Source: an optimization exercise on an open RTL-to-GDS flow (aim: small area). Production flows keep margins and buffers that such runs may drop.
The RTL was checked by simulation tests, not by an equivalence proof against the original design.
The series may have gaps, and a smaller design here may also do less where the tests do not look.
The flow treats the clock pin as an ideal source, which a real chip does not have.

Fig. 1: run 1, pin placement
(2 px per um) Pins as bars across the die edge, other pins in gray.
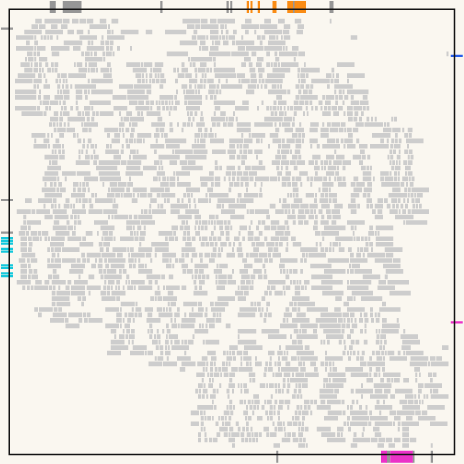
Fig. 2: run 1, register map, names as in the netlist
(2 px per um) Other sequential cells in the stronger gray, the rest of the logic in the fainter gray.
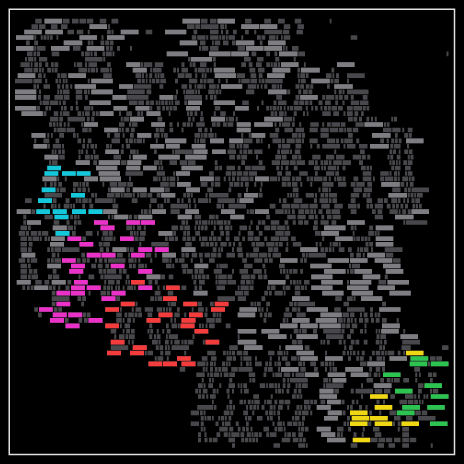
Fig. 3: run 1, clock tree after CTS
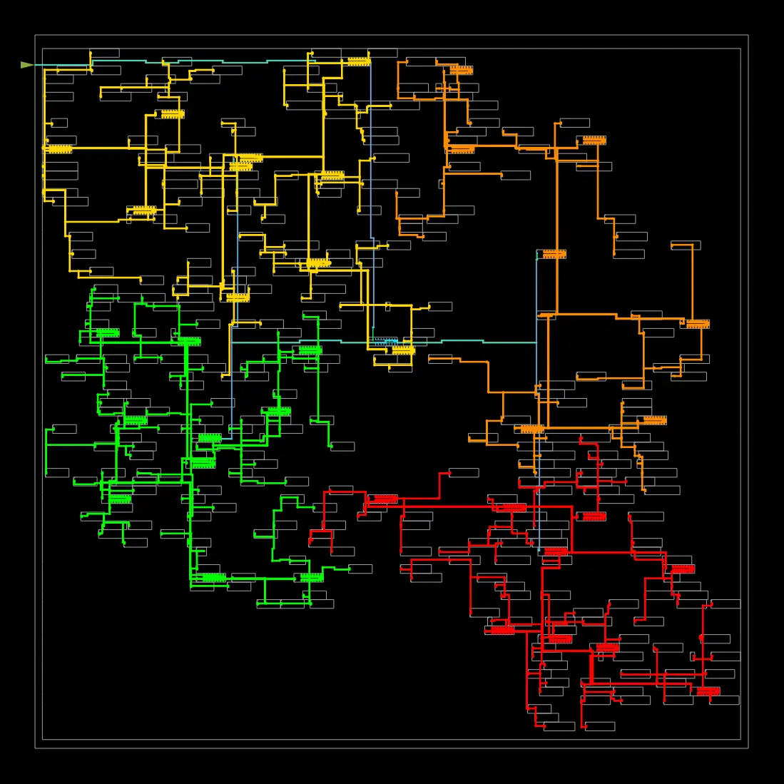
File: design/flow/run.sh
#!/bin/bash
# synth_recipe.tcl (not shown) runs the flow's synth.tcl, then flattens the netlist and writes it again
# the make line also repeats each setting of config.mk as NAME=value (left out here)
make -C /OpenROAD-flow-scripts/flow DESIGN_CONFIG=/design/flow/config.mk WORK_HOME=/design/flow/orfs CLKGATE_MAP_FILE= SYNTH_SCRIPT=/design/flow/synth_recipe.tcl finish
File: design/flow/config.mk
export PLATFORM = sky130hd
export DESIGN_NAME = Pong
export DESIGN_NICKNAME = Pong
export VERILOG_FILES = /design/flow/design.v
export SDC_FILE = /design/flow/constraint.sdc
export NUM_CORES = 4
export LEC_CHECK = 0
export CAP_MARGIN = 20
export CORE_MARGIN = 2
export CORE_UTILIZATION = 40
export PLACE_DENSITY = 0.6
export SLEW_MARGIN = 20
File: design/flow/constraint.sdc
create_clock -name core_clock -period 8.0 [get_ports {clock}]
set_input_delay 1.6000 -clock core_clock [delete_from_list [all_inputs] [get_ports {clock}]]
set_output_delay 1.6000 -clock core_clock [all_outputs]
set_load 0.01 [all_outputs]
File: design/flow/design.v
module LT24Display #(
    parameter CLOCK_FREQ = 50000000,
    parameter WIDTH = 240,
    parameter HEIGHT = 320,
    parameter XBITS = 
    (WIDTH <= 2) ? 1 : 
    (WIDTH <= 4) ? 2 : 
    (WIDTH <= 8) ? 3 : 
    (WIDTH <= 16) ? 4 : 
    (WIDTH <= 32) ? 5 : 
    (WIDTH <= 64) ? 6 : 
    (WIDTH <= 128) ? 7 : 
    (WIDTH <= 256) ? 8 : 
    (WIDTH <= 512) ? 9 : 
    (WIDTH <= 1024) ? 10 : 
    (WIDTH <= 2048) ? 11 : 
    (WIDTH <= 4096) ? 12 : 
    (WIDTH <= 8192) ? 13 : 
    (WIDTH <= 16384) ? 14 : 
    (WIDTH <= 32768) ? 15 : 
    (WIDTH <= 65536) ? 16 : 
    (WIDTH <= 131072) ? 17 : 
    (WIDTH <= 262144) ? 18 : 
    (WIDTH <= 524288) ? 19 : 
    (WIDTH <= 1048576) ? 20 : 
    (WIDTH <= 2097152) ? 21 : 
    (WIDTH <= 4194304) ? 22 : 
    (WIDTH <= 8388608) ? 23 : 
    (WIDTH <= 16777216) ? 24 : 
    -1,
    parameter YBITS = 
    (HEIGHT <= 2) ? 1 : 
    (HEIGHT <= 4) ? 2 : 
    (HEIGHT <= 8) ? 3 : 
    (HEIGHT <= 16) ? 4 : 
    (HEIGHT <= 32) ? 5 : 
    (HEIGHT <= 64) ? 6 : 
    (HEIGHT <= 128) ? 7 : 
    (HEIGHT <= 256) ? 8 : 
    (HEIGHT <= 512) ? 9 : 
    (HEIGHT <= 1024) ? 10 : 
    (HEIGHT <= 2048) ? 11 : 
    (HEIGHT <= 4096) ? 12 : 
    (HEIGHT <= 8192) ? 13 : 
    (HEIGHT <= 16384) ? 14 : 
    (HEIGHT <= 32768) ? 15 : 
    (HEIGHT <= 65536) ? 16 : 
    (HEIGHT <= 131072) ? 17 : 
    (HEIGHT <= 262144) ? 18 : 
    (HEIGHT <= 524288) ? 19 : 
    (HEIGHT <= 1048576) ? 20 : 
    (HEIGHT <= 2097152) ? 21 : 
    (HEIGHT <= 4194304) ? 22 : 
    (HEIGHT <= 8388608) ? 23 : 
    (HEIGHT <= 16777216) ? 24 : 
    -1
)(
    input              clock,
    input              globalReset,
    output             resetApp,
    input  [XBITS-1:0] xAddr,
    input  [YBITS-1:0] yAddr,
    input  [     15:0] pixelData,
    input              pixelWrite,
    output reg         pixelReady,
    input              pixelRawMode,
    input  [      7:0] cmdData,
    input              cmdWrite,
    input              cmdDone,
    output reg         cmdReady,
    output             LT24Wr_n,
    output             LT24Rd_n,
    output             LT24CS_n,
    output             LT24RS,
    output             LT24Reset_n,
    output [     15:0] LT24Data,
    output             LT24LCDOn
);
assign LT24LCDOn = 1'b1;  
wire reset;  
ResetSynchroniser resetGen (
    .clock   (clock      ),  
    .resetIn (globalReset),  
    .resetOut(reset      )   
);
reg  [6:0] initDataRomAddr;
wire [6:0] initRomMaxAddr;
wire [8:0] initData;
LT24InitialData #(
    .WIDTH(WIDTH),
    .HEIGHT(HEIGHT)
) initDataRom (
    .clock   (clock          ),
    .addr    (initDataRomAddr),
    .initData(initData       ),
    .maxAddr (initRomMaxAddr )
);
reg        displayInitialised;
wire       displayReady;
reg        displayRegSelect;
reg [15:0] displayData;
reg        displayWrite;
reg [15:0] xAddrTemp;  
reg [15:0] yAddrTemp;  
reg [15:0] pixelDataTemp;
reg [3:0] stateMachine;
localparam INIT_STATE   = 4'b0000;  
localparam LOAD_STATE   = 4'b0001;  
localparam IDLE_STATE   = 4'b1111;  
localparam CASET_STATE  = 4'b1110;  
localparam XHADDR_STATE = 4'b1101;  
localparam XLADDR_STATE = 4'b1100;  
localparam PASET_STATE  = 4'b1011;  
localparam YHADDR_STATE = 4'b1010;  
localparam YLADDR_STATE = 4'b1001;  
localparam WRITE_STATE  = 4'b1000;  
localparam CMD_STATE    = 4'b0111;  
always @ (posedge clock or posedge reset) begin
    if (reset) begin
        displayRegSelect                <= 1'b1;
        displayData                     <= 16'b0;
        displayWrite                    <= 1'b0;
        displayInitialised              <= 1'b0;
        initDataRomAddr                 <= 7'b0;
        cmdReady                        <= 1'b0;                         
        pixelReady                      <= 1'b0;                         
        stateMachine                    <= INIT_STATE;                   
    end else begin
        case (stateMachine)
            INIT_STATE: begin  
                displayInitialised      <= 1'b0;                         
                initDataRomAddr         <= 7'b0;                         
                stateMachine            <= LOAD_STATE;                   
            end
            LOAD_STATE: begin  
                if (displayReady) begin  
                    displayData         <= {8'b0,initData[7:0]};         
                    displayRegSelect    <= initData[8];                  
                    displayWrite        <= 1'b1;                         
                    if (initDataRomAddr < initRomMaxAddr) begin
                        initDataRomAddr <= initDataRomAddr + 7'b1;       
                    end else begin
                        stateMachine    <= IDLE_STATE;                   
                    end
                end
            end
            IDLE_STATE: begin
                displayInitialised      <= 1'b1;                         
                if (displayReady && cmdWrite) begin
                    cmdReady            <= 1'b1;                         
                    pixelReady          <= 1'b0;                         
                    displayData         <= {8'b0,cmdData};               
                    displayWrite        <= 1'b1;                         
                    displayRegSelect    <= 1'b0;                         
                    stateMachine        <= CMD_STATE;                    
                end else if (displayReady && pixelWrite) begin
                    cmdReady            <= 1'b0;                         
                    pixelReady          <= 1'b1;                         
                    xAddrTemp           <= {{(16-XBITS){1'b0}},xAddr};   
                    yAddrTemp           <= {{(16-YBITS){1'b0}},yAddr};   
                    pixelDataTemp       <= pixelData;                    
                    if (pixelRawMode) begin
                        displayRegSelect<= 1'b1;                         
                        displayData     <= pixelData;                    
                    end else begin
                        displayRegSelect<= 1'b0;                         
                        displayData     <= 16'h2A;                       
                        stateMachine    <= CASET_STATE;                  
                    end
                    displayWrite        <= 1'b1;                         
                end else begin
                    cmdReady            <= 1'b0;                         
                    pixelReady          <= 1'b0;                         
                    displayWrite        <= 1'b0;                         
                end
            end
            CMD_STATE: begin
                cmdReady                <= displayReady;                 
                if (displayReady && cmdWrite) begin
                    displayData         <= {8'b0,cmdData};               
                    displayWrite        <= 1'b1;                         
                    if (cmdDone) begin
                        stateMachine    <= IDLE_STATE;
                    end
                end else begin
                    displayWrite        <= 1'b0;                         
                end
            end
            CASET_STATE: begin  
                pixelReady              <= 1'b0;                         
                if (displayReady) begin
                    displayRegSelect    <= 1'b1;                         
                    displayData         <= {8'b0,xAddrTemp[15:8]};       
                    displayWrite        <= 1'b1;                         
                    stateMachine        <= XHADDR_STATE;                 
                end
            end
            XHADDR_STATE: begin  
                if (displayReady) begin
                    displayRegSelect    <= 1'b1;                         
                    displayData         <= {8'b0,xAddrTemp[7:0]};        
                    displayWrite        <= 1'b1;                         
                    stateMachine        <= XLADDR_STATE;                 
                end
            end
            XLADDR_STATE: begin  
                if (displayReady) begin
                    stateMachine        <= PASET_STATE;                  
                    displayRegSelect    <= 1'b0;                         
                    displayData         <= 16'h2B;                       
                    displayWrite        <= 1'b1;                         
                end
            end
            PASET_STATE: begin  
                if (displayReady) begin
                    stateMachine        <= YHADDR_STATE;                 
                    displayRegSelect    <= 1'b1;                         
                    displayData         <= {8'b0,yAddrTemp[15:8]};       
                    displayWrite        <= 1'b1;                         
                end
            end
            YHADDR_STATE: begin  
                if (displayReady) begin
                    stateMachine        <= YLADDR_STATE;                 
                    displayRegSelect    <= 1'b1;                         
                    displayData         <= {8'b0,yAddrTemp[7:0]};        
                    displayWrite        <= 1'b1;                         
                end
            end
            YLADDR_STATE: begin  
                if (displayReady) begin
                    stateMachine        <= WRITE_STATE;                  
                    displayRegSelect    <= 1'b0;                         
                    displayData         <= 16'h2C;                       
                    displayWrite        <= 1'b1;                         
                end
            end
            WRITE_STATE: begin  
                if (displayReady) begin
                    stateMachine        <= IDLE_STATE;                   
                    displayRegSelect    <= 1'b1;                         
                    displayData         <= pixelDataTemp;                
                    displayWrite        <= 1'b1;                         
                end
            end
            default: begin
                stateMachine            <= INIT_STATE;                   
            end
        endcase        
    end
end
assign resetApp = reset || !displayInitialised;
LT24DisplayInterface #(
    .CLOCK_FREQ(CLOCK_FREQ)
) LT24Interface (
    .clock      (clock           ),  
    .reset      (reset           ),  
    .regSelect  (displayRegSelect),
    .data       (displayData     ),
    .write      (displayWrite    ),
    .ready      (displayReady    ),
    .LT24Wr_n   (LT24Wr_n        ),
    .LT24Rd_n   (LT24Rd_n        ),
    .LT24CS_n   (LT24CS_n        ),
    .LT24RS     (LT24RS          ),
    .LT24Reset_n(LT24Reset_n     ),
    .LT24Data   (LT24Data        )
);
endmodule
module LT24DisplayInterface #(
    parameter CLOCK_FREQ = 64'd50000000
)(
    input              clock,
    input              reset,
    input              regSelect,  
    input      [ 15:0] data,
    input              write,      
    output             ready,      
    output             LT24Wr_n,
    output             LT24Rd_n,
    output             LT24CS_n,
    output             LT24RS,
    output             LT24Reset_n,
    output     [ 15:0] LT24Data
);
localparam RESETTIME = 64'd120;  
localparam RESETCOUNT = (RESETTIME * CLOCK_FREQ) / 64'd1000;
localparam RESETBITS = 
    (RESETCOUNT+1 <= 2) ? 1 : 
    (RESETCOUNT+1 <= 4) ? 2 : 
    (RESETCOUNT+1 <= 8) ? 3 : 
    (RESETCOUNT+1 <= 16) ? 4 : 
    (RESETCOUNT+1 <= 32) ? 5 : 
    (RESETCOUNT+1 <= 64) ? 6 : 
    (RESETCOUNT+1 <= 128) ? 7 : 
    (RESETCOUNT+1 <= 256) ? 8 : 
    (RESETCOUNT+1 <= 512) ? 9 : 
    (RESETCOUNT+1 <= 1024) ? 10 : 
    (RESETCOUNT+1 <= 2048) ? 11 : 
    (RESETCOUNT+1 <= 4096) ? 12 : 
    (RESETCOUNT+1 <= 8192) ? 13 : 
    (RESETCOUNT+1 <= 16384) ? 14 : 
    (RESETCOUNT+1 <= 32768) ? 15 : 
    (RESETCOUNT+1 <= 65536) ? 16 : 
    (RESETCOUNT+1 <= 131072) ? 17 : 
    (RESETCOUNT+1 <= 262144) ? 18 : 
    (RESETCOUNT+1 <= 524288) ? 19 : 
    (RESETCOUNT+1 <= 1048576) ? 20 : 
    (RESETCOUNT+1 <= 2097152) ? 21 : 
    (RESETCOUNT+1 <= 4194304) ? 22 : 
    (RESETCOUNT+1 <= 8388608) ? 23 : 
    (RESETCOUNT+1 <= 16777216) ? 24 : 
    -1;  
localparam ZERO = 0;
localparam ONE = 1;
reg [RESETBITS-1:0] counter;
always @ (posedge clock or posedge reset) begin
    if (reset) begin
        counter <= ZERO[RESETBITS-1:0];                  
    end else if (counter < RESETCOUNT) begin  
        counter <= counter + ONE[RESETBITS-1:0];         
    end
end
reg writeDly;
always @ (posedge clock or posedge reset) begin
    if (reset) begin
        writeDly <= 1'b0;
    end else begin
        writeDly <= write && !writeDly;
    end
end
assign ready = !(counter < RESETCOUNT) && !(write && !writeDly);
assign LT24CS_n     = 1'b0;
assign LT24Rd_n     = 1'b1;
assign LT24Data     = data;
assign LT24RS       = regSelect;
assign LT24Wr_n     = writeDly;
assign LT24Reset_n  = !reset;
endmodule
module ResetSynchroniser (
    input clock,
    input resetIn,
    output resetOut
);
reg [3:0] resetSync;
always @ (posedge clock or posedge resetIn) begin
    if (resetIn) begin
        resetSync <= 4'hF;  
    end else begin
        resetSync <= {resetSync[2:0],1'b0};  
    end
end
assign resetOut = resetSync[3];
endmodule
module LT24InitialData #(
    parameter WIDTH  = 240,
    parameter HEIGHT = 320
)(
    input            clock,
    input      [6:0] addr,
    output reg [8:0] initData,
    output     [6:0] maxAddr
);
localparam MAX_X_PIXEL = WIDTH - 1;
localparam MAX_Y_PIXEL = HEIGHT - 1;
localparam INIT_LENGTH = 102;
assign maxAddr = INIT_LENGTH[6:0];  
always @ (posedge clock) begin
    case (addr)
        7'd000: initData <= {1'b0,8'hEF};
        7'd001: initData <= {1'b1,8'h03};
        7'd002: initData <= {1'b1,8'h80};
        7'd003: initData <= {1'b1,8'h02};
        7'd004: initData <= {1'b0,8'hCF};
        7'd005: initData <= {1'b1,8'h00};
        7'd006: initData <= {1'b1,8'h81};
        7'd007: initData <= {1'b1,8'hc0};
        7'd008: initData <= {1'b0,8'hED};
        7'd009: initData <= {1'b1,8'h64};
        7'd010: initData <= {1'b1,8'h03};
        7'd011: initData <= {1'b1,8'h12};
        7'd012: initData <= {1'b1,8'h81};
        7'd013: initData <= {1'b0,8'hE8};
        7'd014: initData <= {1'b1,8'h85};
        7'd015: initData <= {1'b1,8'h01};
        7'd016: initData <= {1'b1,8'h78};
        7'd017: initData <= {1'b0,8'hCB};
        7'd018: initData <= {1'b1,8'h39};
        7'd019: initData <= {1'b1,8'h2C};
        7'd020: initData <= {1'b1,8'h00};
        7'd021: initData <= {1'b1,8'h34};
        7'd022: initData <= {1'b1,8'h02};
        7'd023: initData <= {1'b0,8'hF7};
        7'd024: initData <= {1'b1,8'h20};
        7'd025: initData <= {1'b0,8'hEA};
        7'd026: initData <= {1'b1,8'h00};
        7'd027: initData <= {1'b1,8'h00};
        7'd028: initData <= {1'b0,8'hC0};
        7'd029: initData <= {1'b1,8'h23};
        7'd030: initData <= {1'b0,8'hC1};
        7'd031: initData <= {1'b1,8'h10};
        7'd032: initData <= {1'b0,8'hC5};
        7'd033: initData <= {1'b1,8'h3E};
        7'd034: initData <= {1'b1,8'h28};
        7'd035: initData <= {1'b0,8'hC7};
        7'd036: initData <= {1'b1,8'h86};
        7'd037: initData <= {1'b0,8'h36};
        7'd038: initData <= {1'b1,8'h48};
        7'd039: initData <= {1'b0,8'h3A};
        7'd040: initData <= {1'b1,8'h55};
        7'd041: initData <= {1'b0,8'hB1};
        7'd042: initData <= {1'b1,8'h00};
        7'd043: initData <= {1'b1,8'h1b};
        7'd044: initData <= {1'b0,8'hB6};
        7'd045: initData <= {1'b1,8'h08};
        7'd046: initData <= {1'b1,8'h82};
        7'd047: initData <= {1'b1,8'h27};
        7'd048: initData <= {1'b0,8'hF2};
        7'd049: initData <= {1'b1,8'h00};
        7'd050: initData <= {1'b0,8'h26};
        7'd051: initData <= {1'b1,8'h01};
        7'd052: initData <= {1'b0,8'hE0};
        7'd053: initData <= {1'b1,8'h0F};
        7'd054: initData <= {1'b1,8'h31};
        7'd055: initData <= {1'b1,8'h2B};
        7'd056: initData <= {1'b1,8'h0C};
        7'd057: initData <= {1'b1,8'h0E};
        7'd058: initData <= {1'b1,8'h08};
        7'd059: initData <= {1'b1,8'h4E};
        7'd060: initData <= {1'b1,8'hF1};
        7'd061: initData <= {1'b1,8'h37};
        7'd062: initData <= {1'b1,8'h07};
        7'd063: initData <= {1'b1,8'h10};
        7'd064: initData <= {1'b1,8'h03};
        7'd065: initData <= {1'b1,8'h0E};
        7'd066: initData <= {1'b1,8'h09};
        7'd067: initData <= {1'b1,8'h00};
        7'd068: initData <= {1'b0,8'hE1};
        7'd069: initData <= {1'b1,8'h00};
        7'd070: initData <= {1'b1,8'h0E};
        7'd071: initData <= {1'b1,8'h14};
        7'd072: initData <= {1'b1,8'h03};
        7'd073: initData <= {1'b1,8'h11};
        7'd074: initData <= {1'b1,8'h07};
        7'd075: initData <= {1'b1,8'h31};
        7'd076: initData <= {1'b1,8'hC1};
        7'd077: initData <= {1'b1,8'h48};
        7'd078: initData <= {1'b1,8'h08};
        7'd079: initData <= {1'b1,8'h0F};
        7'd080: initData <= {1'b1,8'h0C};
        7'd081: initData <= {1'b1,8'h31};
        7'd082: initData <= {1'b1,8'h36};
        7'd083: initData <= {1'b1,8'h0f};
        7'd084: initData <= {1'b0,8'hB1};
        7'd085: initData <= {1'b1,8'h00};
        7'd086: initData <= {1'b1,8'h01};
        7'd087: initData <= {1'b0,8'hf6};
        7'd088: initData <= {1'b1,8'h01};
        7'd089: initData <= {1'b1,8'h10};
        7'd090: initData <= {1'b1,8'h00};
        7'd091: initData <= {1'b0,8'h11};
        7'd092: initData <= {1'b0,8'h2A};
        7'd093: initData <= {1'b1,8'h00};
        7'd094: initData <= {1'b1,8'h00};
        7'd095: initData <= {1'b1,MAX_X_PIXEL[15:8]};
        7'd096: initData <= {1'b1,MAX_X_PIXEL[ 7:0]};
        7'd097: initData <= {1'b0,8'h2B};
        7'd098: initData <= {1'b1,8'h00};
        7'd099: initData <= {1'b1,8'h00};
        7'd100: initData <= {1'b1,MAX_Y_PIXEL[15:8]};
        7'd101: initData <= {1'b1,MAX_Y_PIXEL[ 7:0]};
        7'd102: initData <= {1'b0,8'h29};
        default: initData <= {1'b0,8'h00};  
    endcase
end
endmodule
module Xaddr#(
	parameter X_MAX = 240
	)(
	input wire			clock,
	input wire 			reset,
	input wire 			enable,
	output reg [7:0] 	x_addr
	);
	always @(posedge clock or posedge reset) begin 
		if (reset) begin 
			x_addr <= 0;
		end else if (enable) begin
			if (x_addr >= X_MAX) begin
				x_addr <= 8'd0;
			end else begin 
			x_addr <= x_addr + 8'd1;
			end
		end
	end
endmodule
module Yaddr#(
	parameter Y_MAX = 9'd320
	)(
	input wire			clock,
	input wire 			reset,
	input wire 			enable,
	output reg [8:0] 	y_addr
	);
	always @(posedge clock or posedge reset) begin 
		if (reset) begin 
			y_addr <= 9'd0;
		end else if (enable) begin
			if (y_addr >= Y_MAX) begin
				y_addr <= 9'd0;
			end else begin 
				y_addr <= y_addr + 9'd1;
			end
		end
	end
endmodule
module ClockDivider #(
	parameter CLOCK_IN = 50000000,						 
	parameter CLOCK_OUT = 128000,						 
	parameter HALF_CLOCK_RATIO = (CLOCK_IN/CLOCK_OUT)/2	 
	)(
	input 		clk_in,									 
	input			rst,								 
	output reg	clk_out,									 
	output		tick										 
);
	reg [23:0]	count;									 
	always @(posedge clk_in) begin		 
		 if(rst) begin
			count <=	24'd0;							 
			clk_out <= 1'b1;
		 end else begin
			if (count == (HALF_CLOCK_RATIO)-1) begin
				count <=	24'd0;						 
				clk_out <= ~clk_out;
			end else begin
				count <= count + 1'b1;					 
			end
		end
	end
	assign tick = !rst && (count == (HALF_CLOCK_RATIO)-1) && !clk_out;
endmodule
module Ball #(
	parameter SIZE = 9'd10,							 
	parameter MAX_Y = 9'd290,						 
	parameter MAX_X = 8'd239,						 
	parameter MIN_Y = 9'd30,						 
	parameter MIN_X = 8'd0,							 
	parameter START_Y = 9'd155,					 
	parameter START_X = 8'd115,					 
	parameter PADDLE_WIDTH = 9'd5,
	parameter PADDLE_HEIGHT = 8'd41
	)(
	input wire			reset,						 
	input wire			clock,						 
	input wire			tick,						 
	input wire	[7:0]	player_1_x,					 
	input	wire	[7:0]	player_2_x,					 
	output reg	[8:0]	ball_y,						 
	output reg	[7:0]	ball_x,						 
	output reg			player_1_scored,
	output reg			player_2_scored
	);
	reg direction_y, direction_x;					 
	reg [8:0]	next_y;
	reg [7:0]	next_x;
	reg			next_dir_y, next_dir_x, next_p1_scored, next_p2_scored;
	always @(posedge clock) begin								
		next_y = ball_y;
		next_x = ball_x;
		next_dir_y = direction_y;
		next_dir_x = direction_x;
		next_p1_scored = player_1_scored;
		next_p2_scored = player_2_scored;
		if (reset) begin
			next_y = START_Y;							 
			next_x = START_X;							 
			next_dir_y = 1;							 
			next_dir_x = 0;							 
			next_p1_scored = 1'b0;
			next_p2_scored = 1'b0;
		end else if (tick) begin
			if ((next_y == MIN_Y + PADDLE_WIDTH)  && (((next_x + SIZE) > player_1_x) && ((next_x) < player_1_x + PADDLE_HEIGHT))) begin				
				next_dir_y = ~next_dir_y;
				next_p1_scored = 1'b0;
				next_p2_scored = 1'b0;
			end else if (((next_y + SIZE) == MAX_Y) && (((next_x + SIZE) > player_2_x) && ((next_x) < player_1_x + PADDLE_HEIGHT))) begin
				next_dir_y = ~next_dir_y;
				next_p1_scored = 1'b0;
				next_p2_scored = 1'b0;
			end else if ((next_x	+ SIZE) == MAX_X || next_x == MIN_X) begin	 
				next_dir_x = ~next_dir_x;
				next_p1_scored = 1'b0;
				next_p2_scored = 1'b0;
			end
			if (next_dir_x == 1) begin
				next_x = next_x + 8'd1;
				next_p1_scored = 1'b0;
				next_p2_scored = 1'b0;
			end else begin
				next_x = next_x - 8'd1;
				next_p1_scored = 1'b0;
				next_p2_scored = 1'b0;
			end
			if (next_dir_y == 1) begin
				next_y = next_y + 9'd1;
				if (next_y > 9'd319) begin
					next_p1_scored = 1'b0;
					next_p2_scored = 1'b1;
					next_y = START_Y;
					next_x = START_X;
					next_dir_y = ~next_dir_y;
				end
			end else begin
				next_y = next_y - 9'd1;
				if (next_y < 9'd1) begin
					next_p1_scored = 1'b1;
					next_p2_scored = 1'b0;
					next_y = START_Y;
					next_x = START_X;
					next_dir_y = ~next_dir_y;
				end
			end
		end
		ball_y <= next_y;
		ball_x <= next_x;
		direction_y <= next_dir_y;
		direction_x <= next_dir_x;
		player_1_scored <= next_p1_scored;
		player_2_scored <= next_p2_scored;
	end
endmodule
module Paddle#(
	parameter WIDTH = 9'd5,						 
	parameter HEIGTH = 8'd40,					 
	parameter MAX_Y = 9'd320,					 
	parameter MAX_X = 8'd239,					 
	parameter MIN_Y = 9'd0,						 
	parameter MIN_X = 8'd0,						 
	parameter START_X = (MAX_X - MIN_X) / 2,	 
	parameter POSITION_Y = 30
	)(
	input wire 			reset,		 
	input wire 			clock,		 
	input wire 			tick,		 
	input wire 			up,			 
	input wire 			down,		 
	output reg [7:0]	paddle_x	 
	);
	always @(posedge clock or posedge reset) begin
		if (reset) begin
			paddle_x <= START_X;
		end else if (tick) begin
			if (up) begin
				if ((paddle_x + HEIGTH) < MAX_X) begin
					paddle_x <= paddle_x + 8'd1;
				end else begin 
					paddle_x <= MAX_X - HEIGTH;
				end
			end else if (down) begin
				if (paddle_x > MIN_X) begin
					paddle_x <= paddle_x - 8'd1;
				end else begin 
					paddle_x <= MIN_X;
				end
			end else begin 
				paddle_x <= paddle_x;
			end
		end
	end
endmodule
module Graphics #(
	parameter BACKGROUND_RGB	= 16'b0000000000000000,	 
	parameter BALL_RGB 			= 16'b0000011111000000,	 
	parameter PADDLE_1_RGB		= 16'b1111100000000000,	 
	parameter PADDLE_2_RGB		= 16'b0000000000111111,	 
	parameter BALL_SIZE			= 10,					 
	parameter PADDLE_WIDTH 		= 5,					 
	parameter PADDLE_HEIGTH 	= 40,					 
	parameter PADDLE_1_Y		= 9'd30,				 
	parameter PADDLE_2_Y		= 9'd290				 
	)(
	input wire			clock,		 
	input wire			reset,		 
	input wire [7:0]	ball_x,		 
	input wire [8:0]	ball_y,		 
	input wire [7:0]	paddle_1_x,	 
	input wire [7:0]	paddle_2_x,	 
	input wire [7:0]	pixel_x,	 
	input wire [8:0]	pixel_y,	 
	output reg [15:0]	pixel_rgb	 
	);
	always @(posedge clock or posedge reset) begin 
		if (reset) begin
		  pixel_rgb <= BACKGROUND_RGB;
		end else begin
			if (((pixel_x >= paddle_2_x) && (pixel_x <= (paddle_2_x + PADDLE_HEIGTH))) && ((pixel_y >= PADDLE_2_Y) && ((pixel_y <= (PADDLE_2_Y + PADDLE_WIDTH))))) begin
				pixel_rgb <= PADDLE_2_RGB;
			end else if (((pixel_x >= paddle_1_x) && (pixel_x <= (paddle_1_x + PADDLE_HEIGTH))) && (pixel_y >= PADDLE_1_Y && pixel_y <= (PADDLE_1_Y + PADDLE_WIDTH))) begin
				pixel_rgb <= PADDLE_1_RGB;
			end else if ((((pixel_y >= ball_y) && (pixel_y <= (ball_y + BALL_SIZE))) && ((pixel_x >= ball_x) && (pixel_x <= (ball_x + BALL_SIZE))))) begin
				pixel_rgb <= BALL_RGB;
			end else begin
				pixel_rgb <= BACKGROUND_RGB;
			end
		end
	end
endmodule	
module win (
    input clock,
    input tick,     
	 input reset,
	 input p1_scored,
	 input p2_scored,
	 output reg win1,
	 output reg win2,
	 output reg [3:0]	score1,
	 output reg [3:0]	score2,
	 output reg	update_score     
	 );
	localparam MAX_SCORE = 10;		
	always @ (posedge clock) begin
	   if (reset) begin 
		     score1 <= 4'b0;
			  score2 <= 4'b0;
			  win1 <= 0;
			  win2 <= 0;
			  update_score <= 0;
	   end else if (!tick) begin
	   end else if (p1_scored) begin     
		     score1 <= score1 + 1'b1;
			  update_score <= 1;
	   end else if (score1 == MAX_SCORE) begin     
		     win1 <= 1;
			  update_score <= 0;     
		 end else if (p2_scored) begin     
		     score2 <= score2 + 1'b1;
			  update_score <= 1;
		 end else if (score2 == MAX_SCORE) begin    
		     win2 <= 1;
			  update_score <= 0;
		 end else 
			update_score <= 0;
	end
endmodule
module BinaryToBCD #(
	parameter INPUT_LENGTH = 8,
	parameter N_DIGITS = 2
	)(
	input	wire								clock,
	input	wire								reset,
	input	wire								start,
	input wire	[INPUT_LENGTH-1:0]	binary,
	output 	 	[N_DIGITS*4-1:0]		bcd,
	output 									completed
	);
	localparam IDLE 					= 3'b000;
	localparam SHIFT					= 3'b001;
	localparam CHECK_SHIFT_INDEX	= 3'b010;
	localparam ADD						= 3'b011;
	localparam CHECK_DIGIT_INDEX	= 3'b100;
	localparam FINISHED				= 3'b101;
	reg [2:0] state;
	reg [7:0] loop_counter;
	reg [3:0] decimal_digit_index;
	reg [INPUT_LENGTH-1:0]	binary_buf;
	reg 	[N_DIGITS*4-1:0]	bcd_buf;
	reg							completed_buf;
	always @(posedge clock) begin
		if (reset) begin
			state <= IDLE;
			loop_counter <= 0;
			decimal_digit_index <= 0;
			completed_buf <= 1'b0;
		end else
		case (state)
			IDLE :
				begin
				completed_buf <= 1'b0;
				if (start == 1'b1) begin
					binary_buf <= binary;
					state <= SHIFT;
					bcd_buf <= 0;
					end else begin
					state <= IDLE;
					end
				end
			SHIFT	:
				begin
				bcd_buf <= bcd_buf << 1;
				bcd_buf[0] <= binary_buf[INPUT_LENGTH-1];
				binary_buf <= binary_buf << 1;
				state <= CHECK_SHIFT_INDEX;
				end
			CHECK_SHIFT_INDEX :
				begin
				if (loop_counter == (INPUT_LENGTH-1)) begin
					loop_counter <= 0;
					state <= FINISHED;
				end else begin
					loop_counter <= loop_counter + 1;
					state <= ADD;
					end
				end
			ADD :
				begin
				if (bcd_buf[(decimal_digit_index*4)+:4] > 4) begin
					bcd_buf[(decimal_digit_index*4)+:4] <= bcd_buf[(decimal_digit_index*4)+:4] + 3;
				end
				state <= CHECK_DIGIT_INDEX;
				end
			CHECK_DIGIT_INDEX:
				begin
				if (decimal_digit_index == N_DIGITS-1) begin
					decimal_digit_index <= 0;
					state <= SHIFT;
				end else begin
					decimal_digit_index <= decimal_digit_index + 1;
					state <= ADD;
				end
				end
			FINISHED :
				begin
				completed_buf <= 1'b1;
				state <= IDLE;
				end
			default:
				state <= IDLE;
		endcase
	end
	assign bcd = bcd_buf;
	assign completed = completed_buf;
endmodule 
module Display7Segment (
		input			 clock,		 
		input	   		 reset,		 
		input  	   [3:0] N_in,		 
		input			 update,	 
		output reg [6:0] N_out		 
	);
	always @(posedge clock or posedge reset) begin
		if (reset) begin
			N_out <= 7'b1000000;
		end else if (update)
		case (N_in)
			4'b0000: N_out <= 7'b1000000;
			4'b0001: N_out <= 7'b1111001;
			4'b0010: N_out <= 7'b0100100;
			4'b0011: N_out <= 7'b0110000;
			4'b0100: N_out <= 7'b0011001;
			4'b0101: N_out <= 7'b0010010;
			4'b0110: N_out <= 7'b0000010;
			4'b0111: N_out <= 7'b1111000;
			4'b1000: N_out <= 7'b0000000;
			4'b1001: N_out <= 7'b0010000;
			default: N_out <= 7'b1000000;
		endcase
	end
endmodule 
module led #(
    parameter COUNTER_BITS = 25
    ) (
    input clock,
	 input reset,
	 input right,
	 input left,
	output wire [9:1] led     
	 );
	reg [COUNTER_BITS-1:0] counter;     
	 reg enable;
	 reg [9:1] led_loop;
	 wire enable_loop;
	 assign enable_loop = enable;
	 assign led = led_loop;
	 always @ (posedge clock) begin
	     if (reset) begin
		      counter <= {COUNTER_BITS{1'b0}};
		  end else begin
		      counter <= counter+1'b1;     
		  end
	 end 
	 always @ (posedge clock) begin
	     if (reset) begin
		      enable <= 1'b0;
	     end else if (counter=={1'b0, {(COUNTER_BITS-1){1'b1}}}) begin     
		      enable <= 1'b1;
		  end else begin
		      enable <= 1'b0;
		  end 
	 end 
	 always @ (posedge clock) begin
	     if (reset) begin
		      led_loop <= 9'b100000000;     
		  end else if(enable_loop && left) begin
			  led_loop <= {led_loop[1], led_loop[9:2]};     
		  end else if(enable_loop && right) begin
			  led_loop <= {led_loop[8:1], led_loop[9]};     
		  end
	 end
endmodule
module Pong #(
	parameter LCD_WIDTH  = 240,
	parameter LCD_HEIGHT = 320,
	parameter CLOCK_FREQ = 12800     
	)(
	input wire	clock,
	input wire		player_1_up,
	input wire		player_1_down,
	input wire		player_2_up,
	input wire		player_2_down,     
	input wire 		pause,     
	input wire     globalReset,     
        output 		   resetApp,    
	output [13:0] 	display_score1,     
	output [13:0]	display_score2,
	output [8:0]	leds,     
   output        LT24Wr_n,
   output        LT24Rd_n,
   output        LT24CS_n,
   output        LT24RS,
   output        LT24Reset_n,
   output [15:0] LT24Data,
   output        LT24LCDOn
	);
	wire 	        game_clock;
	wire			game_tick;     
	wire [7:0]	paddle_1_x, paddle_2_x;     
	wire [7:0]	ball_x;     
	wire [8:0]	ball_y;     
	wire		pixelReady;     
	reg 		pixelWrite;     
	wire [15:0]	graphicOut;     
	reg  [15:0]	pixelData;    
	wire [8:0]	y_addr;
	wire [7:0] 	x_addr;
	wire p1_scores, p2_scores, p1_wins, p2_wins;     
	wire update_score;
	wire [3:0] score1;     
	wire [3:0] score2;
	wire [7:0] bcd_score1;     
	wire [7:0] bcd_score2;    
	wire conv_comp1, conv_comp2;
	LT24Display #(
		.WIDTH       (LCD_WIDTH  ),
		.HEIGHT      (LCD_HEIGHT ),
		.CLOCK_FREQ  (CLOCK_FREQ )
		) Display (
		.clock       (clock      ),
		.globalReset (globalReset),
		.resetApp    (resetApp   ),
		.xAddr       (x_addr      ),
		.yAddr       (y_addr      ),
		.pixelData   (pixelData  ),
		.pixelWrite  (pixelWrite ),
		.pixelReady  (pixelReady ),
		.pixelRawMode(1'b0       ),
		.cmdData     (8'b0       ),
		.cmdWrite    (1'b0       ),
		.cmdDone     (1'b0       ),
		.cmdReady    (           ),
		.LT24Wr_n    (LT24Wr_n   ),
		.LT24Rd_n    (LT24Rd_n   ),
		.LT24CS_n    (LT24CS_n   ),
		.LT24RS      (LT24RS     ),
		.LT24Reset_n (LT24Reset_n),
		.LT24Data    (LT24Data   ),
		.LT24LCDOn   (LT24LCDOn  )
		);
	reg resetGC;     
	Xaddr GameXaddr ( 
		.clock	(clock),
		.reset	(resetApp),
		.enable	(pixelReady),
		.x_addr	(x_addr)
		);
	wire YaddrEN = pixelReady && (x_addr == (LCD_WIDTH-1));
	Yaddr GameYaddr (
		.clock	(clock),
		.reset	(resetApp),
		.enable	(YaddrEN),
		.y_addr	(y_addr)
		);
	ClockDivider #(
		.CLOCK_IN	(CLOCK_FREQ),
		.CLOCK_OUT	(50)
		) GameClock (
		.clk_in		(clock),
		.rst			(resetGC),
		.clk_out		(game_clock),
		.tick			(game_tick)
		);
	Ball GameBall (
		.reset		(resetApp),									
		.clock		(clock),
		.tick		(game_tick),
		.player_1_x	(paddle_1_x),						
		.player_2_x	(paddle_2_x),						
		.ball_y		(ball_y),			
		.ball_x		(ball_x),
		.player_1_scored	(p1_scores),
		.player_2_scored	(p2_scores)
		);
	Paddle Paddle1 (
		.reset 		(resetApp),
		.clock		(clock),
		.tick		(game_tick),
		.up			(~player_1_up),
		.down			(~player_1_down),
		.paddle_x	(paddle_1_x)
	);
	Paddle#(
		.POSITION_Y (290)
		) Paddle2 (
		.reset 		(resetApp),
		.clock		(clock),
		.tick		(game_tick),
		.up			(~player_2_up),
		.down			(~player_2_down),
		.paddle_x	(paddle_2_x)
	);
	Graphics GameGraphics (
		.clock		(clock),
		.reset		(resetApp),
		.ball_x		(ball_x),
		.ball_y		(ball_y),
		.paddle_1_x	(paddle_1_x),
		.paddle_2_x	(paddle_2_x),
		.pixel_x		(x_addr),
		.pixel_y		(y_addr),
		.pixel_rgb	(graphicOut)
		);
	win GameScore(
		.clock		(clock),
		.tick		(game_tick),
		.reset		(resetApp),
		.p1_scored	(p1_scores),
		.p2_scored	(p2_scores),
		.win1			(p1_wins),
		.win2			(p2_wins),
		.score1		(score1),
		.score2		(score2),
		.update_score	(update_score)
	);
	BinaryToBCD #(
		.INPUT_LENGTH		(4),
		.N_DIGITS			(2)
	)converter1(
		.clock				(clock),
		.reset				(resetApp),
		.start				(update_score),
		.binary				(score1),
		.bcd					(bcd_score1),
		.completed			(conv_comp1)
	);
	Display7Segment score1digit1 (
		.clock			(clock),
		.reset			(resetApp),
		.N_in				(bcd_score1 [3:0]),
		.update			(conv_comp1),
		.N_out			(display_score1 [6:0])
	);
	Display7Segment score1digit2 (
		.clock			(clock),
		.reset			(resetApp),
		.N_in				(bcd_score1 [7:4]),
		.update			(conv_comp1),
		.N_out			(display_score1 [13:7])
	);
	BinaryToBCD #(
		.INPUT_LENGTH		(4),
		.N_DIGITS			(2)
	)converter2(
		.clock				(clock),
		.reset				(resetApp),
		.start				(update_score),
		.binary				(score2),
		.bcd					(bcd_score2),
		.completed			(conv_comp2)
	);
	Display7Segment score2digit1 (
		.clock			(clock),
		.reset			(resetApp),
		.N_in				(bcd_score2 [3:0]),
		.update			(conv_comp2),
		.N_out			(display_score2 [6:0])
	);
	Display7Segment score2digit2 (
		.clock			(clock),
		.reset			(resetApp),
		.N_in				(bcd_score2 [7:4]),
		.update			(conv_comp2),
		.N_out			(display_score2 [13:7])
	);
	led #(
		.COUNTER_BITS	($clog2(CLOCK_FREQ) - 1)
	) LightShow(
		.clock		(clock),
		.reset		(resetApp),
		.right		(p1_wins),
		.left			(p2_wins),
		.led			(leds)
	);
	always @ (posedge clock or posedge resetApp) begin
		if (resetApp) begin     
        pixelWrite <= 1'b0;
		end else begin
        pixelWrite <= 1'b1;
		end
	end
	always @ (posedge clock or posedge resetApp) begin
		if (resetApp) begin
			pixelData <= 16'b0;     
		end else if (pixelReady) begin
			pixelData <= graphicOut;
		end
	end
	reg [31:0] counter;
	always @(posedge clock) begin 
		if (resetApp) begin     
			counter <= 32'd0;
			resetGC <= 1'b1;     
		end else if (pause) begin     
			resetGC <= 1'b1;
		end else if ((p1_wins || p2_wins) && (counter < 7*CLOCK_FREQ)) begin     
			counter <= counter + 1;
			resetGC <= 1'b1;
		end else begin
			resetGC <= 1'b0;
		end
	end
endmodule
==> metrics.md, run 1 <==
| Metric | Value |
|---|---|
| Status | no timing/DRC/antenna violations |
| Core Box Area | around 0.047 mm^2 |
| Num CTS Buffers | 37 |
| Worst reg2reg path depth | 22 |
| PnR worst setup slack | ~2.6 ns |
| ANT nets after route | 0 |
| Crit path max-delay cell type | dfxtp_1 |
| Max Fclk | 184 MHz |
| Layout cells sized above 1 | a little under 6% |
| Async SR Flop Fraction | 35.5% |
| Synth Register Bits | between 300 and 400 |
| CP Buf/Inv Count | 1 |
| Worst EP required | approximately 8.4 ns |
| Final number of hold-violating endpoints | 0 |
| Drc violations | 0 |
| Worst setup endpoint | GameBall.ball_x[7]$_SDFFE_PN0P_ |
| DRT Pass-1 Iters | 17 |
| Die Width | between 200 and 250 um |
| Crit. Startpoint | GameBall.ball_x[3]$_SDFFE_PN0P_ |
| Register area share after synthesis | between 30% and 40% |
| RSZ-0062 raised after global routing | no |
| Final count of negative-setup-slack endpoints | 0 |
| DR vias | approximately 16000 |
| Cell taking the most area after synthesis | dfxtp_1 |
| Largest cells by area after synthesis | dfxtp_1, dfrtp_1, ha_1, edfxtp_1, o21ai_0 |
| Synth-to-Final Area Change | 11.8% |
| Crit path cell chain | a21oi_1, nor3_1, xnor2_1, inv_1, ha_1, nand3_1, or3_1, o2111ai_1, o2111ai_1, a221o_2, nand2_1, xor2_1, ha_1, a21o_1, a21oi_1, nor2b_1, o21ai_0, a21oi_1, xor2_1, xnor2_1, nor4b_1, a311o_1 |
| Worst path most repeated cell | a21oi_1 |
| Core Util, Final | about 45% |
| DR vias/cell | between 5 and 6 |
| Pin count of the biggest net entering global routing | 65 |
| CTS resizes | 0 |
| Number of hold buffers added after CTS | 0 |
| Average wire per standard cell | between 15 and 20 um |
| Post CTS Setup Buffer Count | 0 |
| Startpoint class of the critical path | flip-flop |
| Worst skew pair latency | 0.56 ns |
| Worst Hold End | Display.resetGen.resetSync[2]$_DFF_PP1_ |
| First-pass GRT wire length | 75300 um |
| Start of the worst register-to-register path | GameBall.ball_x[3]$_SDFFE_PN0P_ |
| WP depth | 22 |
| Rel. slew slack | about a third |
| CTS Root Cell | clkbuf_16 |
| Overflow after GRT | 0 |
| Routed Wire Length | approximately 45000 um |
| CTS clk-pin slew, worst paths | 0.06 ns |
| Final Critical Period | 5.42 ns |
| Diode count | 0 |
| Nets | 2390 |
| Initial DRC Count | 1320 |
| Starting Density | 40.7% |
| Number of port buffers | 63 |
| Hold WC Path Type | reg -> reg |
| CP arrival | 5.86 ns |
| Vias in the first global route | 15000 |
| CTS max path bufs | 3 |
| Cells after Synth | between 2000 and 2500 |
| Count of cell types in the netlist | 85 |
| R2r setup slk | roughly 2.6 ns |
| # fillers | 4506 |
| CP Class | reg -> reg |
| Top-area cell type share of the netlist area | between 10% and 20% |
| Post-Place Setup Slack | 2.59 ns |
| Skew final | 0.0222 ns |
| Die area | roughly 0.049 mm^2 |
| Crit path max-delay family | compound AO/OA/AOI/OAI gates |
| CTS tree | done |
| Final period utilization | 67.8% |
| FF-to-FF End | GameBall.ball_x[7]$_SDFFE_PN0P_ |
| Hold_sp | Display.resetGen.resetSync[1]$_DFF_PP1_ |
| Synth Warn # | 16 |
| Die Height | about 220 um |
| Max-slew violations | 0 |
| Critical Path Max Stage Delay | 0.52 ns |
| HPWL Detailed | 31100 um |
| Post-synth EDFFs | 44 |
| Synthesized area per cell | around 8.5 um^2 |
| Cell Rows | 79 |
| WHS Path Cells | 0 |
| GP Congestion | 0.875 |
| Antenna violations before repair | 0 |
| Ys flop type | dfxtp_1 |
-- Fig. 1 (at the start) --
- display_score1: orange (pins 14; direction output; edge north)
- LT24Data: magenta (pins 16; direction output; edge 15 south, 1 east)
- LT24CS_n: blue (pins 1; direction output; edge east)
- leds: cyan (pins 9; direction output; edge west)
- all pins by edge: 33 north, 20 south, 12 west, 2 east

-- Fig. 2 (at the start) --
- Display.LT24Interface.counter: green (flops 11; where south-east)
- Display.displayData: yellow (flops 10; where south-east)
- counter: magenta (flops 32; where west)
- GameClock.count: red (flops 24)
- LightShow.counter: cyan (flops 13; where west)
- not colored: 217

-- Fig. 3 (at the start) --
Num Clock Sinks: 307
Seq cells: 307
H-tree levels: 2

## run 1: per-stage QoR
stage / area, um^2 / hold slack (ns) / cells
after global routing: 21200 / 0.360 / 2859
after CTS: 21200 / 0.358 / 2859
after global placement: 20000 / 0.346 / 2792
after detailed placement: 20000 / 0.350 / 2792
final: 21200 / 0.356 / 2859
after floorplan: 19000 / 0.345 / 2228
## run 1: cell usage after synthesis, types with 21 or more instances
cell type and number:
ha_1 157, dfstp_2 21, o22ai_1 35, dfxtp_1 154, xor2_1 58, inv_1 111, nand4_1 35, nor4_1 23
clkbuf_1 94, nand3_1 60, and2_1 27, dfrtp_1 88, edfxtp_1 44, nor2b_1 23, nand2b_1 35, mux2i_1 38
nand2_1 222, a21oi_1 149, and3_1 23, nor3_1 56, xnor2_1 66, o21ai_0 176, nor2_1 212
## run 1: cell families (layout without fill, tap and decap cells)
kind of cell             after synthesis  count (layout)  share of synthesized area, %
multiplexers                          55              55                          3.07
flip-flops                           307             307                          37.7
other                                  2               5                        0.0396
AND/OR/NAND/NOR                      782             782                          19.7
adder cells (fa/ha/maj)              160             160                          10.6
AO/OA/AOI/OAI                        557             557                          18.1
buffers and inverters                237             261                          4.95
XOR/XNOR                             125             125                          5.87
## run 1: cell type report
cell class | instances | area, um^2 | share of cell area (%)
multi-input cells | 1684 | 10900 | 51.4
flip-flops and latches | 307 | 7160 | 33.7
clock buffers | 58 | 1090 | 5.12
well taps | 607 | 759 | 3.58
repair buffers | 78 | 743 | 3.50
inverters | 116 | 438 | 2.06
clock inverters | 9 | 134 | 0.631
## run 1: flip-flops by register name, indices dropped and copies added, names as in the netlist, 9 cells and up
register and flops:
GameYaddr.y_addr 9, Display.yAddrTemp 9, Display.displayData 10, Display.LT24Interface.counter 11, counter 32, GameBall.ball_y 9
Display.initDataRom.initData 9, LightShow.led_loop 9, GameClock.count 24, LightShow.counter 13
## run 1: layer usage
metal	track usage, %	routed length, um	vias to the layer above
met1	25.0	21400	7605
met3	2.46	1930	71
met4	5.34	974	0
met5	0	0	-
met2	29.4	20600	347
li1	-	-	7913
Fig. 4: run 1, metal layers overlaid
(2 px per um)
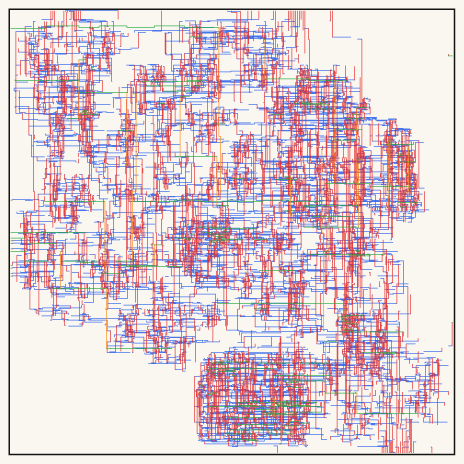

## Run 2: files that changed since run 1, shown whole
==> design/flow/design.v <==
module Pong #(
	parameter LCD_WIDTH  = 240,
	parameter LCD_HEIGHT = 320,
	parameter CLOCK_FREQ = 12800
	)(
	input wire	clock,
	input wire		player_1_up,
	input wire		player_1_down,
	input wire		player_2_up,
	input wire		player_2_down,
	input wire 		pause,
	input wire     globalReset,
	output 		   resetApp,
	output [13:0] 	display_score1,
	output [13:0]	display_score2,
	output [8:0]	leds,
	output        LT24Wr_n,
	output        LT24Rd_n,
	output        LT24CS_n,
	output        LT24RS,
	output        LT24Reset_n,
	output [15:0] LT24Data,
	output        LT24LCDOn
	);
	reg [3:0] resetSync;
	always @(posedge clock or posedge globalReset) begin
		if (globalReset) resetSync <= 4'hF;
		else             resetSync <= {resetSync[2:0], 1'b0};
	end
	wire reset = resetSync[3];
	reg [3:0] c;         
	reg [7:0] X;         
	reg [8:0] Y;         
	reg       pix;       
	wire cEnd   = (c == 4'd15);
	wire X239   = (X == 8'd239);
	wire X240   = (X == 8'd240);
	wire [7:0] xNext = X240 ? 8'd0 : X + 8'd1;
	wire [8:0] yNext = X239 ? ((Y == 9'd320) ? 9'd0 : Y + 9'd1) : Y;
	wire load   = cEnd & (pix | X240);      
	always @(posedge clock) begin
		if (reset) begin
			c <= 4'd0;
			X <= 8'd132;
			Y <= 9'd0;
			pix <= 1'b0;
		end else begin
			c <= c + 4'd1;
			if (cEnd) X <= xNext;
			if (cEnd & pix) Y <= yNext;
			if (load) pix <= 1'b1;
		end
	end
	wire initDone = pix | (X240 & c[3] & c[2] & c[1]);
	assign resetApp = reset | ~initDone;
	reg [16:0] W;        
	reg        done;     
	reg        resetGC;
	reg        win1, win2;
	wire winActive = (win1 | win2) & ~done;
	wire [16:0] Winc = W + 17'd1;
	always @(posedge clock) begin
		if (resetApp) begin
			W <= 17'd0;
			done <= 1'b0;
			resetGC <= 1'b1;
		end else begin
			resetGC <= pause | winActive;
			if (winActive) begin
				if (!pause) begin
					if (W == 17'd89599) begin
						done <= 1'b1;
						W <= 17'd0;
					end else begin
						W <= Winc;
					end
				end
			end else begin
				W <= resetGC ? 17'd0 : {9'd0, Winc[7:0]};
			end
		end
	end
	wire tick = ~resetGC & (&W[7:0]);
	reg [7:0] p1x, p2x;
	always @(posedge clock) begin
		if (resetApp) begin
			p1x <= 8'd119;
			p2x <= 8'd119;
		end else if (tick) begin
			if (!player_1_up) begin
				if (p1x != 8'd199) p1x <= p1x + 8'd1;
			end else if (!player_1_down) begin
				if (p1x != 8'd0) p1x <= p1x - 8'd1;
			end
			if (!player_2_up) begin
				if (p2x != 8'd199) p2x <= p2x + 8'd1;
			end else if (!player_2_down) begin
				if (p2x != 8'd0) p2x <= p2x - 8'd1;
			end
		end
	end
	reg [7:0] bx;
	reg [8:0] by;
	reg dx, dy;
	reg p1s, p2s;
	wire [8:0] bx10 = {1'b0, bx} + 9'd10;
	wire [7:0] p1h = p1x + 8'd41;
	wire hitX = bx < p1h;
	wire hit = hitX & (((by == 9'd35) & (bx10 > {1'b0, p1x})) | ((by == 9'd280) & (bx10 > {1'b0, p2x})));
	wire wall = (bx10 == 9'd239) | (bx == 8'd0);
	wire ndy = dy ^ hit;
	wire ndx = dx ^ (~hit & wall);
	wire [7:0] nbx = ndx ? bx + 8'd1 : bx - 8'd1;
	wire out2 = ndy & (by == 9'd319);
	wire out1 = ~ndy & (by == 9'd1);
	always @(posedge clock) begin
		if (resetApp) begin
			by <= 9'd155;
			bx <= 8'd115;
			dy <= 1'b1;
			dx <= 1'b0;
			p1s <= 1'b0;
			p2s <= 1'b0;
		end else if (tick) begin
			dx <= ndx;
			p1s <= out1;
			p2s <= out2;
			if (out1 | out2) begin
				by <= 9'd155;
				bx <= 8'd115;
				dy <= ~ndy;
			end else begin
				by <= ndy ? by + 9'd1 : by - 9'd1;
				bx <= nbx;
				dy <= ndy;
			end
		end
	end
	reg [3:0] s1, s2;
	reg [4:0] bt;        
	reg       who;       
	always @(posedge clock) begin
		if (resetApp) begin
			s1 <= 4'd0;
			s2 <= 4'd0;
			win1 <= 1'b0;
			win2 <= 1'b0;
			bt <= 5'd0;
		end else begin
			if (bt == 5'd23) begin
				bt <= 5'd0;
				if (who) s2 <= s2 + 4'd1;
				else     s1 <= s1 + 4'd1;
			end else if (bt != 5'd0) begin
				bt <= bt + 5'd1;
			end
			if (tick) begin
				if (p1s) begin
					bt <= 5'd1;
					who <= 1'b0;
				end else if (s1 == 4'd10) begin
					win1 <= 1'b1;
				end else if (p2s) begin
					bt <= 5'd1;
					who <= 1'b1;
				end else if (s2 == 4'd10) begin
					win2 <= 1'b1;
				end
			end
		end
	end
	function [13:0] seg2;
		input [3:0] s;
		reg [3:0] ones;
		begin
			ones = (s >= 4'd10) ? s - 4'd10 : s;
			case (ones)
				4'd0: seg2[6:0] = 7'b1000000;
				4'd1: seg2[6:0] = 7'b1111001;
				4'd2: seg2[6:0] = 7'b0100100;
				4'd3: seg2[6:0] = 7'b0110000;
				4'd4: seg2[6:0] = 7'b0011001;
				4'd5: seg2[6:0] = 7'b0010010;
				4'd6: seg2[6:0] = 7'b0000010;
				4'd7: seg2[6:0] = 7'b1111000;
				4'd8: seg2[6:0] = 7'b0000000;
				default: seg2[6:0] = 7'b0010000;
			endcase
			seg2[13:7] = (s >= 4'd10) ? 7'b1111001 : 7'b1000000;
		end
	endfunction
	assign display_score1 = seg2(reset ? 4'd0 : s1);
	assign display_score2 = seg2(reset ? 4'd0 : s2);
	reg [12:0] lc;
	reg [8:0] ledr;
	wire ledEn = (lc == 13'd4096);
	always @(posedge clock) begin
		if (resetApp) begin
			lc <= 13'd0;
			ledr <= 9'b100000000;
		end else begin
			lc <= lc + 13'd1;
			if (ledEn & win2)      ledr <= {ledr[0], ledr[8:1]};
			else if (ledEn & win1) ledr <= {ledr[7:0], ledr[8]};
		end
	end
	assign leds = ledr;
	wire [8:0] dxp1 = {1'b0, xNext} - {1'b0, p1x};
	wire [8:0] dxp2 = {1'b0, xNext} - {1'b0, p2x};
	wire [8:0] dxb  = {1'b0, xNext} - {1'b0, bx};
	wire [9:0] dyb  = {1'b0, yNext} - {1'b0, by};
	wire inP2 = (dxp2 <= 9'd40) & (yNext >= 9'd290) & (yNext <= 9'd295);
	wire inP1 = (dxp1 <= 9'd40) & (yNext >= 9'd30) & (yNext <= 9'd35);
	wire inB  = (dxb <= 9'd10) & (dyb <= 10'd10);
	wire [1:0] colour = inP2 ? 2'd3 : inP1 ? 2'd2 : inB ? 2'd1 : 2'd0;
	reg [1:0] pd, pt;
	always @(posedge clock) begin
		if (reset) pd <= 2'd0;
		else if (load) pd <= colour;
	end
	always @(posedge clock) begin
		if (load) pt <= pd;
	end
	function [8:0] rom;
		input [7:0] a;
		begin
			case (a)
        8'h40: rom = 9'h100;
        8'h41: rom = 9'h0ef;
        8'h42: rom = 9'h0ef;
        8'h43: rom = 9'h103;
        8'h44: rom = 9'h103;
        8'h45: rom = 9'h180;
        8'h46: rom = 9'h180;
        8'h47: rom = 9'h102;
        8'h48: rom = 9'h102;
        8'h49: rom = 9'h0cf;
        8'h4a: rom = 9'h0cf;
        8'h4b: rom = 9'h100;
        8'h4c: rom = 9'h100;
        8'h4d: rom = 9'h181;
        8'h4e: rom = 9'h181;
        8'h4f: rom = 9'h1c0;
        8'h50: rom = 9'h1c0;
        8'h51: rom = 9'h0ed;
        8'h52: rom = 9'h0ed;
        8'h53: rom = 9'h164;
        8'h54: rom = 9'h164;
        8'h55: rom = 9'h103;
        8'h56: rom = 9'h103;
        8'h57: rom = 9'h112;
        8'h58: rom = 9'h112;
        8'h59: rom = 9'h181;
        8'h5a: rom = 9'h181;
        8'h5b: rom = 9'h0e8;
        8'h5c: rom = 9'h0e8;
        8'h5d: rom = 9'h185;
        8'h5e: rom = 9'h185;
        8'h5f: rom = 9'h101;
        8'h60: rom = 9'h101;
        8'h61: rom = 9'h178;
        8'h62: rom = 9'h178;
        8'h63: rom = 9'h0cb;
        8'h64: rom = 9'h0cb;
        8'h65: rom = 9'h139;
        8'h66: rom = 9'h139;
        8'h67: rom = 9'h12c;
        8'h68: rom = 9'h12c;
        8'h69: rom = 9'h100;
        8'h6a: rom = 9'h100;
        8'h6b: rom = 9'h134;
        8'h6c: rom = 9'h134;
        8'h6d: rom = 9'h102;
        8'h6e: rom = 9'h102;
        8'h6f: rom = 9'h0f7;
        8'h70: rom = 9'h0f7;
        8'h71: rom = 9'h120;
        8'h72: rom = 9'h120;
        8'h73: rom = 9'h0ea;
        8'h74: rom = 9'h0ea;
        8'h75: rom = 9'h100;
        8'h76: rom = 9'h100;
        8'h77: rom = 9'h100;
        8'h78: rom = 9'h100;
        8'h79: rom = 9'h0c0;
        8'h7a: rom = 9'h0c0;
        8'h7b: rom = 9'h123;
        8'h7c: rom = 9'h123;
        8'h7d: rom = 9'h0c1;
        8'h7e: rom = 9'h0c1;
        8'h7f: rom = 9'h110;
        8'h80: rom = 9'h110;
        8'h81: rom = 9'h0c5;
        8'h82: rom = 9'h0c5;
        8'h83: rom = 9'h13e;
        8'h84: rom = 9'h13e;
        8'h85: rom = 9'h128;
        8'h86: rom = 9'h128;
        8'h87: rom = 9'h0c7;
        8'h88: rom = 9'h0c7;
        8'h89: rom = 9'h186;
        8'h8a: rom = 9'h186;
        8'h8b: rom = 9'h036;
        8'h8c: rom = 9'h036;
        8'h8d: rom = 9'h148;
        8'h8e: rom = 9'h148;
        8'h8f: rom = 9'h03a;
        8'h90: rom = 9'h03a;
        8'h91: rom = 9'h155;
        8'h92: rom = 9'h155;
        8'h93: rom = 9'h0b1;
        8'h94: rom = 9'h0b1;
        8'h95: rom = 9'h100;
        8'h96: rom = 9'h100;
        8'h97: rom = 9'h11b;
        8'h98: rom = 9'h11b;
        8'h99: rom = 9'h0b6;
        8'h9a: rom = 9'h0b6;
        8'h9b: rom = 9'h108;
        8'h9c: rom = 9'h108;
        8'h9d: rom = 9'h182;
        8'h9e: rom = 9'h182;
        8'h9f: rom = 9'h127;
        8'ha0: rom = 9'h127;
        8'ha1: rom = 9'h0f2;
        8'ha2: rom = 9'h0f2;
        8'ha3: rom = 9'h100;
        8'ha4: rom = 9'h100;
        8'ha5: rom = 9'h026;
        8'ha6: rom = 9'h026;
        8'ha7: rom = 9'h101;
        8'ha8: rom = 9'h101;
        8'ha9: rom = 9'h0e0;
        8'haa: rom = 9'h0e0;
        8'hab: rom = 9'h10f;
        8'hac: rom = 9'h10f;
        8'had: rom = 9'h131;
        8'hae: rom = 9'h131;
        8'haf: rom = 9'h12b;
        8'hb0: rom = 9'h12b;
        8'hb1: rom = 9'h10c;
        8'hb2: rom = 9'h10c;
        8'hb3: rom = 9'h10e;
        8'hb4: rom = 9'h10e;
        8'hb5: rom = 9'h108;
        8'hb6: rom = 9'h108;
        8'hb7: rom = 9'h14e;
        8'hb8: rom = 9'h14e;
        8'hb9: rom = 9'h1f1;
        8'hba: rom = 9'h1f1;
        8'hbb: rom = 9'h137;
        8'hbc: rom = 9'h137;
        8'hbd: rom = 9'h107;
        8'hbe: rom = 9'h107;
        8'hbf: rom = 9'h110;
        8'hc0: rom = 9'h110;
        8'hc1: rom = 9'h103;
        8'hc2: rom = 9'h103;
        8'hc3: rom = 9'h10e;
        8'hc4: rom = 9'h10e;
        8'hc5: rom = 9'h109;
        8'hc6: rom = 9'h109;
        8'hc7: rom = 9'h100;
        8'hc8: rom = 9'h100;
        8'hc9: rom = 9'h0e1;
        8'hca: rom = 9'h0e1;
        8'hcb: rom = 9'h100;
        8'hcc: rom = 9'h100;
        8'hcd: rom = 9'h10e;
        8'hce: rom = 9'h10e;
        8'hcf: rom = 9'h114;
        8'hd0: rom = 9'h114;
        8'hd1: rom = 9'h103;
        8'hd2: rom = 9'h103;
        8'hd3: rom = 9'h111;
        8'hd4: rom = 9'h111;
        8'hd5: rom = 9'h107;
        8'hd6: rom = 9'h107;
        8'hd7: rom = 9'h131;
        8'hd8: rom = 9'h131;
        8'hd9: rom = 9'h1c1;
        8'hda: rom = 9'h1c1;
        8'hdb: rom = 9'h148;
        8'hdc: rom = 9'h148;
        8'hdd: rom = 9'h108;
        8'hde: rom = 9'h108;
        8'hdf: rom = 9'h10f;
        8'he0: rom = 9'h10f;
        8'he1: rom = 9'h10c;
        8'he2: rom = 9'h10c;
        8'he3: rom = 9'h131;
        8'he4: rom = 9'h131;
        8'he5: rom = 9'h136;
        8'he6: rom = 9'h136;
        8'he7: rom = 9'h10f;
        8'he8: rom = 9'h10f;
        8'he9: rom = 9'h0b1;
        8'hea: rom = 9'h0b1;
        8'heb: rom = 9'h100;
        8'hec: rom = 9'h100;
        8'hed: rom = 9'h101;
        8'hee: rom = 9'h101;
        8'hef: rom = 9'h0f6;
        8'hf0: rom = 9'h0f6;
        8'hf1: rom = 9'h101;
        8'hf2: rom = 9'h101;
        8'hf3: rom = 9'h110;
        8'hf4: rom = 9'h110;
        8'hf5: rom = 9'h100;
        8'hf6: rom = 9'h100;
        8'hf7: rom = 9'h011;
        8'hf8: rom = 9'h011;
        8'hf9: rom = 9'h02a;
        8'hfa: rom = 9'h02a;
        8'hfb: rom = 9'h100;
        8'hfc: rom = 9'h100;
        8'hfd: rom = 9'h100;
        8'hfe: rom = 9'h100;
        8'hff: rom = 9'h100;
        8'h00: rom = 9'h100;
        8'h01: rom = 9'h1ef;
        8'h02: rom = 9'h1ef;
        8'h03: rom = 9'h02b;
        8'h04: rom = 9'h02b;
        8'h05: rom = 9'h100;
        8'h06: rom = 9'h100;
        8'h07: rom = 9'h100;
        8'h08: rom = 9'h100;
        8'h09: rom = 9'h101;
        8'h0a: rom = 9'h101;
        8'h0b: rom = 9'h13f;
        8'h0c: rom = 9'h13f;
        8'h0d: rom = 9'h029;
        8'h0e: rom = 9'h029;
        8'h0f: rom = 9'h029;
				default: rom = 9'h100;
			endcase
		end
	endfunction
	wire pre = X < 8'd228;
	wire [8:0] initWord = pre ? 9'h100 : rom({X[3:0], c});
	wire isP1 = pt == 2'd2;
	wire isB  = pt == 2'd1;
	wire isP2 = pt == 2'd3;
	reg [8:0] pixWord;
	always @(*) begin
		case (c[3:1])
			3'd0: pixWord = 9'h02A;
			3'd1: pixWord = 9'h100;
			3'd2: pixWord = {1'b1, X};
			3'd3: pixWord = 9'h02B;
			3'd4: pixWord = {8'h80, Y[8]};
			3'd5: pixWord = {1'b1, Y[7:0]};
			3'd6: pixWord = 9'h02C;
			default: pixWord = {1'b1, isB, isB, {6{isP2}}};
		endcase
	end
	wire [8:0] word = reset ? 9'h100 : pix ? pixWord : initWord;
	assign LT24RS = word[8];
	assign LT24Data = {{5{~reset & pix & (c[3:1] == 3'd7) & isP1}}, {3{~reset & pix & (c[3:1] == 3'd7) & isB}}, word[7:0]};
	assign LT24Wr_n = ~reset & (pix ? c[0] : (~pre & ~c[0] & ~(X == 8'd228 && c == 4'd0)));
	assign LT24Reset_n = ~reset;
	assign LT24CS_n = 1'b0;
	assign LT24Rd_n = 1'b1;
	assign LT24LCDOn = 1'b1;
endmodule
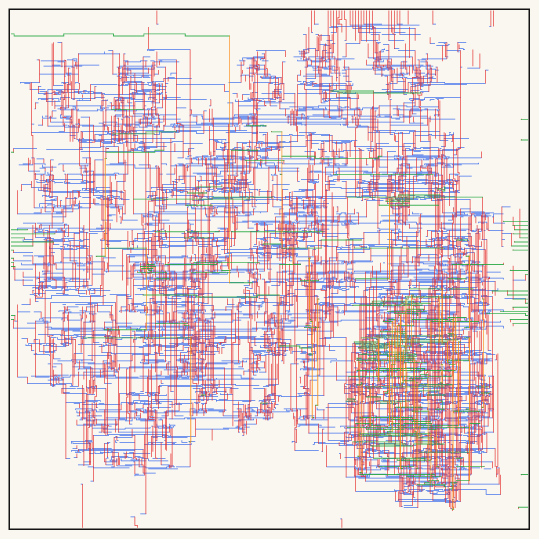
Fig. 5. Metal layers overlaid (run 2).
(3 px per um)
- M1: blue (wire length 14700 um)
- M4: orange (wire length 1010 um)
- M2: red (wire length 14300 um)
- M3: green (wire length 2010 um)
Routed Wire Length: 32000 um
DR vias: 11200
Tot GR Track Use: 21.3%

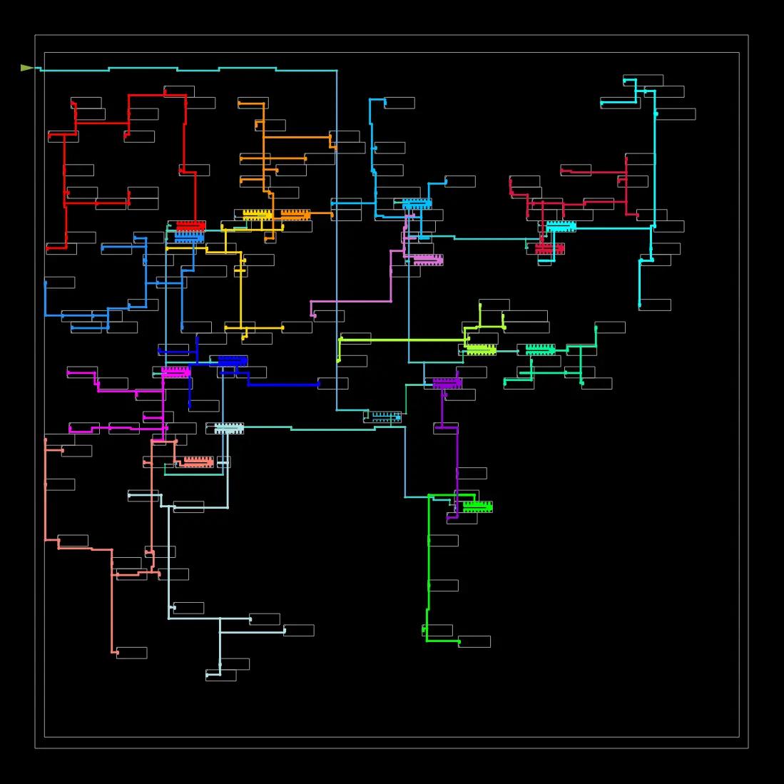
Fig. 6. Clock tree after CTS (run 2).
H-tree levels: 4
Num CTS Buffers: 17
Num Clock Sinks: 124
Seq cells: 124
CTS Root Cell: clkbuf_16

==> metrics.md, run 2 <==
| Metric | Value |
|---|---|
| Area post-placement | between 0.01 and 0.015 mm^2 |
| Startpoint class of the critical path | flip-flop |
| Crit path max-delay family | compound AO/OA/AOI/OAI gates |
| RSZ-0062 raised after global routing | no |
| Top reg by flops | W |
| Start of the worst register-to-register path | bx[1]$_SDFFE_PN1P_ |
| Antenna violations before repair | 0 |
| Max Fclk | roughly 170 MHz |
| CTS max path bufs | 2 |
| Cell taking the most area after synthesis | dfxtp_1 |
| Synth-to-Final Area Change | 11.0% |
| Layout cells sized above 1 | ~5.2% |
| Count of cell types in the netlist | 92 |
| Final count of negative-setup-slack endpoints | 0 |
| Count leader, synth | nor2_1 |
| Fin Hold WS | 0.358 ns |
| ANT nets after route | 0 |
| Final Critical Period | 5.82 ns |
| Overflow after GRT | 0 |
| Cell Rows | 61 |
| Drc violations | 0 |
| Status | no timing/DRC/antenna violations |
| Critical Path Max Stage Delay | 0.59 ns |
| CTS resizes | 0 |
| Final number of hold-violating endpoints | 0 |
| Ys flop type | dfxtp_1 |
| Crit path max-delay cell type | and2_0 |
| Worst skew pair latency | 0.43 ns |
| Average wire per standard cell | between 15 and 20 um |
| Synthesized area per cell | 7.35 um^2 |
| CP Class | reg -> out |
| Top-area cell type share of the netlist area | a little over 20% |
| Die area | 0.0299 mm^2 |
| Synth cell count leaders | nor2_1, nand2_1, a21oi_1, dfxtp_1, ha_1 |
| Async SR Flop Fraction | 3.23% |
| Number of hold buffers added after CTS | 0 |
| Finished Cell Area | 0.0127 mm^2 |
| Core Box Area | 0.0279 mm^2 |
| Worst path most repeated cell | a21oi_1 |
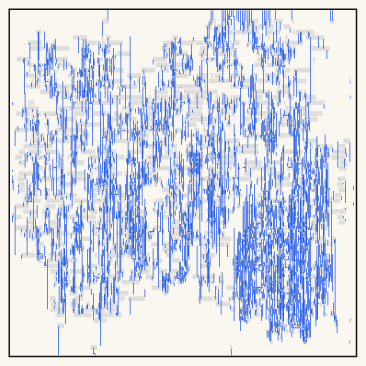
Fig. 7. The metal 2 layer (run 2).
(2 px per um) Cells faint in the background.
- longest straight run: 52.0 um
- wire length on this layer: 14300 um
- nets with wire on the layer: 1329

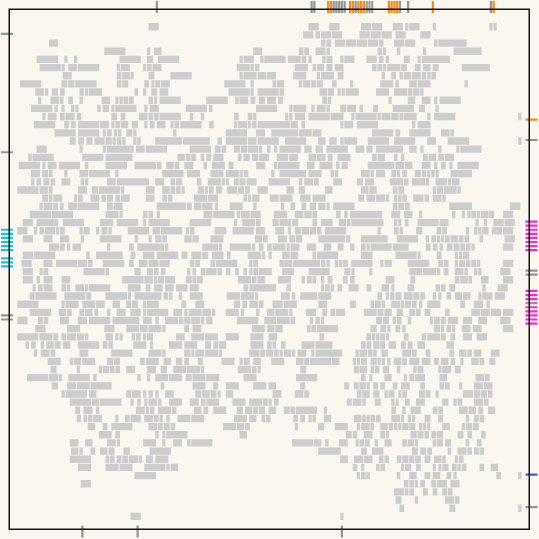
Fig. 8. Pin placement (run 2).
(3 px per um) Pins as bars across the die edge, other pins in gray.
- LT24Data: magenta (pins 16; direction output; edge east)
- leds: cyan (pins 9; direction output; edge west)
- display_score1: orange (pins 14; direction output; edge 13 north, 1 east)
- LT24CS_n: blue (pins 1; direction output; edge east)
Die Width: 173 um
Die Height: 173 um
number of port buffers: 57

-- run 2: cell types whose count changed in the layout (fill, tap and decap cells not counted), moves of 21 or more --
| cell | previous run | this run |
|---|---|---|
| inv_1 | 110 | 85 |
| ha_1 | 157 | 106 |
| mux2i_1 | 38 | 15 |
| nor2_1 | 212 | 157 |
| edfxtp_1 | 44 | 3 |
| nand2_1 | 221 | 150 |
| o21ai_0 | 175 | 93 |
| clkbuf_16 | 38 | 17 |
| dfxtp_1 | 154 | 115 |
| xor2_1 | 58 | 32 |
| dfrtp_1 | 88 | 0 |
-- run 2: area by class of cell --
class	count	area, um^2
Tap cell	378	473
Sequential cell	124	2540
Fill cell	2834	15300
Timing Repair Buffer	69	661
Clock inverter	15	174
Multi-Input combinational cell	1238	8050
Clock buffer	17	425
Inverter	90	338
-- run 2: stage by stage --
stage                     std cells  worst slack, ns  utilization (%)
final                          1931             2.18             45.3
after global routing           1931             2.01             45.3
after CTS                      1931             2.33             45.3
after detailed placement       1899             2.78             43.2
after global placement         1899             2.84             43.2
after floorplan                1560             3.75                -
-- run 2: path summary, 6_finish.rpt --
path                       slack (ns)  depth (start not counted)                     end
setup / recovery                 2.18                         11             LT24Data[5]
hold / removal                   0.36                          0  resetSync[2]$_DFF_PP1_
setup reg to reg                 3.29                         16      bx[6]$_SDFFE_PN1P_
hold reg to reg                  0.36                          0  resetSync[2]$_DFF_PP1_
max in group asynchronous        6.44                          2  resetSync[3]$_DFF_PP1_
min in group asynchronous        1.54                          2  resetSync[0]$_DFF_PP1_
-- run 2: kinds of logic (layout without fill, tap and decap cells) --
group | Yosys count | after routing | synth area share [%]
simple gates | 579 | 579 | 25.2
compound gates | 434 | 434 | 24.2
buf+inv | 198 | 191 | 7.49
flops | 124 | 124 | 22.2
fa+ha+maj | 110 | 110 | 12.3
xor+xnor | 86 | 86 | 6.77
mux | 19 | 19 | 1.74
other cells | 2 | 10 | 0.0658
-- run 2: per-layer routing --
| metal | wire, um | vias up | GRT usage, % |
|---|---|---|---|
| met3 | 2010 | 94 | 3.30 |
| met4 | 1010 | 0 | 8.69 |
| li1 | - | 5542 | - |
| met2 | 14300 | 417 | 34.2 |
| met1 | 14700 | 5167 | 28.4 |
| met5 | 0 | - | 0 |
Fig. 9: run 2, register map, names as in the netlist
(3 px per um) Other sequential cells in the stronger gray, the rest of the logic in the fainter gray.
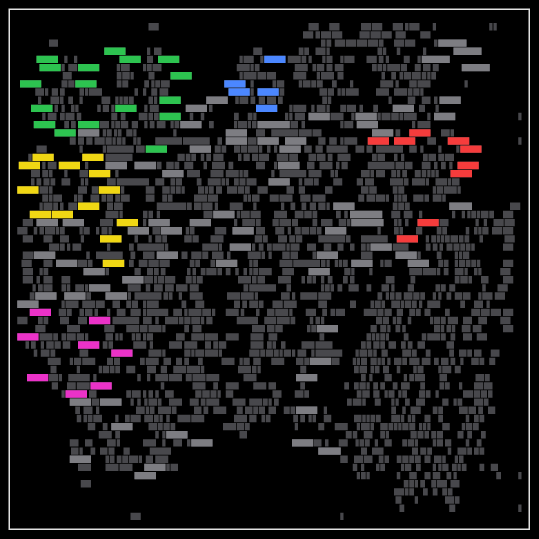

==> run 3: a larger rewrite; changed files in full <==
removed: design/flow/run.sh
==> design/flow/design.v <==
module Pong #(
	parameter LCD_WIDTH  = 240,
	parameter LCD_HEIGHT = 320,
	parameter CLOCK_FREQ = 12800
	)(
	input wire	clock,
	input wire		player_1_up,
	input wire		player_1_down,
	input wire		player_2_up,
	input wire		player_2_down,
	input wire 		pause,
	input wire     globalReset,
	output 		   resetApp,
	output [13:0] 	display_score1,
	output [13:0]	display_score2,
	output [8:0]	leds,
	output        LT24Wr_n,
	output        LT24Rd_n,
	output        LT24CS_n,
	output        LT24RS,
	output        LT24Reset_n,
	output [15:0] LT24Data,
	output        LT24LCDOn
	);
	reg [3:0] resetSync;
	always @(posedge clock or posedge globalReset) begin
		if (globalReset) resetSync <= 4'hF;
		else             resetSync <= {resetSync[2:0], 1'b0};
	end
	wire reset = resetSync[3];
	reg [12:0] Z;
	reg [7:0] X;         
	reg [8:0] Y;         
	reg       pix;       
	wire [3:0] c = Z[3:0];
	wire cEnd   = (c == 4'd15);
	wire X239   = (X == 8'd239);
	wire X240   = (X == 8'd240);
	wire [7:0] xNext = X240 ? 8'd0 : X + 8'd1;
	wire [8:0] yNext = X239 ? ((Y == 9'd320) ? 9'd0 : Y + 9'd1) : Y;
	wire load   = (c == 4'd14) & (pix | X240);      
	always @(posedge clock) begin
		if (reset) begin
			Z <= 13'h1FFF;
			X <= 8'd131;
			Y <= 9'd0;
			pix <= 1'b0;
		end else begin
			Z <= Z + 13'd1;
			if (cEnd) X <= xNext;
			if (cEnd & pix) Y <= yNext;
			if (load) pix <= 1'b1;
		end
	end
	wire initDone = pix | (X240 & c[3] & c[2] & (c[1] | c[0]));
	assign resetApp = reset | ~initDone;
	reg [16:0] W;        
	reg        done;     
	reg        resetGC;
	reg        win1, win2;
	wire winActive = (win1 | win2) & ~done;
	wire [16:0] Winc = W + 17'd1;
	always @(posedge clock) begin
		if (resetApp) begin
			W <= 17'd0;
			done <= 1'b0;
			resetGC <= 1'b1;
		end else begin
			resetGC <= pause | winActive;
			if (winActive) begin
				if (!pause) begin
					if (W == 17'd89599) begin
						done <= 1'b1;
						W <= 17'd0;
					end else begin
						W <= Winc;
					end
				end
			end else begin
				W <= resetGC ? 17'd0 : {9'd0, Winc[7:0]};
			end
		end
	end
	wire tick = ~resetGC & (&W[7:0]);
	reg [7:0] p1x, p2x;
	always @(posedge clock) begin
		if (resetApp) begin
			p1x <= 8'd119;
			p2x <= 8'd119;
		end else if (tick) begin
			if (!player_1_up) begin
				if (p1x != 8'd199) p1x <= p1x + 8'd1;
			end else if (!player_1_down) begin
				if (p1x != 8'd0) p1x <= p1x - 8'd1;
			end
			if (!player_2_up) begin
				if (p2x != 8'd199) p2x <= p2x + 8'd1;
			end else if (!player_2_down) begin
				if (p2x != 8'd0) p2x <= p2x - 8'd1;
			end
		end
	end
	reg [7:0] bx;
	reg [8:0] by;
	reg dx, dy;
	reg p1s, p2s;
	wire [8:0] bx10 = {1'b0, bx} + 9'd10;
	wire [7:0] p1h = p1x + 8'd41;
	wire hitX = bx < p1h;
	wire [7:0] pb = by[8] ? p2x : p1x;       
	wire hit = hitX & ((by == 9'd35) | (by == 9'd280)) & (bx10 > {1'b0, pb});
	wire wall = (bx10 == 9'd239) | (bx == 8'd0);
	wire ndy = dy ^ hit;
	wire ndx = dx ^ (~hit & wall);
	wire [7:0] nbx = ndx ? bx + 8'd1 : bx - 8'd1;
	wire out2 = ndy & (by == 9'd319);
	wire out1 = ~ndy & (by == 9'd1);
	always @(posedge clock) begin
		if (resetApp) begin
			by <= 9'd155;
			bx <= 8'd115;
			dy <= 1'b1;
			dx <= 1'b0;
			p1s <= 1'b0;
			p2s <= 1'b0;
		end else if (tick) begin
			dx <= ndx;
			p1s <= out1;
			p2s <= out2;
			if (out1 | out2) begin
				by <= 9'd155;
				bx <= 8'd115;
				dy <= ~ndy;
			end else begin
				by <= ndy ? by + 9'd1 : by - 9'd1;
				bx <= nbx;
				dy <= ndy;
			end
		end
	end
	reg [3:0] s1, s2;
	reg [4:0] bt;        
	reg       who;       
	always @(posedge clock) begin
		if (resetApp) begin
			s1 <= 4'd0;
			s2 <= 4'd0;
			win1 <= 1'b0;
			win2 <= 1'b0;
			bt <= 5'd0;
		end else begin
			if (bt == 5'd23) begin
				bt <= 5'd0;
				if (who) s2 <= s2 + 4'd1;
				else     s1 <= s1 + 4'd1;
			end else if (bt != 5'd0) begin
				bt <= bt + 5'd1;
			end
			if (tick) begin
				if (p1s) begin
					bt <= 5'd1;
					who <= 1'b0;
				end else if (s1 == 4'd10) begin
					win1 <= 1'b1;
				end else if (p2s) begin
					bt <= 5'd1;
					who <= 1'b1;
				end else if (s2 == 4'd10) begin
					win2 <= 1'b1;
				end
			end
		end
	end
	function [13:0] seg2;
		input [3:0] s;
		reg [3:0] ones;
		begin
			ones = (s >= 4'd10) ? s - 4'd10 : s;
			case (ones)
				4'd0: seg2[6:0] = 7'b1000000;
				4'd1: seg2[6:0] = 7'b1111001;
				4'd2: seg2[6:0] = 7'b0100100;
				4'd3: seg2[6:0] = 7'b0110000;
				4'd4: seg2[6:0] = 7'b0011001;
				4'd5: seg2[6:0] = 7'b0010010;
				4'd6: seg2[6:0] = 7'b0000010;
				4'd7: seg2[6:0] = 7'b1111000;
				4'd8: seg2[6:0] = 7'b0000000;
				default: seg2[6:0] = 7'b0010000;
			endcase
			seg2[13:7] = (s >= 4'd10) ? 7'b1111001 : 7'b1000000;
		end
	endfunction
	assign display_score1 = seg2(reset ? 4'd0 : s1);
	assign display_score2 = seg2(reset ? 4'd0 : s2);
	reg [8:0] ledr;
	wire ledEn = (Z == 13'd5837);    
	always @(posedge clock) begin
		if (resetApp) begin
			ledr <= 9'b100000000;
		end else begin
			if (ledEn & win2)      ledr <= {ledr[0], ledr[8:1]};
			else if (ledEn & win1) ledr <= {ledr[7:0], ledr[8]};
		end
	end
	assign leds = ledr;
	wire [7:0] pp = yNext[8] ? p2x : p1x;    
	wire [8:0] dxp = {1'b0, xNext} - {1'b0, pp};
	wire [8:0] dxb  = {1'b0, xNext} - {1'b0, bx};
	wire [9:0] dyb  = {1'b0, yNext} - {1'b0, by};
	wire inP  = (dxp <= 9'd40);
	wire inP2 = inP & (yNext >= 9'd290) & (yNext <= 9'd295);
	wire inP1 = inP & (yNext >= 9'd30) & (yNext <= 9'd35);
	wire inB  = (dxb <= 9'd10) & (dyb <= 10'd10);
	wire [1:0] colour = inP2 ? 2'd3 : inP1 ? 2'd2 : inB ? 2'd1 : 2'd0;
	reg [1:0] pd, pt;
	always @(posedge clock) begin
		if (reset) pd <= 2'd0;
		else if (load) pd <= colour;
	end
	always @(posedge clock) begin
		if (load) pt <= pd;
	end
	function [8:0] rom;
		input [6:0] a;
		begin
			case (a)
        7'h20: rom = 9'h0ef;
        7'h21: rom = 9'h103;
        7'h22: rom = 9'h180;
        7'h23: rom = 9'h102;
        7'h24: rom = 9'h0cf;
        7'h25: rom = 9'h100;
        7'h26: rom = 9'h181;
        7'h27: rom = 9'h1c0;
        7'h28: rom = 9'h0ed;
        7'h29: rom = 9'h164;
        7'h2a: rom = 9'h103;
        7'h2b: rom = 9'h112;
        7'h2c: rom = 9'h181;
        7'h2d: rom = 9'h0e8;
        7'h2e: rom = 9'h185;
        7'h2f: rom = 9'h101;
        7'h30: rom = 9'h178;
        7'h31: rom = 9'h0cb;
        7'h32: rom = 9'h139;
        7'h33: rom = 9'h12c;
        7'h34: rom = 9'h100;
        7'h35: rom = 9'h134;
        7'h36: rom = 9'h102;
        7'h37: rom = 9'h0f7;
        7'h38: rom = 9'h120;
        7'h39: rom = 9'h0ea;
        7'h3a: rom = 9'h100;
        7'h3b: rom = 9'h100;
        7'h3c: rom = 9'h0c0;
        7'h3d: rom = 9'h123;
        7'h3e: rom = 9'h0c1;
        7'h3f: rom = 9'h110;
        7'h40: rom = 9'h0c5;
        7'h41: rom = 9'h13e;
        7'h42: rom = 9'h128;
        7'h43: rom = 9'h0c7;
        7'h44: rom = 9'h186;
        7'h45: rom = 9'h036;
        7'h46: rom = 9'h148;
        7'h47: rom = 9'h03a;
        7'h48: rom = 9'h155;
        7'h49: rom = 9'h0b1;
        7'h4a: rom = 9'h100;
        7'h4b: rom = 9'h11b;
        7'h4c: rom = 9'h0b6;
        7'h4d: rom = 9'h108;
        7'h4e: rom = 9'h182;
        7'h4f: rom = 9'h127;
        7'h50: rom = 9'h0f2;
        7'h51: rom = 9'h100;
        7'h52: rom = 9'h026;
        7'h53: rom = 9'h101;
        7'h54: rom = 9'h0e0;
        7'h55: rom = 9'h10f;
        7'h56: rom = 9'h131;
        7'h57: rom = 9'h12b;
        7'h58: rom = 9'h10c;
        7'h59: rom = 9'h10e;
        7'h5a: rom = 9'h108;
        7'h5b: rom = 9'h14e;
        7'h5c: rom = 9'h1f1;
        7'h5d: rom = 9'h137;
        7'h5e: rom = 9'h107;
        7'h5f: rom = 9'h110;
        7'h60: rom = 9'h103;
        7'h61: rom = 9'h10e;
        7'h62: rom = 9'h109;
        7'h63: rom = 9'h100;
        7'h64: rom = 9'h0e1;
        7'h65: rom = 9'h100;
        7'h66: rom = 9'h10e;
        7'h67: rom = 9'h114;
        7'h68: rom = 9'h103;
        7'h69: rom = 9'h111;
        7'h6a: rom = 9'h107;
        7'h6b: rom = 9'h131;
        7'h6c: rom = 9'h1c1;
        7'h6d: rom = 9'h148;
        7'h6e: rom = 9'h108;
        7'h6f: rom = 9'h10f;
        7'h70: rom = 9'h10c;
        7'h71: rom = 9'h131;
        7'h72: rom = 9'h136;
        7'h73: rom = 9'h10f;
        7'h74: rom = 9'h0b1;
        7'h75: rom = 9'h100;
        7'h76: rom = 9'h101;
        7'h77: rom = 9'h0f6;
        7'h78: rom = 9'h101;
        7'h79: rom = 9'h110;
        7'h7a: rom = 9'h100;
        7'h7b: rom = 9'h011;
        7'h7c: rom = 9'h02a;
        7'h7d: rom = 9'h100;
        7'h7e: rom = 9'h100;
        7'h7f: rom = 9'h100;
        7'h00: rom = 9'h1ef;
        7'h01: rom = 9'h02b;
        7'h02: rom = 9'h100;
        7'h03: rom = 9'h100;
        7'h04: rom = 9'h101;
        7'h05: rom = 9'h13f;
        7'h06: rom = 9'h029;
        7'h07: rom = 9'h029;
				default: rom = 9'h100;
			endcase
		end
	endfunction
	wire pre = X < 8'd228;
	wire [8:0] initWord = pre ? 9'h100 : rom({X[3:0], c[3:1]});
	wire isP1 = pt == 2'd2;
	wire isB  = pt == 2'd1;
	wire isP2 = pt == 2'd3;
	wire pixW = (c == 4'd13) | (c == 4'd14);    
	reg [8:0] pixWord;
	always @(*) begin
		case (c)
			4'd15, 4'd0:  pixWord = 9'h02A;
			4'd1, 4'd2:   pixWord = 9'h100;
			4'd3, 4'd4:   pixWord = {1'b1, X};
			4'd5, 4'd6:   pixWord = 9'h02B;
			4'd7, 4'd8:   pixWord = {8'h80, Y[8]};
			4'd9, 4'd10:  pixWord = {1'b1, Y[7:0]};
			4'd11, 4'd12: pixWord = 9'h02C;
			default:      pixWord = {1'b1, isB, isB, {6{isP2}}};
		endcase
	end
	wire [8:0] word = reset ? 9'h100 : pix ? pixWord : initWord;
	assign LT24RS = word[8];
	assign LT24Data = {{5{~reset & pix & pixW & isP1}}, {3{~reset & pix & pixW & isB}}, word[7:0]};
	assign LT24Wr_n = ~reset & (pix ? ~c[0] : (~pre & c[0]));
	assign LT24Reset_n = ~reset;
	assign LT24CS_n = 1'b0;
	assign LT24Rd_n = 1'b1;
	assign LT24LCDOn = 1'b1;
endmodule
==> design/flow/flow/run.sh <==
#!/bin/bash
set -euo pipefail
W=$PWD
# synthesis script: synth_recipe.tcl sourcing a copy of ORFS synth.tcl whose abc call uses flow/area.abc
sed 's|^  log_cmd abc {\*}\$abc_args$|  log_cmd abc -script '"$W"'/flow/area.abc {*}[lrange $abc_args 2 end]|' \
  "$FLOW_HOME/scripts/synth.tcl" > "$W/synth_body.tcl"
if cmp -s "$FLOW_HOME/scripts/synth.tcl" "$W/synth_body.tcl"; then
  echo "run.sh: abc line not found in synth.tcl, using the standard ABC script" >&2
fi
sed "s|source \$::env(SCRIPTS_DIR)/synth.tcl|source $W/synth_body.tcl|" synth_recipe.tcl > "$W/my_synth.tcl"
export BUFFER_PORTS_ARGS="-buffer_cell sky130_fd_sc_hd__buf_1"
export CTS_ARGS="-sink_clustering_enable -repair_clock_nets -dont_use_dummy_load -buf_list sky130_fd_sc_hd__clkbuf_8 -root_buf sky130_fd_sc_hd__clkbuf_8 ${CTS_EXTRA:-}"
bash standard.sh SYNTH_SCRIPT="$W/my_synth.tcl" ADDER_MAP_FILE= finish > "$W/standard.log" 2>&1
==> design/flow/flow/area.abc <==
strash
balance
rewrite
refactor
balance
rewrite
rewrite -z
balance
refactor -z
rewrite -z
balance
balance
rewrite
refactor
balance
rewrite
rewrite -z
balance
refactor -z
rewrite -z
balance
dch -f
map -a
strash
dch -f
map -a
topo
==> design/flow/standard.sh <==
#!/bin/bash
# synth_recipe.tcl (not shown) runs the flow's synth.tcl, then flattens the netlist and writes it again
# the make line also repeats each setting of config.mk as NAME=value (left out here)
make -C /OpenROAD-flow-scripts/flow DESIGN_CONFIG=/design/flow/config.mk WORK_HOME=/design/flow/orfs CLKGATE_MAP_FILE= SYNTH_SCRIPT=/design/flow/synth_recipe.tcl "${@:-finish}"
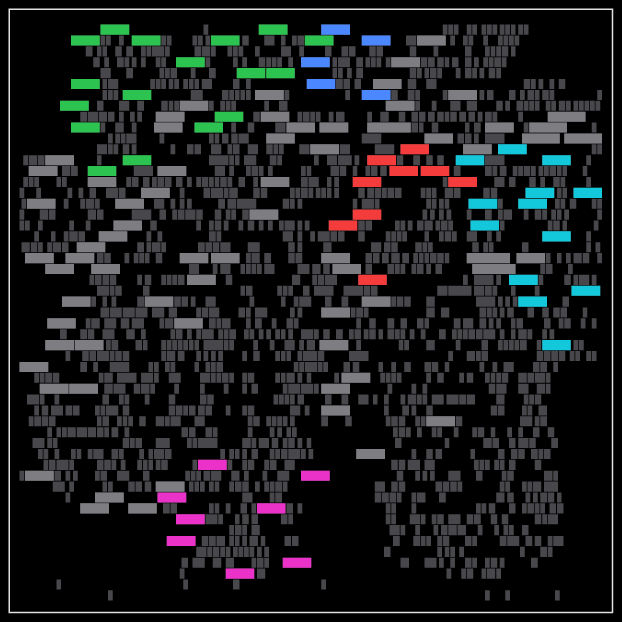
Fig. 10. Register map, names as in the netlist (run 3).
(4 px per um) Other sequential cells in the stronger gray, the rest of the logic in the fainter gray.
- W: green (flops 17; where north-west)
- Y: red (flops 9)
- p2x: magenta (flops 8)
- Z: cyan (flops 13)
- bt: blue (flops 5; where north)
- not colored: 68
fraction of area in registers: 26.4%
register area: 0.00246 mm^2
Core Util, Final: 44.3%

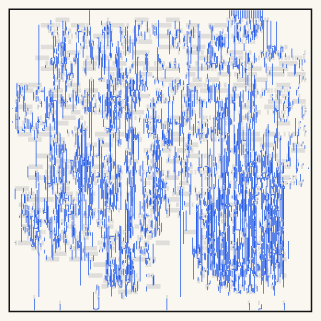
Fig. 11. The metal 2 layer (run 3).
(2 px per um) Cells faint in the background.
- wire length on this layer: 11200 um
- share of all routed wire: 43%
- main direction: vertical
- longest straight run: 64.9 um

==> metrics.md, run 3 <==
| Metric | Value |
|---|---|
| Status | no timing/DRC/antenna violations |
| Hold_sp | resetSync[0]$_DFF_PP1_ |
| Post CTS Setup Buffer Count | 0 |
| Vias in the first global route | 8510 |
| ANT nets after route | 0 |
| CTS clk-pin slew, worst paths | ~0.06 ns |
| CTS tree | done |
| Drc violations | 0 |
| Antenna violations before repair | 0 |
| Initial DRC Count | 739 |
| Hold WC Path Type | reg -> reg |
| Final count of negative-setup-slack endpoints | 0 |
| # fillers | 2295 |
| Rel. slew slack | 31.9% |
| DRT Pass-1 Iters | 6 |
| Skew final | 0.0278 ns |
| Register area share after synthesis | 28.7% |
| IO Pins | between 60 and 70 |
| Worst EP required | roughly 8.4 ns |
| Synth Warn # | 1 |
| Start of the worst register-to-register path | X[0]$_SDFFE_PP1P_ |
| Startpoint class of the critical path | flip-flop |
| HPWL Detailed | 19800 um |
| Synthesized area per cell | between 6 and 7 um^2 |
| Top-area cell type share of the netlist area | 26.4% |
| Die Height | 150 um |
| Count leader, synth | nor2_1 |
| Die Width | 150 um |
| Synth cell count leaders | nor2_1, clkinv_1, nand2_1, o21ai_0, a21oi_1 |
| Layout cells sized above 1 | 2.76% |
| Tightest Pin Transition | 1.01 ns |
| GP Congestion | 0.945 |
| Post-synth EDFFs | 3 |
| MaxCap Viol Count | 0 |
| Cell Rows | 53 |
| H-tree levels | 4 |
| Core Box Area | 0.0210 mm^2 |
| Num CTS Buffers | 17 |
| Commonest cells after routing, fill and taps aside | nor2_1, clkinv_1, nand2_1 |
| Overflow after GRT | 0 |
| Final Critical Period | 6.58 ns |
| Number of hold buffers added after CTS | 0 |
| Max-slew violations | 0 |
| Ys flop type | dfxtp_1 |
| DR vias/cell | 5.43 |
| Final period utilization | 82.3% |
| Cell taking the most area after synthesis | dfxtp_1 |
| CTS resizes | 0 |
| Number of port buffers | 57 |
| First-pass GRT wire length | 42400 um |
| R2r setup slk | ~1.4 ns |
| Synth Register Bits | 120 |
| Worst reg2reg path depth | 34 |
| Crit path max-delay cell type | dfxtp_1 |
| Max Fclk | between 150 and 200 MHz |
| Worst path most repeated cell | clkinv_1 |
| Worst skew pair latency | 0.45 ns |
| Starting Density | 40.8% |
| Synth-to-Final Area Change | 8.67% |
| CP endpoint kind | flip-flop |
| Final number of hold-violating endpoints | 0 |
| Die area | 0.0226 mm^2 |
| Diode count | 0 |
| Placed insts | 1742 |
| CTS max path bufs | 2 |
| Count of cell types in the netlist | 42 |
| CP Class | reg -> reg |
| FF-to-FF End | pd[0]$_SDFFE_PP0P_ |
| Final non-filler cell total | 1760 |
| Largest register FFs | 17 |
| Worst Hold End | resetSync[1]$_DFF_PP1_ |
| Crit. Startpoint | X[0]$_SDFFE_PP1P_ |
| Top reg by flops | W |
| Largest regs | W (17), Z (13) |
| Critical Path Max Stage Delay | ~0.71 ns |
| Cells after Synth | 1415 |
| Async SR Flop Fraction | 3.33% |
| Largest cells by area after synthesis | dfxtp_1, nor2_1, clkinv_1, o21ai_0, a21oi_1 |
| WHS Path Cells | 0 |
| Nets | between 1000 and 1500 |
| CP arrival | 6.94 ns |
| Pin count of the biggest net entering global routing | 32 |
| RSZ-0062 raised after global routing | no |
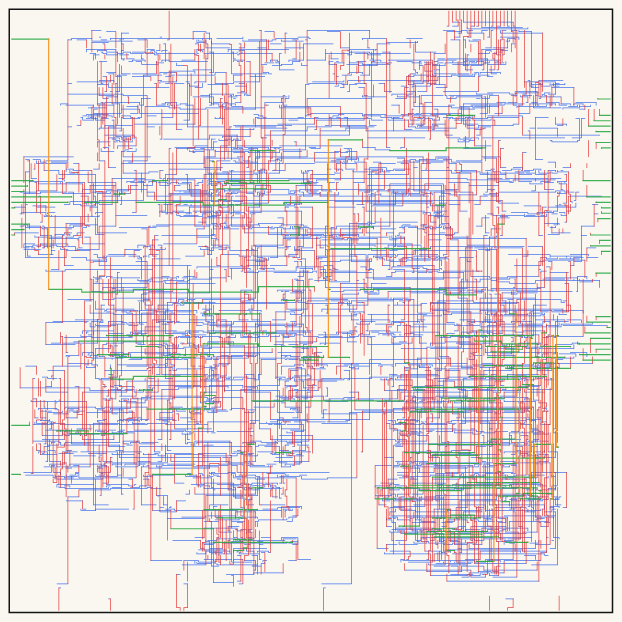
Fig. 12. Metal layers overlaid (run 3).
(4 px per um)
Tot GR Track Use: 23.3%
DR vias: 9557
average wire per standard cell: 14.8 um
Routed Wire Length: 26000 um

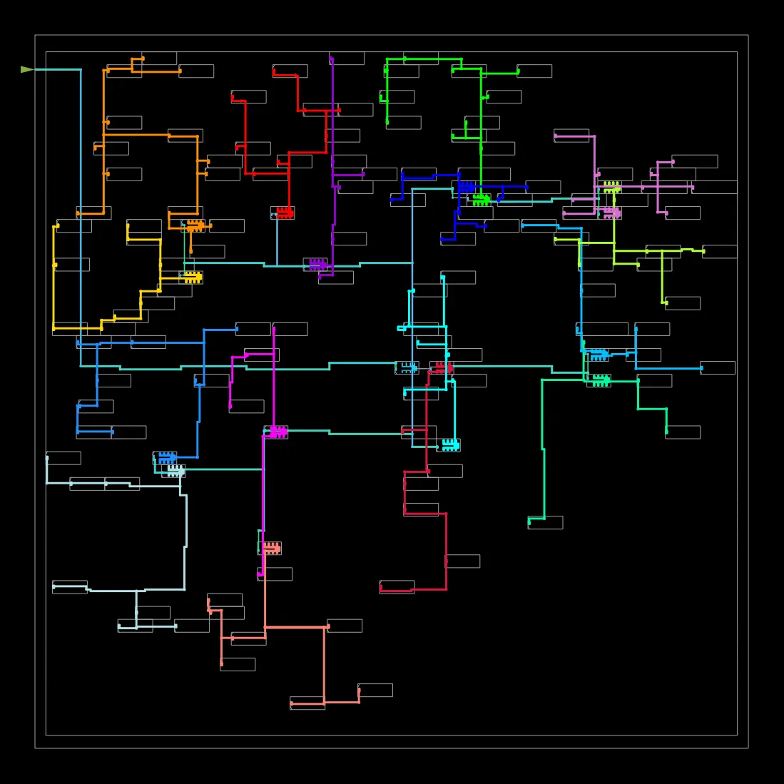
Fig. 13. Clock tree after CTS (run 3).
CTS Root Cell: clkbuf_8
Num Clock Sinks: 120
Seq cells: 120

## run 3: cell types whose count changed after synthesis, moves of 60 or more
| cell | before | now |
|---|---|---|
| clkinv_1 | 4 | 235 |
| nor2_1 | 158 | 272 |
| ha_1 | 106 | 0 |
| inv_1 | 86 | 0 |
| o21ai_0 | 93 | 160 |
| clkbuf_1 | 60 | 0 |
## run 3: area by class of cell
class	count	area, um^2	share of cell area [%]
clock buffers	17	234	2.51
inverters	235	882	9.46
multi-input cells	1047	5120	54.9
flip-flops and latches	120	2460	26.4
well taps	275	344	3.69
repair buffers	66	282	3.02
## run 3: logic make-up (layout without fill, tap and decap cells)
logic type	after synthesis	after routing	synth area share, %
flip-flops	120	120	28.7
AND/OR/NAND/NOR	588	588	28.3
AO/OA/AOI/OAI	427	427	28.6
XOR/XNOR	21	21	2.14
other	2	10	0.0876
buffers and inverters	256	318	12.1
adder cells (fa/ha/maj)	1	1	0.117
## run 3: worst max path at each step
stage | cells after the start | end
global placement | 34 | pd[0]$_SDFFE_PP0P_
global route | 34 | pd[0]$_SDFFE_PP0P_
floorplan | 33 | pd[0]$_SDFFE_PP0P_
CTS | 34 | pd[0]$_SDFFE_PP0P_
finish | 34 | pd[0]$_SDFFE_PP0P_
detailed placement | 34 | pd[0]$_SDFFE_PP0P_
## run 3: per-stage QoR
stage	hold slack (ns)	area [um^2]	setup slack, ns
finish	0.357	9320	1.42
global route	0.361	9320	0.473
CTS	0.358	9310	1.46
detailed placement	0.347	9080	1.51
global placement	0.347	9080	1.69
floorplan	0.345	8610	2.29
## run 3: layer usage
metal  global-route usage [%]  wire length, um  vias to the layer above
met2                     36.0            11200                      258
met1                     32.7            12700                     4275
met5                        0                0                        -
li1                         -                -                     4979
met3                     4.55             1440                       45
met4                     7.64              632                        0
## run 3: critical path: cells and delay by family (launching register included)
family	cells	cell delay, ns
flops	1	0.71
simple gates	13	2.40
buf+inv	12	2.04
compound gates	9	1.34
Fig. 14: run 3, pin placement
(3 px per um) Pins as bars across the die edge, other pins in gray.
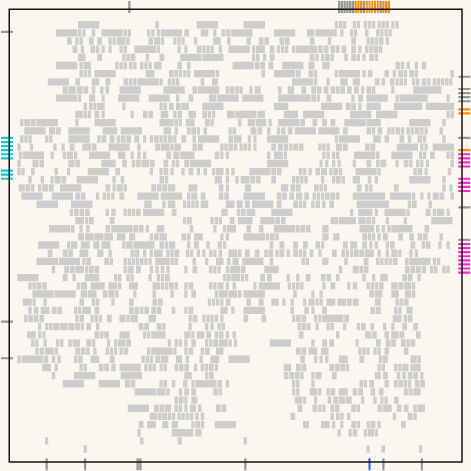

==> run 4: changes to the inputs <==
==> design/flow/flow/area.abc (replaced) <==
strash
&get -n
&deepsyn -T 240
&put
dch -f
map -a
strash
dch -f
amap
topo
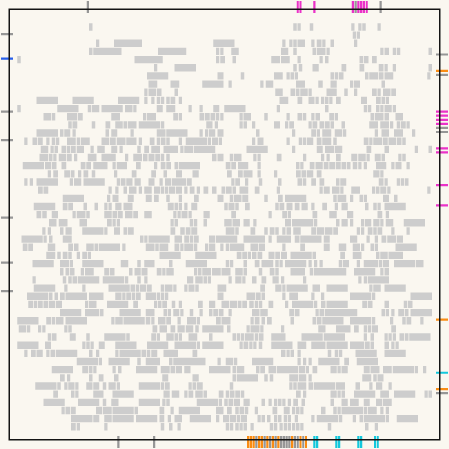
Fig. 15. Pin placement (run 4).
(3 px per um) Pins as bars across the die edge, other pins in gray.
- LT24Data: magenta (pins 16; direction output; edge 8 east, 8 north)
- display_score1: orange (pins 14; direction output; edge 11 south, 3 east)
- leds: cyan (pins 9; direction output; edge 8 south, 1 east)
- LT24CS_n: blue (pins 1; direction output; edge west)
- all pins by edge: 32 south, 17 east, 11 north, 7 west
Die Width: 143 um
Die Height: 143 um

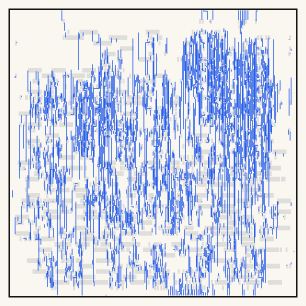
Fig. 16. The metal 2 layer (run 4).
(2 px per um) Cells faint in the background.
met2 usage in global routing: 37.5%
Routed Wire Length: 25400 um
DR vias: 8703

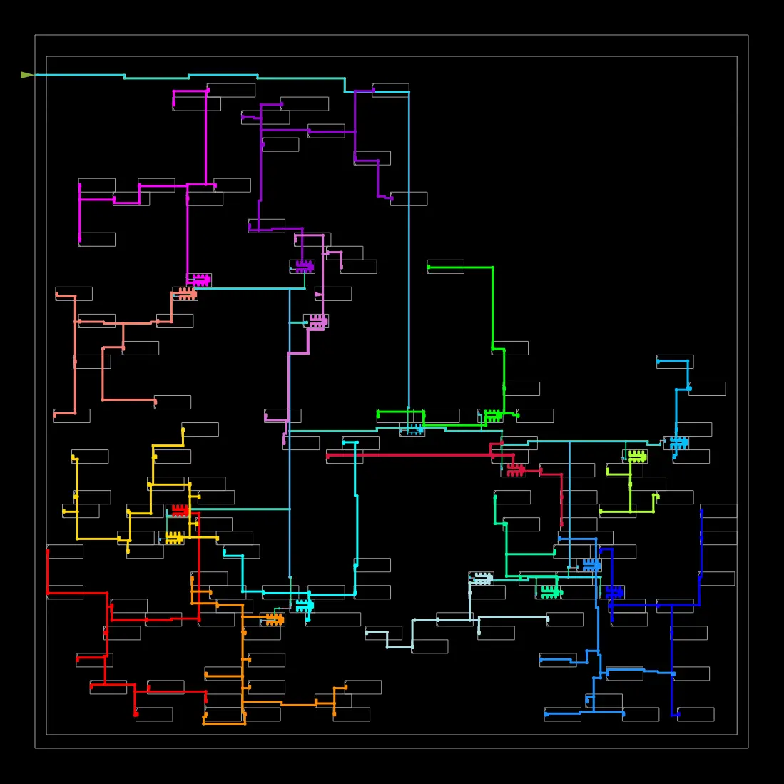
Fig. 17. Clock tree after CTS (run 4).

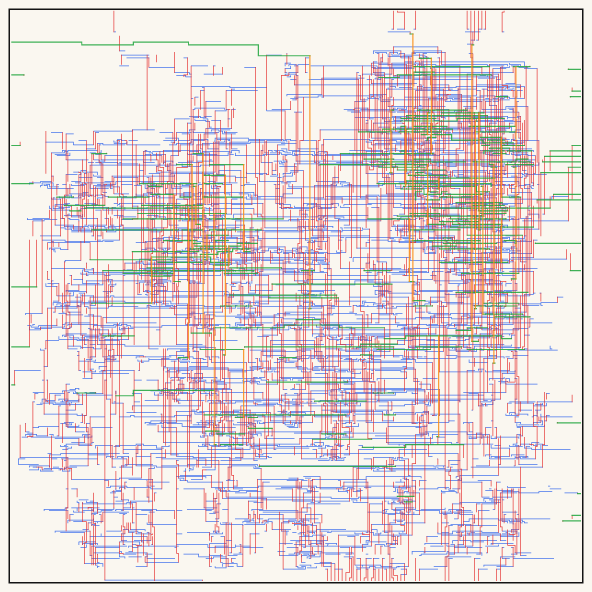
Fig. 18. Metal layers overlaid (run 4).
(4 px per um)
- M3: green (wire length 2070 um)
- M1: blue (wire length 11600 um)
- M4: orange (wire length 853 um)
- M2: red (wire length 10900 um)

==> metrics.md, run 4 <==
| Metric | Value |
|---|---|
| Status | no timing/DRC/antenna violations |
| Number of hold buffers added after CTS | 0 |
| First-pass GRT wire length | 41000 um |
| CP Class | reg -> reg |
| Hold WC Path Type | reg -> reg |
| CTS Root Cell | clkbuf_8 |
| Max-slew violations | 0 |
| Top reg by flops | W |
| Synth Register Bits | 120 |
| Area post-placement | about 0.008 mm^2 |
| Register area | 0.00246 mm^2 |
| Tot GR Track Use | 25.3% |
| WHS Path Cells | 0 |
| Synth Warn # | 1 |
| Critical Path Max Stage Delay | 0.58 ns |
| Max Fclk | 152 MHz |
| Layout cells sized above 1 | 2.69% |
| Worst path most repeated cell | nor2_1 |
| Average wire per standard cell | 17.1 um |
| FF-to-FF End | pd[0]$_SDFFE_PP0P_ |
| CTS clk-pin slew, worst paths | roughly 0.07 ns |
| CTS tree | done |
| RSZ-0062 raised after global routing | no |
| Overflow after GRT | 0 |
| ANT nets after route | 0 |
| Synth-to-Final Area Change | 9.52% |
| Core Box Area | 0.0188 mm^2 |
| CP endpoint kind | flip-flop |
| # fillers | 1983 |
| Cells after Synth | 1156 |
| Cell Rows | 50 |
| Worst Hold End | resetSync[2]$_DFF_PP1_ |
| Largest cells by area after synthesis | dfxtp_1, nor2_1, clkinv_1, o21ai_0, nand2_1 |
| Placed insts | 1472 |
| Fin Hold WS | 0.353 ns |
| Multi-input gate area | between 0.004 and 0.005 mm^2 |
| CTS resizes | 0 |
| PnR worst setup slack | 1.41 ns |
| Finished Cell Area | 0.00847 mm^2 |
| Nets | 1238 |
| Top-area cell type share of the netlist area | a little under 30% |
| Final period utilization | 82.3% |
run 4: cells by family after synthesis:
group	after synthesis	synth area share [%]
AOI/OAI and AO/OA	359	30.4
xor gates and xnor gates	1	0.113
buffers and inverters	178	9.66
DFF	120	31.8
other	2	0.0972
and+or+nand+nor	496	27.9
run 4: worst max-delay path: cells and delay by family, from the launching register on:
kind	cells	cell delay, ns
and+or+nand+nor	17	3.47
DFF	1	0.58
AOI/OAI and AO/OA	8	1.33
buffers and inverters	4	1.13
run 4: how the worst max path moves through the flow:
stage                     slack [ns]         startpoint  cells after the start                 end
after floorplan                 2.51  X[1]$_SDFFE_PP1P_                     28  pd[0]$_SDFFE_PP0P_
after global placement          1.93  X[0]$_SDFFE_PP1P_                     29  pd[0]$_SDFFE_PP0P_
after detailed placement        1.55  X[0]$_SDFFE_PP1P_                     29  pd[0]$_SDFFE_PP0P_
after CTS                       1.51  X[0]$_SDFFE_PP1P_                     29  pd[0]$_SDFFE_PP0P_
after global routing            0.63  X[0]$_SDFFE_PP1P_                     29  pd[0]$_SDFFE_PP0P_
final                           1.41  X[0]$_SDFFE_PP1P_                     29  pd[0]$_SDFFE_PP0P_
run 4: layout make-up:
class / count / area share, %
tap: 260 / 3.84
inverter: 157 / 6.96
timing repair buffer: 69 / 3.59
multi-input combinational: 866 / 53.8
sequential: 120 / 29.0
clock buffer: 17 / 2.76
run 4: stage by stage:
step / utilization, %
after floorplan: -
after global placement: 43.7
after detailed placement: 43.7
after CTS: 45.0
after global routing: 45.0
final: 45.0
run 4: routing by layer:
layer / vias to the layer above / wire, um / part of all wire [%] / global-route usage (%)
met5: - / 0 / 0 / 0
met4: 0 / 853 / 3.4 / 9.22
met3: 69 / 2070 / 8.1 / 5.03
met2: 382 / 10900 / 43 / 37.5
met1: 3934 / 11600 / 46 / 36.1
li1: 4318 / - / - / -
==> run 5: changes to the inputs <==
--- a/design/flow/flow/run.sh
+++ b/design/flow/flow/run.sh
@@ -11,3 +11,3 @@
 export BUFFER_PORTS_ARGS="-buffer_cell sky130_fd_sc_hd__buf_1"
-export CTS_ARGS="-sink_clustering_enable -repair_clock_nets -dont_use_dummy_load -buf_list sky130_fd_sc_hd__clkbuf_8 -root_buf sky130_fd_sc_hd__clkbuf_8 ${CTS_EXTRA:-}"
+export CTS_ARGS="-sink_clustering_enable -repair_clock_nets -dont_use_dummy_load -buf_list \"sky130_fd_sc_hd__clkbuf_4 sky130_fd_sc_hd__clkbuf_8\" -root_buf sky130_fd_sc_hd__clkbuf_8 -sink_clustering_size 30 -sink_clustering_max_diameter 300"
 bash standard.sh SYNTH_SCRIPT="$W/my_synth.tcl" ADDER_MAP_FILE= finish > "$W/standard.log" 2>&1
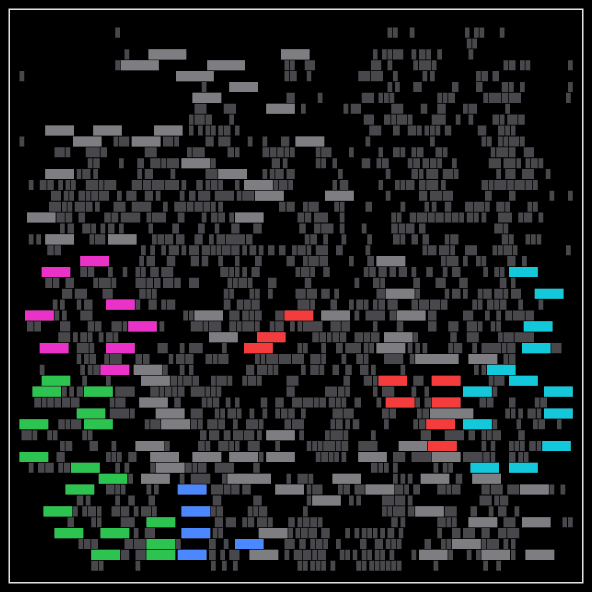
Fig. 19. Register map, names as in the netlist (run 5).
(4 px per um) Other sequential cells in the stronger gray, the rest of the logic in the fainter gray.
fraction of area in registers: 29.0%

==> metrics.md, run 5 <==
| Metric | Value |
|---|---|
| Area post-placement | 0.00823 mm^2 |
| Hold_sp | resetSync[1]$_DFF_PP1_ |
| Worst path most repeated cell | nor2_1 |
| Final number of hold-violating endpoints | 0 |
| Average wire per standard cell | 17.1 um |
| Count of cell types in the netlist | 54 |
| Core Box Area | about 0.019 mm^2 |
| Post CTS Setup Buffer Count | 0 |
| CP endpoint kind | flip-flop |
| Max-slew violations | 0 |
| Num Clock Sinks | 120 |
| Count leader, synth | nor2_1 |
| Die Width | between 100 and 150 um |
| Overflow after GRT | 0 |
| Rel. slew slack | between 40% and 50% |
| M1 WL | about 12000 um |
| Setup_tns | 0 ns |
| Final Critical Period | 6.59 ns |
| WHS Path Cells | 0 |
| GP Congestion | 0.984 |
| HPWL Detailed | 19300 um |
| Startpoint class of the critical path | flip-flop |
| Synth cell count leaders | nor2_1, clkinv_1, dfxtp_1, o21ai_0, nand2_1 |
| DR vias/cell | about 5.8 |
| Final count of negative-setup-slack endpoints | 0 |
| # fillers | 1983 |
| Crit path max-delay cell type | dfxtp_1 |
| Register area share after synthesis | roughly a third |
| Status | no timing/DRC/antenna violations |
| Nets | 1238 |
| Drc violations | 0 |
| Pin count of the biggest net entering global routing | 32 |
| MaxCap Viol Count | 0 |
| Cell taking the most area after synthesis | dfxtp_1 |
| Met3 wire length | 2070 um |
| CP Class | reg -> reg |
| Cells after Synth | 1156 |
| Largest register FFs | 17 |
| Register area | 0.00246 mm^2 |
| Cell Rows | 50 |
| Highest metal used | met4 |
| Fin Hold WS | between 0.3 and 0.4 ns |
| CTS max path bufs | 2 |
| Num CTS Buffers | 17 |
| Tightest Pin Transition | ~0.85 ns |
| Diode count | 0 |
| Commonest non-fill, non-tap cell in the layout | nor2_1 |
| Top-area cell type share of the netlist area | 29.3% |
| Commonest cells after routing, fill and taps aside | nor2_1, clkinv_1, dfxtp_1 |
| Starting Density | around 41% |
| Post-synth EDFFs | 3 |
| Ys flop type | dfxtp_1 |
| FF-to-FF End | pd[0]$_SDFFE_PP0P_ |
| Initial DRC Count | 821 |
| CTS tree | done |
| First-pass GRT wire length | 41000 um |
| CP Buf/Inv Count | 4 |
| Largest regs | W (17), Z (13) |
| H-tree levels | 4 |
| Largest cells by area after synthesis | dfxtp_1, nor2_1, clkinv_1, o21ai_0, nand2_1 |
| Worst skew pair latency | 0.44 ns |
| Die area | 0.0205 mm^2 |
| Max Fclk | about 150 MHz |
| Die Height | 143 um |
| Number of hold buffers added after CTS | 0 |
| Start of the worst register-to-register path | X[0]$_SDFFE_PP1P_ |
| Worst reg2reg path depth | 29 |
| CTS resizes | 0 |
| Skew final | 0.0357 ns |
| Number of port buffers | 57 |
| Worst Hold End | resetSync[2]$_DFF_PP1_ |
| DRT Pass-1 Iters | 5 |
| Top reg by flops | W |
| Layout cells sized above 1 | roughly 2.7% |
| Synthesized area per cell | roughly 6.7 um^2 |
| Worst EP required | 8.36 ns |
| IO Pins | 67 |
| Synth-to-Final Area Change | 9.52% |
| RSZ-0062 raised after global routing | no |
| CP arrival | 6.95 ns |
| Tot GR Track Use | 25.3% |
| Vias in the first global route | between 7000 and 8000 |
| Critical Path Max Stage Delay | just under 0.6 ns |
| Crit path max-delay family | simple AND/OR/NAND/NOR gates |
| Routed Wire Length | 25400 um |
| ANT nets after route | 0 |
| Async SR Flop Fraction | roughly 3.3% |
| Finished Cell Area | 0.00847 mm^2 |
| DR vias | ~8700 |
| Antenna violations before repair | 0 |
| CTS clk-pin slew, worst paths | roughly 0.070 ns |
| CTS Root Cell | clkbuf_8 |
| Met2 wire length | 10900 um |
| Synthesized area | 0.00773 mm^2 |
| Synth Warn # | 1 |
| Hold WC Path Type | reg -> reg |
| R2r setup slk | 1.41 ns |
| Synth Register Bits | 120 |
| Multi-input gate area | about 0.0046 mm^2 |
| Final period utilization | 82.3% |
==> run 5: through the flow <==
stage	cells	setup slack (ns)	utilization, %
floorplan	1164	2.51	-
detailed placement	1472	1.55	43.7
finish	1489	1.41	45.0
global route	1489	0.630	45.0
global placement	1472	1.93	43.7
CTS	1489	1.51	45.0
==> run 5: worst max path at each step <==
stage	slack [ns]	endpoint	startpoint	cells after the start
finish	1.41	pd[0]$_SDFFE_PP0P_	X[0]$_SDFFE_PP1P_	29
global route	0.63	pd[0]$_SDFFE_PP0P_	X[0]$_SDFFE_PP1P_	29
CTS	1.51	pd[0]$_SDFFE_PP0P_	X[0]$_SDFFE_PP1P_	29
detailed placement	1.55	pd[0]$_SDFFE_PP0P_	X[0]$_SDFFE_PP1P_	29
global placement	1.93	pd[0]$_SDFFE_PP0P_	X[0]$_SDFFE_PP1P_	29
floorplan	2.51	pd[0]$_SDFFE_PP0P_	X[1]$_SDFFE_PP1P_	28
==> run 5: layout make-up <==
| type | count | share of cell area [%] |
|---|---|---|
| clock buffers | 17 | 2.76 |
| inverters | 157 | 6.96 |
| multi-input cells | 866 | 53.8 |
| flip-flops and latches | 120 | 29.0 |
| well taps | 260 | 3.84 |
| repair buffers | 69 | 3.59 |
==> run 5: layer usage <==
| layer | vias to the layer above | track usage (%) |
|---|---|---|
| met5 | - | 0 |
| met2 | 382 | 37.5 |
| met1 | 3934 | 36.1 |
| met4 | 0 | 9.22 |
| met3 | 69 | 5.03 |
| li1 | 4318 | - |
==> run 5: kinds of logic after synthesis <==
group / Yosys count / share of synthesized area, %
flip-flops: 120 / 31.8
XOR/XNOR: 1 / 0.113
AND/OR/NAND/NOR: 496 / 27.9
other: 2 / 0.0972
buffers and inverters: 178 / 9.66
AO/OA/AOI/OAI: 359 / 30.4
==> run 6: changes to the inputs <==
==> design/flow/run.sh (new file) <==
#!/bin/bash
# synth_recipe.tcl (not shown) runs the flow's synth.tcl, then flattens the netlist and writes it again
# the make line also repeats each setting of config.mk as NAME=value (left out here)
make -C /OpenROAD-flow-scripts/flow DESIGN_CONFIG=/design/flow/config.mk WORK_HOME=/design/flow/orfs CLKGATE_MAP_FILE= SYNTH_SCRIPT=/design/flow/synth_recipe.tcl finish
--- a/design/flow/config.mk
+++ b/design/flow/config.mk
@@ -7,2 +7,3 @@
 export LEC_CHECK = 0
+export ABC_AREA = 1
 export CAP_MARGIN = 20
@@ -10,2 +11,5 @@
 export CORE_UTILIZATION = 40
+export CTS_BUF_LIST = sky130_fd_sc_hd__clkbuf_8
+export CTS_CLUSTER_DIAMETER = 100
+export CTS_CLUSTER_SIZE = 40
 export PLACE_DENSITY = 0.6
removed: design/flow/flow/run.sh
removed: design/flow/flow/area.abc
removed: design/flow/standard.sh
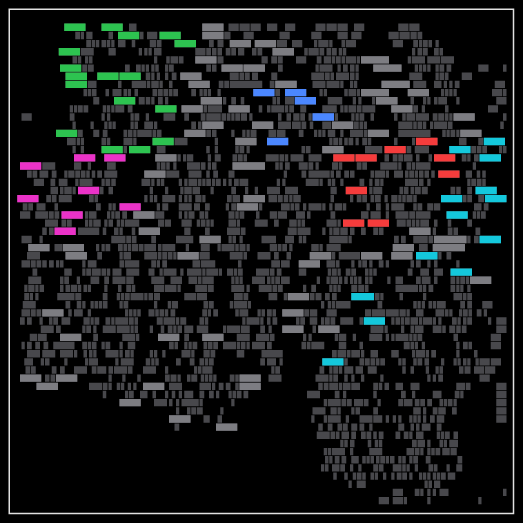
Fig. 20. Register map, names as in the netlist (run 6).
(3 px per um) Other sequential cells in the stronger gray, the rest of the logic in the fainter gray.
Core Util, Final: 45.1%

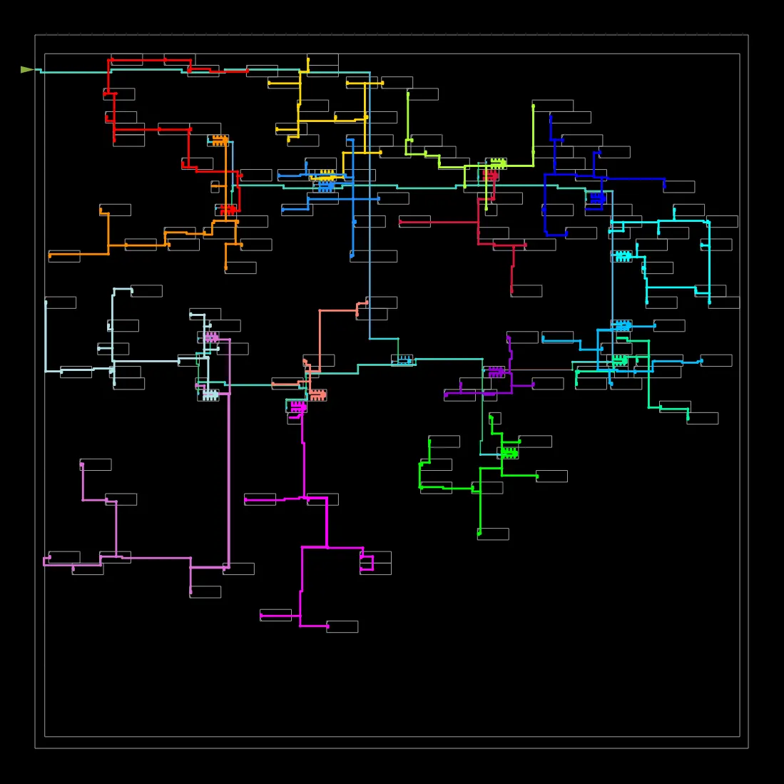
Fig. 21. Clock tree after CTS (run 6).

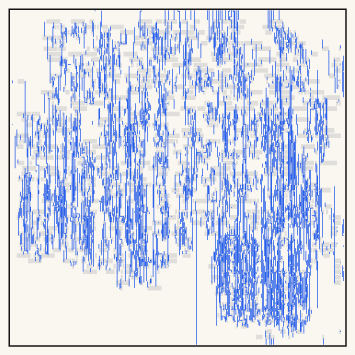
Fig. 22. The metal 2 layer (run 6).
(2 px per um) Cells faint in the background.
met2 usage in global routing: 36.0%
DR vias: 10700
Routed Wire Length: 30000 um

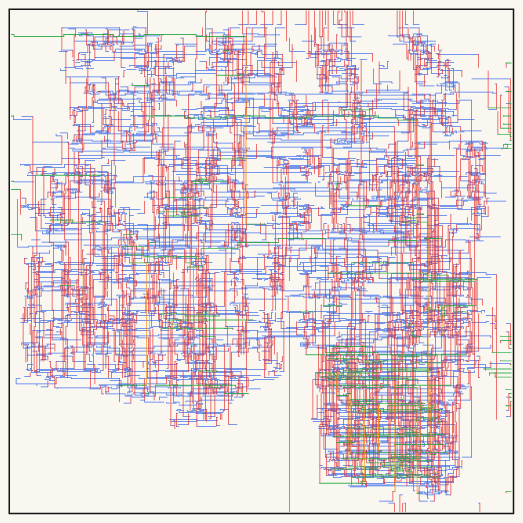
Fig. 23. Metal layers overlaid (run 6).
(3 px per um)
- M1: blue (wire length 14000 um)
- M3: green (wire length 1660 um)
- M2: red (wire length 13800 um)
- M4: orange (wire length 611 um)
Tot GR Track Use: 21.7%
average wire per standard cell: 15.1 um

==> metrics.md, run 6 <==
| Metric | Value |
|---|---|
| Die Height | roughly 170 um |
| Post-synthesis xor/xnor area fraction | about 3.6% |
| Synth cell count leaders | nand2_1, inv_1, nor2_1, o21ai_0, a21oi_1 |
| Async SR Flop Fraction | about 3.3% |
| Setup_tns | 0 ns |
| Skew final | roughly 0.023 ns |
| CTS Root Cell | clkbuf_8 |
| Core Box Area | about 0.026 mm^2 |
| Worst skew pair latency | 0.46 ns |
| DRT Pass-1 Iters | 6 |
| Worst EP required | 6.40 ns |
| HPWL Detailed | roughly 23000 um |
| CTS clk-pin slew, worst paths | approximately 0.080 ns |
| Antenna violations before repair | 0 |
| H-tree levels | 4 |
| Starting Density | around two fifths |
| Drc violations | 0 |
| Worst reg2reg path depth | 22 |
| Post CTS Setup Buffer Count | 0 |
| First-pass GRT wire length | 50400 um |
| Count leader, synth | nand2_1 |
| Pin count of the biggest net entering global routing | 33 |
| Vias in the first global route | roughly 10000 |
| WHS Path Cells | 0 |
| Mux contribution to synthesized area | 0% |
| Synthesized area | 0.0107 mm^2 |
| CTS tree | done |
| Area post-placement | 0.0114 mm^2 |
| Nets | around 1800 |
| Simple-gate portion of the synthesized area | 27.3% |
| Num CTS Buffers | 17 |
| Largest regs | W (17), Z (13) |
| Largest cells by area after synthesis | dfxtp_1, ha_1, nand2_1, inv_1, o21ai_0 |
| Rel. slew slack | 31.1% |
| R2r setup slk | 3.89 ns |
| Status | no timing/DRC/antenna violations |
| Final period utilization | ~72% |
| Overflow after GRT | 0 |
| Die area | 0.0281 mm^2 |
| Finished Cell Area | 0.0118 mm^2 |
| Adder and majority gate portion of the synthesized area | 11.8% |
| Commonest cells after routing, fill and taps aside | nand2_1, inv_1, nor2_1 |
| Startpoint class of the critical path | flip-flop |
| Crit path max-delay cell type | dfstp_2 |
| Top-area cell type share of the netlist area | 21.1% |
| Final count of negative-setup-slack endpoints | 0 |
| MaxCap Viol Count | 0 |
| ANT nets after route | 0 |
| Crit. Startpoint | resetSync[3]$_DFF_PP1_ |
| Max Fclk | 173 MHz |
| Critical Path Max Stage Delay | 0.94 ns |
| Num Clock Sinks | 120 |
| Top reg by flops | W |
| Synth Register Bits | 120 |
| Final Critical Period | 5.78 ns |
| Cell taking the most area after synthesis | dfxtp_1 |
| IO Pins | 67 |
| Die Width | about 170 um |
| # fillers | about 2700 |
| GP Congestion | around 0.95 |
==> run 6: layout make-up <==
type	instances	area (um^2)	area share, %
inverters	251	942	7.97
repair buffers	62	608	5.14
flip-flops and latches	120	2460	20.8
multi-input cells	1193	6990	59.1
well taps	335	419	3.55
clock buffers	19	262	2.21
clock inverters	13	144	1.22
==> run 6: cells by family (layout without fill, tap and decap cells) <==
| family | after synthesis | count (layout) |
|---|---|---|
| and+or+nand+nor | 637 | 637 |
| AOI/OAI and AO/OA | 405 | 405 |
| buffers and inverters | 318 | 345 |
| DFF | 120 | 120 |
| adders and majority gates | 99 | 99 |
| xor gates and xnor gates | 42 | 42 |
| other | 2 | 10 |
==> run 6: critical path, delay by kind of cell, from the launching register on <==
family	cells	cell delay [ns]
buffers and inverters	4	1.51
adder cells (fa/ha/maj)	1	0.16
flip-flops	1	0.94
AND/OR/NAND/NOR	2	0.45
AO/OA/AOI/OAI	3	0.66
==> run 6: how the worst min path moves through the flow <==
stage / to / slack (ns)
global placement: resetSync[1]$_DFF_PP1_ / 0.35
finish: resetSync[3]$_DFF_PP1_ / 0.35
detailed placement: resetSync[3]$_DFF_PP1_ / 0.35
floorplan: resetSync[1]$_DFF_PP1_ / 0.35
global route: resetSync[3]$_DFF_PP1_ / 0.36
CTS: resetSync[3]$_DFF_PP1_ / 0.36
==> run 6: per-layer routing <==
metal  up-vias  routed length (um)  track usage, %  share of wire (%)
met1      4900               14000            29.2                 47
met5         -                   0               0                  0
li1       5472                   -               -                  -
met2       319               13800            36.0                 46
met4         0                 611            6.20                2.0
met3        52                1660            3.69                5.5
==> run 6: per-stage QoR <==
step,setup slack [ns],cells
after CTS,2.21,1993
after global placement,2.83,1961
after floorplan,4.19,1631
final,2.22,1993
after detailed placement,2.78,1961
after global routing,1.80,1993
Fig. 24: run 6, pin placement
(3 px per um) Pins as bars across the die edge, other pins in gray.
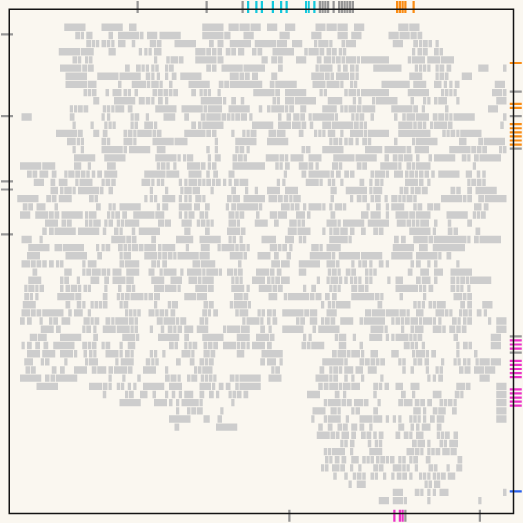

==> run 7: changes to the inputs <==
==> design/flow/flow/run.sh (new file) <==
#!/bin/bash
set -euo pipefail
W=$PWD
# synthesis script: synth_recipe.tcl sourcing a copy of ORFS synth.tcl whose abc call uses flow/area.abc
sed 's|^  log_cmd abc {\*}\$abc_args$|  log_cmd abc -script '"$W"'/flow/area.abc {*}[lrange $abc_args 2 end]|' \
  "$FLOW_HOME/scripts/synth.tcl" > "$W/synth_body.tcl"
if cmp -s "$FLOW_HOME/scripts/synth.tcl" "$W/synth_body.tcl"; then
  echo "run.sh: abc line not found in synth.tcl, using the standard ABC script" >&2
fi
sed "s|source \$::env(SCRIPTS_DIR)/synth.tcl|source $W/synth_body.tcl|" synth_recipe.tcl > "$W/my_synth.tcl"
export BUFFER_PORTS_ARGS="-buffer_cell sky130_fd_sc_hd__buf_1"
export PRE_CTS_TCL="$W/flow/cts_hook.tcl"
export CTS_ARGS="-clk_nets clock -dont_use_dummy_load -buf_list sky130_fd_sc_hd__clkbuf_8 -root_buf sky130_fd_sc_hd__clkbuf_8"
bash standard.sh SYNTH_SCRIPT="$W/my_synth.tcl" ADDER_MAP_FILE= finish > "$W/standard.log" 2>&1
==> design/flow/flow/area.abc (new file) <==
strash
&get -n
&deepsyn -T 240
&put
dch -f
map -a
strash
dch -f
amap
topo
==> design/flow/flow/cts_hook.tcl (new file) <==
# PRE_CTS hook: build the clock tree by hand (TritonCTS is then run on the
# clock port net only, where it finds a single sink and adds nothing).
# The clock port drives one root clkbuf_8, which drives one clkbuf_8 per
# cluster of about 13 flip-flops (k-means on their placed locations).
source [file join [file dirname [info script]] manual_cts.tcl]
set nsinks [llength [[[ord::get_db_block] findNet clock] getITerms]]
set nleaf [expr {max(2, int(ceil($nsinks / 13.0)))}]
manual_cts $nleaf sky130_fd_sc_hd__clkbuf_8 sky130_fd_sc_hd__clkbuf_8
set_propagated_clock [all_clocks]
==> design/flow/flow/manual_cts.tcl (new file) <==
# Manual clock tree: the clock port drives NLEAF clock buffers, each driving
# one cluster of flip-flop clock pins (k-means on the pins' placed locations).
proc manual_cts { nleaf bufname {rootbuf {}} } {
  set block [ord::get_db_block]
  set db [ord::get_db]
  set master [$db findMaster $bufname]
  set clk [$block findNet clock]
  set sinks {}
  foreach it [$clk getITerms] {
    set inst [$it getInst]
    set bb [$inst getBBox]
    lappend sinks [list $it [expr {([$bb xMin] + [$bb xMax]) / 2}] [expr {([$bb yMin] + [$bb yMax]) / 2}]]
  }
  set n [llength $sinks]
  # initial centres: sinks sorted by x, picked evenly
  set sorted [lsort -integer -index 1 $sinks]
  set cx {}; set cy {}
  for {set k 0} {$k < $nleaf} {incr k} {
    set s [lindex $sorted [expr {int(($k + 0.5) * $n / $nleaf)}]]
    lappend cx [lindex $s 1]; lappend cy [lindex $s 2]
  }
  set cap [expr {int(ceil(double($n) / $nleaf)) + 2}]
  for {set iter 0} {$iter < 30} {incr iter} {
    # balanced assignment: greedy by distance with a capacity per cluster
    set pairs {}
    set i 0
    foreach s $sinks {
      for {set k 0} {$k < $nleaf} {incr k} {
        set d [expr {abs([lindex $s 1] - [lindex $cx $k]) + abs([lindex $s 2] - [lindex $cy $k])}]
        lappend pairs [list $d $i $k]
      }
      incr i
    }
    set pairs [lsort -integer -index 0 $pairs]
    array unset asg; array unset cnt
    for {set k 0} {$k < $nleaf} {incr k} { set cnt($k) 0 }
    foreach p $pairs {
      lassign $p d i k
      if {[info exists asg($i)] || $cnt($k) >= $cap} continue
      set asg($i) $k; incr cnt($k)
    }
    set ncx {}; set ncy {}
    for {set k 0} {$k < $nleaf} {incr k} { set sx($k) 0; set sy($k) 0 }
    for {set i 0} {$i < $n} {incr i} {
      set k $asg($i); set s [lindex $sinks $i]
      set sx($k) [expr {$sx($k) + [lindex $s 1]}]; set sy($k) [expr {$sy($k) + [lindex $s 2]}]
    }
    for {set k 0} {$k < $nleaf} {incr k} {
      if {$cnt($k) > 0} { lappend ncx [expr {$sx($k) / $cnt($k)}]; lappend ncy [expr {$sy($k) / $cnt($k)}] } else { lappend ncx [lindex $cx $k]; lappend ncy [lindex $cy $k] }
    }
    set cx $ncx; set cy $ncy
  }
  set drv $clk
  if {$rootbuf ne {}} {
    set rinst [odb::dbInst_create $block [$db findMaster $rootbuf] "clkbuf_root"]
    set drv [odb::dbNet_create $block "clknet_root"]
    $drv setSigType CLOCK
    set rsx 0; set rsy 0
    foreach x $cx y $cy { set rsx [expr {$rsx + $x}]; set rsy [expr {$rsy + $y}] }
    $rinst setLocation [expr {$rsx / $nleaf}] [expr {$rsy / $nleaf}]
    $rinst setPlacementStatus PLACED
    [$rinst findITerm A] connect $clk
    [$rinst findITerm X] connect $drv
  }
  for {set k 0} {$k < $nleaf} {incr k} {
    set inst [odb::dbInst_create $block $master "clkbuf_leaf_$k"]
    set net [odb::dbNet_create $block "clknet_leaf_$k"]
    $net setSigType CLOCK
    $inst setLocation [lindex $cx $k] [lindex $cy $k]
    $inst setPlacementStatus PLACED
    [$inst findITerm A] connect $drv
    [$inst findITerm X] connect $net
    set nets($k) $net
  }
  for {set i 0} {$i < $n} {incr i} {
    set it [lindex [lindex $sinks $i] 0]
    $it disconnect
    $it connect $nets($asg($i))
  }
  puts "manual_cts: $n sinks in $nleaf clusters: [array get cnt]"
}
==> design/flow/standard.sh (new file) <==
#!/bin/bash
# synth_recipe.tcl (not shown) runs the flow's synth.tcl, then flattens the netlist and writes it again
# the make line also repeats each setting of config.mk as NAME=value (left out here)
make -C /OpenROAD-flow-scripts/flow DESIGN_CONFIG=/design/flow/config.mk WORK_HOME=/design/flow/orfs CLKGATE_MAP_FILE= SYNTH_SCRIPT=/design/flow/synth_recipe.tcl "${@:-finish}"
--- a/design/flow/config.mk
+++ b/design/flow/config.mk
@@ -7,3 +7,2 @@
 export LEC_CHECK = 0
-export ABC_AREA = 1
 export CAP_MARGIN = 20
@@ -11,5 +10,3 @@
 export CORE_UTILIZATION = 40
-export CTS_BUF_LIST = sky130_fd_sc_hd__clkbuf_8
-export CTS_CLUSTER_DIAMETER = 100
-export CTS_CLUSTER_SIZE = 40
+export GPL_TIMING_DRIVEN = 0
 export PLACE_DENSITY = 0.6
removed: design/flow/run.sh
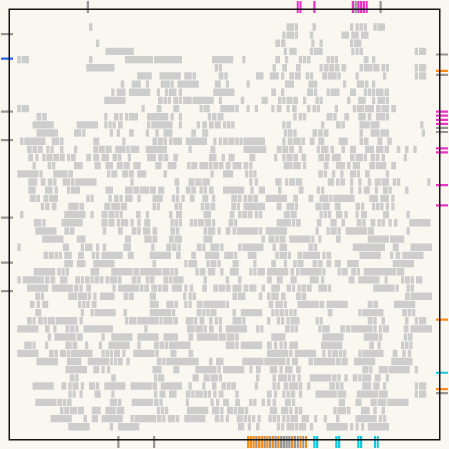
Fig. 25. Pin placement (run 7).
(3 px per um) Pins as bars across the die edge, other pins in gray.
- LT24CS_n: blue (pins 1; direction output; edge west)
- display_score1: orange (pins 14; direction output; edge 11 south, 3 east)
- LT24Data: magenta (pins 16; direction output; edge 8 east, 8 north)
- leds: cyan (pins 9; direction output; edge 8 south, 1 east)

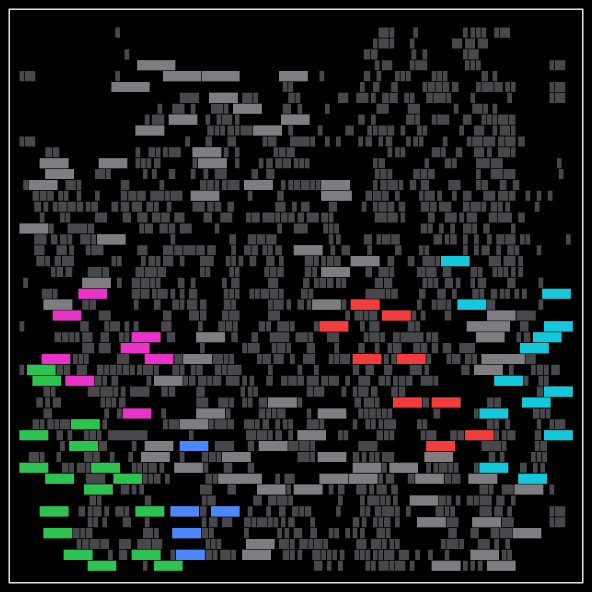
Fig. 26. Register map, names as in the netlist (run 7).
(4 px per um) Other sequential cells in the stronger gray, the rest of the logic in the fainter gray.
fraction of area in registers: 28.9%
Core Util, Final: 45.2%
register area: 0.00246 mm^2

==> metrics.md, run 7 <==
| Metric | Value |
|---|---|
| Starting Density | 41.0% |
| Ys flop type | dfxtp_1 |
| Worst path most repeated cell | nor2_1 |
| MaxCap Viol Count | 0 |
| Drc violations | 0 |
| Worst skew pair latency | 0.43 ns |
| Synth cell count leaders | nor2_1, clkinv_1, dfxtp_1, o21ai_0, nand2_1 |
| Async SR Flop Fraction | 3.33% |
| Crit Path Max Fanout | 13 |
| Die Width | 143 um |
| Largest cells by area after synthesis | dfxtp_1, nor2_1, clkinv_1, o21ai_0, nand2_1 |
| Critical Path Max Stage Delay | 0.70 ns |
| Final Critical Period | about 7.3 ns |
| PnR worst setup slack | 0.727 ns |
| HPWL Detailed | 18600 um |
| Synth Warn # | 1 |
| Diode count | 0 |
| Synthesized area per cell | between 6 and 7 um^2 |
| Largest register FFs | 17 |
| Synthesized area | ~0.0077 mm^2 |
| Synth-to-Final Area Change | 10.1% |
| First-pass GRT wire length | 39400 um |
| Tightest Pin Transition | 0.978 ns |
| Vias in the first global route | between 7000 and 8000 |
| Post-synth EDFFs | 3 |
| Skew final | 0.0308 ns |
| # fillers | roughly 2100 |
| Antenna violations before repair | 0 |
| Cell Rows | 50 |
| Area post-placement | 0.00831 mm^2 |
| Final non-filler cell total | ~1500 |
| R2r setup slk | 0.73 ns |
| Initial DRC Count | 776 |
| Worst setup endpoint | pd[0]$_SDFFE_PP0P_ |
| Synth Register Bits | 120 |
| Core Box Area | around 0.019 mm^2 |
| Final count of negative-setup-slack endpoints | 0 |
| CP arrival | 7.64 ns |
| Max Fclk | 137 MHz |
| Die Height | 143 um |
| Largest regs | W (17), Z (13) |
| Hold WC Path Type | reg -> reg |
| Top-area cell type share of the netlist area | between 20% and 30% |
| Multi-input gate area | 0.00457 mm^2 |
| Final period utilization | 90.9% |
| Max-slew violations | 0 |
| Finished Cell Area | 0.00851 mm^2 |
| ANT nets after route | 0 |
| Worst EP required | 8.36 ns |
| DRT Pass-1 Iters | 6 |
| RSZ-0062 raised after global routing | no |
| CP Class | reg -> reg |
| Die area | 0.0205 mm^2 |
| Start of the worst register-to-register path | X[0]$_SDFFE_PP1P_ |
| Startpoint class of the critical path | flip-flop |
| Hold_sp | resetSync[1]$_DFF_PP1_ |
| Top reg by flops | W |
| Cell taking the most area after synthesis | dfxtp_1 |
| Crit. Startpoint | X[0]$_SDFFE_PP1P_ |
| Register area share after synthesis | a little under a third |
| Cells after Synth | 1156 |
| IO Pins | 67 |
| Rel. slew slack | 34.1% |
| CTS clk-pin slew, worst paths | 0.08 ns |
| Final number of hold-violating endpoints | 0 |
| Placed insts | 1482 |
| FF-to-FF End | pd[0]$_SDFFE_PP0P_ |
| Commonest cells after routing, fill and taps aside | nor2_1, clkinv_1, dfxtp_1 |
| Layout cells sized above 1 | 3.57% |
| Status | no timing/DRC/antenna violations |
| Nets | around 1200 |
| Post-Place Setup Slack | -0.0931 ns |
| DR vias/cell | 5.79 |
| Pin count of the biggest net entering global routing | 32 |
| GP Congestion | 0.952 |
| Commonest non-fill, non-tap cell in the layout | nor2_1 |
| Setup_tns | 0 ns |
| Crit path max-delay cell type | dfxtp_1 |
| Count leader, synth | nor2_1 |
| CP endpoint kind | flip-flop |
| Count of cell types in the netlist | 54 |
| Number of port buffers | between 50 and 60 |
| Overflow after GRT | 0 |
| Worst reg2reg path depth | 28 |
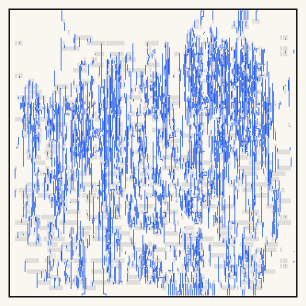
Fig. 27. The metal 2 layer (run 7).
(2 px per um) Cells faint in the background.
- longest straight run: 44.2 um
- share of all routed wire: 42%
met2 usage in global routing: 36.3%
DR vias: 8648
Routed Wire Length: 24500 um

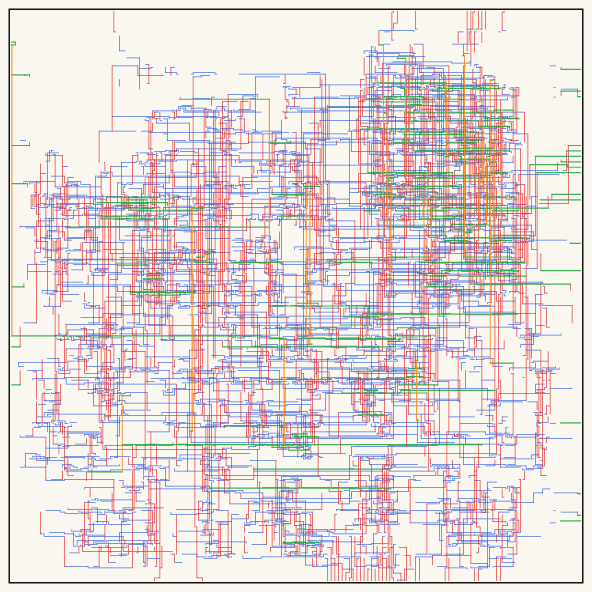
Fig. 28. Metal layers overlaid (run 7).
(4 px per um)
- M3: green (wire length 1920 um)
- M4: orange (wire length 815 um)
- M2: red (wire length 10400 um)
- M1: blue (wire length 11400 um)
average wire per standard cell: 16.4 um
Tot GR Track Use: 23.4%

## run 7: cell types whose count changed in the layout (fill, tap and decap cells not counted), sizes merged, moves of 57 or more
cell           change
ha                -95
nand3             -84
a21oi             -87
nor2              +80
clkdlybuf4s50     -57
buf               +75
clkinv           +148
inv              -252
nand2            -184
## run 7: critical path: cells and delay by family (launching register included)
family          cells  cell delay, ns
buf+inv             3            1.01
simple gates       17            3.77
flops               1            0.70
compound gates      8            1.73
## run 7: kinds of logic after synthesis
logic type             after synthesis  share of synthesized area (%)
XOR/XNOR                             1                          0.113
buffers and inverters              178                           9.66
AND/OR/NAND/NOR                    496                           27.9
flip-flops                         120                           31.8
other                                2                         0.0972
AO/OA/AOI/OAI                      359                           30.4
## run 7: worst min-delay path by stage
| stage | end | slack [ns] | cells past startpoint |
|---|---|---|---|
| after floorplan | resetSync[1]$_DFF_PP1_ | 0.35 | 0 |
| after global placement | resetSync[2]$_DFF_PP1_ | 0.35 | 0 |
| after detailed placement | resetSync[3]$_DFF_PP1_ | 0.35 | 0 |
| after CTS | resetSync[3]$_DFF_PP1_ | 0.36 | 0 |
| after global routing | resetSync[2]$_DFF_PP1_ | 0.36 | 0 |
| final | resetSync[2]$_DFF_PP1_ | 0.36 | 0 |
## run 7: layout make-up
class                   count  area share [%]
multi-input cells         866            53.7
plain buffers              32            3.63
flip-flops and latches    120            28.9
inverters                 157            7.01
repair buffers             59            2.93
well taps                 260            3.82
## run 7: metal layers
metal  part of all wire (%)  GRT usage (%)  vias up
li1                       -              -     4325
met1                     46           34.4     3913
met2                     42           36.3      350
met3                    7.8           2.55       60
met4                    3.3           6.62        0
met5                      0              0        -
## run 7: metrics by stage
step / hold slack, ns / util (%)
2_1_floorplan: 0.345 / -
3_3_place_gp: 0.346 / 44.1
3_5_place_dp: 0.347 / 44.1
4_1_cts: 0.358 / 45.0
5_1_grt: 0.362 / 45.2
6_report: 0.357 / 45.2
## run 7: what timing repair did
action,CTS,global route
resized for setup,1,5
endpoints found under the setup margin,1,2
hold buffers,0,0
setup buffers,0,0
==> run 8: changes to the inputs <==
--- a/design/flow/config.mk
+++ b/design/flow/config.mk
@@ -10,3 +10,2 @@
 export CORE_UTILIZATION = 40
-export GPL_TIMING_DRIVEN = 0
 export PLACE_DENSITY = 0.6
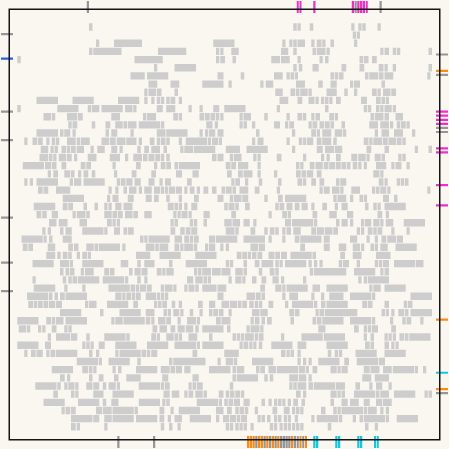
Fig. 29. Pin placement (run 8).
(3 px per um) Pins as bars across the die edge, other pins in gray.
- leds: cyan (pins 9; direction output; edge 8 south, 1 east)
- LT24Data: magenta (pins 16; direction output; edge 8 east, 8 north)
- LT24CS_n: blue (pins 1; direction output; edge west)
- display_score1: orange (pins 14; direction output; edge 11 south, 3 east)

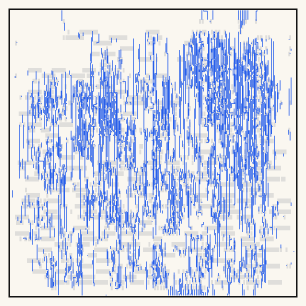
Fig. 30. The metal 2 layer (run 8).
(2 px per um) Cells faint in the background.
Routed Wire Length: 25200 um
met2 usage in global routing: 37.1%

==> metrics.md, run 8 <==
| Metric | Value |
|---|---|
| Final non-filler cell total | between 1000 and 1500 |
| Cells after Synth | 1156 |
| PnR worst setup slack | 1.43 ns |
| Final count of negative-setup-slack endpoints | 0 |
| Synth Warn # | 1 |
| CP Buf/Inv Count | 4 |
| Startpoint class of the critical path | flip-flop |
| Top-area cell type share of the netlist area | 29.3% |
| Async SR Flop Fraction | under 10% |
| CP arrival | between 6 and 7 ns |
| Cell taking the most area after synthesis | dfxtp_1 |
| IO Pins | 67 |
| Final number of hold-violating endpoints | 0 |
| ANT nets after route | 0 |
| Count leader, synth | nor2_1 |
| Drc violations | 0 |
| Number of hold buffers added after CTS | 0 |
| RSZ-0062 raised after global routing | no |
| Status | no timing/DRC/antenna violations |
| Core Box Area | 0.0188 mm^2 |
| First-pass GRT wire length | 40800 um |
| Crit Path Max Fanout | 13 |
| Rel. slew slack | 38.5% |
| Layout cells sized above 1 | between 2 and 2.5% |
| Synthesized area per cell | 6.69 um^2 |
| CP Class | reg -> reg |
| Count of cell types in the netlist | 54 |
| Largest cells by area after synthesis | dfxtp_1, nor2_1, clkinv_1, o21ai_0, nand2_1 |
| CTS clk-pin slew, worst paths | 0.08 ns |
| Largest register FFs | 17 |
| Hold WC Path Type | reg -> reg |
| Nets | 1232 |
| Post-synth EDFFs | 3 |
| Skew final | 0.0170 ns |
| DR vias | 8648 |
| Worst path most repeated cell | nor2_1 |
| Synth Register Bits | 120 |
| Placed insts | around 1500 |
| Initial DRC Count | 865 |
| Setup_tns | 0 ns |
| Commonest cells after routing, fill and taps aside | nor2_1, clkinv_1, dfxtp_1 |
| MaxCap Viol Count | 0 |
| Die Width | around 140 um |
| Max-slew violations | 0 |
| Synthesized area | 0.00773 mm^2 |
| HPWL Detailed | around 19000 um |
| Crit path max-delay cell type | dfxtp_1 |
| Die Height | 143 um |
| Post CTS Setup Buffer Count | 0 |
| Register area share after synthesis | 31.8% |
| Critical Path Max Stage Delay | around 0.60 ns |
| Top reg by flops | W |
| Largest regs | W (17), Z (13) |
| Fin Hold WS | 0.358 ns |
| Vias in the first global route | 7744 |
| Final period utilization | 82.2% |
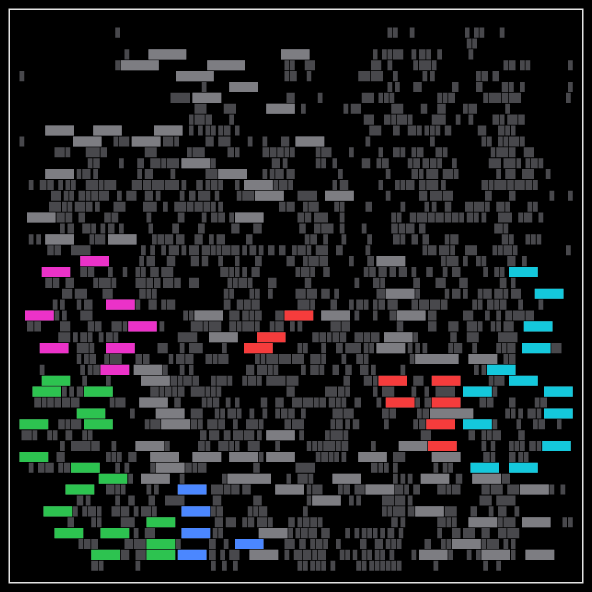
Fig. 31. Register map, names as in the netlist (run 8).
(4 px per um) Other sequential cells in the stronger gray, the rest of the logic in the fainter gray.
register area: 0.00246 mm^2
Core Util, Final: 44.5%

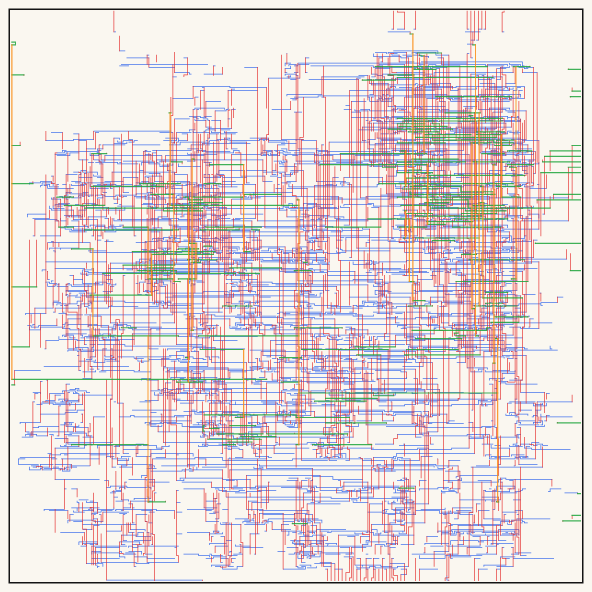
Fig. 32. Metal layers overlaid (run 8).
(4 px per um)
- M2: red (wire length 10700 um)
- M1: blue (wire length 11700 um)
- M3: green (wire length 1910 um)
- M4: orange (wire length 893 um)
Tot GR Track Use: 24.4%
average wire per standard cell: 17.0 um

## run 8: cell counts after synthesis
Identical to the previous run, type by type.
## run 8: area by class of cell
type	count	area (um^2)	share of cell area, %
Buffer	11	151	1.81
Sequential cell	120	2460	29.3
Inverter	157	589	7.03
Tap cell	260	325	3.88
Timing Repair Buffer	69	304	3.63
Multi-Input combinational cell	866	4560	54.3
## run 8: worst register-to-register path: cells and delay by family, from the launching register on
family,cells,cell delay (ns)
and+or+nand+nor,17,3.46
AOI/OAI and AO/OA,8,1.31
buffers and inverters,4,1.12
DFF,1,0.60
## run 8: per-layer routing
| layer | track usage [%] | wire, um |
|---|---|---|
| met2 | 37.1 | 10700 |
| met5 | 0 | 0 |
| met3 | 2.85 | 1910 |
| met1 | 35.9 | 11700 |
| met4 | 7.56 | 892 |
## run 8: worst paths after layout
path | startpoint | endpoint | slack, ns
hold reg to reg | resetSync[0]$_DFF_PP1_ | resetSync[1]$_DFF_PP1_ | 0.36
setup / recovery | X[0]$_SDFFE_PP1P_ | pd[0]$_SDFFE_PP0P_ | 1.43
hold / removal | resetSync[0]$_DFF_PP1_ | resetSync[1]$_DFF_PP1_ | 0.36
min in group asynchronous | globalReset | resetSync[0]$_DFF_PP1_ | 1.18
setup reg to reg | X[0]$_SDFFE_PP1P_ | pd[0]$_SDFFE_PP0P_ | 1.43
max in group asynchronous | globalReset | resetSync[2]$_DFF_PP1_ | 6.80
## run 8: cells by family after synthesis
kind of cell | Yosys count | synth area share (%)
AND/OR/NAND/NOR | 496 | 27.9
other | 2 | 0.0972
flip-flops | 120 | 31.8
AO/OA/AOI/OAI | 359 | 30.4
XOR/XNOR | 1 | 0.113
buffers and inverters | 178 | 9.66
## run 8: through the flow
step	cell area, um^2	utilization (%)
after floorplan	7760	-
after global placement	8230	43.7
after detailed placement	8230	43.7
after CTS	8380	44.5
after global routing	8380	44.5
final	8380	44.5
==> run 9: changes to the inputs <==
--- a/design/flow/config.mk
+++ b/design/flow/config.mk
@@ -7,3 +7,3 @@
 export LEC_CHECK = 0
-export CAP_MARGIN = 20
+export CAP_MARGIN = 0
 export CORE_MARGIN = 2
@@ -11,2 +11,2 @@
 export PLACE_DENSITY = 0.6
-export SLEW_MARGIN = 20
+export SLEW_MARGIN = 0
==> metrics.md, run 9 <==
| Metric | Value |
|---|---|
| Antenna violations before repair | 0 |
| Number of port buffers | 57 |
| RSZ-0062 raised after global routing | no |
| Commonest non-fill, non-tap cell in the layout | nor2_1 |
| Cell taking the most area after synthesis | dfxtp_1 |
| Final Critical Period | 6.57 ns |
| Die Width | 143 um |
| Most Crowded Layer GR | met2 |
| Nets | 1232 |
| DR vias/cell | 5.83 |
| Skew final | 0.0170 ns |
| Synth-to-Final Area Change | 8.45% |
| Average wire per standard cell | 17.0 um |
| Startpoint class of the critical path | flip-flop |
| Synth Register Bits | 120 |
| Async SR Flop Fraction | 3.33% |
| Count of cell types in the netlist | 54 |
| Initial DRC Count | 865 |
| Core Box Area | 0.0188 mm^2 |
| Worst skew pair latency | 0.43 ns |
| Die Height | approximately 140 um |
| Synthesized area | 0.00773 mm^2 |
| Tot GR Track Use | approximately 24% |
| CTS resizes | 0 |
| Cells after Synth | 1156 |
| Worst path most repeated cell | nor2_1 |
| Rel. slew slack | 38.5% |
| Crit path max-delay cell type | dfxtp_1 |
| Die area | 0.0205 mm^2 |
| GR Layer Usage met3 | under 10% |
| Layout cells sized above 1 | around 2.2% |
| Hold WC Path Type | reg -> reg |
| ANT nets after route | 0 |
| Drc violations | 0 |
| Largest cells by area after synthesis | dfxtp_1, nor2_1, clkinv_1, o21ai_0, nand2_1 |
| Synth Warn # | 1 |
| Max-slew violations | 0 |
| Setup_tns | 0 ns |
| Crit Path Max Fanout | 13 |
| Post-synth EDFFs | 3 |
| Met2 usage in global routing | 37.1% |
| Worst EP required | between 8 and 9 ns |
| Final non-filler cell total | about 1500 |
| Ys flop type | dfxtp_1 |
| DR vias | 8648 |
| Starting Density | between 40% and 50% |
| Final period utilization | 82.2% |
| Critical Path Max Stage Delay | 0.60 ns |
| Number of hold buffers added after CTS | 0 |
| DRT Pass-1 Iters | 7 |
| Top-area cell type share of the netlist area | a little under 30% |
| Post CTS Setup Buffer Count | 0 |
| Routed Wire Length | 25200 um |
| Final number of hold-violating endpoints | 0 |
| MaxCap Viol Count | 0 |
| CP Class | reg -> reg |
| GP Congestion | 0.984 |
| Largest register FFs | 17 |
| CTS clk-pin slew, worst paths | around 0.08 ns |
| Placed insts | 1472 |
| Overflow after GRT | 0 |
| Count leader, synth | nor2_1 |
| Met1 usage | 35.9% |
| IO Pins | 67 |
| Pin count of the biggest net entering global routing | 32 |
| CP endpoint kind | flip-flop |
| Tightest Pin Transition | 0.899 ns |
| Top reg by flops | W |
| Synthesized area per cell | 6.69 um^2 |
| Diode count | 0 |
| First-pass GRT wire length | 40800 um |
| Largest regs | W (17), Z (13) |
| Status | no timing/DRC/antenna violations |
run 9: final timing paths:
check,startpoint,end,slack (ns),cells past startpoint
max in group asynchronous,globalReset,resetSync[2]$_DFF_PP1_,6.80,2
min in group asynchronous,globalReset,resetSync[0]$_DFF_PP1_,1.18,2
worst min-delay path,resetSync[0]$_DFF_PP1_,resetSync[1]$_DFF_PP1_,0.36,0
worst max-delay path,X[0]$_SDFFE_PP1P_,pd[0]$_SDFFE_PP0P_,1.43,29
worst min register to register,resetSync[0]$_DFF_PP1_,resetSync[1]$_DFF_PP1_,0.36,0
worst max register to register,X[0]$_SDFFE_PP1P_,pd[0]$_SDFFE_PP0P_,1.43,29
run 9: logic make-up after synthesis:
logic type / share of synthesized area [%]
AOI/OAI and AO/OA: 30.4
buffers and inverters: 9.66
other: 0.0972
and+or+nand+nor: 27.9
xor gates and xnor gates: 0.113
DFF: 31.8
run 9: final cells by class:
cell class	count	area [um^2]
tap	260	325
multi-input combinational	866	4560
timing repair buffer	69	304
sequential	120	2460
inverter	157	589
fill	2000	10400
buffer	11	151
run 9: routing by layer:
metal  share of wire, %  up-vias  routed length (um)
met2                 42      364               10700
met3                7.6       66                1910
met4                3.5        0                 892
li1                   -     4304                   -
met1                 46     3914               11700
met5                  0        -                   0
run 9: per-stage QoR:
step           hold slack [ns]  setup WS, ns  util [%]  cell area [um^2]
2_1_floorplan            0.345          2.51         -              7760
3_3_place_gp             0.346          1.93      43.7              8230
3_5_place_dp             0.347          1.55      43.7              8230
4_1_cts                  0.360          1.50      44.5              8380
5_1_grt                  0.364         0.627      44.5              8380
6_report                 0.358          1.43      44.5              8380
run 9: worst reg2reg max path, delay by kind of cell, from the launching register on:
| kind | cells | cell delay (ns) |
|---|---|---|
| AND/OR/NAND/NOR | 17 | 3.46 |
| flip-flops | 1 | 0.60 |
| AO/OA/AOI/OAI | 8 | 1.31 |
| buffers and inverters | 4 | 1.12 |
==> run 10: changes to the inputs <==
--- a/design/flow/design.v
+++ b/design/flow/design.v
@@ -195,3 +195,3 @@
 	assign display_score2 = seg2(reset ? 4'd0 : s2);
-	reg [8:0] ledr;
+	reg [3:0] ledp;
 	wire ledEn = (Z == 13'd5837);    
@@ -199,9 +199,10 @@
 		if (resetApp) begin
-			ledr <= 9'b100000000;
-		end else begin
-			if (ledEn & win2)      ledr <= {ledr[0], ledr[8:1]};
-			else if (ledEn & win1) ledr <= {ledr[7:0], ledr[8]};
+			ledp <= 4'd8;
+		end else if (ledEn & win2) begin
+			ledp <= (ledp == 4'd0) ? 4'd8 : ledp - 4'd1;
+		end else if (ledEn & win1) begin
+			ledp <= (ledp == 4'd8) ? 4'd0 : ledp + 4'd1;
 		end
 	end
-	assign leds = ledr;
+	assign leds = 9'd1 << ledp;
 	wire [7:0] pp = yNext[8] ? p2x : p1x;    
--- a/design/flow/config.mk
+++ b/design/flow/config.mk
@@ -7,3 +7,3 @@
 export LEC_CHECK = 0
-export CAP_MARGIN = 0
+export CAP_MARGIN = 20
 export CORE_MARGIN = 2
@@ -11,2 +11,2 @@
 export PLACE_DENSITY = 0.6
-export SLEW_MARGIN = 0
+export SLEW_MARGIN = 20
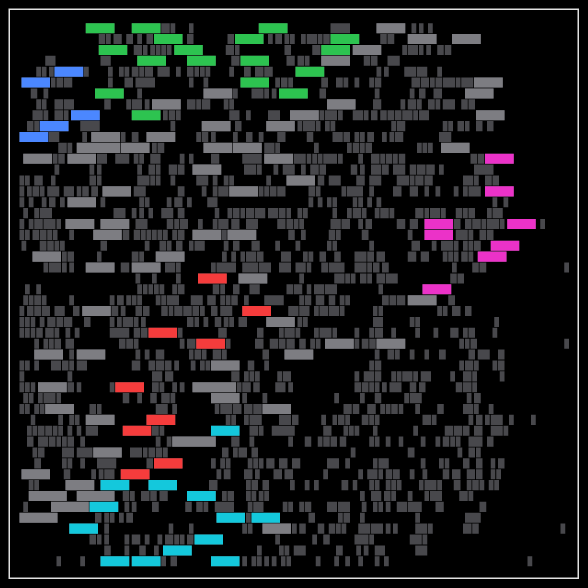
Fig. 33. Register map, names as in the netlist (run 10).
(4 px per um) Other sequential cells in the stronger gray, the rest of the logic in the fainter gray.
- p2x: magenta (flops 8; where east)
- W: green (flops 17)
- bt: blue (flops 5; where north-west)
- Y: red (flops 9)
- Z: cyan (flops 13)
- not colored: 63

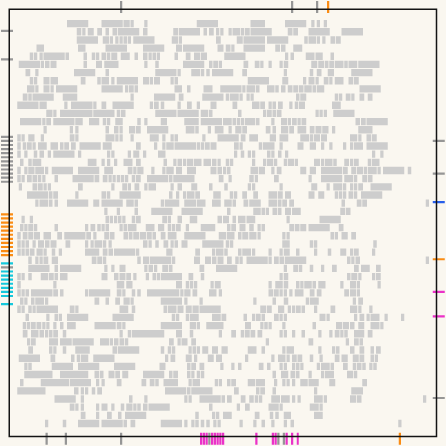
Fig. 34. Pin placement (run 10).
(3 px per um) Pins as bars across the die edge, other pins in gray.
- display_score1: orange (pins 14; direction output; edge 11 west, 1 south, 1 north, 1 east)
- leds: cyan (pins 9; direction output; edge west)
- LT24CS_n: blue (pins 1; direction output; edge east)
- LT24Data: magenta (pins 16; direction output; edge 14 south, 2 east)
- all pins by edge: 35 west, 21 south, 7 east, 4 north
Die Height: 142 um
Die Width: 142 um

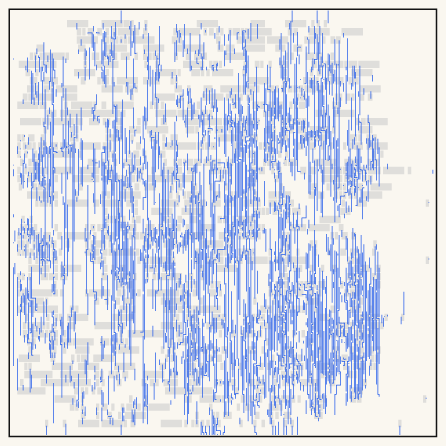
Fig. 35. The metal 2 layer (run 10).
(3 px per um) Cells faint in the background.
- wire length on this layer: 11500 um
- main direction: vertical
- share of all routed wire: 45%
met2 usage in global routing: 41.0%
DR vias: 8642
Routed Wire Length: 25700 um

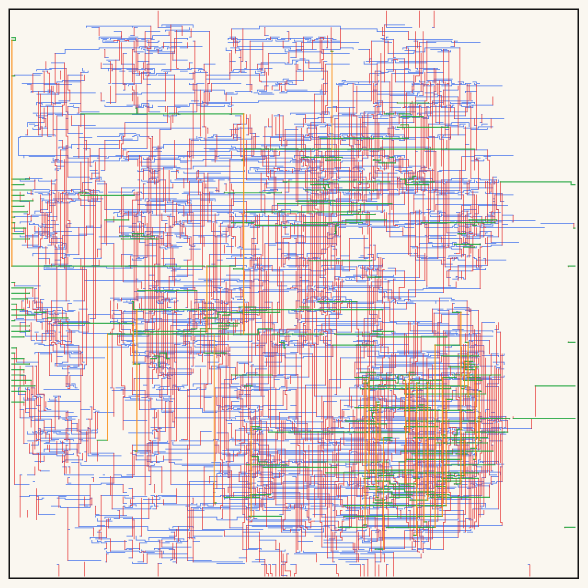
Fig. 36. Metal layers overlaid (run 10).
(4 px per um)
- M4: orange (wire length 761 um)
- M3: green (wire length 1730 um)
- M1: blue (wire length 11700 um)
- M2: red (wire length 11500 um)
average wire per standard cell: 17.6 um
Tot GR Track Use: 24.7%

==> metrics.md, run 10 <==
| Metric | Value |
|---|---|
| Status | no timing/DRC/antenna violations |
| CTS clk-pin slew, worst paths | 0.09 ns |
| CP arrival | 6.44 ns |
| PnR worst setup slack | 1.90 ns |
| Largest cells by area after synthesis | dfxtp_1, nor2_1, clkinv_1, o21ai_0, nor3_1 |
| Starting Density | 40.7% |
| Max Fclk | around 160 MHz |
| Commonest cells after routing, fill and taps aside | nor2_1, clkinv_1, dfxtp_1 |
| Synthesized area | 0.00761 mm^2 |
| Register area share after synthesis | 31.0% |
| Skew final | 0.0145 ns |
| Simple-gate portion of the synthesized area | 29.2% |
| Number of port buffers | 57 |
| Tightest Pin Transition | 0.952 ns |
| RSZ-0062 raised after global routing | no |
| Synth Register Bits | ~120 |
| Finished Cell Area | 0.00817 mm^2 |
| MaxCap Viol Count | 0 |
| Vias in the first global route | around 7800 |
| Worst reg2reg path depth | 27 |
| CTS resizes | 0 |
| Die area | roughly 0.020 mm^2 |
| Hold WC Path Type | reg -> reg |
| Async SR Flop Fraction | ~3.5% |
| Worst EP required | 8.34 ns |
| R2r setup slk | 1.90 ns |
| First-pass GRT wire length | 40900 um |
| Top reg by flops | W |
| Post-Place Setup Slack | 2.12 ns |
| Synth-to-Final Area Change | 7.38% |
| Layout cells sized above 1 | roughly 1.6% |
| Synthesized area per cell | about 6.5 um^2 |
| Adder and majority gate portion of the synthesized area | 0% |
| Setup_tns | 0 ns |
| Placed insts | 1451 |
| Largest register FFs | 17 |
| Number of hold buffers added after CTS | 0 |
| Commonest non-fill, non-tap cell in the layout | nor2_1 |
| Cell Rows | 50 |
| Diode count | 0 |
| Pin count of the biggest net entering global routing | 38 |
| Worst setup endpoint | pd[0]$_SDFFE_PP0P_ |
| Synth Warn # | 1 |
| Startpoint class of the critical path | flip-flop |
| FF-to-FF End | pd[0]$_SDFFE_PP0P_ |
| Overflow after GRT | 0 |
| Highest metal used | met4 |
| Count leader, synth | nor2_1 |
| Count of cell types in the netlist | 50 |
| Drc violations | 0 |
| Cell taking the most area after synthesis | dfxtp_1 |
| DR vias/cell | slightly below 6 |
| Final number of hold-violating endpoints | 0 |
| Post-synthesis compound-gate area fraction | 28.9% |
| CP endpoint kind | flip-flop |
| Post-synth EDFFs | 3 |
| CP Class | reg -> reg |
| Post-synthesis xor/xnor area fraction | 0.230% |
| Area post-placement | 0.00803 mm^2 |
| Max-slew violations | 0 |
| Nets | 1236 |
| Met3 wire length | 1730 um |
| Main combinational cell family by area after synthesis | simple AND/OR/NAND/NOR gates |
| Worst skew pair latency | between 0.4 and 0.5 ns |
| Ys flop type | dfxtp_1 |
| Met2 wire length | around 12000 um |
| Crit. Startpoint | X[1]$_SDFFE_PP1P_ |
| Final non-filler cell total | around 1500 |
| Core Box Area | between 0.015 and 0.02 mm^2 |
| ANT nets after route | 0 |
| Rel. slew slack | 34.9% |
| Initial DRC Count | 743 |
| Top-area cell type share of the netlist area | 28.4% |
| M1 WL | 11700 um |
| GP Congestion | 1.02 |
| IO Pins | 67 |
| Final count of negative-setup-slack endpoints | 0 |
| Largest regs | W (17), Z (13) |
| Crit Path Max Fanout | 17 |
| Mux contribution to synthesized area | 0% |
## run 10: stage by stage
stage	util, %	hold WS [ns]
final	43.7	0.360
after global routing	43.7	0.364
after CTS	43.7	0.361
after global placement	42.9	0.347
after floorplan	-	0.345
after detailed placement	42.9	0.347
## run 10: how the worst min path moves through the flow
stage | end | start | cells after the start | slack (ns)
floorplan | resetSync[1]$_DFF_PP1_ | resetSync[0]$_DFF_PP1_ | 0 | 0.35
global placement | resetSync[2]$_DFF_PP1_ | resetSync[1]$_DFF_PP1_ | 0 | 0.35
detailed placement | resetSync[3]$_DFF_PP1_ | resetSync[2]$_DFF_PP1_ | 0 | 0.35
CTS | resetSync[3]$_DFF_PP1_ | resetSync[2]$_DFF_PP1_ | 0 | 0.36
global route | resetSync[3]$_DFF_PP1_ | resetSync[2]$_DFF_PP1_ | 0 | 0.36
finish | resetSync[3]$_DFF_PP1_ | resetSync[2]$_DFF_PP1_ | 0 | 0.36
## run 10: logic make-up after synthesis
| kind of cell | Yosys count |
|---|---|
| AO/OA/AOI/OAI | 340 |
| buffers and inverters | 193 |
| XOR/XNOR | 2 |
| AND/OR/NAND/NOR | 516 |
| other | 2 |
| flip-flops | 115 |
## run 10: final cells by class
class | instances | area [um^2]
plain buffers | 10 | 138
multi-input cells | 868 | 4480
well taps | 234 | 293
fillers | 1990 | 10500
inverters | 172 | 646
flip-flops and latches | 115 | 2360
repair buffers | 62 | 251
## run 10: metal layers
metal	up-vias	track usage, %
li1	4260	-
met1	3944	34.6
met4	0	6.42
met3	61	2.26
met2	377	41.0
met5	-	0
## run 10: critical path: stages, from the launching register on
cell      delay [ns]
dfxtp_1         0.73
clkinv_1        0.45
nor2_1          0.36
clkinv_1        0.33
nor2_1          0.22
clkinv_1        0.13
nor2_1          0.25
nand3_1         0.18
nor2_1          0.22
nand2_1         0.13
nor3_1          0.22
nand2_1         0.12
nor2_1          0.16
o21ai_0         0.09
o21ai_0         0.09
buf_4           0.22
clkinv_1        0.27
o22ai_1         0.30
o21ai_0         0.12
a311oi_1        0.22
nor3_1          0.10
o21ai_0         0.18
o2111a_1        0.18
o21ai_0         0.12
o41ai_1         0.35
o21a_1          0.18
nor2_1          0.04
nor2_1          0.07
==> run 11: changes to the inputs <==
--- a/design/flow/design.v
+++ b/design/flow/design.v
@@ -35,8 +35,9 @@
 	wire [3:0] c = Z[3:0];
-	wire cEnd   = (c == 4'd15);
 	wire X239   = (X == 8'd239);
 	wire X240   = (X == 8'd240);
+	wire X0     = (X == 8'd0);
 	wire [7:0] xNext = X240 ? 8'd0 : X + 8'd1;
 	wire [8:0] yNext = X239 ? ((Y == 9'd320) ? 9'd0 : Y + 9'd1) : Y;
-	wire load   = (c == 4'd14) & (pix | X240);      
+	wire step   = pix ? (c == 4'd13) : ((c == 4'd15) | (X240 & (c == 4'd13)));
+	wire load   = (c == 4'd14) & (pix | X0);      
 	always @(posedge clock) begin
@@ -49,4 +50,4 @@
 			Z <= Z + 13'd1;
-			if (cEnd) X <= xNext;
-			if (cEnd & pix) Y <= yNext;
+			if (step) X <= xNext;
+			if (step & pix) Y <= yNext;
 			if (load) pix <= 1'b1;
@@ -54,3 +55,3 @@
 	end
-	wire initDone = pix | (X240 & c[3] & c[2] & (c[1] | c[0]));
+	wire initDone = pix | X0 | (X240 & (c == 4'd13));
 	assign resetApp = reset | ~initDone;
@@ -156,3 +157,3 @@
 			end else if (bt != 5'd0) begin
-				bt <= bt + 5'd1;
+				bt <= {bt[3:0], bt[4] ^ bt[2]};    
 			end
@@ -207,9 +208,9 @@
 	assign leds = 9'd1 << ledp;
-	wire [7:0] pp = yNext[8] ? p2x : p1x;    
-	wire [8:0] dxp = {1'b0, xNext} - {1'b0, pp};
-	wire [8:0] dxb  = {1'b0, xNext} - {1'b0, bx};
-	wire [9:0] dyb  = {1'b0, yNext} - {1'b0, by};
+	wire [7:0] pp = Y[8] ? p2x : p1x;    
+	wire [8:0] dxp = {1'b0, X} - {1'b0, pp};
+	wire [8:0] dxb  = {1'b0, X} - {1'b0, bx};
+	wire [9:0] dyb  = {1'b0, Y} - {1'b0, by};
 	wire inP  = (dxp <= 9'd40);
-	wire inP2 = inP & (yNext >= 9'd290) & (yNext <= 9'd295);
-	wire inP1 = inP & (yNext >= 9'd30) & (yNext <= 9'd35);
+	wire inP2 = inP & (Y >= 9'd290) & (Y <= 9'd295);
+	wire inP1 = inP & (Y >= 9'd30) & (Y <= 9'd35);
 	wire inB  = (dxb <= 9'd10) & (dyb <= 10'd10);
@@ -336,3 +337,3 @@
 	endfunction
-	wire pre = X < 8'd228;
+	wire pre = X[7] & (X < 8'd228);    
 	wire [8:0] initWord = pre ? 9'h100 : rom({X[3:0], c[3:1]});
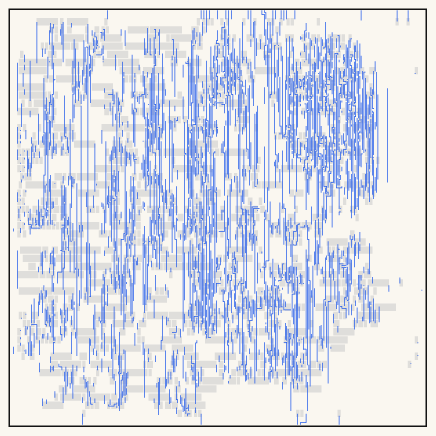
Fig. 37. The metal 2 layer (run 11).
(3 px per um) Cells faint in the background.
- share of all routed wire: 44%
- main direction: vertical
- longest straight run: 85.8 um
- nets with wire on the layer: 939

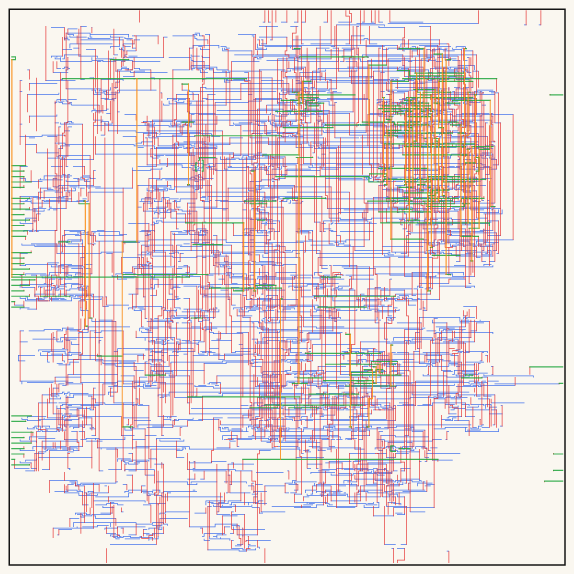
Fig. 38. Metal layers overlaid (run 11).
(4 px per um)
- M4: orange (wire length 1080 um)
- M3: green (wire length 1350 um)
- M1: blue (wire length 10400 um)
- M2: red (wire length 9910 um)

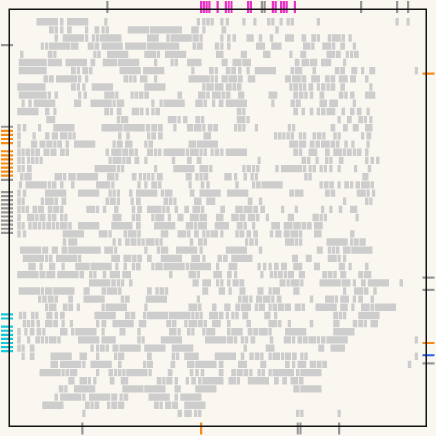
Fig. 39. Pin placement (run 11).
(3 px per um) Pins as bars across the die edge, other pins in gray.
Die Height: 139 um
Die Width: 139 um

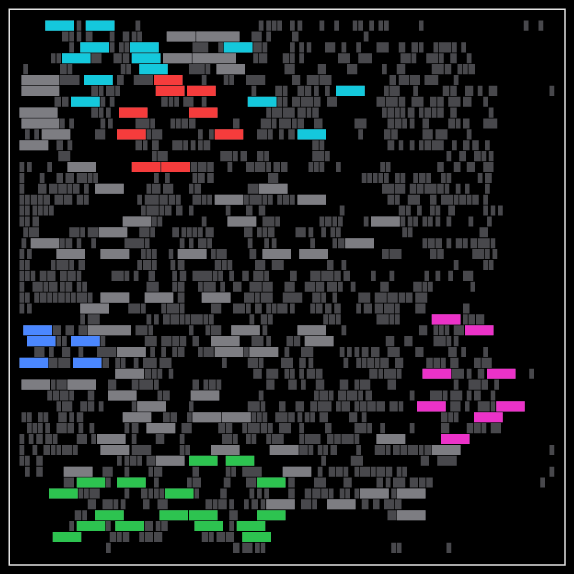
Fig. 40. Register map, names as in the netlist (run 11).
(4 px per um) Other sequential cells in the stronger gray, the rest of the logic in the fainter gray.
register area: 0.00236 mm^2
fraction of area in registers: 30.3%

==> metrics.md, run 11 <==
| Metric | Value |
|---|---|
| Status | no timing/DRC/antenna violations |
| Async SR Flop Fraction | approximately 3.5% |
| Synth cell count leaders | nor2_1, clkinv_1, dfxtp_1, o21ai_0, nand2_1 |
| Number of hold buffers added after CTS | 0 |
| Final Critical Period | between 5 and 6 ns |
| HPWL Detailed | roughly 17000 um |
| Overflow after GRT | 0 |
| Skew final | 0.0314 ns |
| Setup_tns | 0 ns |
| Core Box Area | 0.0178 mm^2 |
| CP arrival | 4.33 ns |
| Synth-to-Final Area Change | 7.41% |
| First-pass GRT wire length | 37000 um |
| CP endpoint kind | primary output |
| Starting Density | approximately two fifths |
| CTS clk-pin slew, worst paths | 0.08 ns |
| Final non-filler cell total | 1356 |
| Tightest Pin Transition | 0.964 ns |
| Largest cells by area after synthesis | dfxtp_1, nor2_1, clkinv_1, o21ai_0, nor3_1 |
| Final number of hold-violating endpoints | 0 |
| Commonest non-fill, non-tap cell in the layout | nor2_1 |
| Post CTS Setup Buffer Count | 0 |
| Final period utilization | 74.1% |
| Count leader, synth | nor2_1 |
| Rel. slew slack | a little over a third |
| Top-area cell type share of the netlist area | between 20% and 30% |
| Synthesized area per cell | 6.77 um^2 |
| Antenna violations before repair | 0 |
| Fin Hold WS | ~0.36 ns |
| Commonest cells after routing, fill and taps aside | nor2_1, clkinv_1, dfxtp_1 |
| DR vias/cell | 5.85 |
| Initial DRC Count | 825 |
| Synth Register Bits | 115 |
| MaxCap Viol Count | 0 |
| Pin count of the biggest net entering global routing | 27 |
| CTS resizes | 0 |
| Largest regs | W (17), Z (13) |
| Synthesized area | 0.00724 mm^2 |
| Cells after Synth | 1070 |
| Startpoint class of the critical path | flip-flop |
| Diode count | 0 |
| DR vias | 7936 |
| Cell taking the most area after synthesis | dfxtp_1 |
| Number of port buffers | 57 |
| Die area | 0.0192 mm^2 |
| Synth Warn # | 1 |
| Largest register FFs | 17 |
| Crit Path Max Fanout | 15 |
| Tot GR Track Use | about 23% |
| Count of cell types in the netlist | 50 |
| Placed insts | 1346 |
| Post-synth EDFFs | 3 |
| Max-slew violations | 0 |
| Drc violations | 0 |
| Top reg by flops | W |
| Max Fclk | 169 MHz |
| Worst skew pair latency | 0.41 ns |
| Ys flop type | dfxtp_1 |
| RSZ-0062 raised after global routing | no |
| Average wire per standard cell | 16.8 um |
| Vias in the first global route | 7206 |
| DRT Pass-1 Iters | 6 |
| IO Pins | 67 |
| ANT nets after route | 0 |
| Routed Wire Length | approximately 23000 um |
| Nets | 1136 |
| Layout cells sized above 1 | 1.60% |
| Cell Rows | 49 |
| Final count of negative-setup-slack endpoints | 0 |
| GP Congestion | 1.03 |
| Register area share after synthesis | 32.6% |
| CP Class | reg -> out |
| Worst EP required | roughly 6.4 ns |
| Hold WC Path Type | reg -> reg |
-- run 11: kinds of logic after synthesis --
logic type,after synthesis,share of synthesized area [%]
DFF,115,32.6
and+or+nand+nor,456,27.3
buffers and inverters,171,9.95
AOI/OAI and AO/OA,326,30.1
other,2,0.104
-- run 11: layout make-up --
type                            count  area (um^2)
Buffer                             10          138
Inverter                          150          563
Timing Repair Buffer               60          236
Sequential cell                   115         2360
Tap cell                          229          287
Fill cell                        1873        10100
Multi-Input combinational cell    792         4200
-- run 11: per-layer routing --
layer  up-vias  global-route usage [%]  share of wire, %
met1      3561                    31.5                46
li1       3952                       -                 -
met4         0                    8.00               4.8
met5         -                       0                 0
met2       329                    37.1                44
met3        94                    2.04               5.9
-- run 11: worst paths after layout --
check                                  startpoint                      to  slack (ns)  depth (start not counted)
max                               Z[2]$_SDFF_PP1_             LT24Data[3]        2.07                         12
min                        resetSync[0]$_DFF_PP1_  resetSync[1]$_DFF_PP1_        0.36                          0
max reg2reg                       Z[2]$_SDFF_PP1_       Y[8]$_SDFFE_PP0P_        2.37                         22
min reg2reg                resetSync[0]$_DFF_PP1_  resetSync[1]$_DFF_PP1_        0.36                          0
max in group asynchronous             globalReset  resetSync[0]$_DFF_PP1_        6.76                          2
min in group asynchronous             globalReset  resetSync[3]$_DFF_PP1_        1.22                          2
-- run 11: metrics by stage --
| stage | instance area (um^2) | setup slack (ns) | util [%] |
|---|---|---|---|
| 6_report | 7780 | 2.07 | 43.6 |
| 5_1_grt | 7780 | 1.63 | 43.6 |
| 4_1_cts | 7780 | 2.19 | 43.6 |
| 3_5_place_dp | 7640 | 2.61 | 42.8 |
| 3_3_place_gp | 7640 | 2.46 | 42.8 |
| 2_1_floorplan | 7270 | 3.30 | - |
-- run 11: critical path, cell delays in order (launching register included) --
cell and delay (ns):
dfxtp_1 0.73, clkinv_1 0.56, nor2_1 0.40, clkinv_1 0.29
nor2_1 0.33, a311oi_1 0.20, o21ai_0 0.31, a2111oi_0 0.12
a311o_1 0.39, o21a_1 0.18, a21oi_1 0.15, a31o_1 0.13
buf_1 0.15
==> run 12: changes to the inputs <==
--- a/design/flow/design.v
+++ b/design/flow/design.v
@@ -157,3 +157,3 @@
 			end else if (bt != 5'd0) begin
-				bt <= {bt[3:0], bt[4] ^ bt[2]};    
+				bt <= bt + 5'd1;
 			end
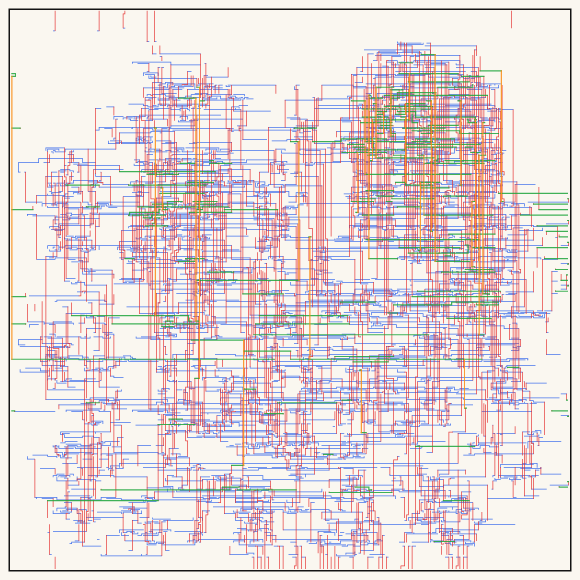
Fig. 41. Metal layers overlaid (run 12).
(4 px per um)
- M4: orange (wire length 830 um)
- M2: red (wire length 10400 um)
- M1: blue (wire length 10800 um)
- M3: green (wire length 1610 um)

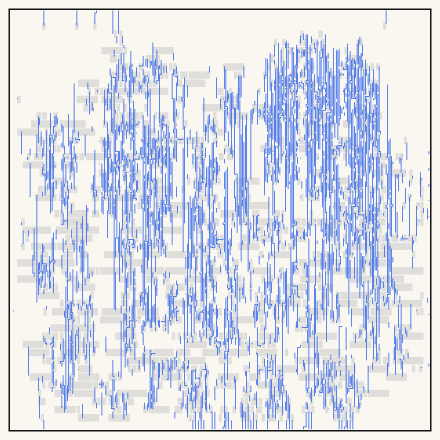
Fig. 42. The metal 2 layer (run 12).
(3 px per um) Cells faint in the background.
- main direction: vertical
- longest straight run: 43.5 um
- share of all routed wire: 44%
- wire length on this layer: 10400 um
- nets with wire on the layer: 958

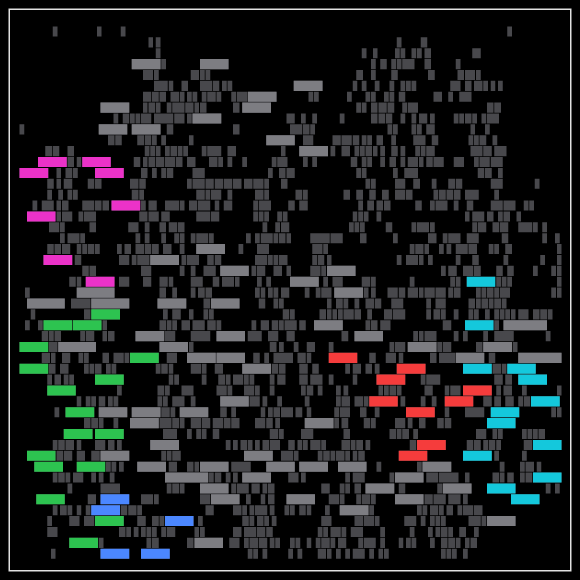
Fig. 43. Register map, names as in the netlist (run 12).
(4 px per um) Other sequential cells in the stronger gray, the rest of the logic in the fainter gray.
- W: green (flops 17)
- Y: red (flops 9)
- Z: cyan (flops 13)
- bt: blue (flops 5; where south-west)
- p2x: magenta (flops 8)
- not colored: 63

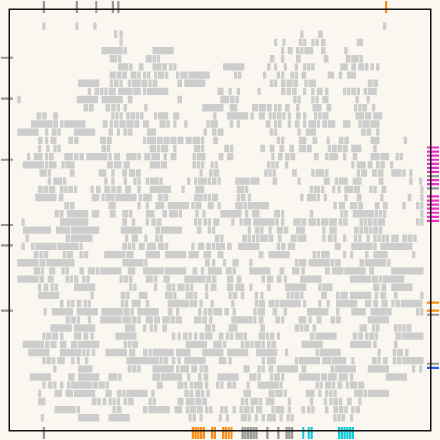
Fig. 44. Pin placement (run 12).
(3 px per um) Pins as bars across the die edge, other pins in gray.
- LT24Data: magenta (pins 16; direction output; edge east)
- display_score1: orange (pins 14; direction output; edge 11 south, 2 east, 1 north)
- leds: cyan (pins 9; direction output; edge south)
- LT24CS_n: blue (pins 1; direction output; edge east)
- all pins by edge: 32 south, 23 east, 6 north, 6 west
Die Width: 140 um
Die Height: 140 um

==> metrics.md, run 12 <==
| Metric | Value |
|---|---|
| Worst reg2reg path depth | 24 |
| Synthesized area per cell | around 6.6 um^2 |
| Status | no timing/DRC/antenna violations |
| Crit path cell chain | clkinv_1, o22ai_1, clkinv_1, o22ai_1, o21a_1, a31oi_1, o32a_1, a221o_1, o211ai_1, o211ai_1, o21a_1, a2111oi_0, xor2_1, clkinv_1, nor2_1, nor2_1, clkinv_1, nor2_1, o221ai_1, clkinv_1, o221ai_1, nor2_1, nor2_1, a211oi_1 |
| Synthesized area | 0.00740 mm^2 |
| Synth Register Bits | 115 |
| DRT Pass-1 Iters | 21 |
| MaxCap Viol Count | 0 |
| Diode count | 0 |
| Top reg by flops | W |
| Post-Place Setup Slack | 2.24 ns |
| Overflow after GRT | 0 |
| CTS resizes | 0 |
| Number of hold buffers added after CTS | 0 |
| Async SR Flop Fraction | 3.48% |
| Worst EP required | ~8.3 ns |
| Commonest cells after routing, fill and taps aside | nor2_1, clkinv_1, dfxtp_1 |
| Max Fclk | between 150 and 200 MHz |
| Initial DRC Count | around 900 |
| Area post-placement | just under 0.008 mm^2 |
| Fin Hold WS | 0.363 ns |
| Vias in the first global route | ~7500 |
| First-pass GRT wire length | 38400 um |
| Number of port buffers | 57 |
| Crit path max-delay cell type | a2111oi_0 |
| CP Buf/Inv Count | 5 |
| Worst skew pair latency | 0.42 ns |
| Antenna violations before repair | 0 |
| Final Critical Period | 6.04 ns |
| Startpoint class of the critical path | flip-flop |
| CP arrival | between 6 and 7 ns |
| ANT nets after route | 0 |
| WHS Path Cells | 0 |
| Crit Path Max Fanout | 16 |
| Top-area cell type share of the netlist area | between 20% and 30% |
| CTS clk-pin slew, worst paths | 0.10 ns |
| Skew final | 0.0239 ns |
| HPWL Detailed | between 15000 and 20000 um |
| Cell Rows | 49 |
| Cell taking the most area after synthesis | dfxtp_1 |
| Crit path max-delay family | compound AO/OA/AOI/OAI gates |
| Ys flop type | dfxtp_1 |
| Synth Warn # | 1 |
| Average wire per standard cell | approximately 17 um |
| WP depth | 24 |
run 12: final timing paths:
kind                                        start                     end  slack (ns)
min                        resetSync[2]$_DFF_PP1_  resetSync[3]$_DFF_PP1_        0.36
max reg2reg                    by[8]$_SDFFE_PN0P_      bx[7]$_SDFFE_PN0P_        1.96
min in group asynchronous             globalReset  resetSync[1]$_DFF_PP1_        1.19
max                            by[8]$_SDFFE_PN0P_      bx[7]$_SDFFE_PN0P_        1.96
min reg2reg                resetSync[2]$_DFF_PP1_  resetSync[3]$_DFF_PP1_        0.36
max in group asynchronous             globalReset  resetSync[2]$_DFF_PP1_        6.79
run 12: metrics by stage:
| step | std cells | utilization (%) |
|---|---|---|
| final | 1400 | 43.9 |
| after global routing | 1400 | 43.9 |
| after detailed placement | 1390 | 43.1 |
| after CTS | 1400 | 43.9 |
| after global placement | 1390 | 43.1 |
| after floorplan | 1121 | - |
run 12: kinds of logic after synthesis:
kind of cell / after synthesis / synth area share (%)
buffers and inverters: 165 / 9.44
flip-flops: 115 / 31.9
AO/OA/AOI/OAI: 332 / 29.4
other: 2 / 0.101
XOR/XNOR: 1 / 0.118
AND/OR/NAND/NOR: 498 / 29.1
run 12: layout make-up:
cell class                 instances  area [um^2]
fill                            1918        10100
sequential                       115         2360
inverter                         144          541
tap                              229          287
multi-input combinational        841         4370
timing repair buffer              61          244
buffer                            10          138
run 12: per-layer routing:
| layer | wire [um] | up-vias | GRT usage, % |
|---|---|---|---|
| met2 | 10400 | 334 | 37.6 |
| met3 | 1610 | 67 | 2.97 |
| met4 | 830 | 0 | 7.76 |
| met1 | 10800 | 3775 | 32.4 |
| li1 | - | 4113 | - |
| met5 | 0 | - | 0 |

[port drivers added, routing unchanged]
In the flow no input, the clock included, has a driving cell. The finished layouts below were timed again as built, in two steps. Step 1 sets driving cells, clkbuf_16 on the clock port and buf_2 on the other inputs (assumed; they add their load-dependent delay and slew). Step 2 adds t to the input delays and takes it off the output delays; t is the mean of the earliest and latest rising clock arrival at the registers after step 1. Input paths then give back, and output paths get back, about the clock's delay inside the block. Three values: no drivers, after step 1, after step 2; two values: the first two.
run | t, ns | slack for setup (ns) | worst register clock-pin slew, ns
run 1 | 0.598 | 2.576 / 2.576 / 2.576 | 0.06 / 0.06
run 2 | 0.473 | 2.177 / 2.128 / 2.601 | 0.07 / 0.07
run 3 | 0.471 | 1.415 / 1.415 / 1.415 | 0.08 / 0.08
run 4 | 0.466 | 1.414 / 1.414 / 1.414 | 0.08 / 0.08
run 5 | 0.466 | 1.414 / 1.414 / 1.414 | 0.08 / 0.08
run 6 | 0.491 | 2.223 / 2.179 / 2.670 | 0.09 / 0.09
run 7 | 0.453 | 0.727 / 0.727 / 0.727 | 0.10 / 0.10
run 8 | 0.457 | 1.427 / 1.427 / 1.427 | 0.08 / 0.08
run 9 | 0.457 | 1.427 / 1.427 / 1.427 | 0.08 / 0.08
run 10 | 0.436 | 1.903 / 1.903 / 1.903 | 0.09 / 0.09
run 11 | 0.429 | 2.075 / 2.039 / 2.371 | 0.10 / 0.10
run 12 | 0.441 | 1.962 / 1.962 / 1.962 | 0.10 / 0.10
After both steps every run listed still meets setup and hold.
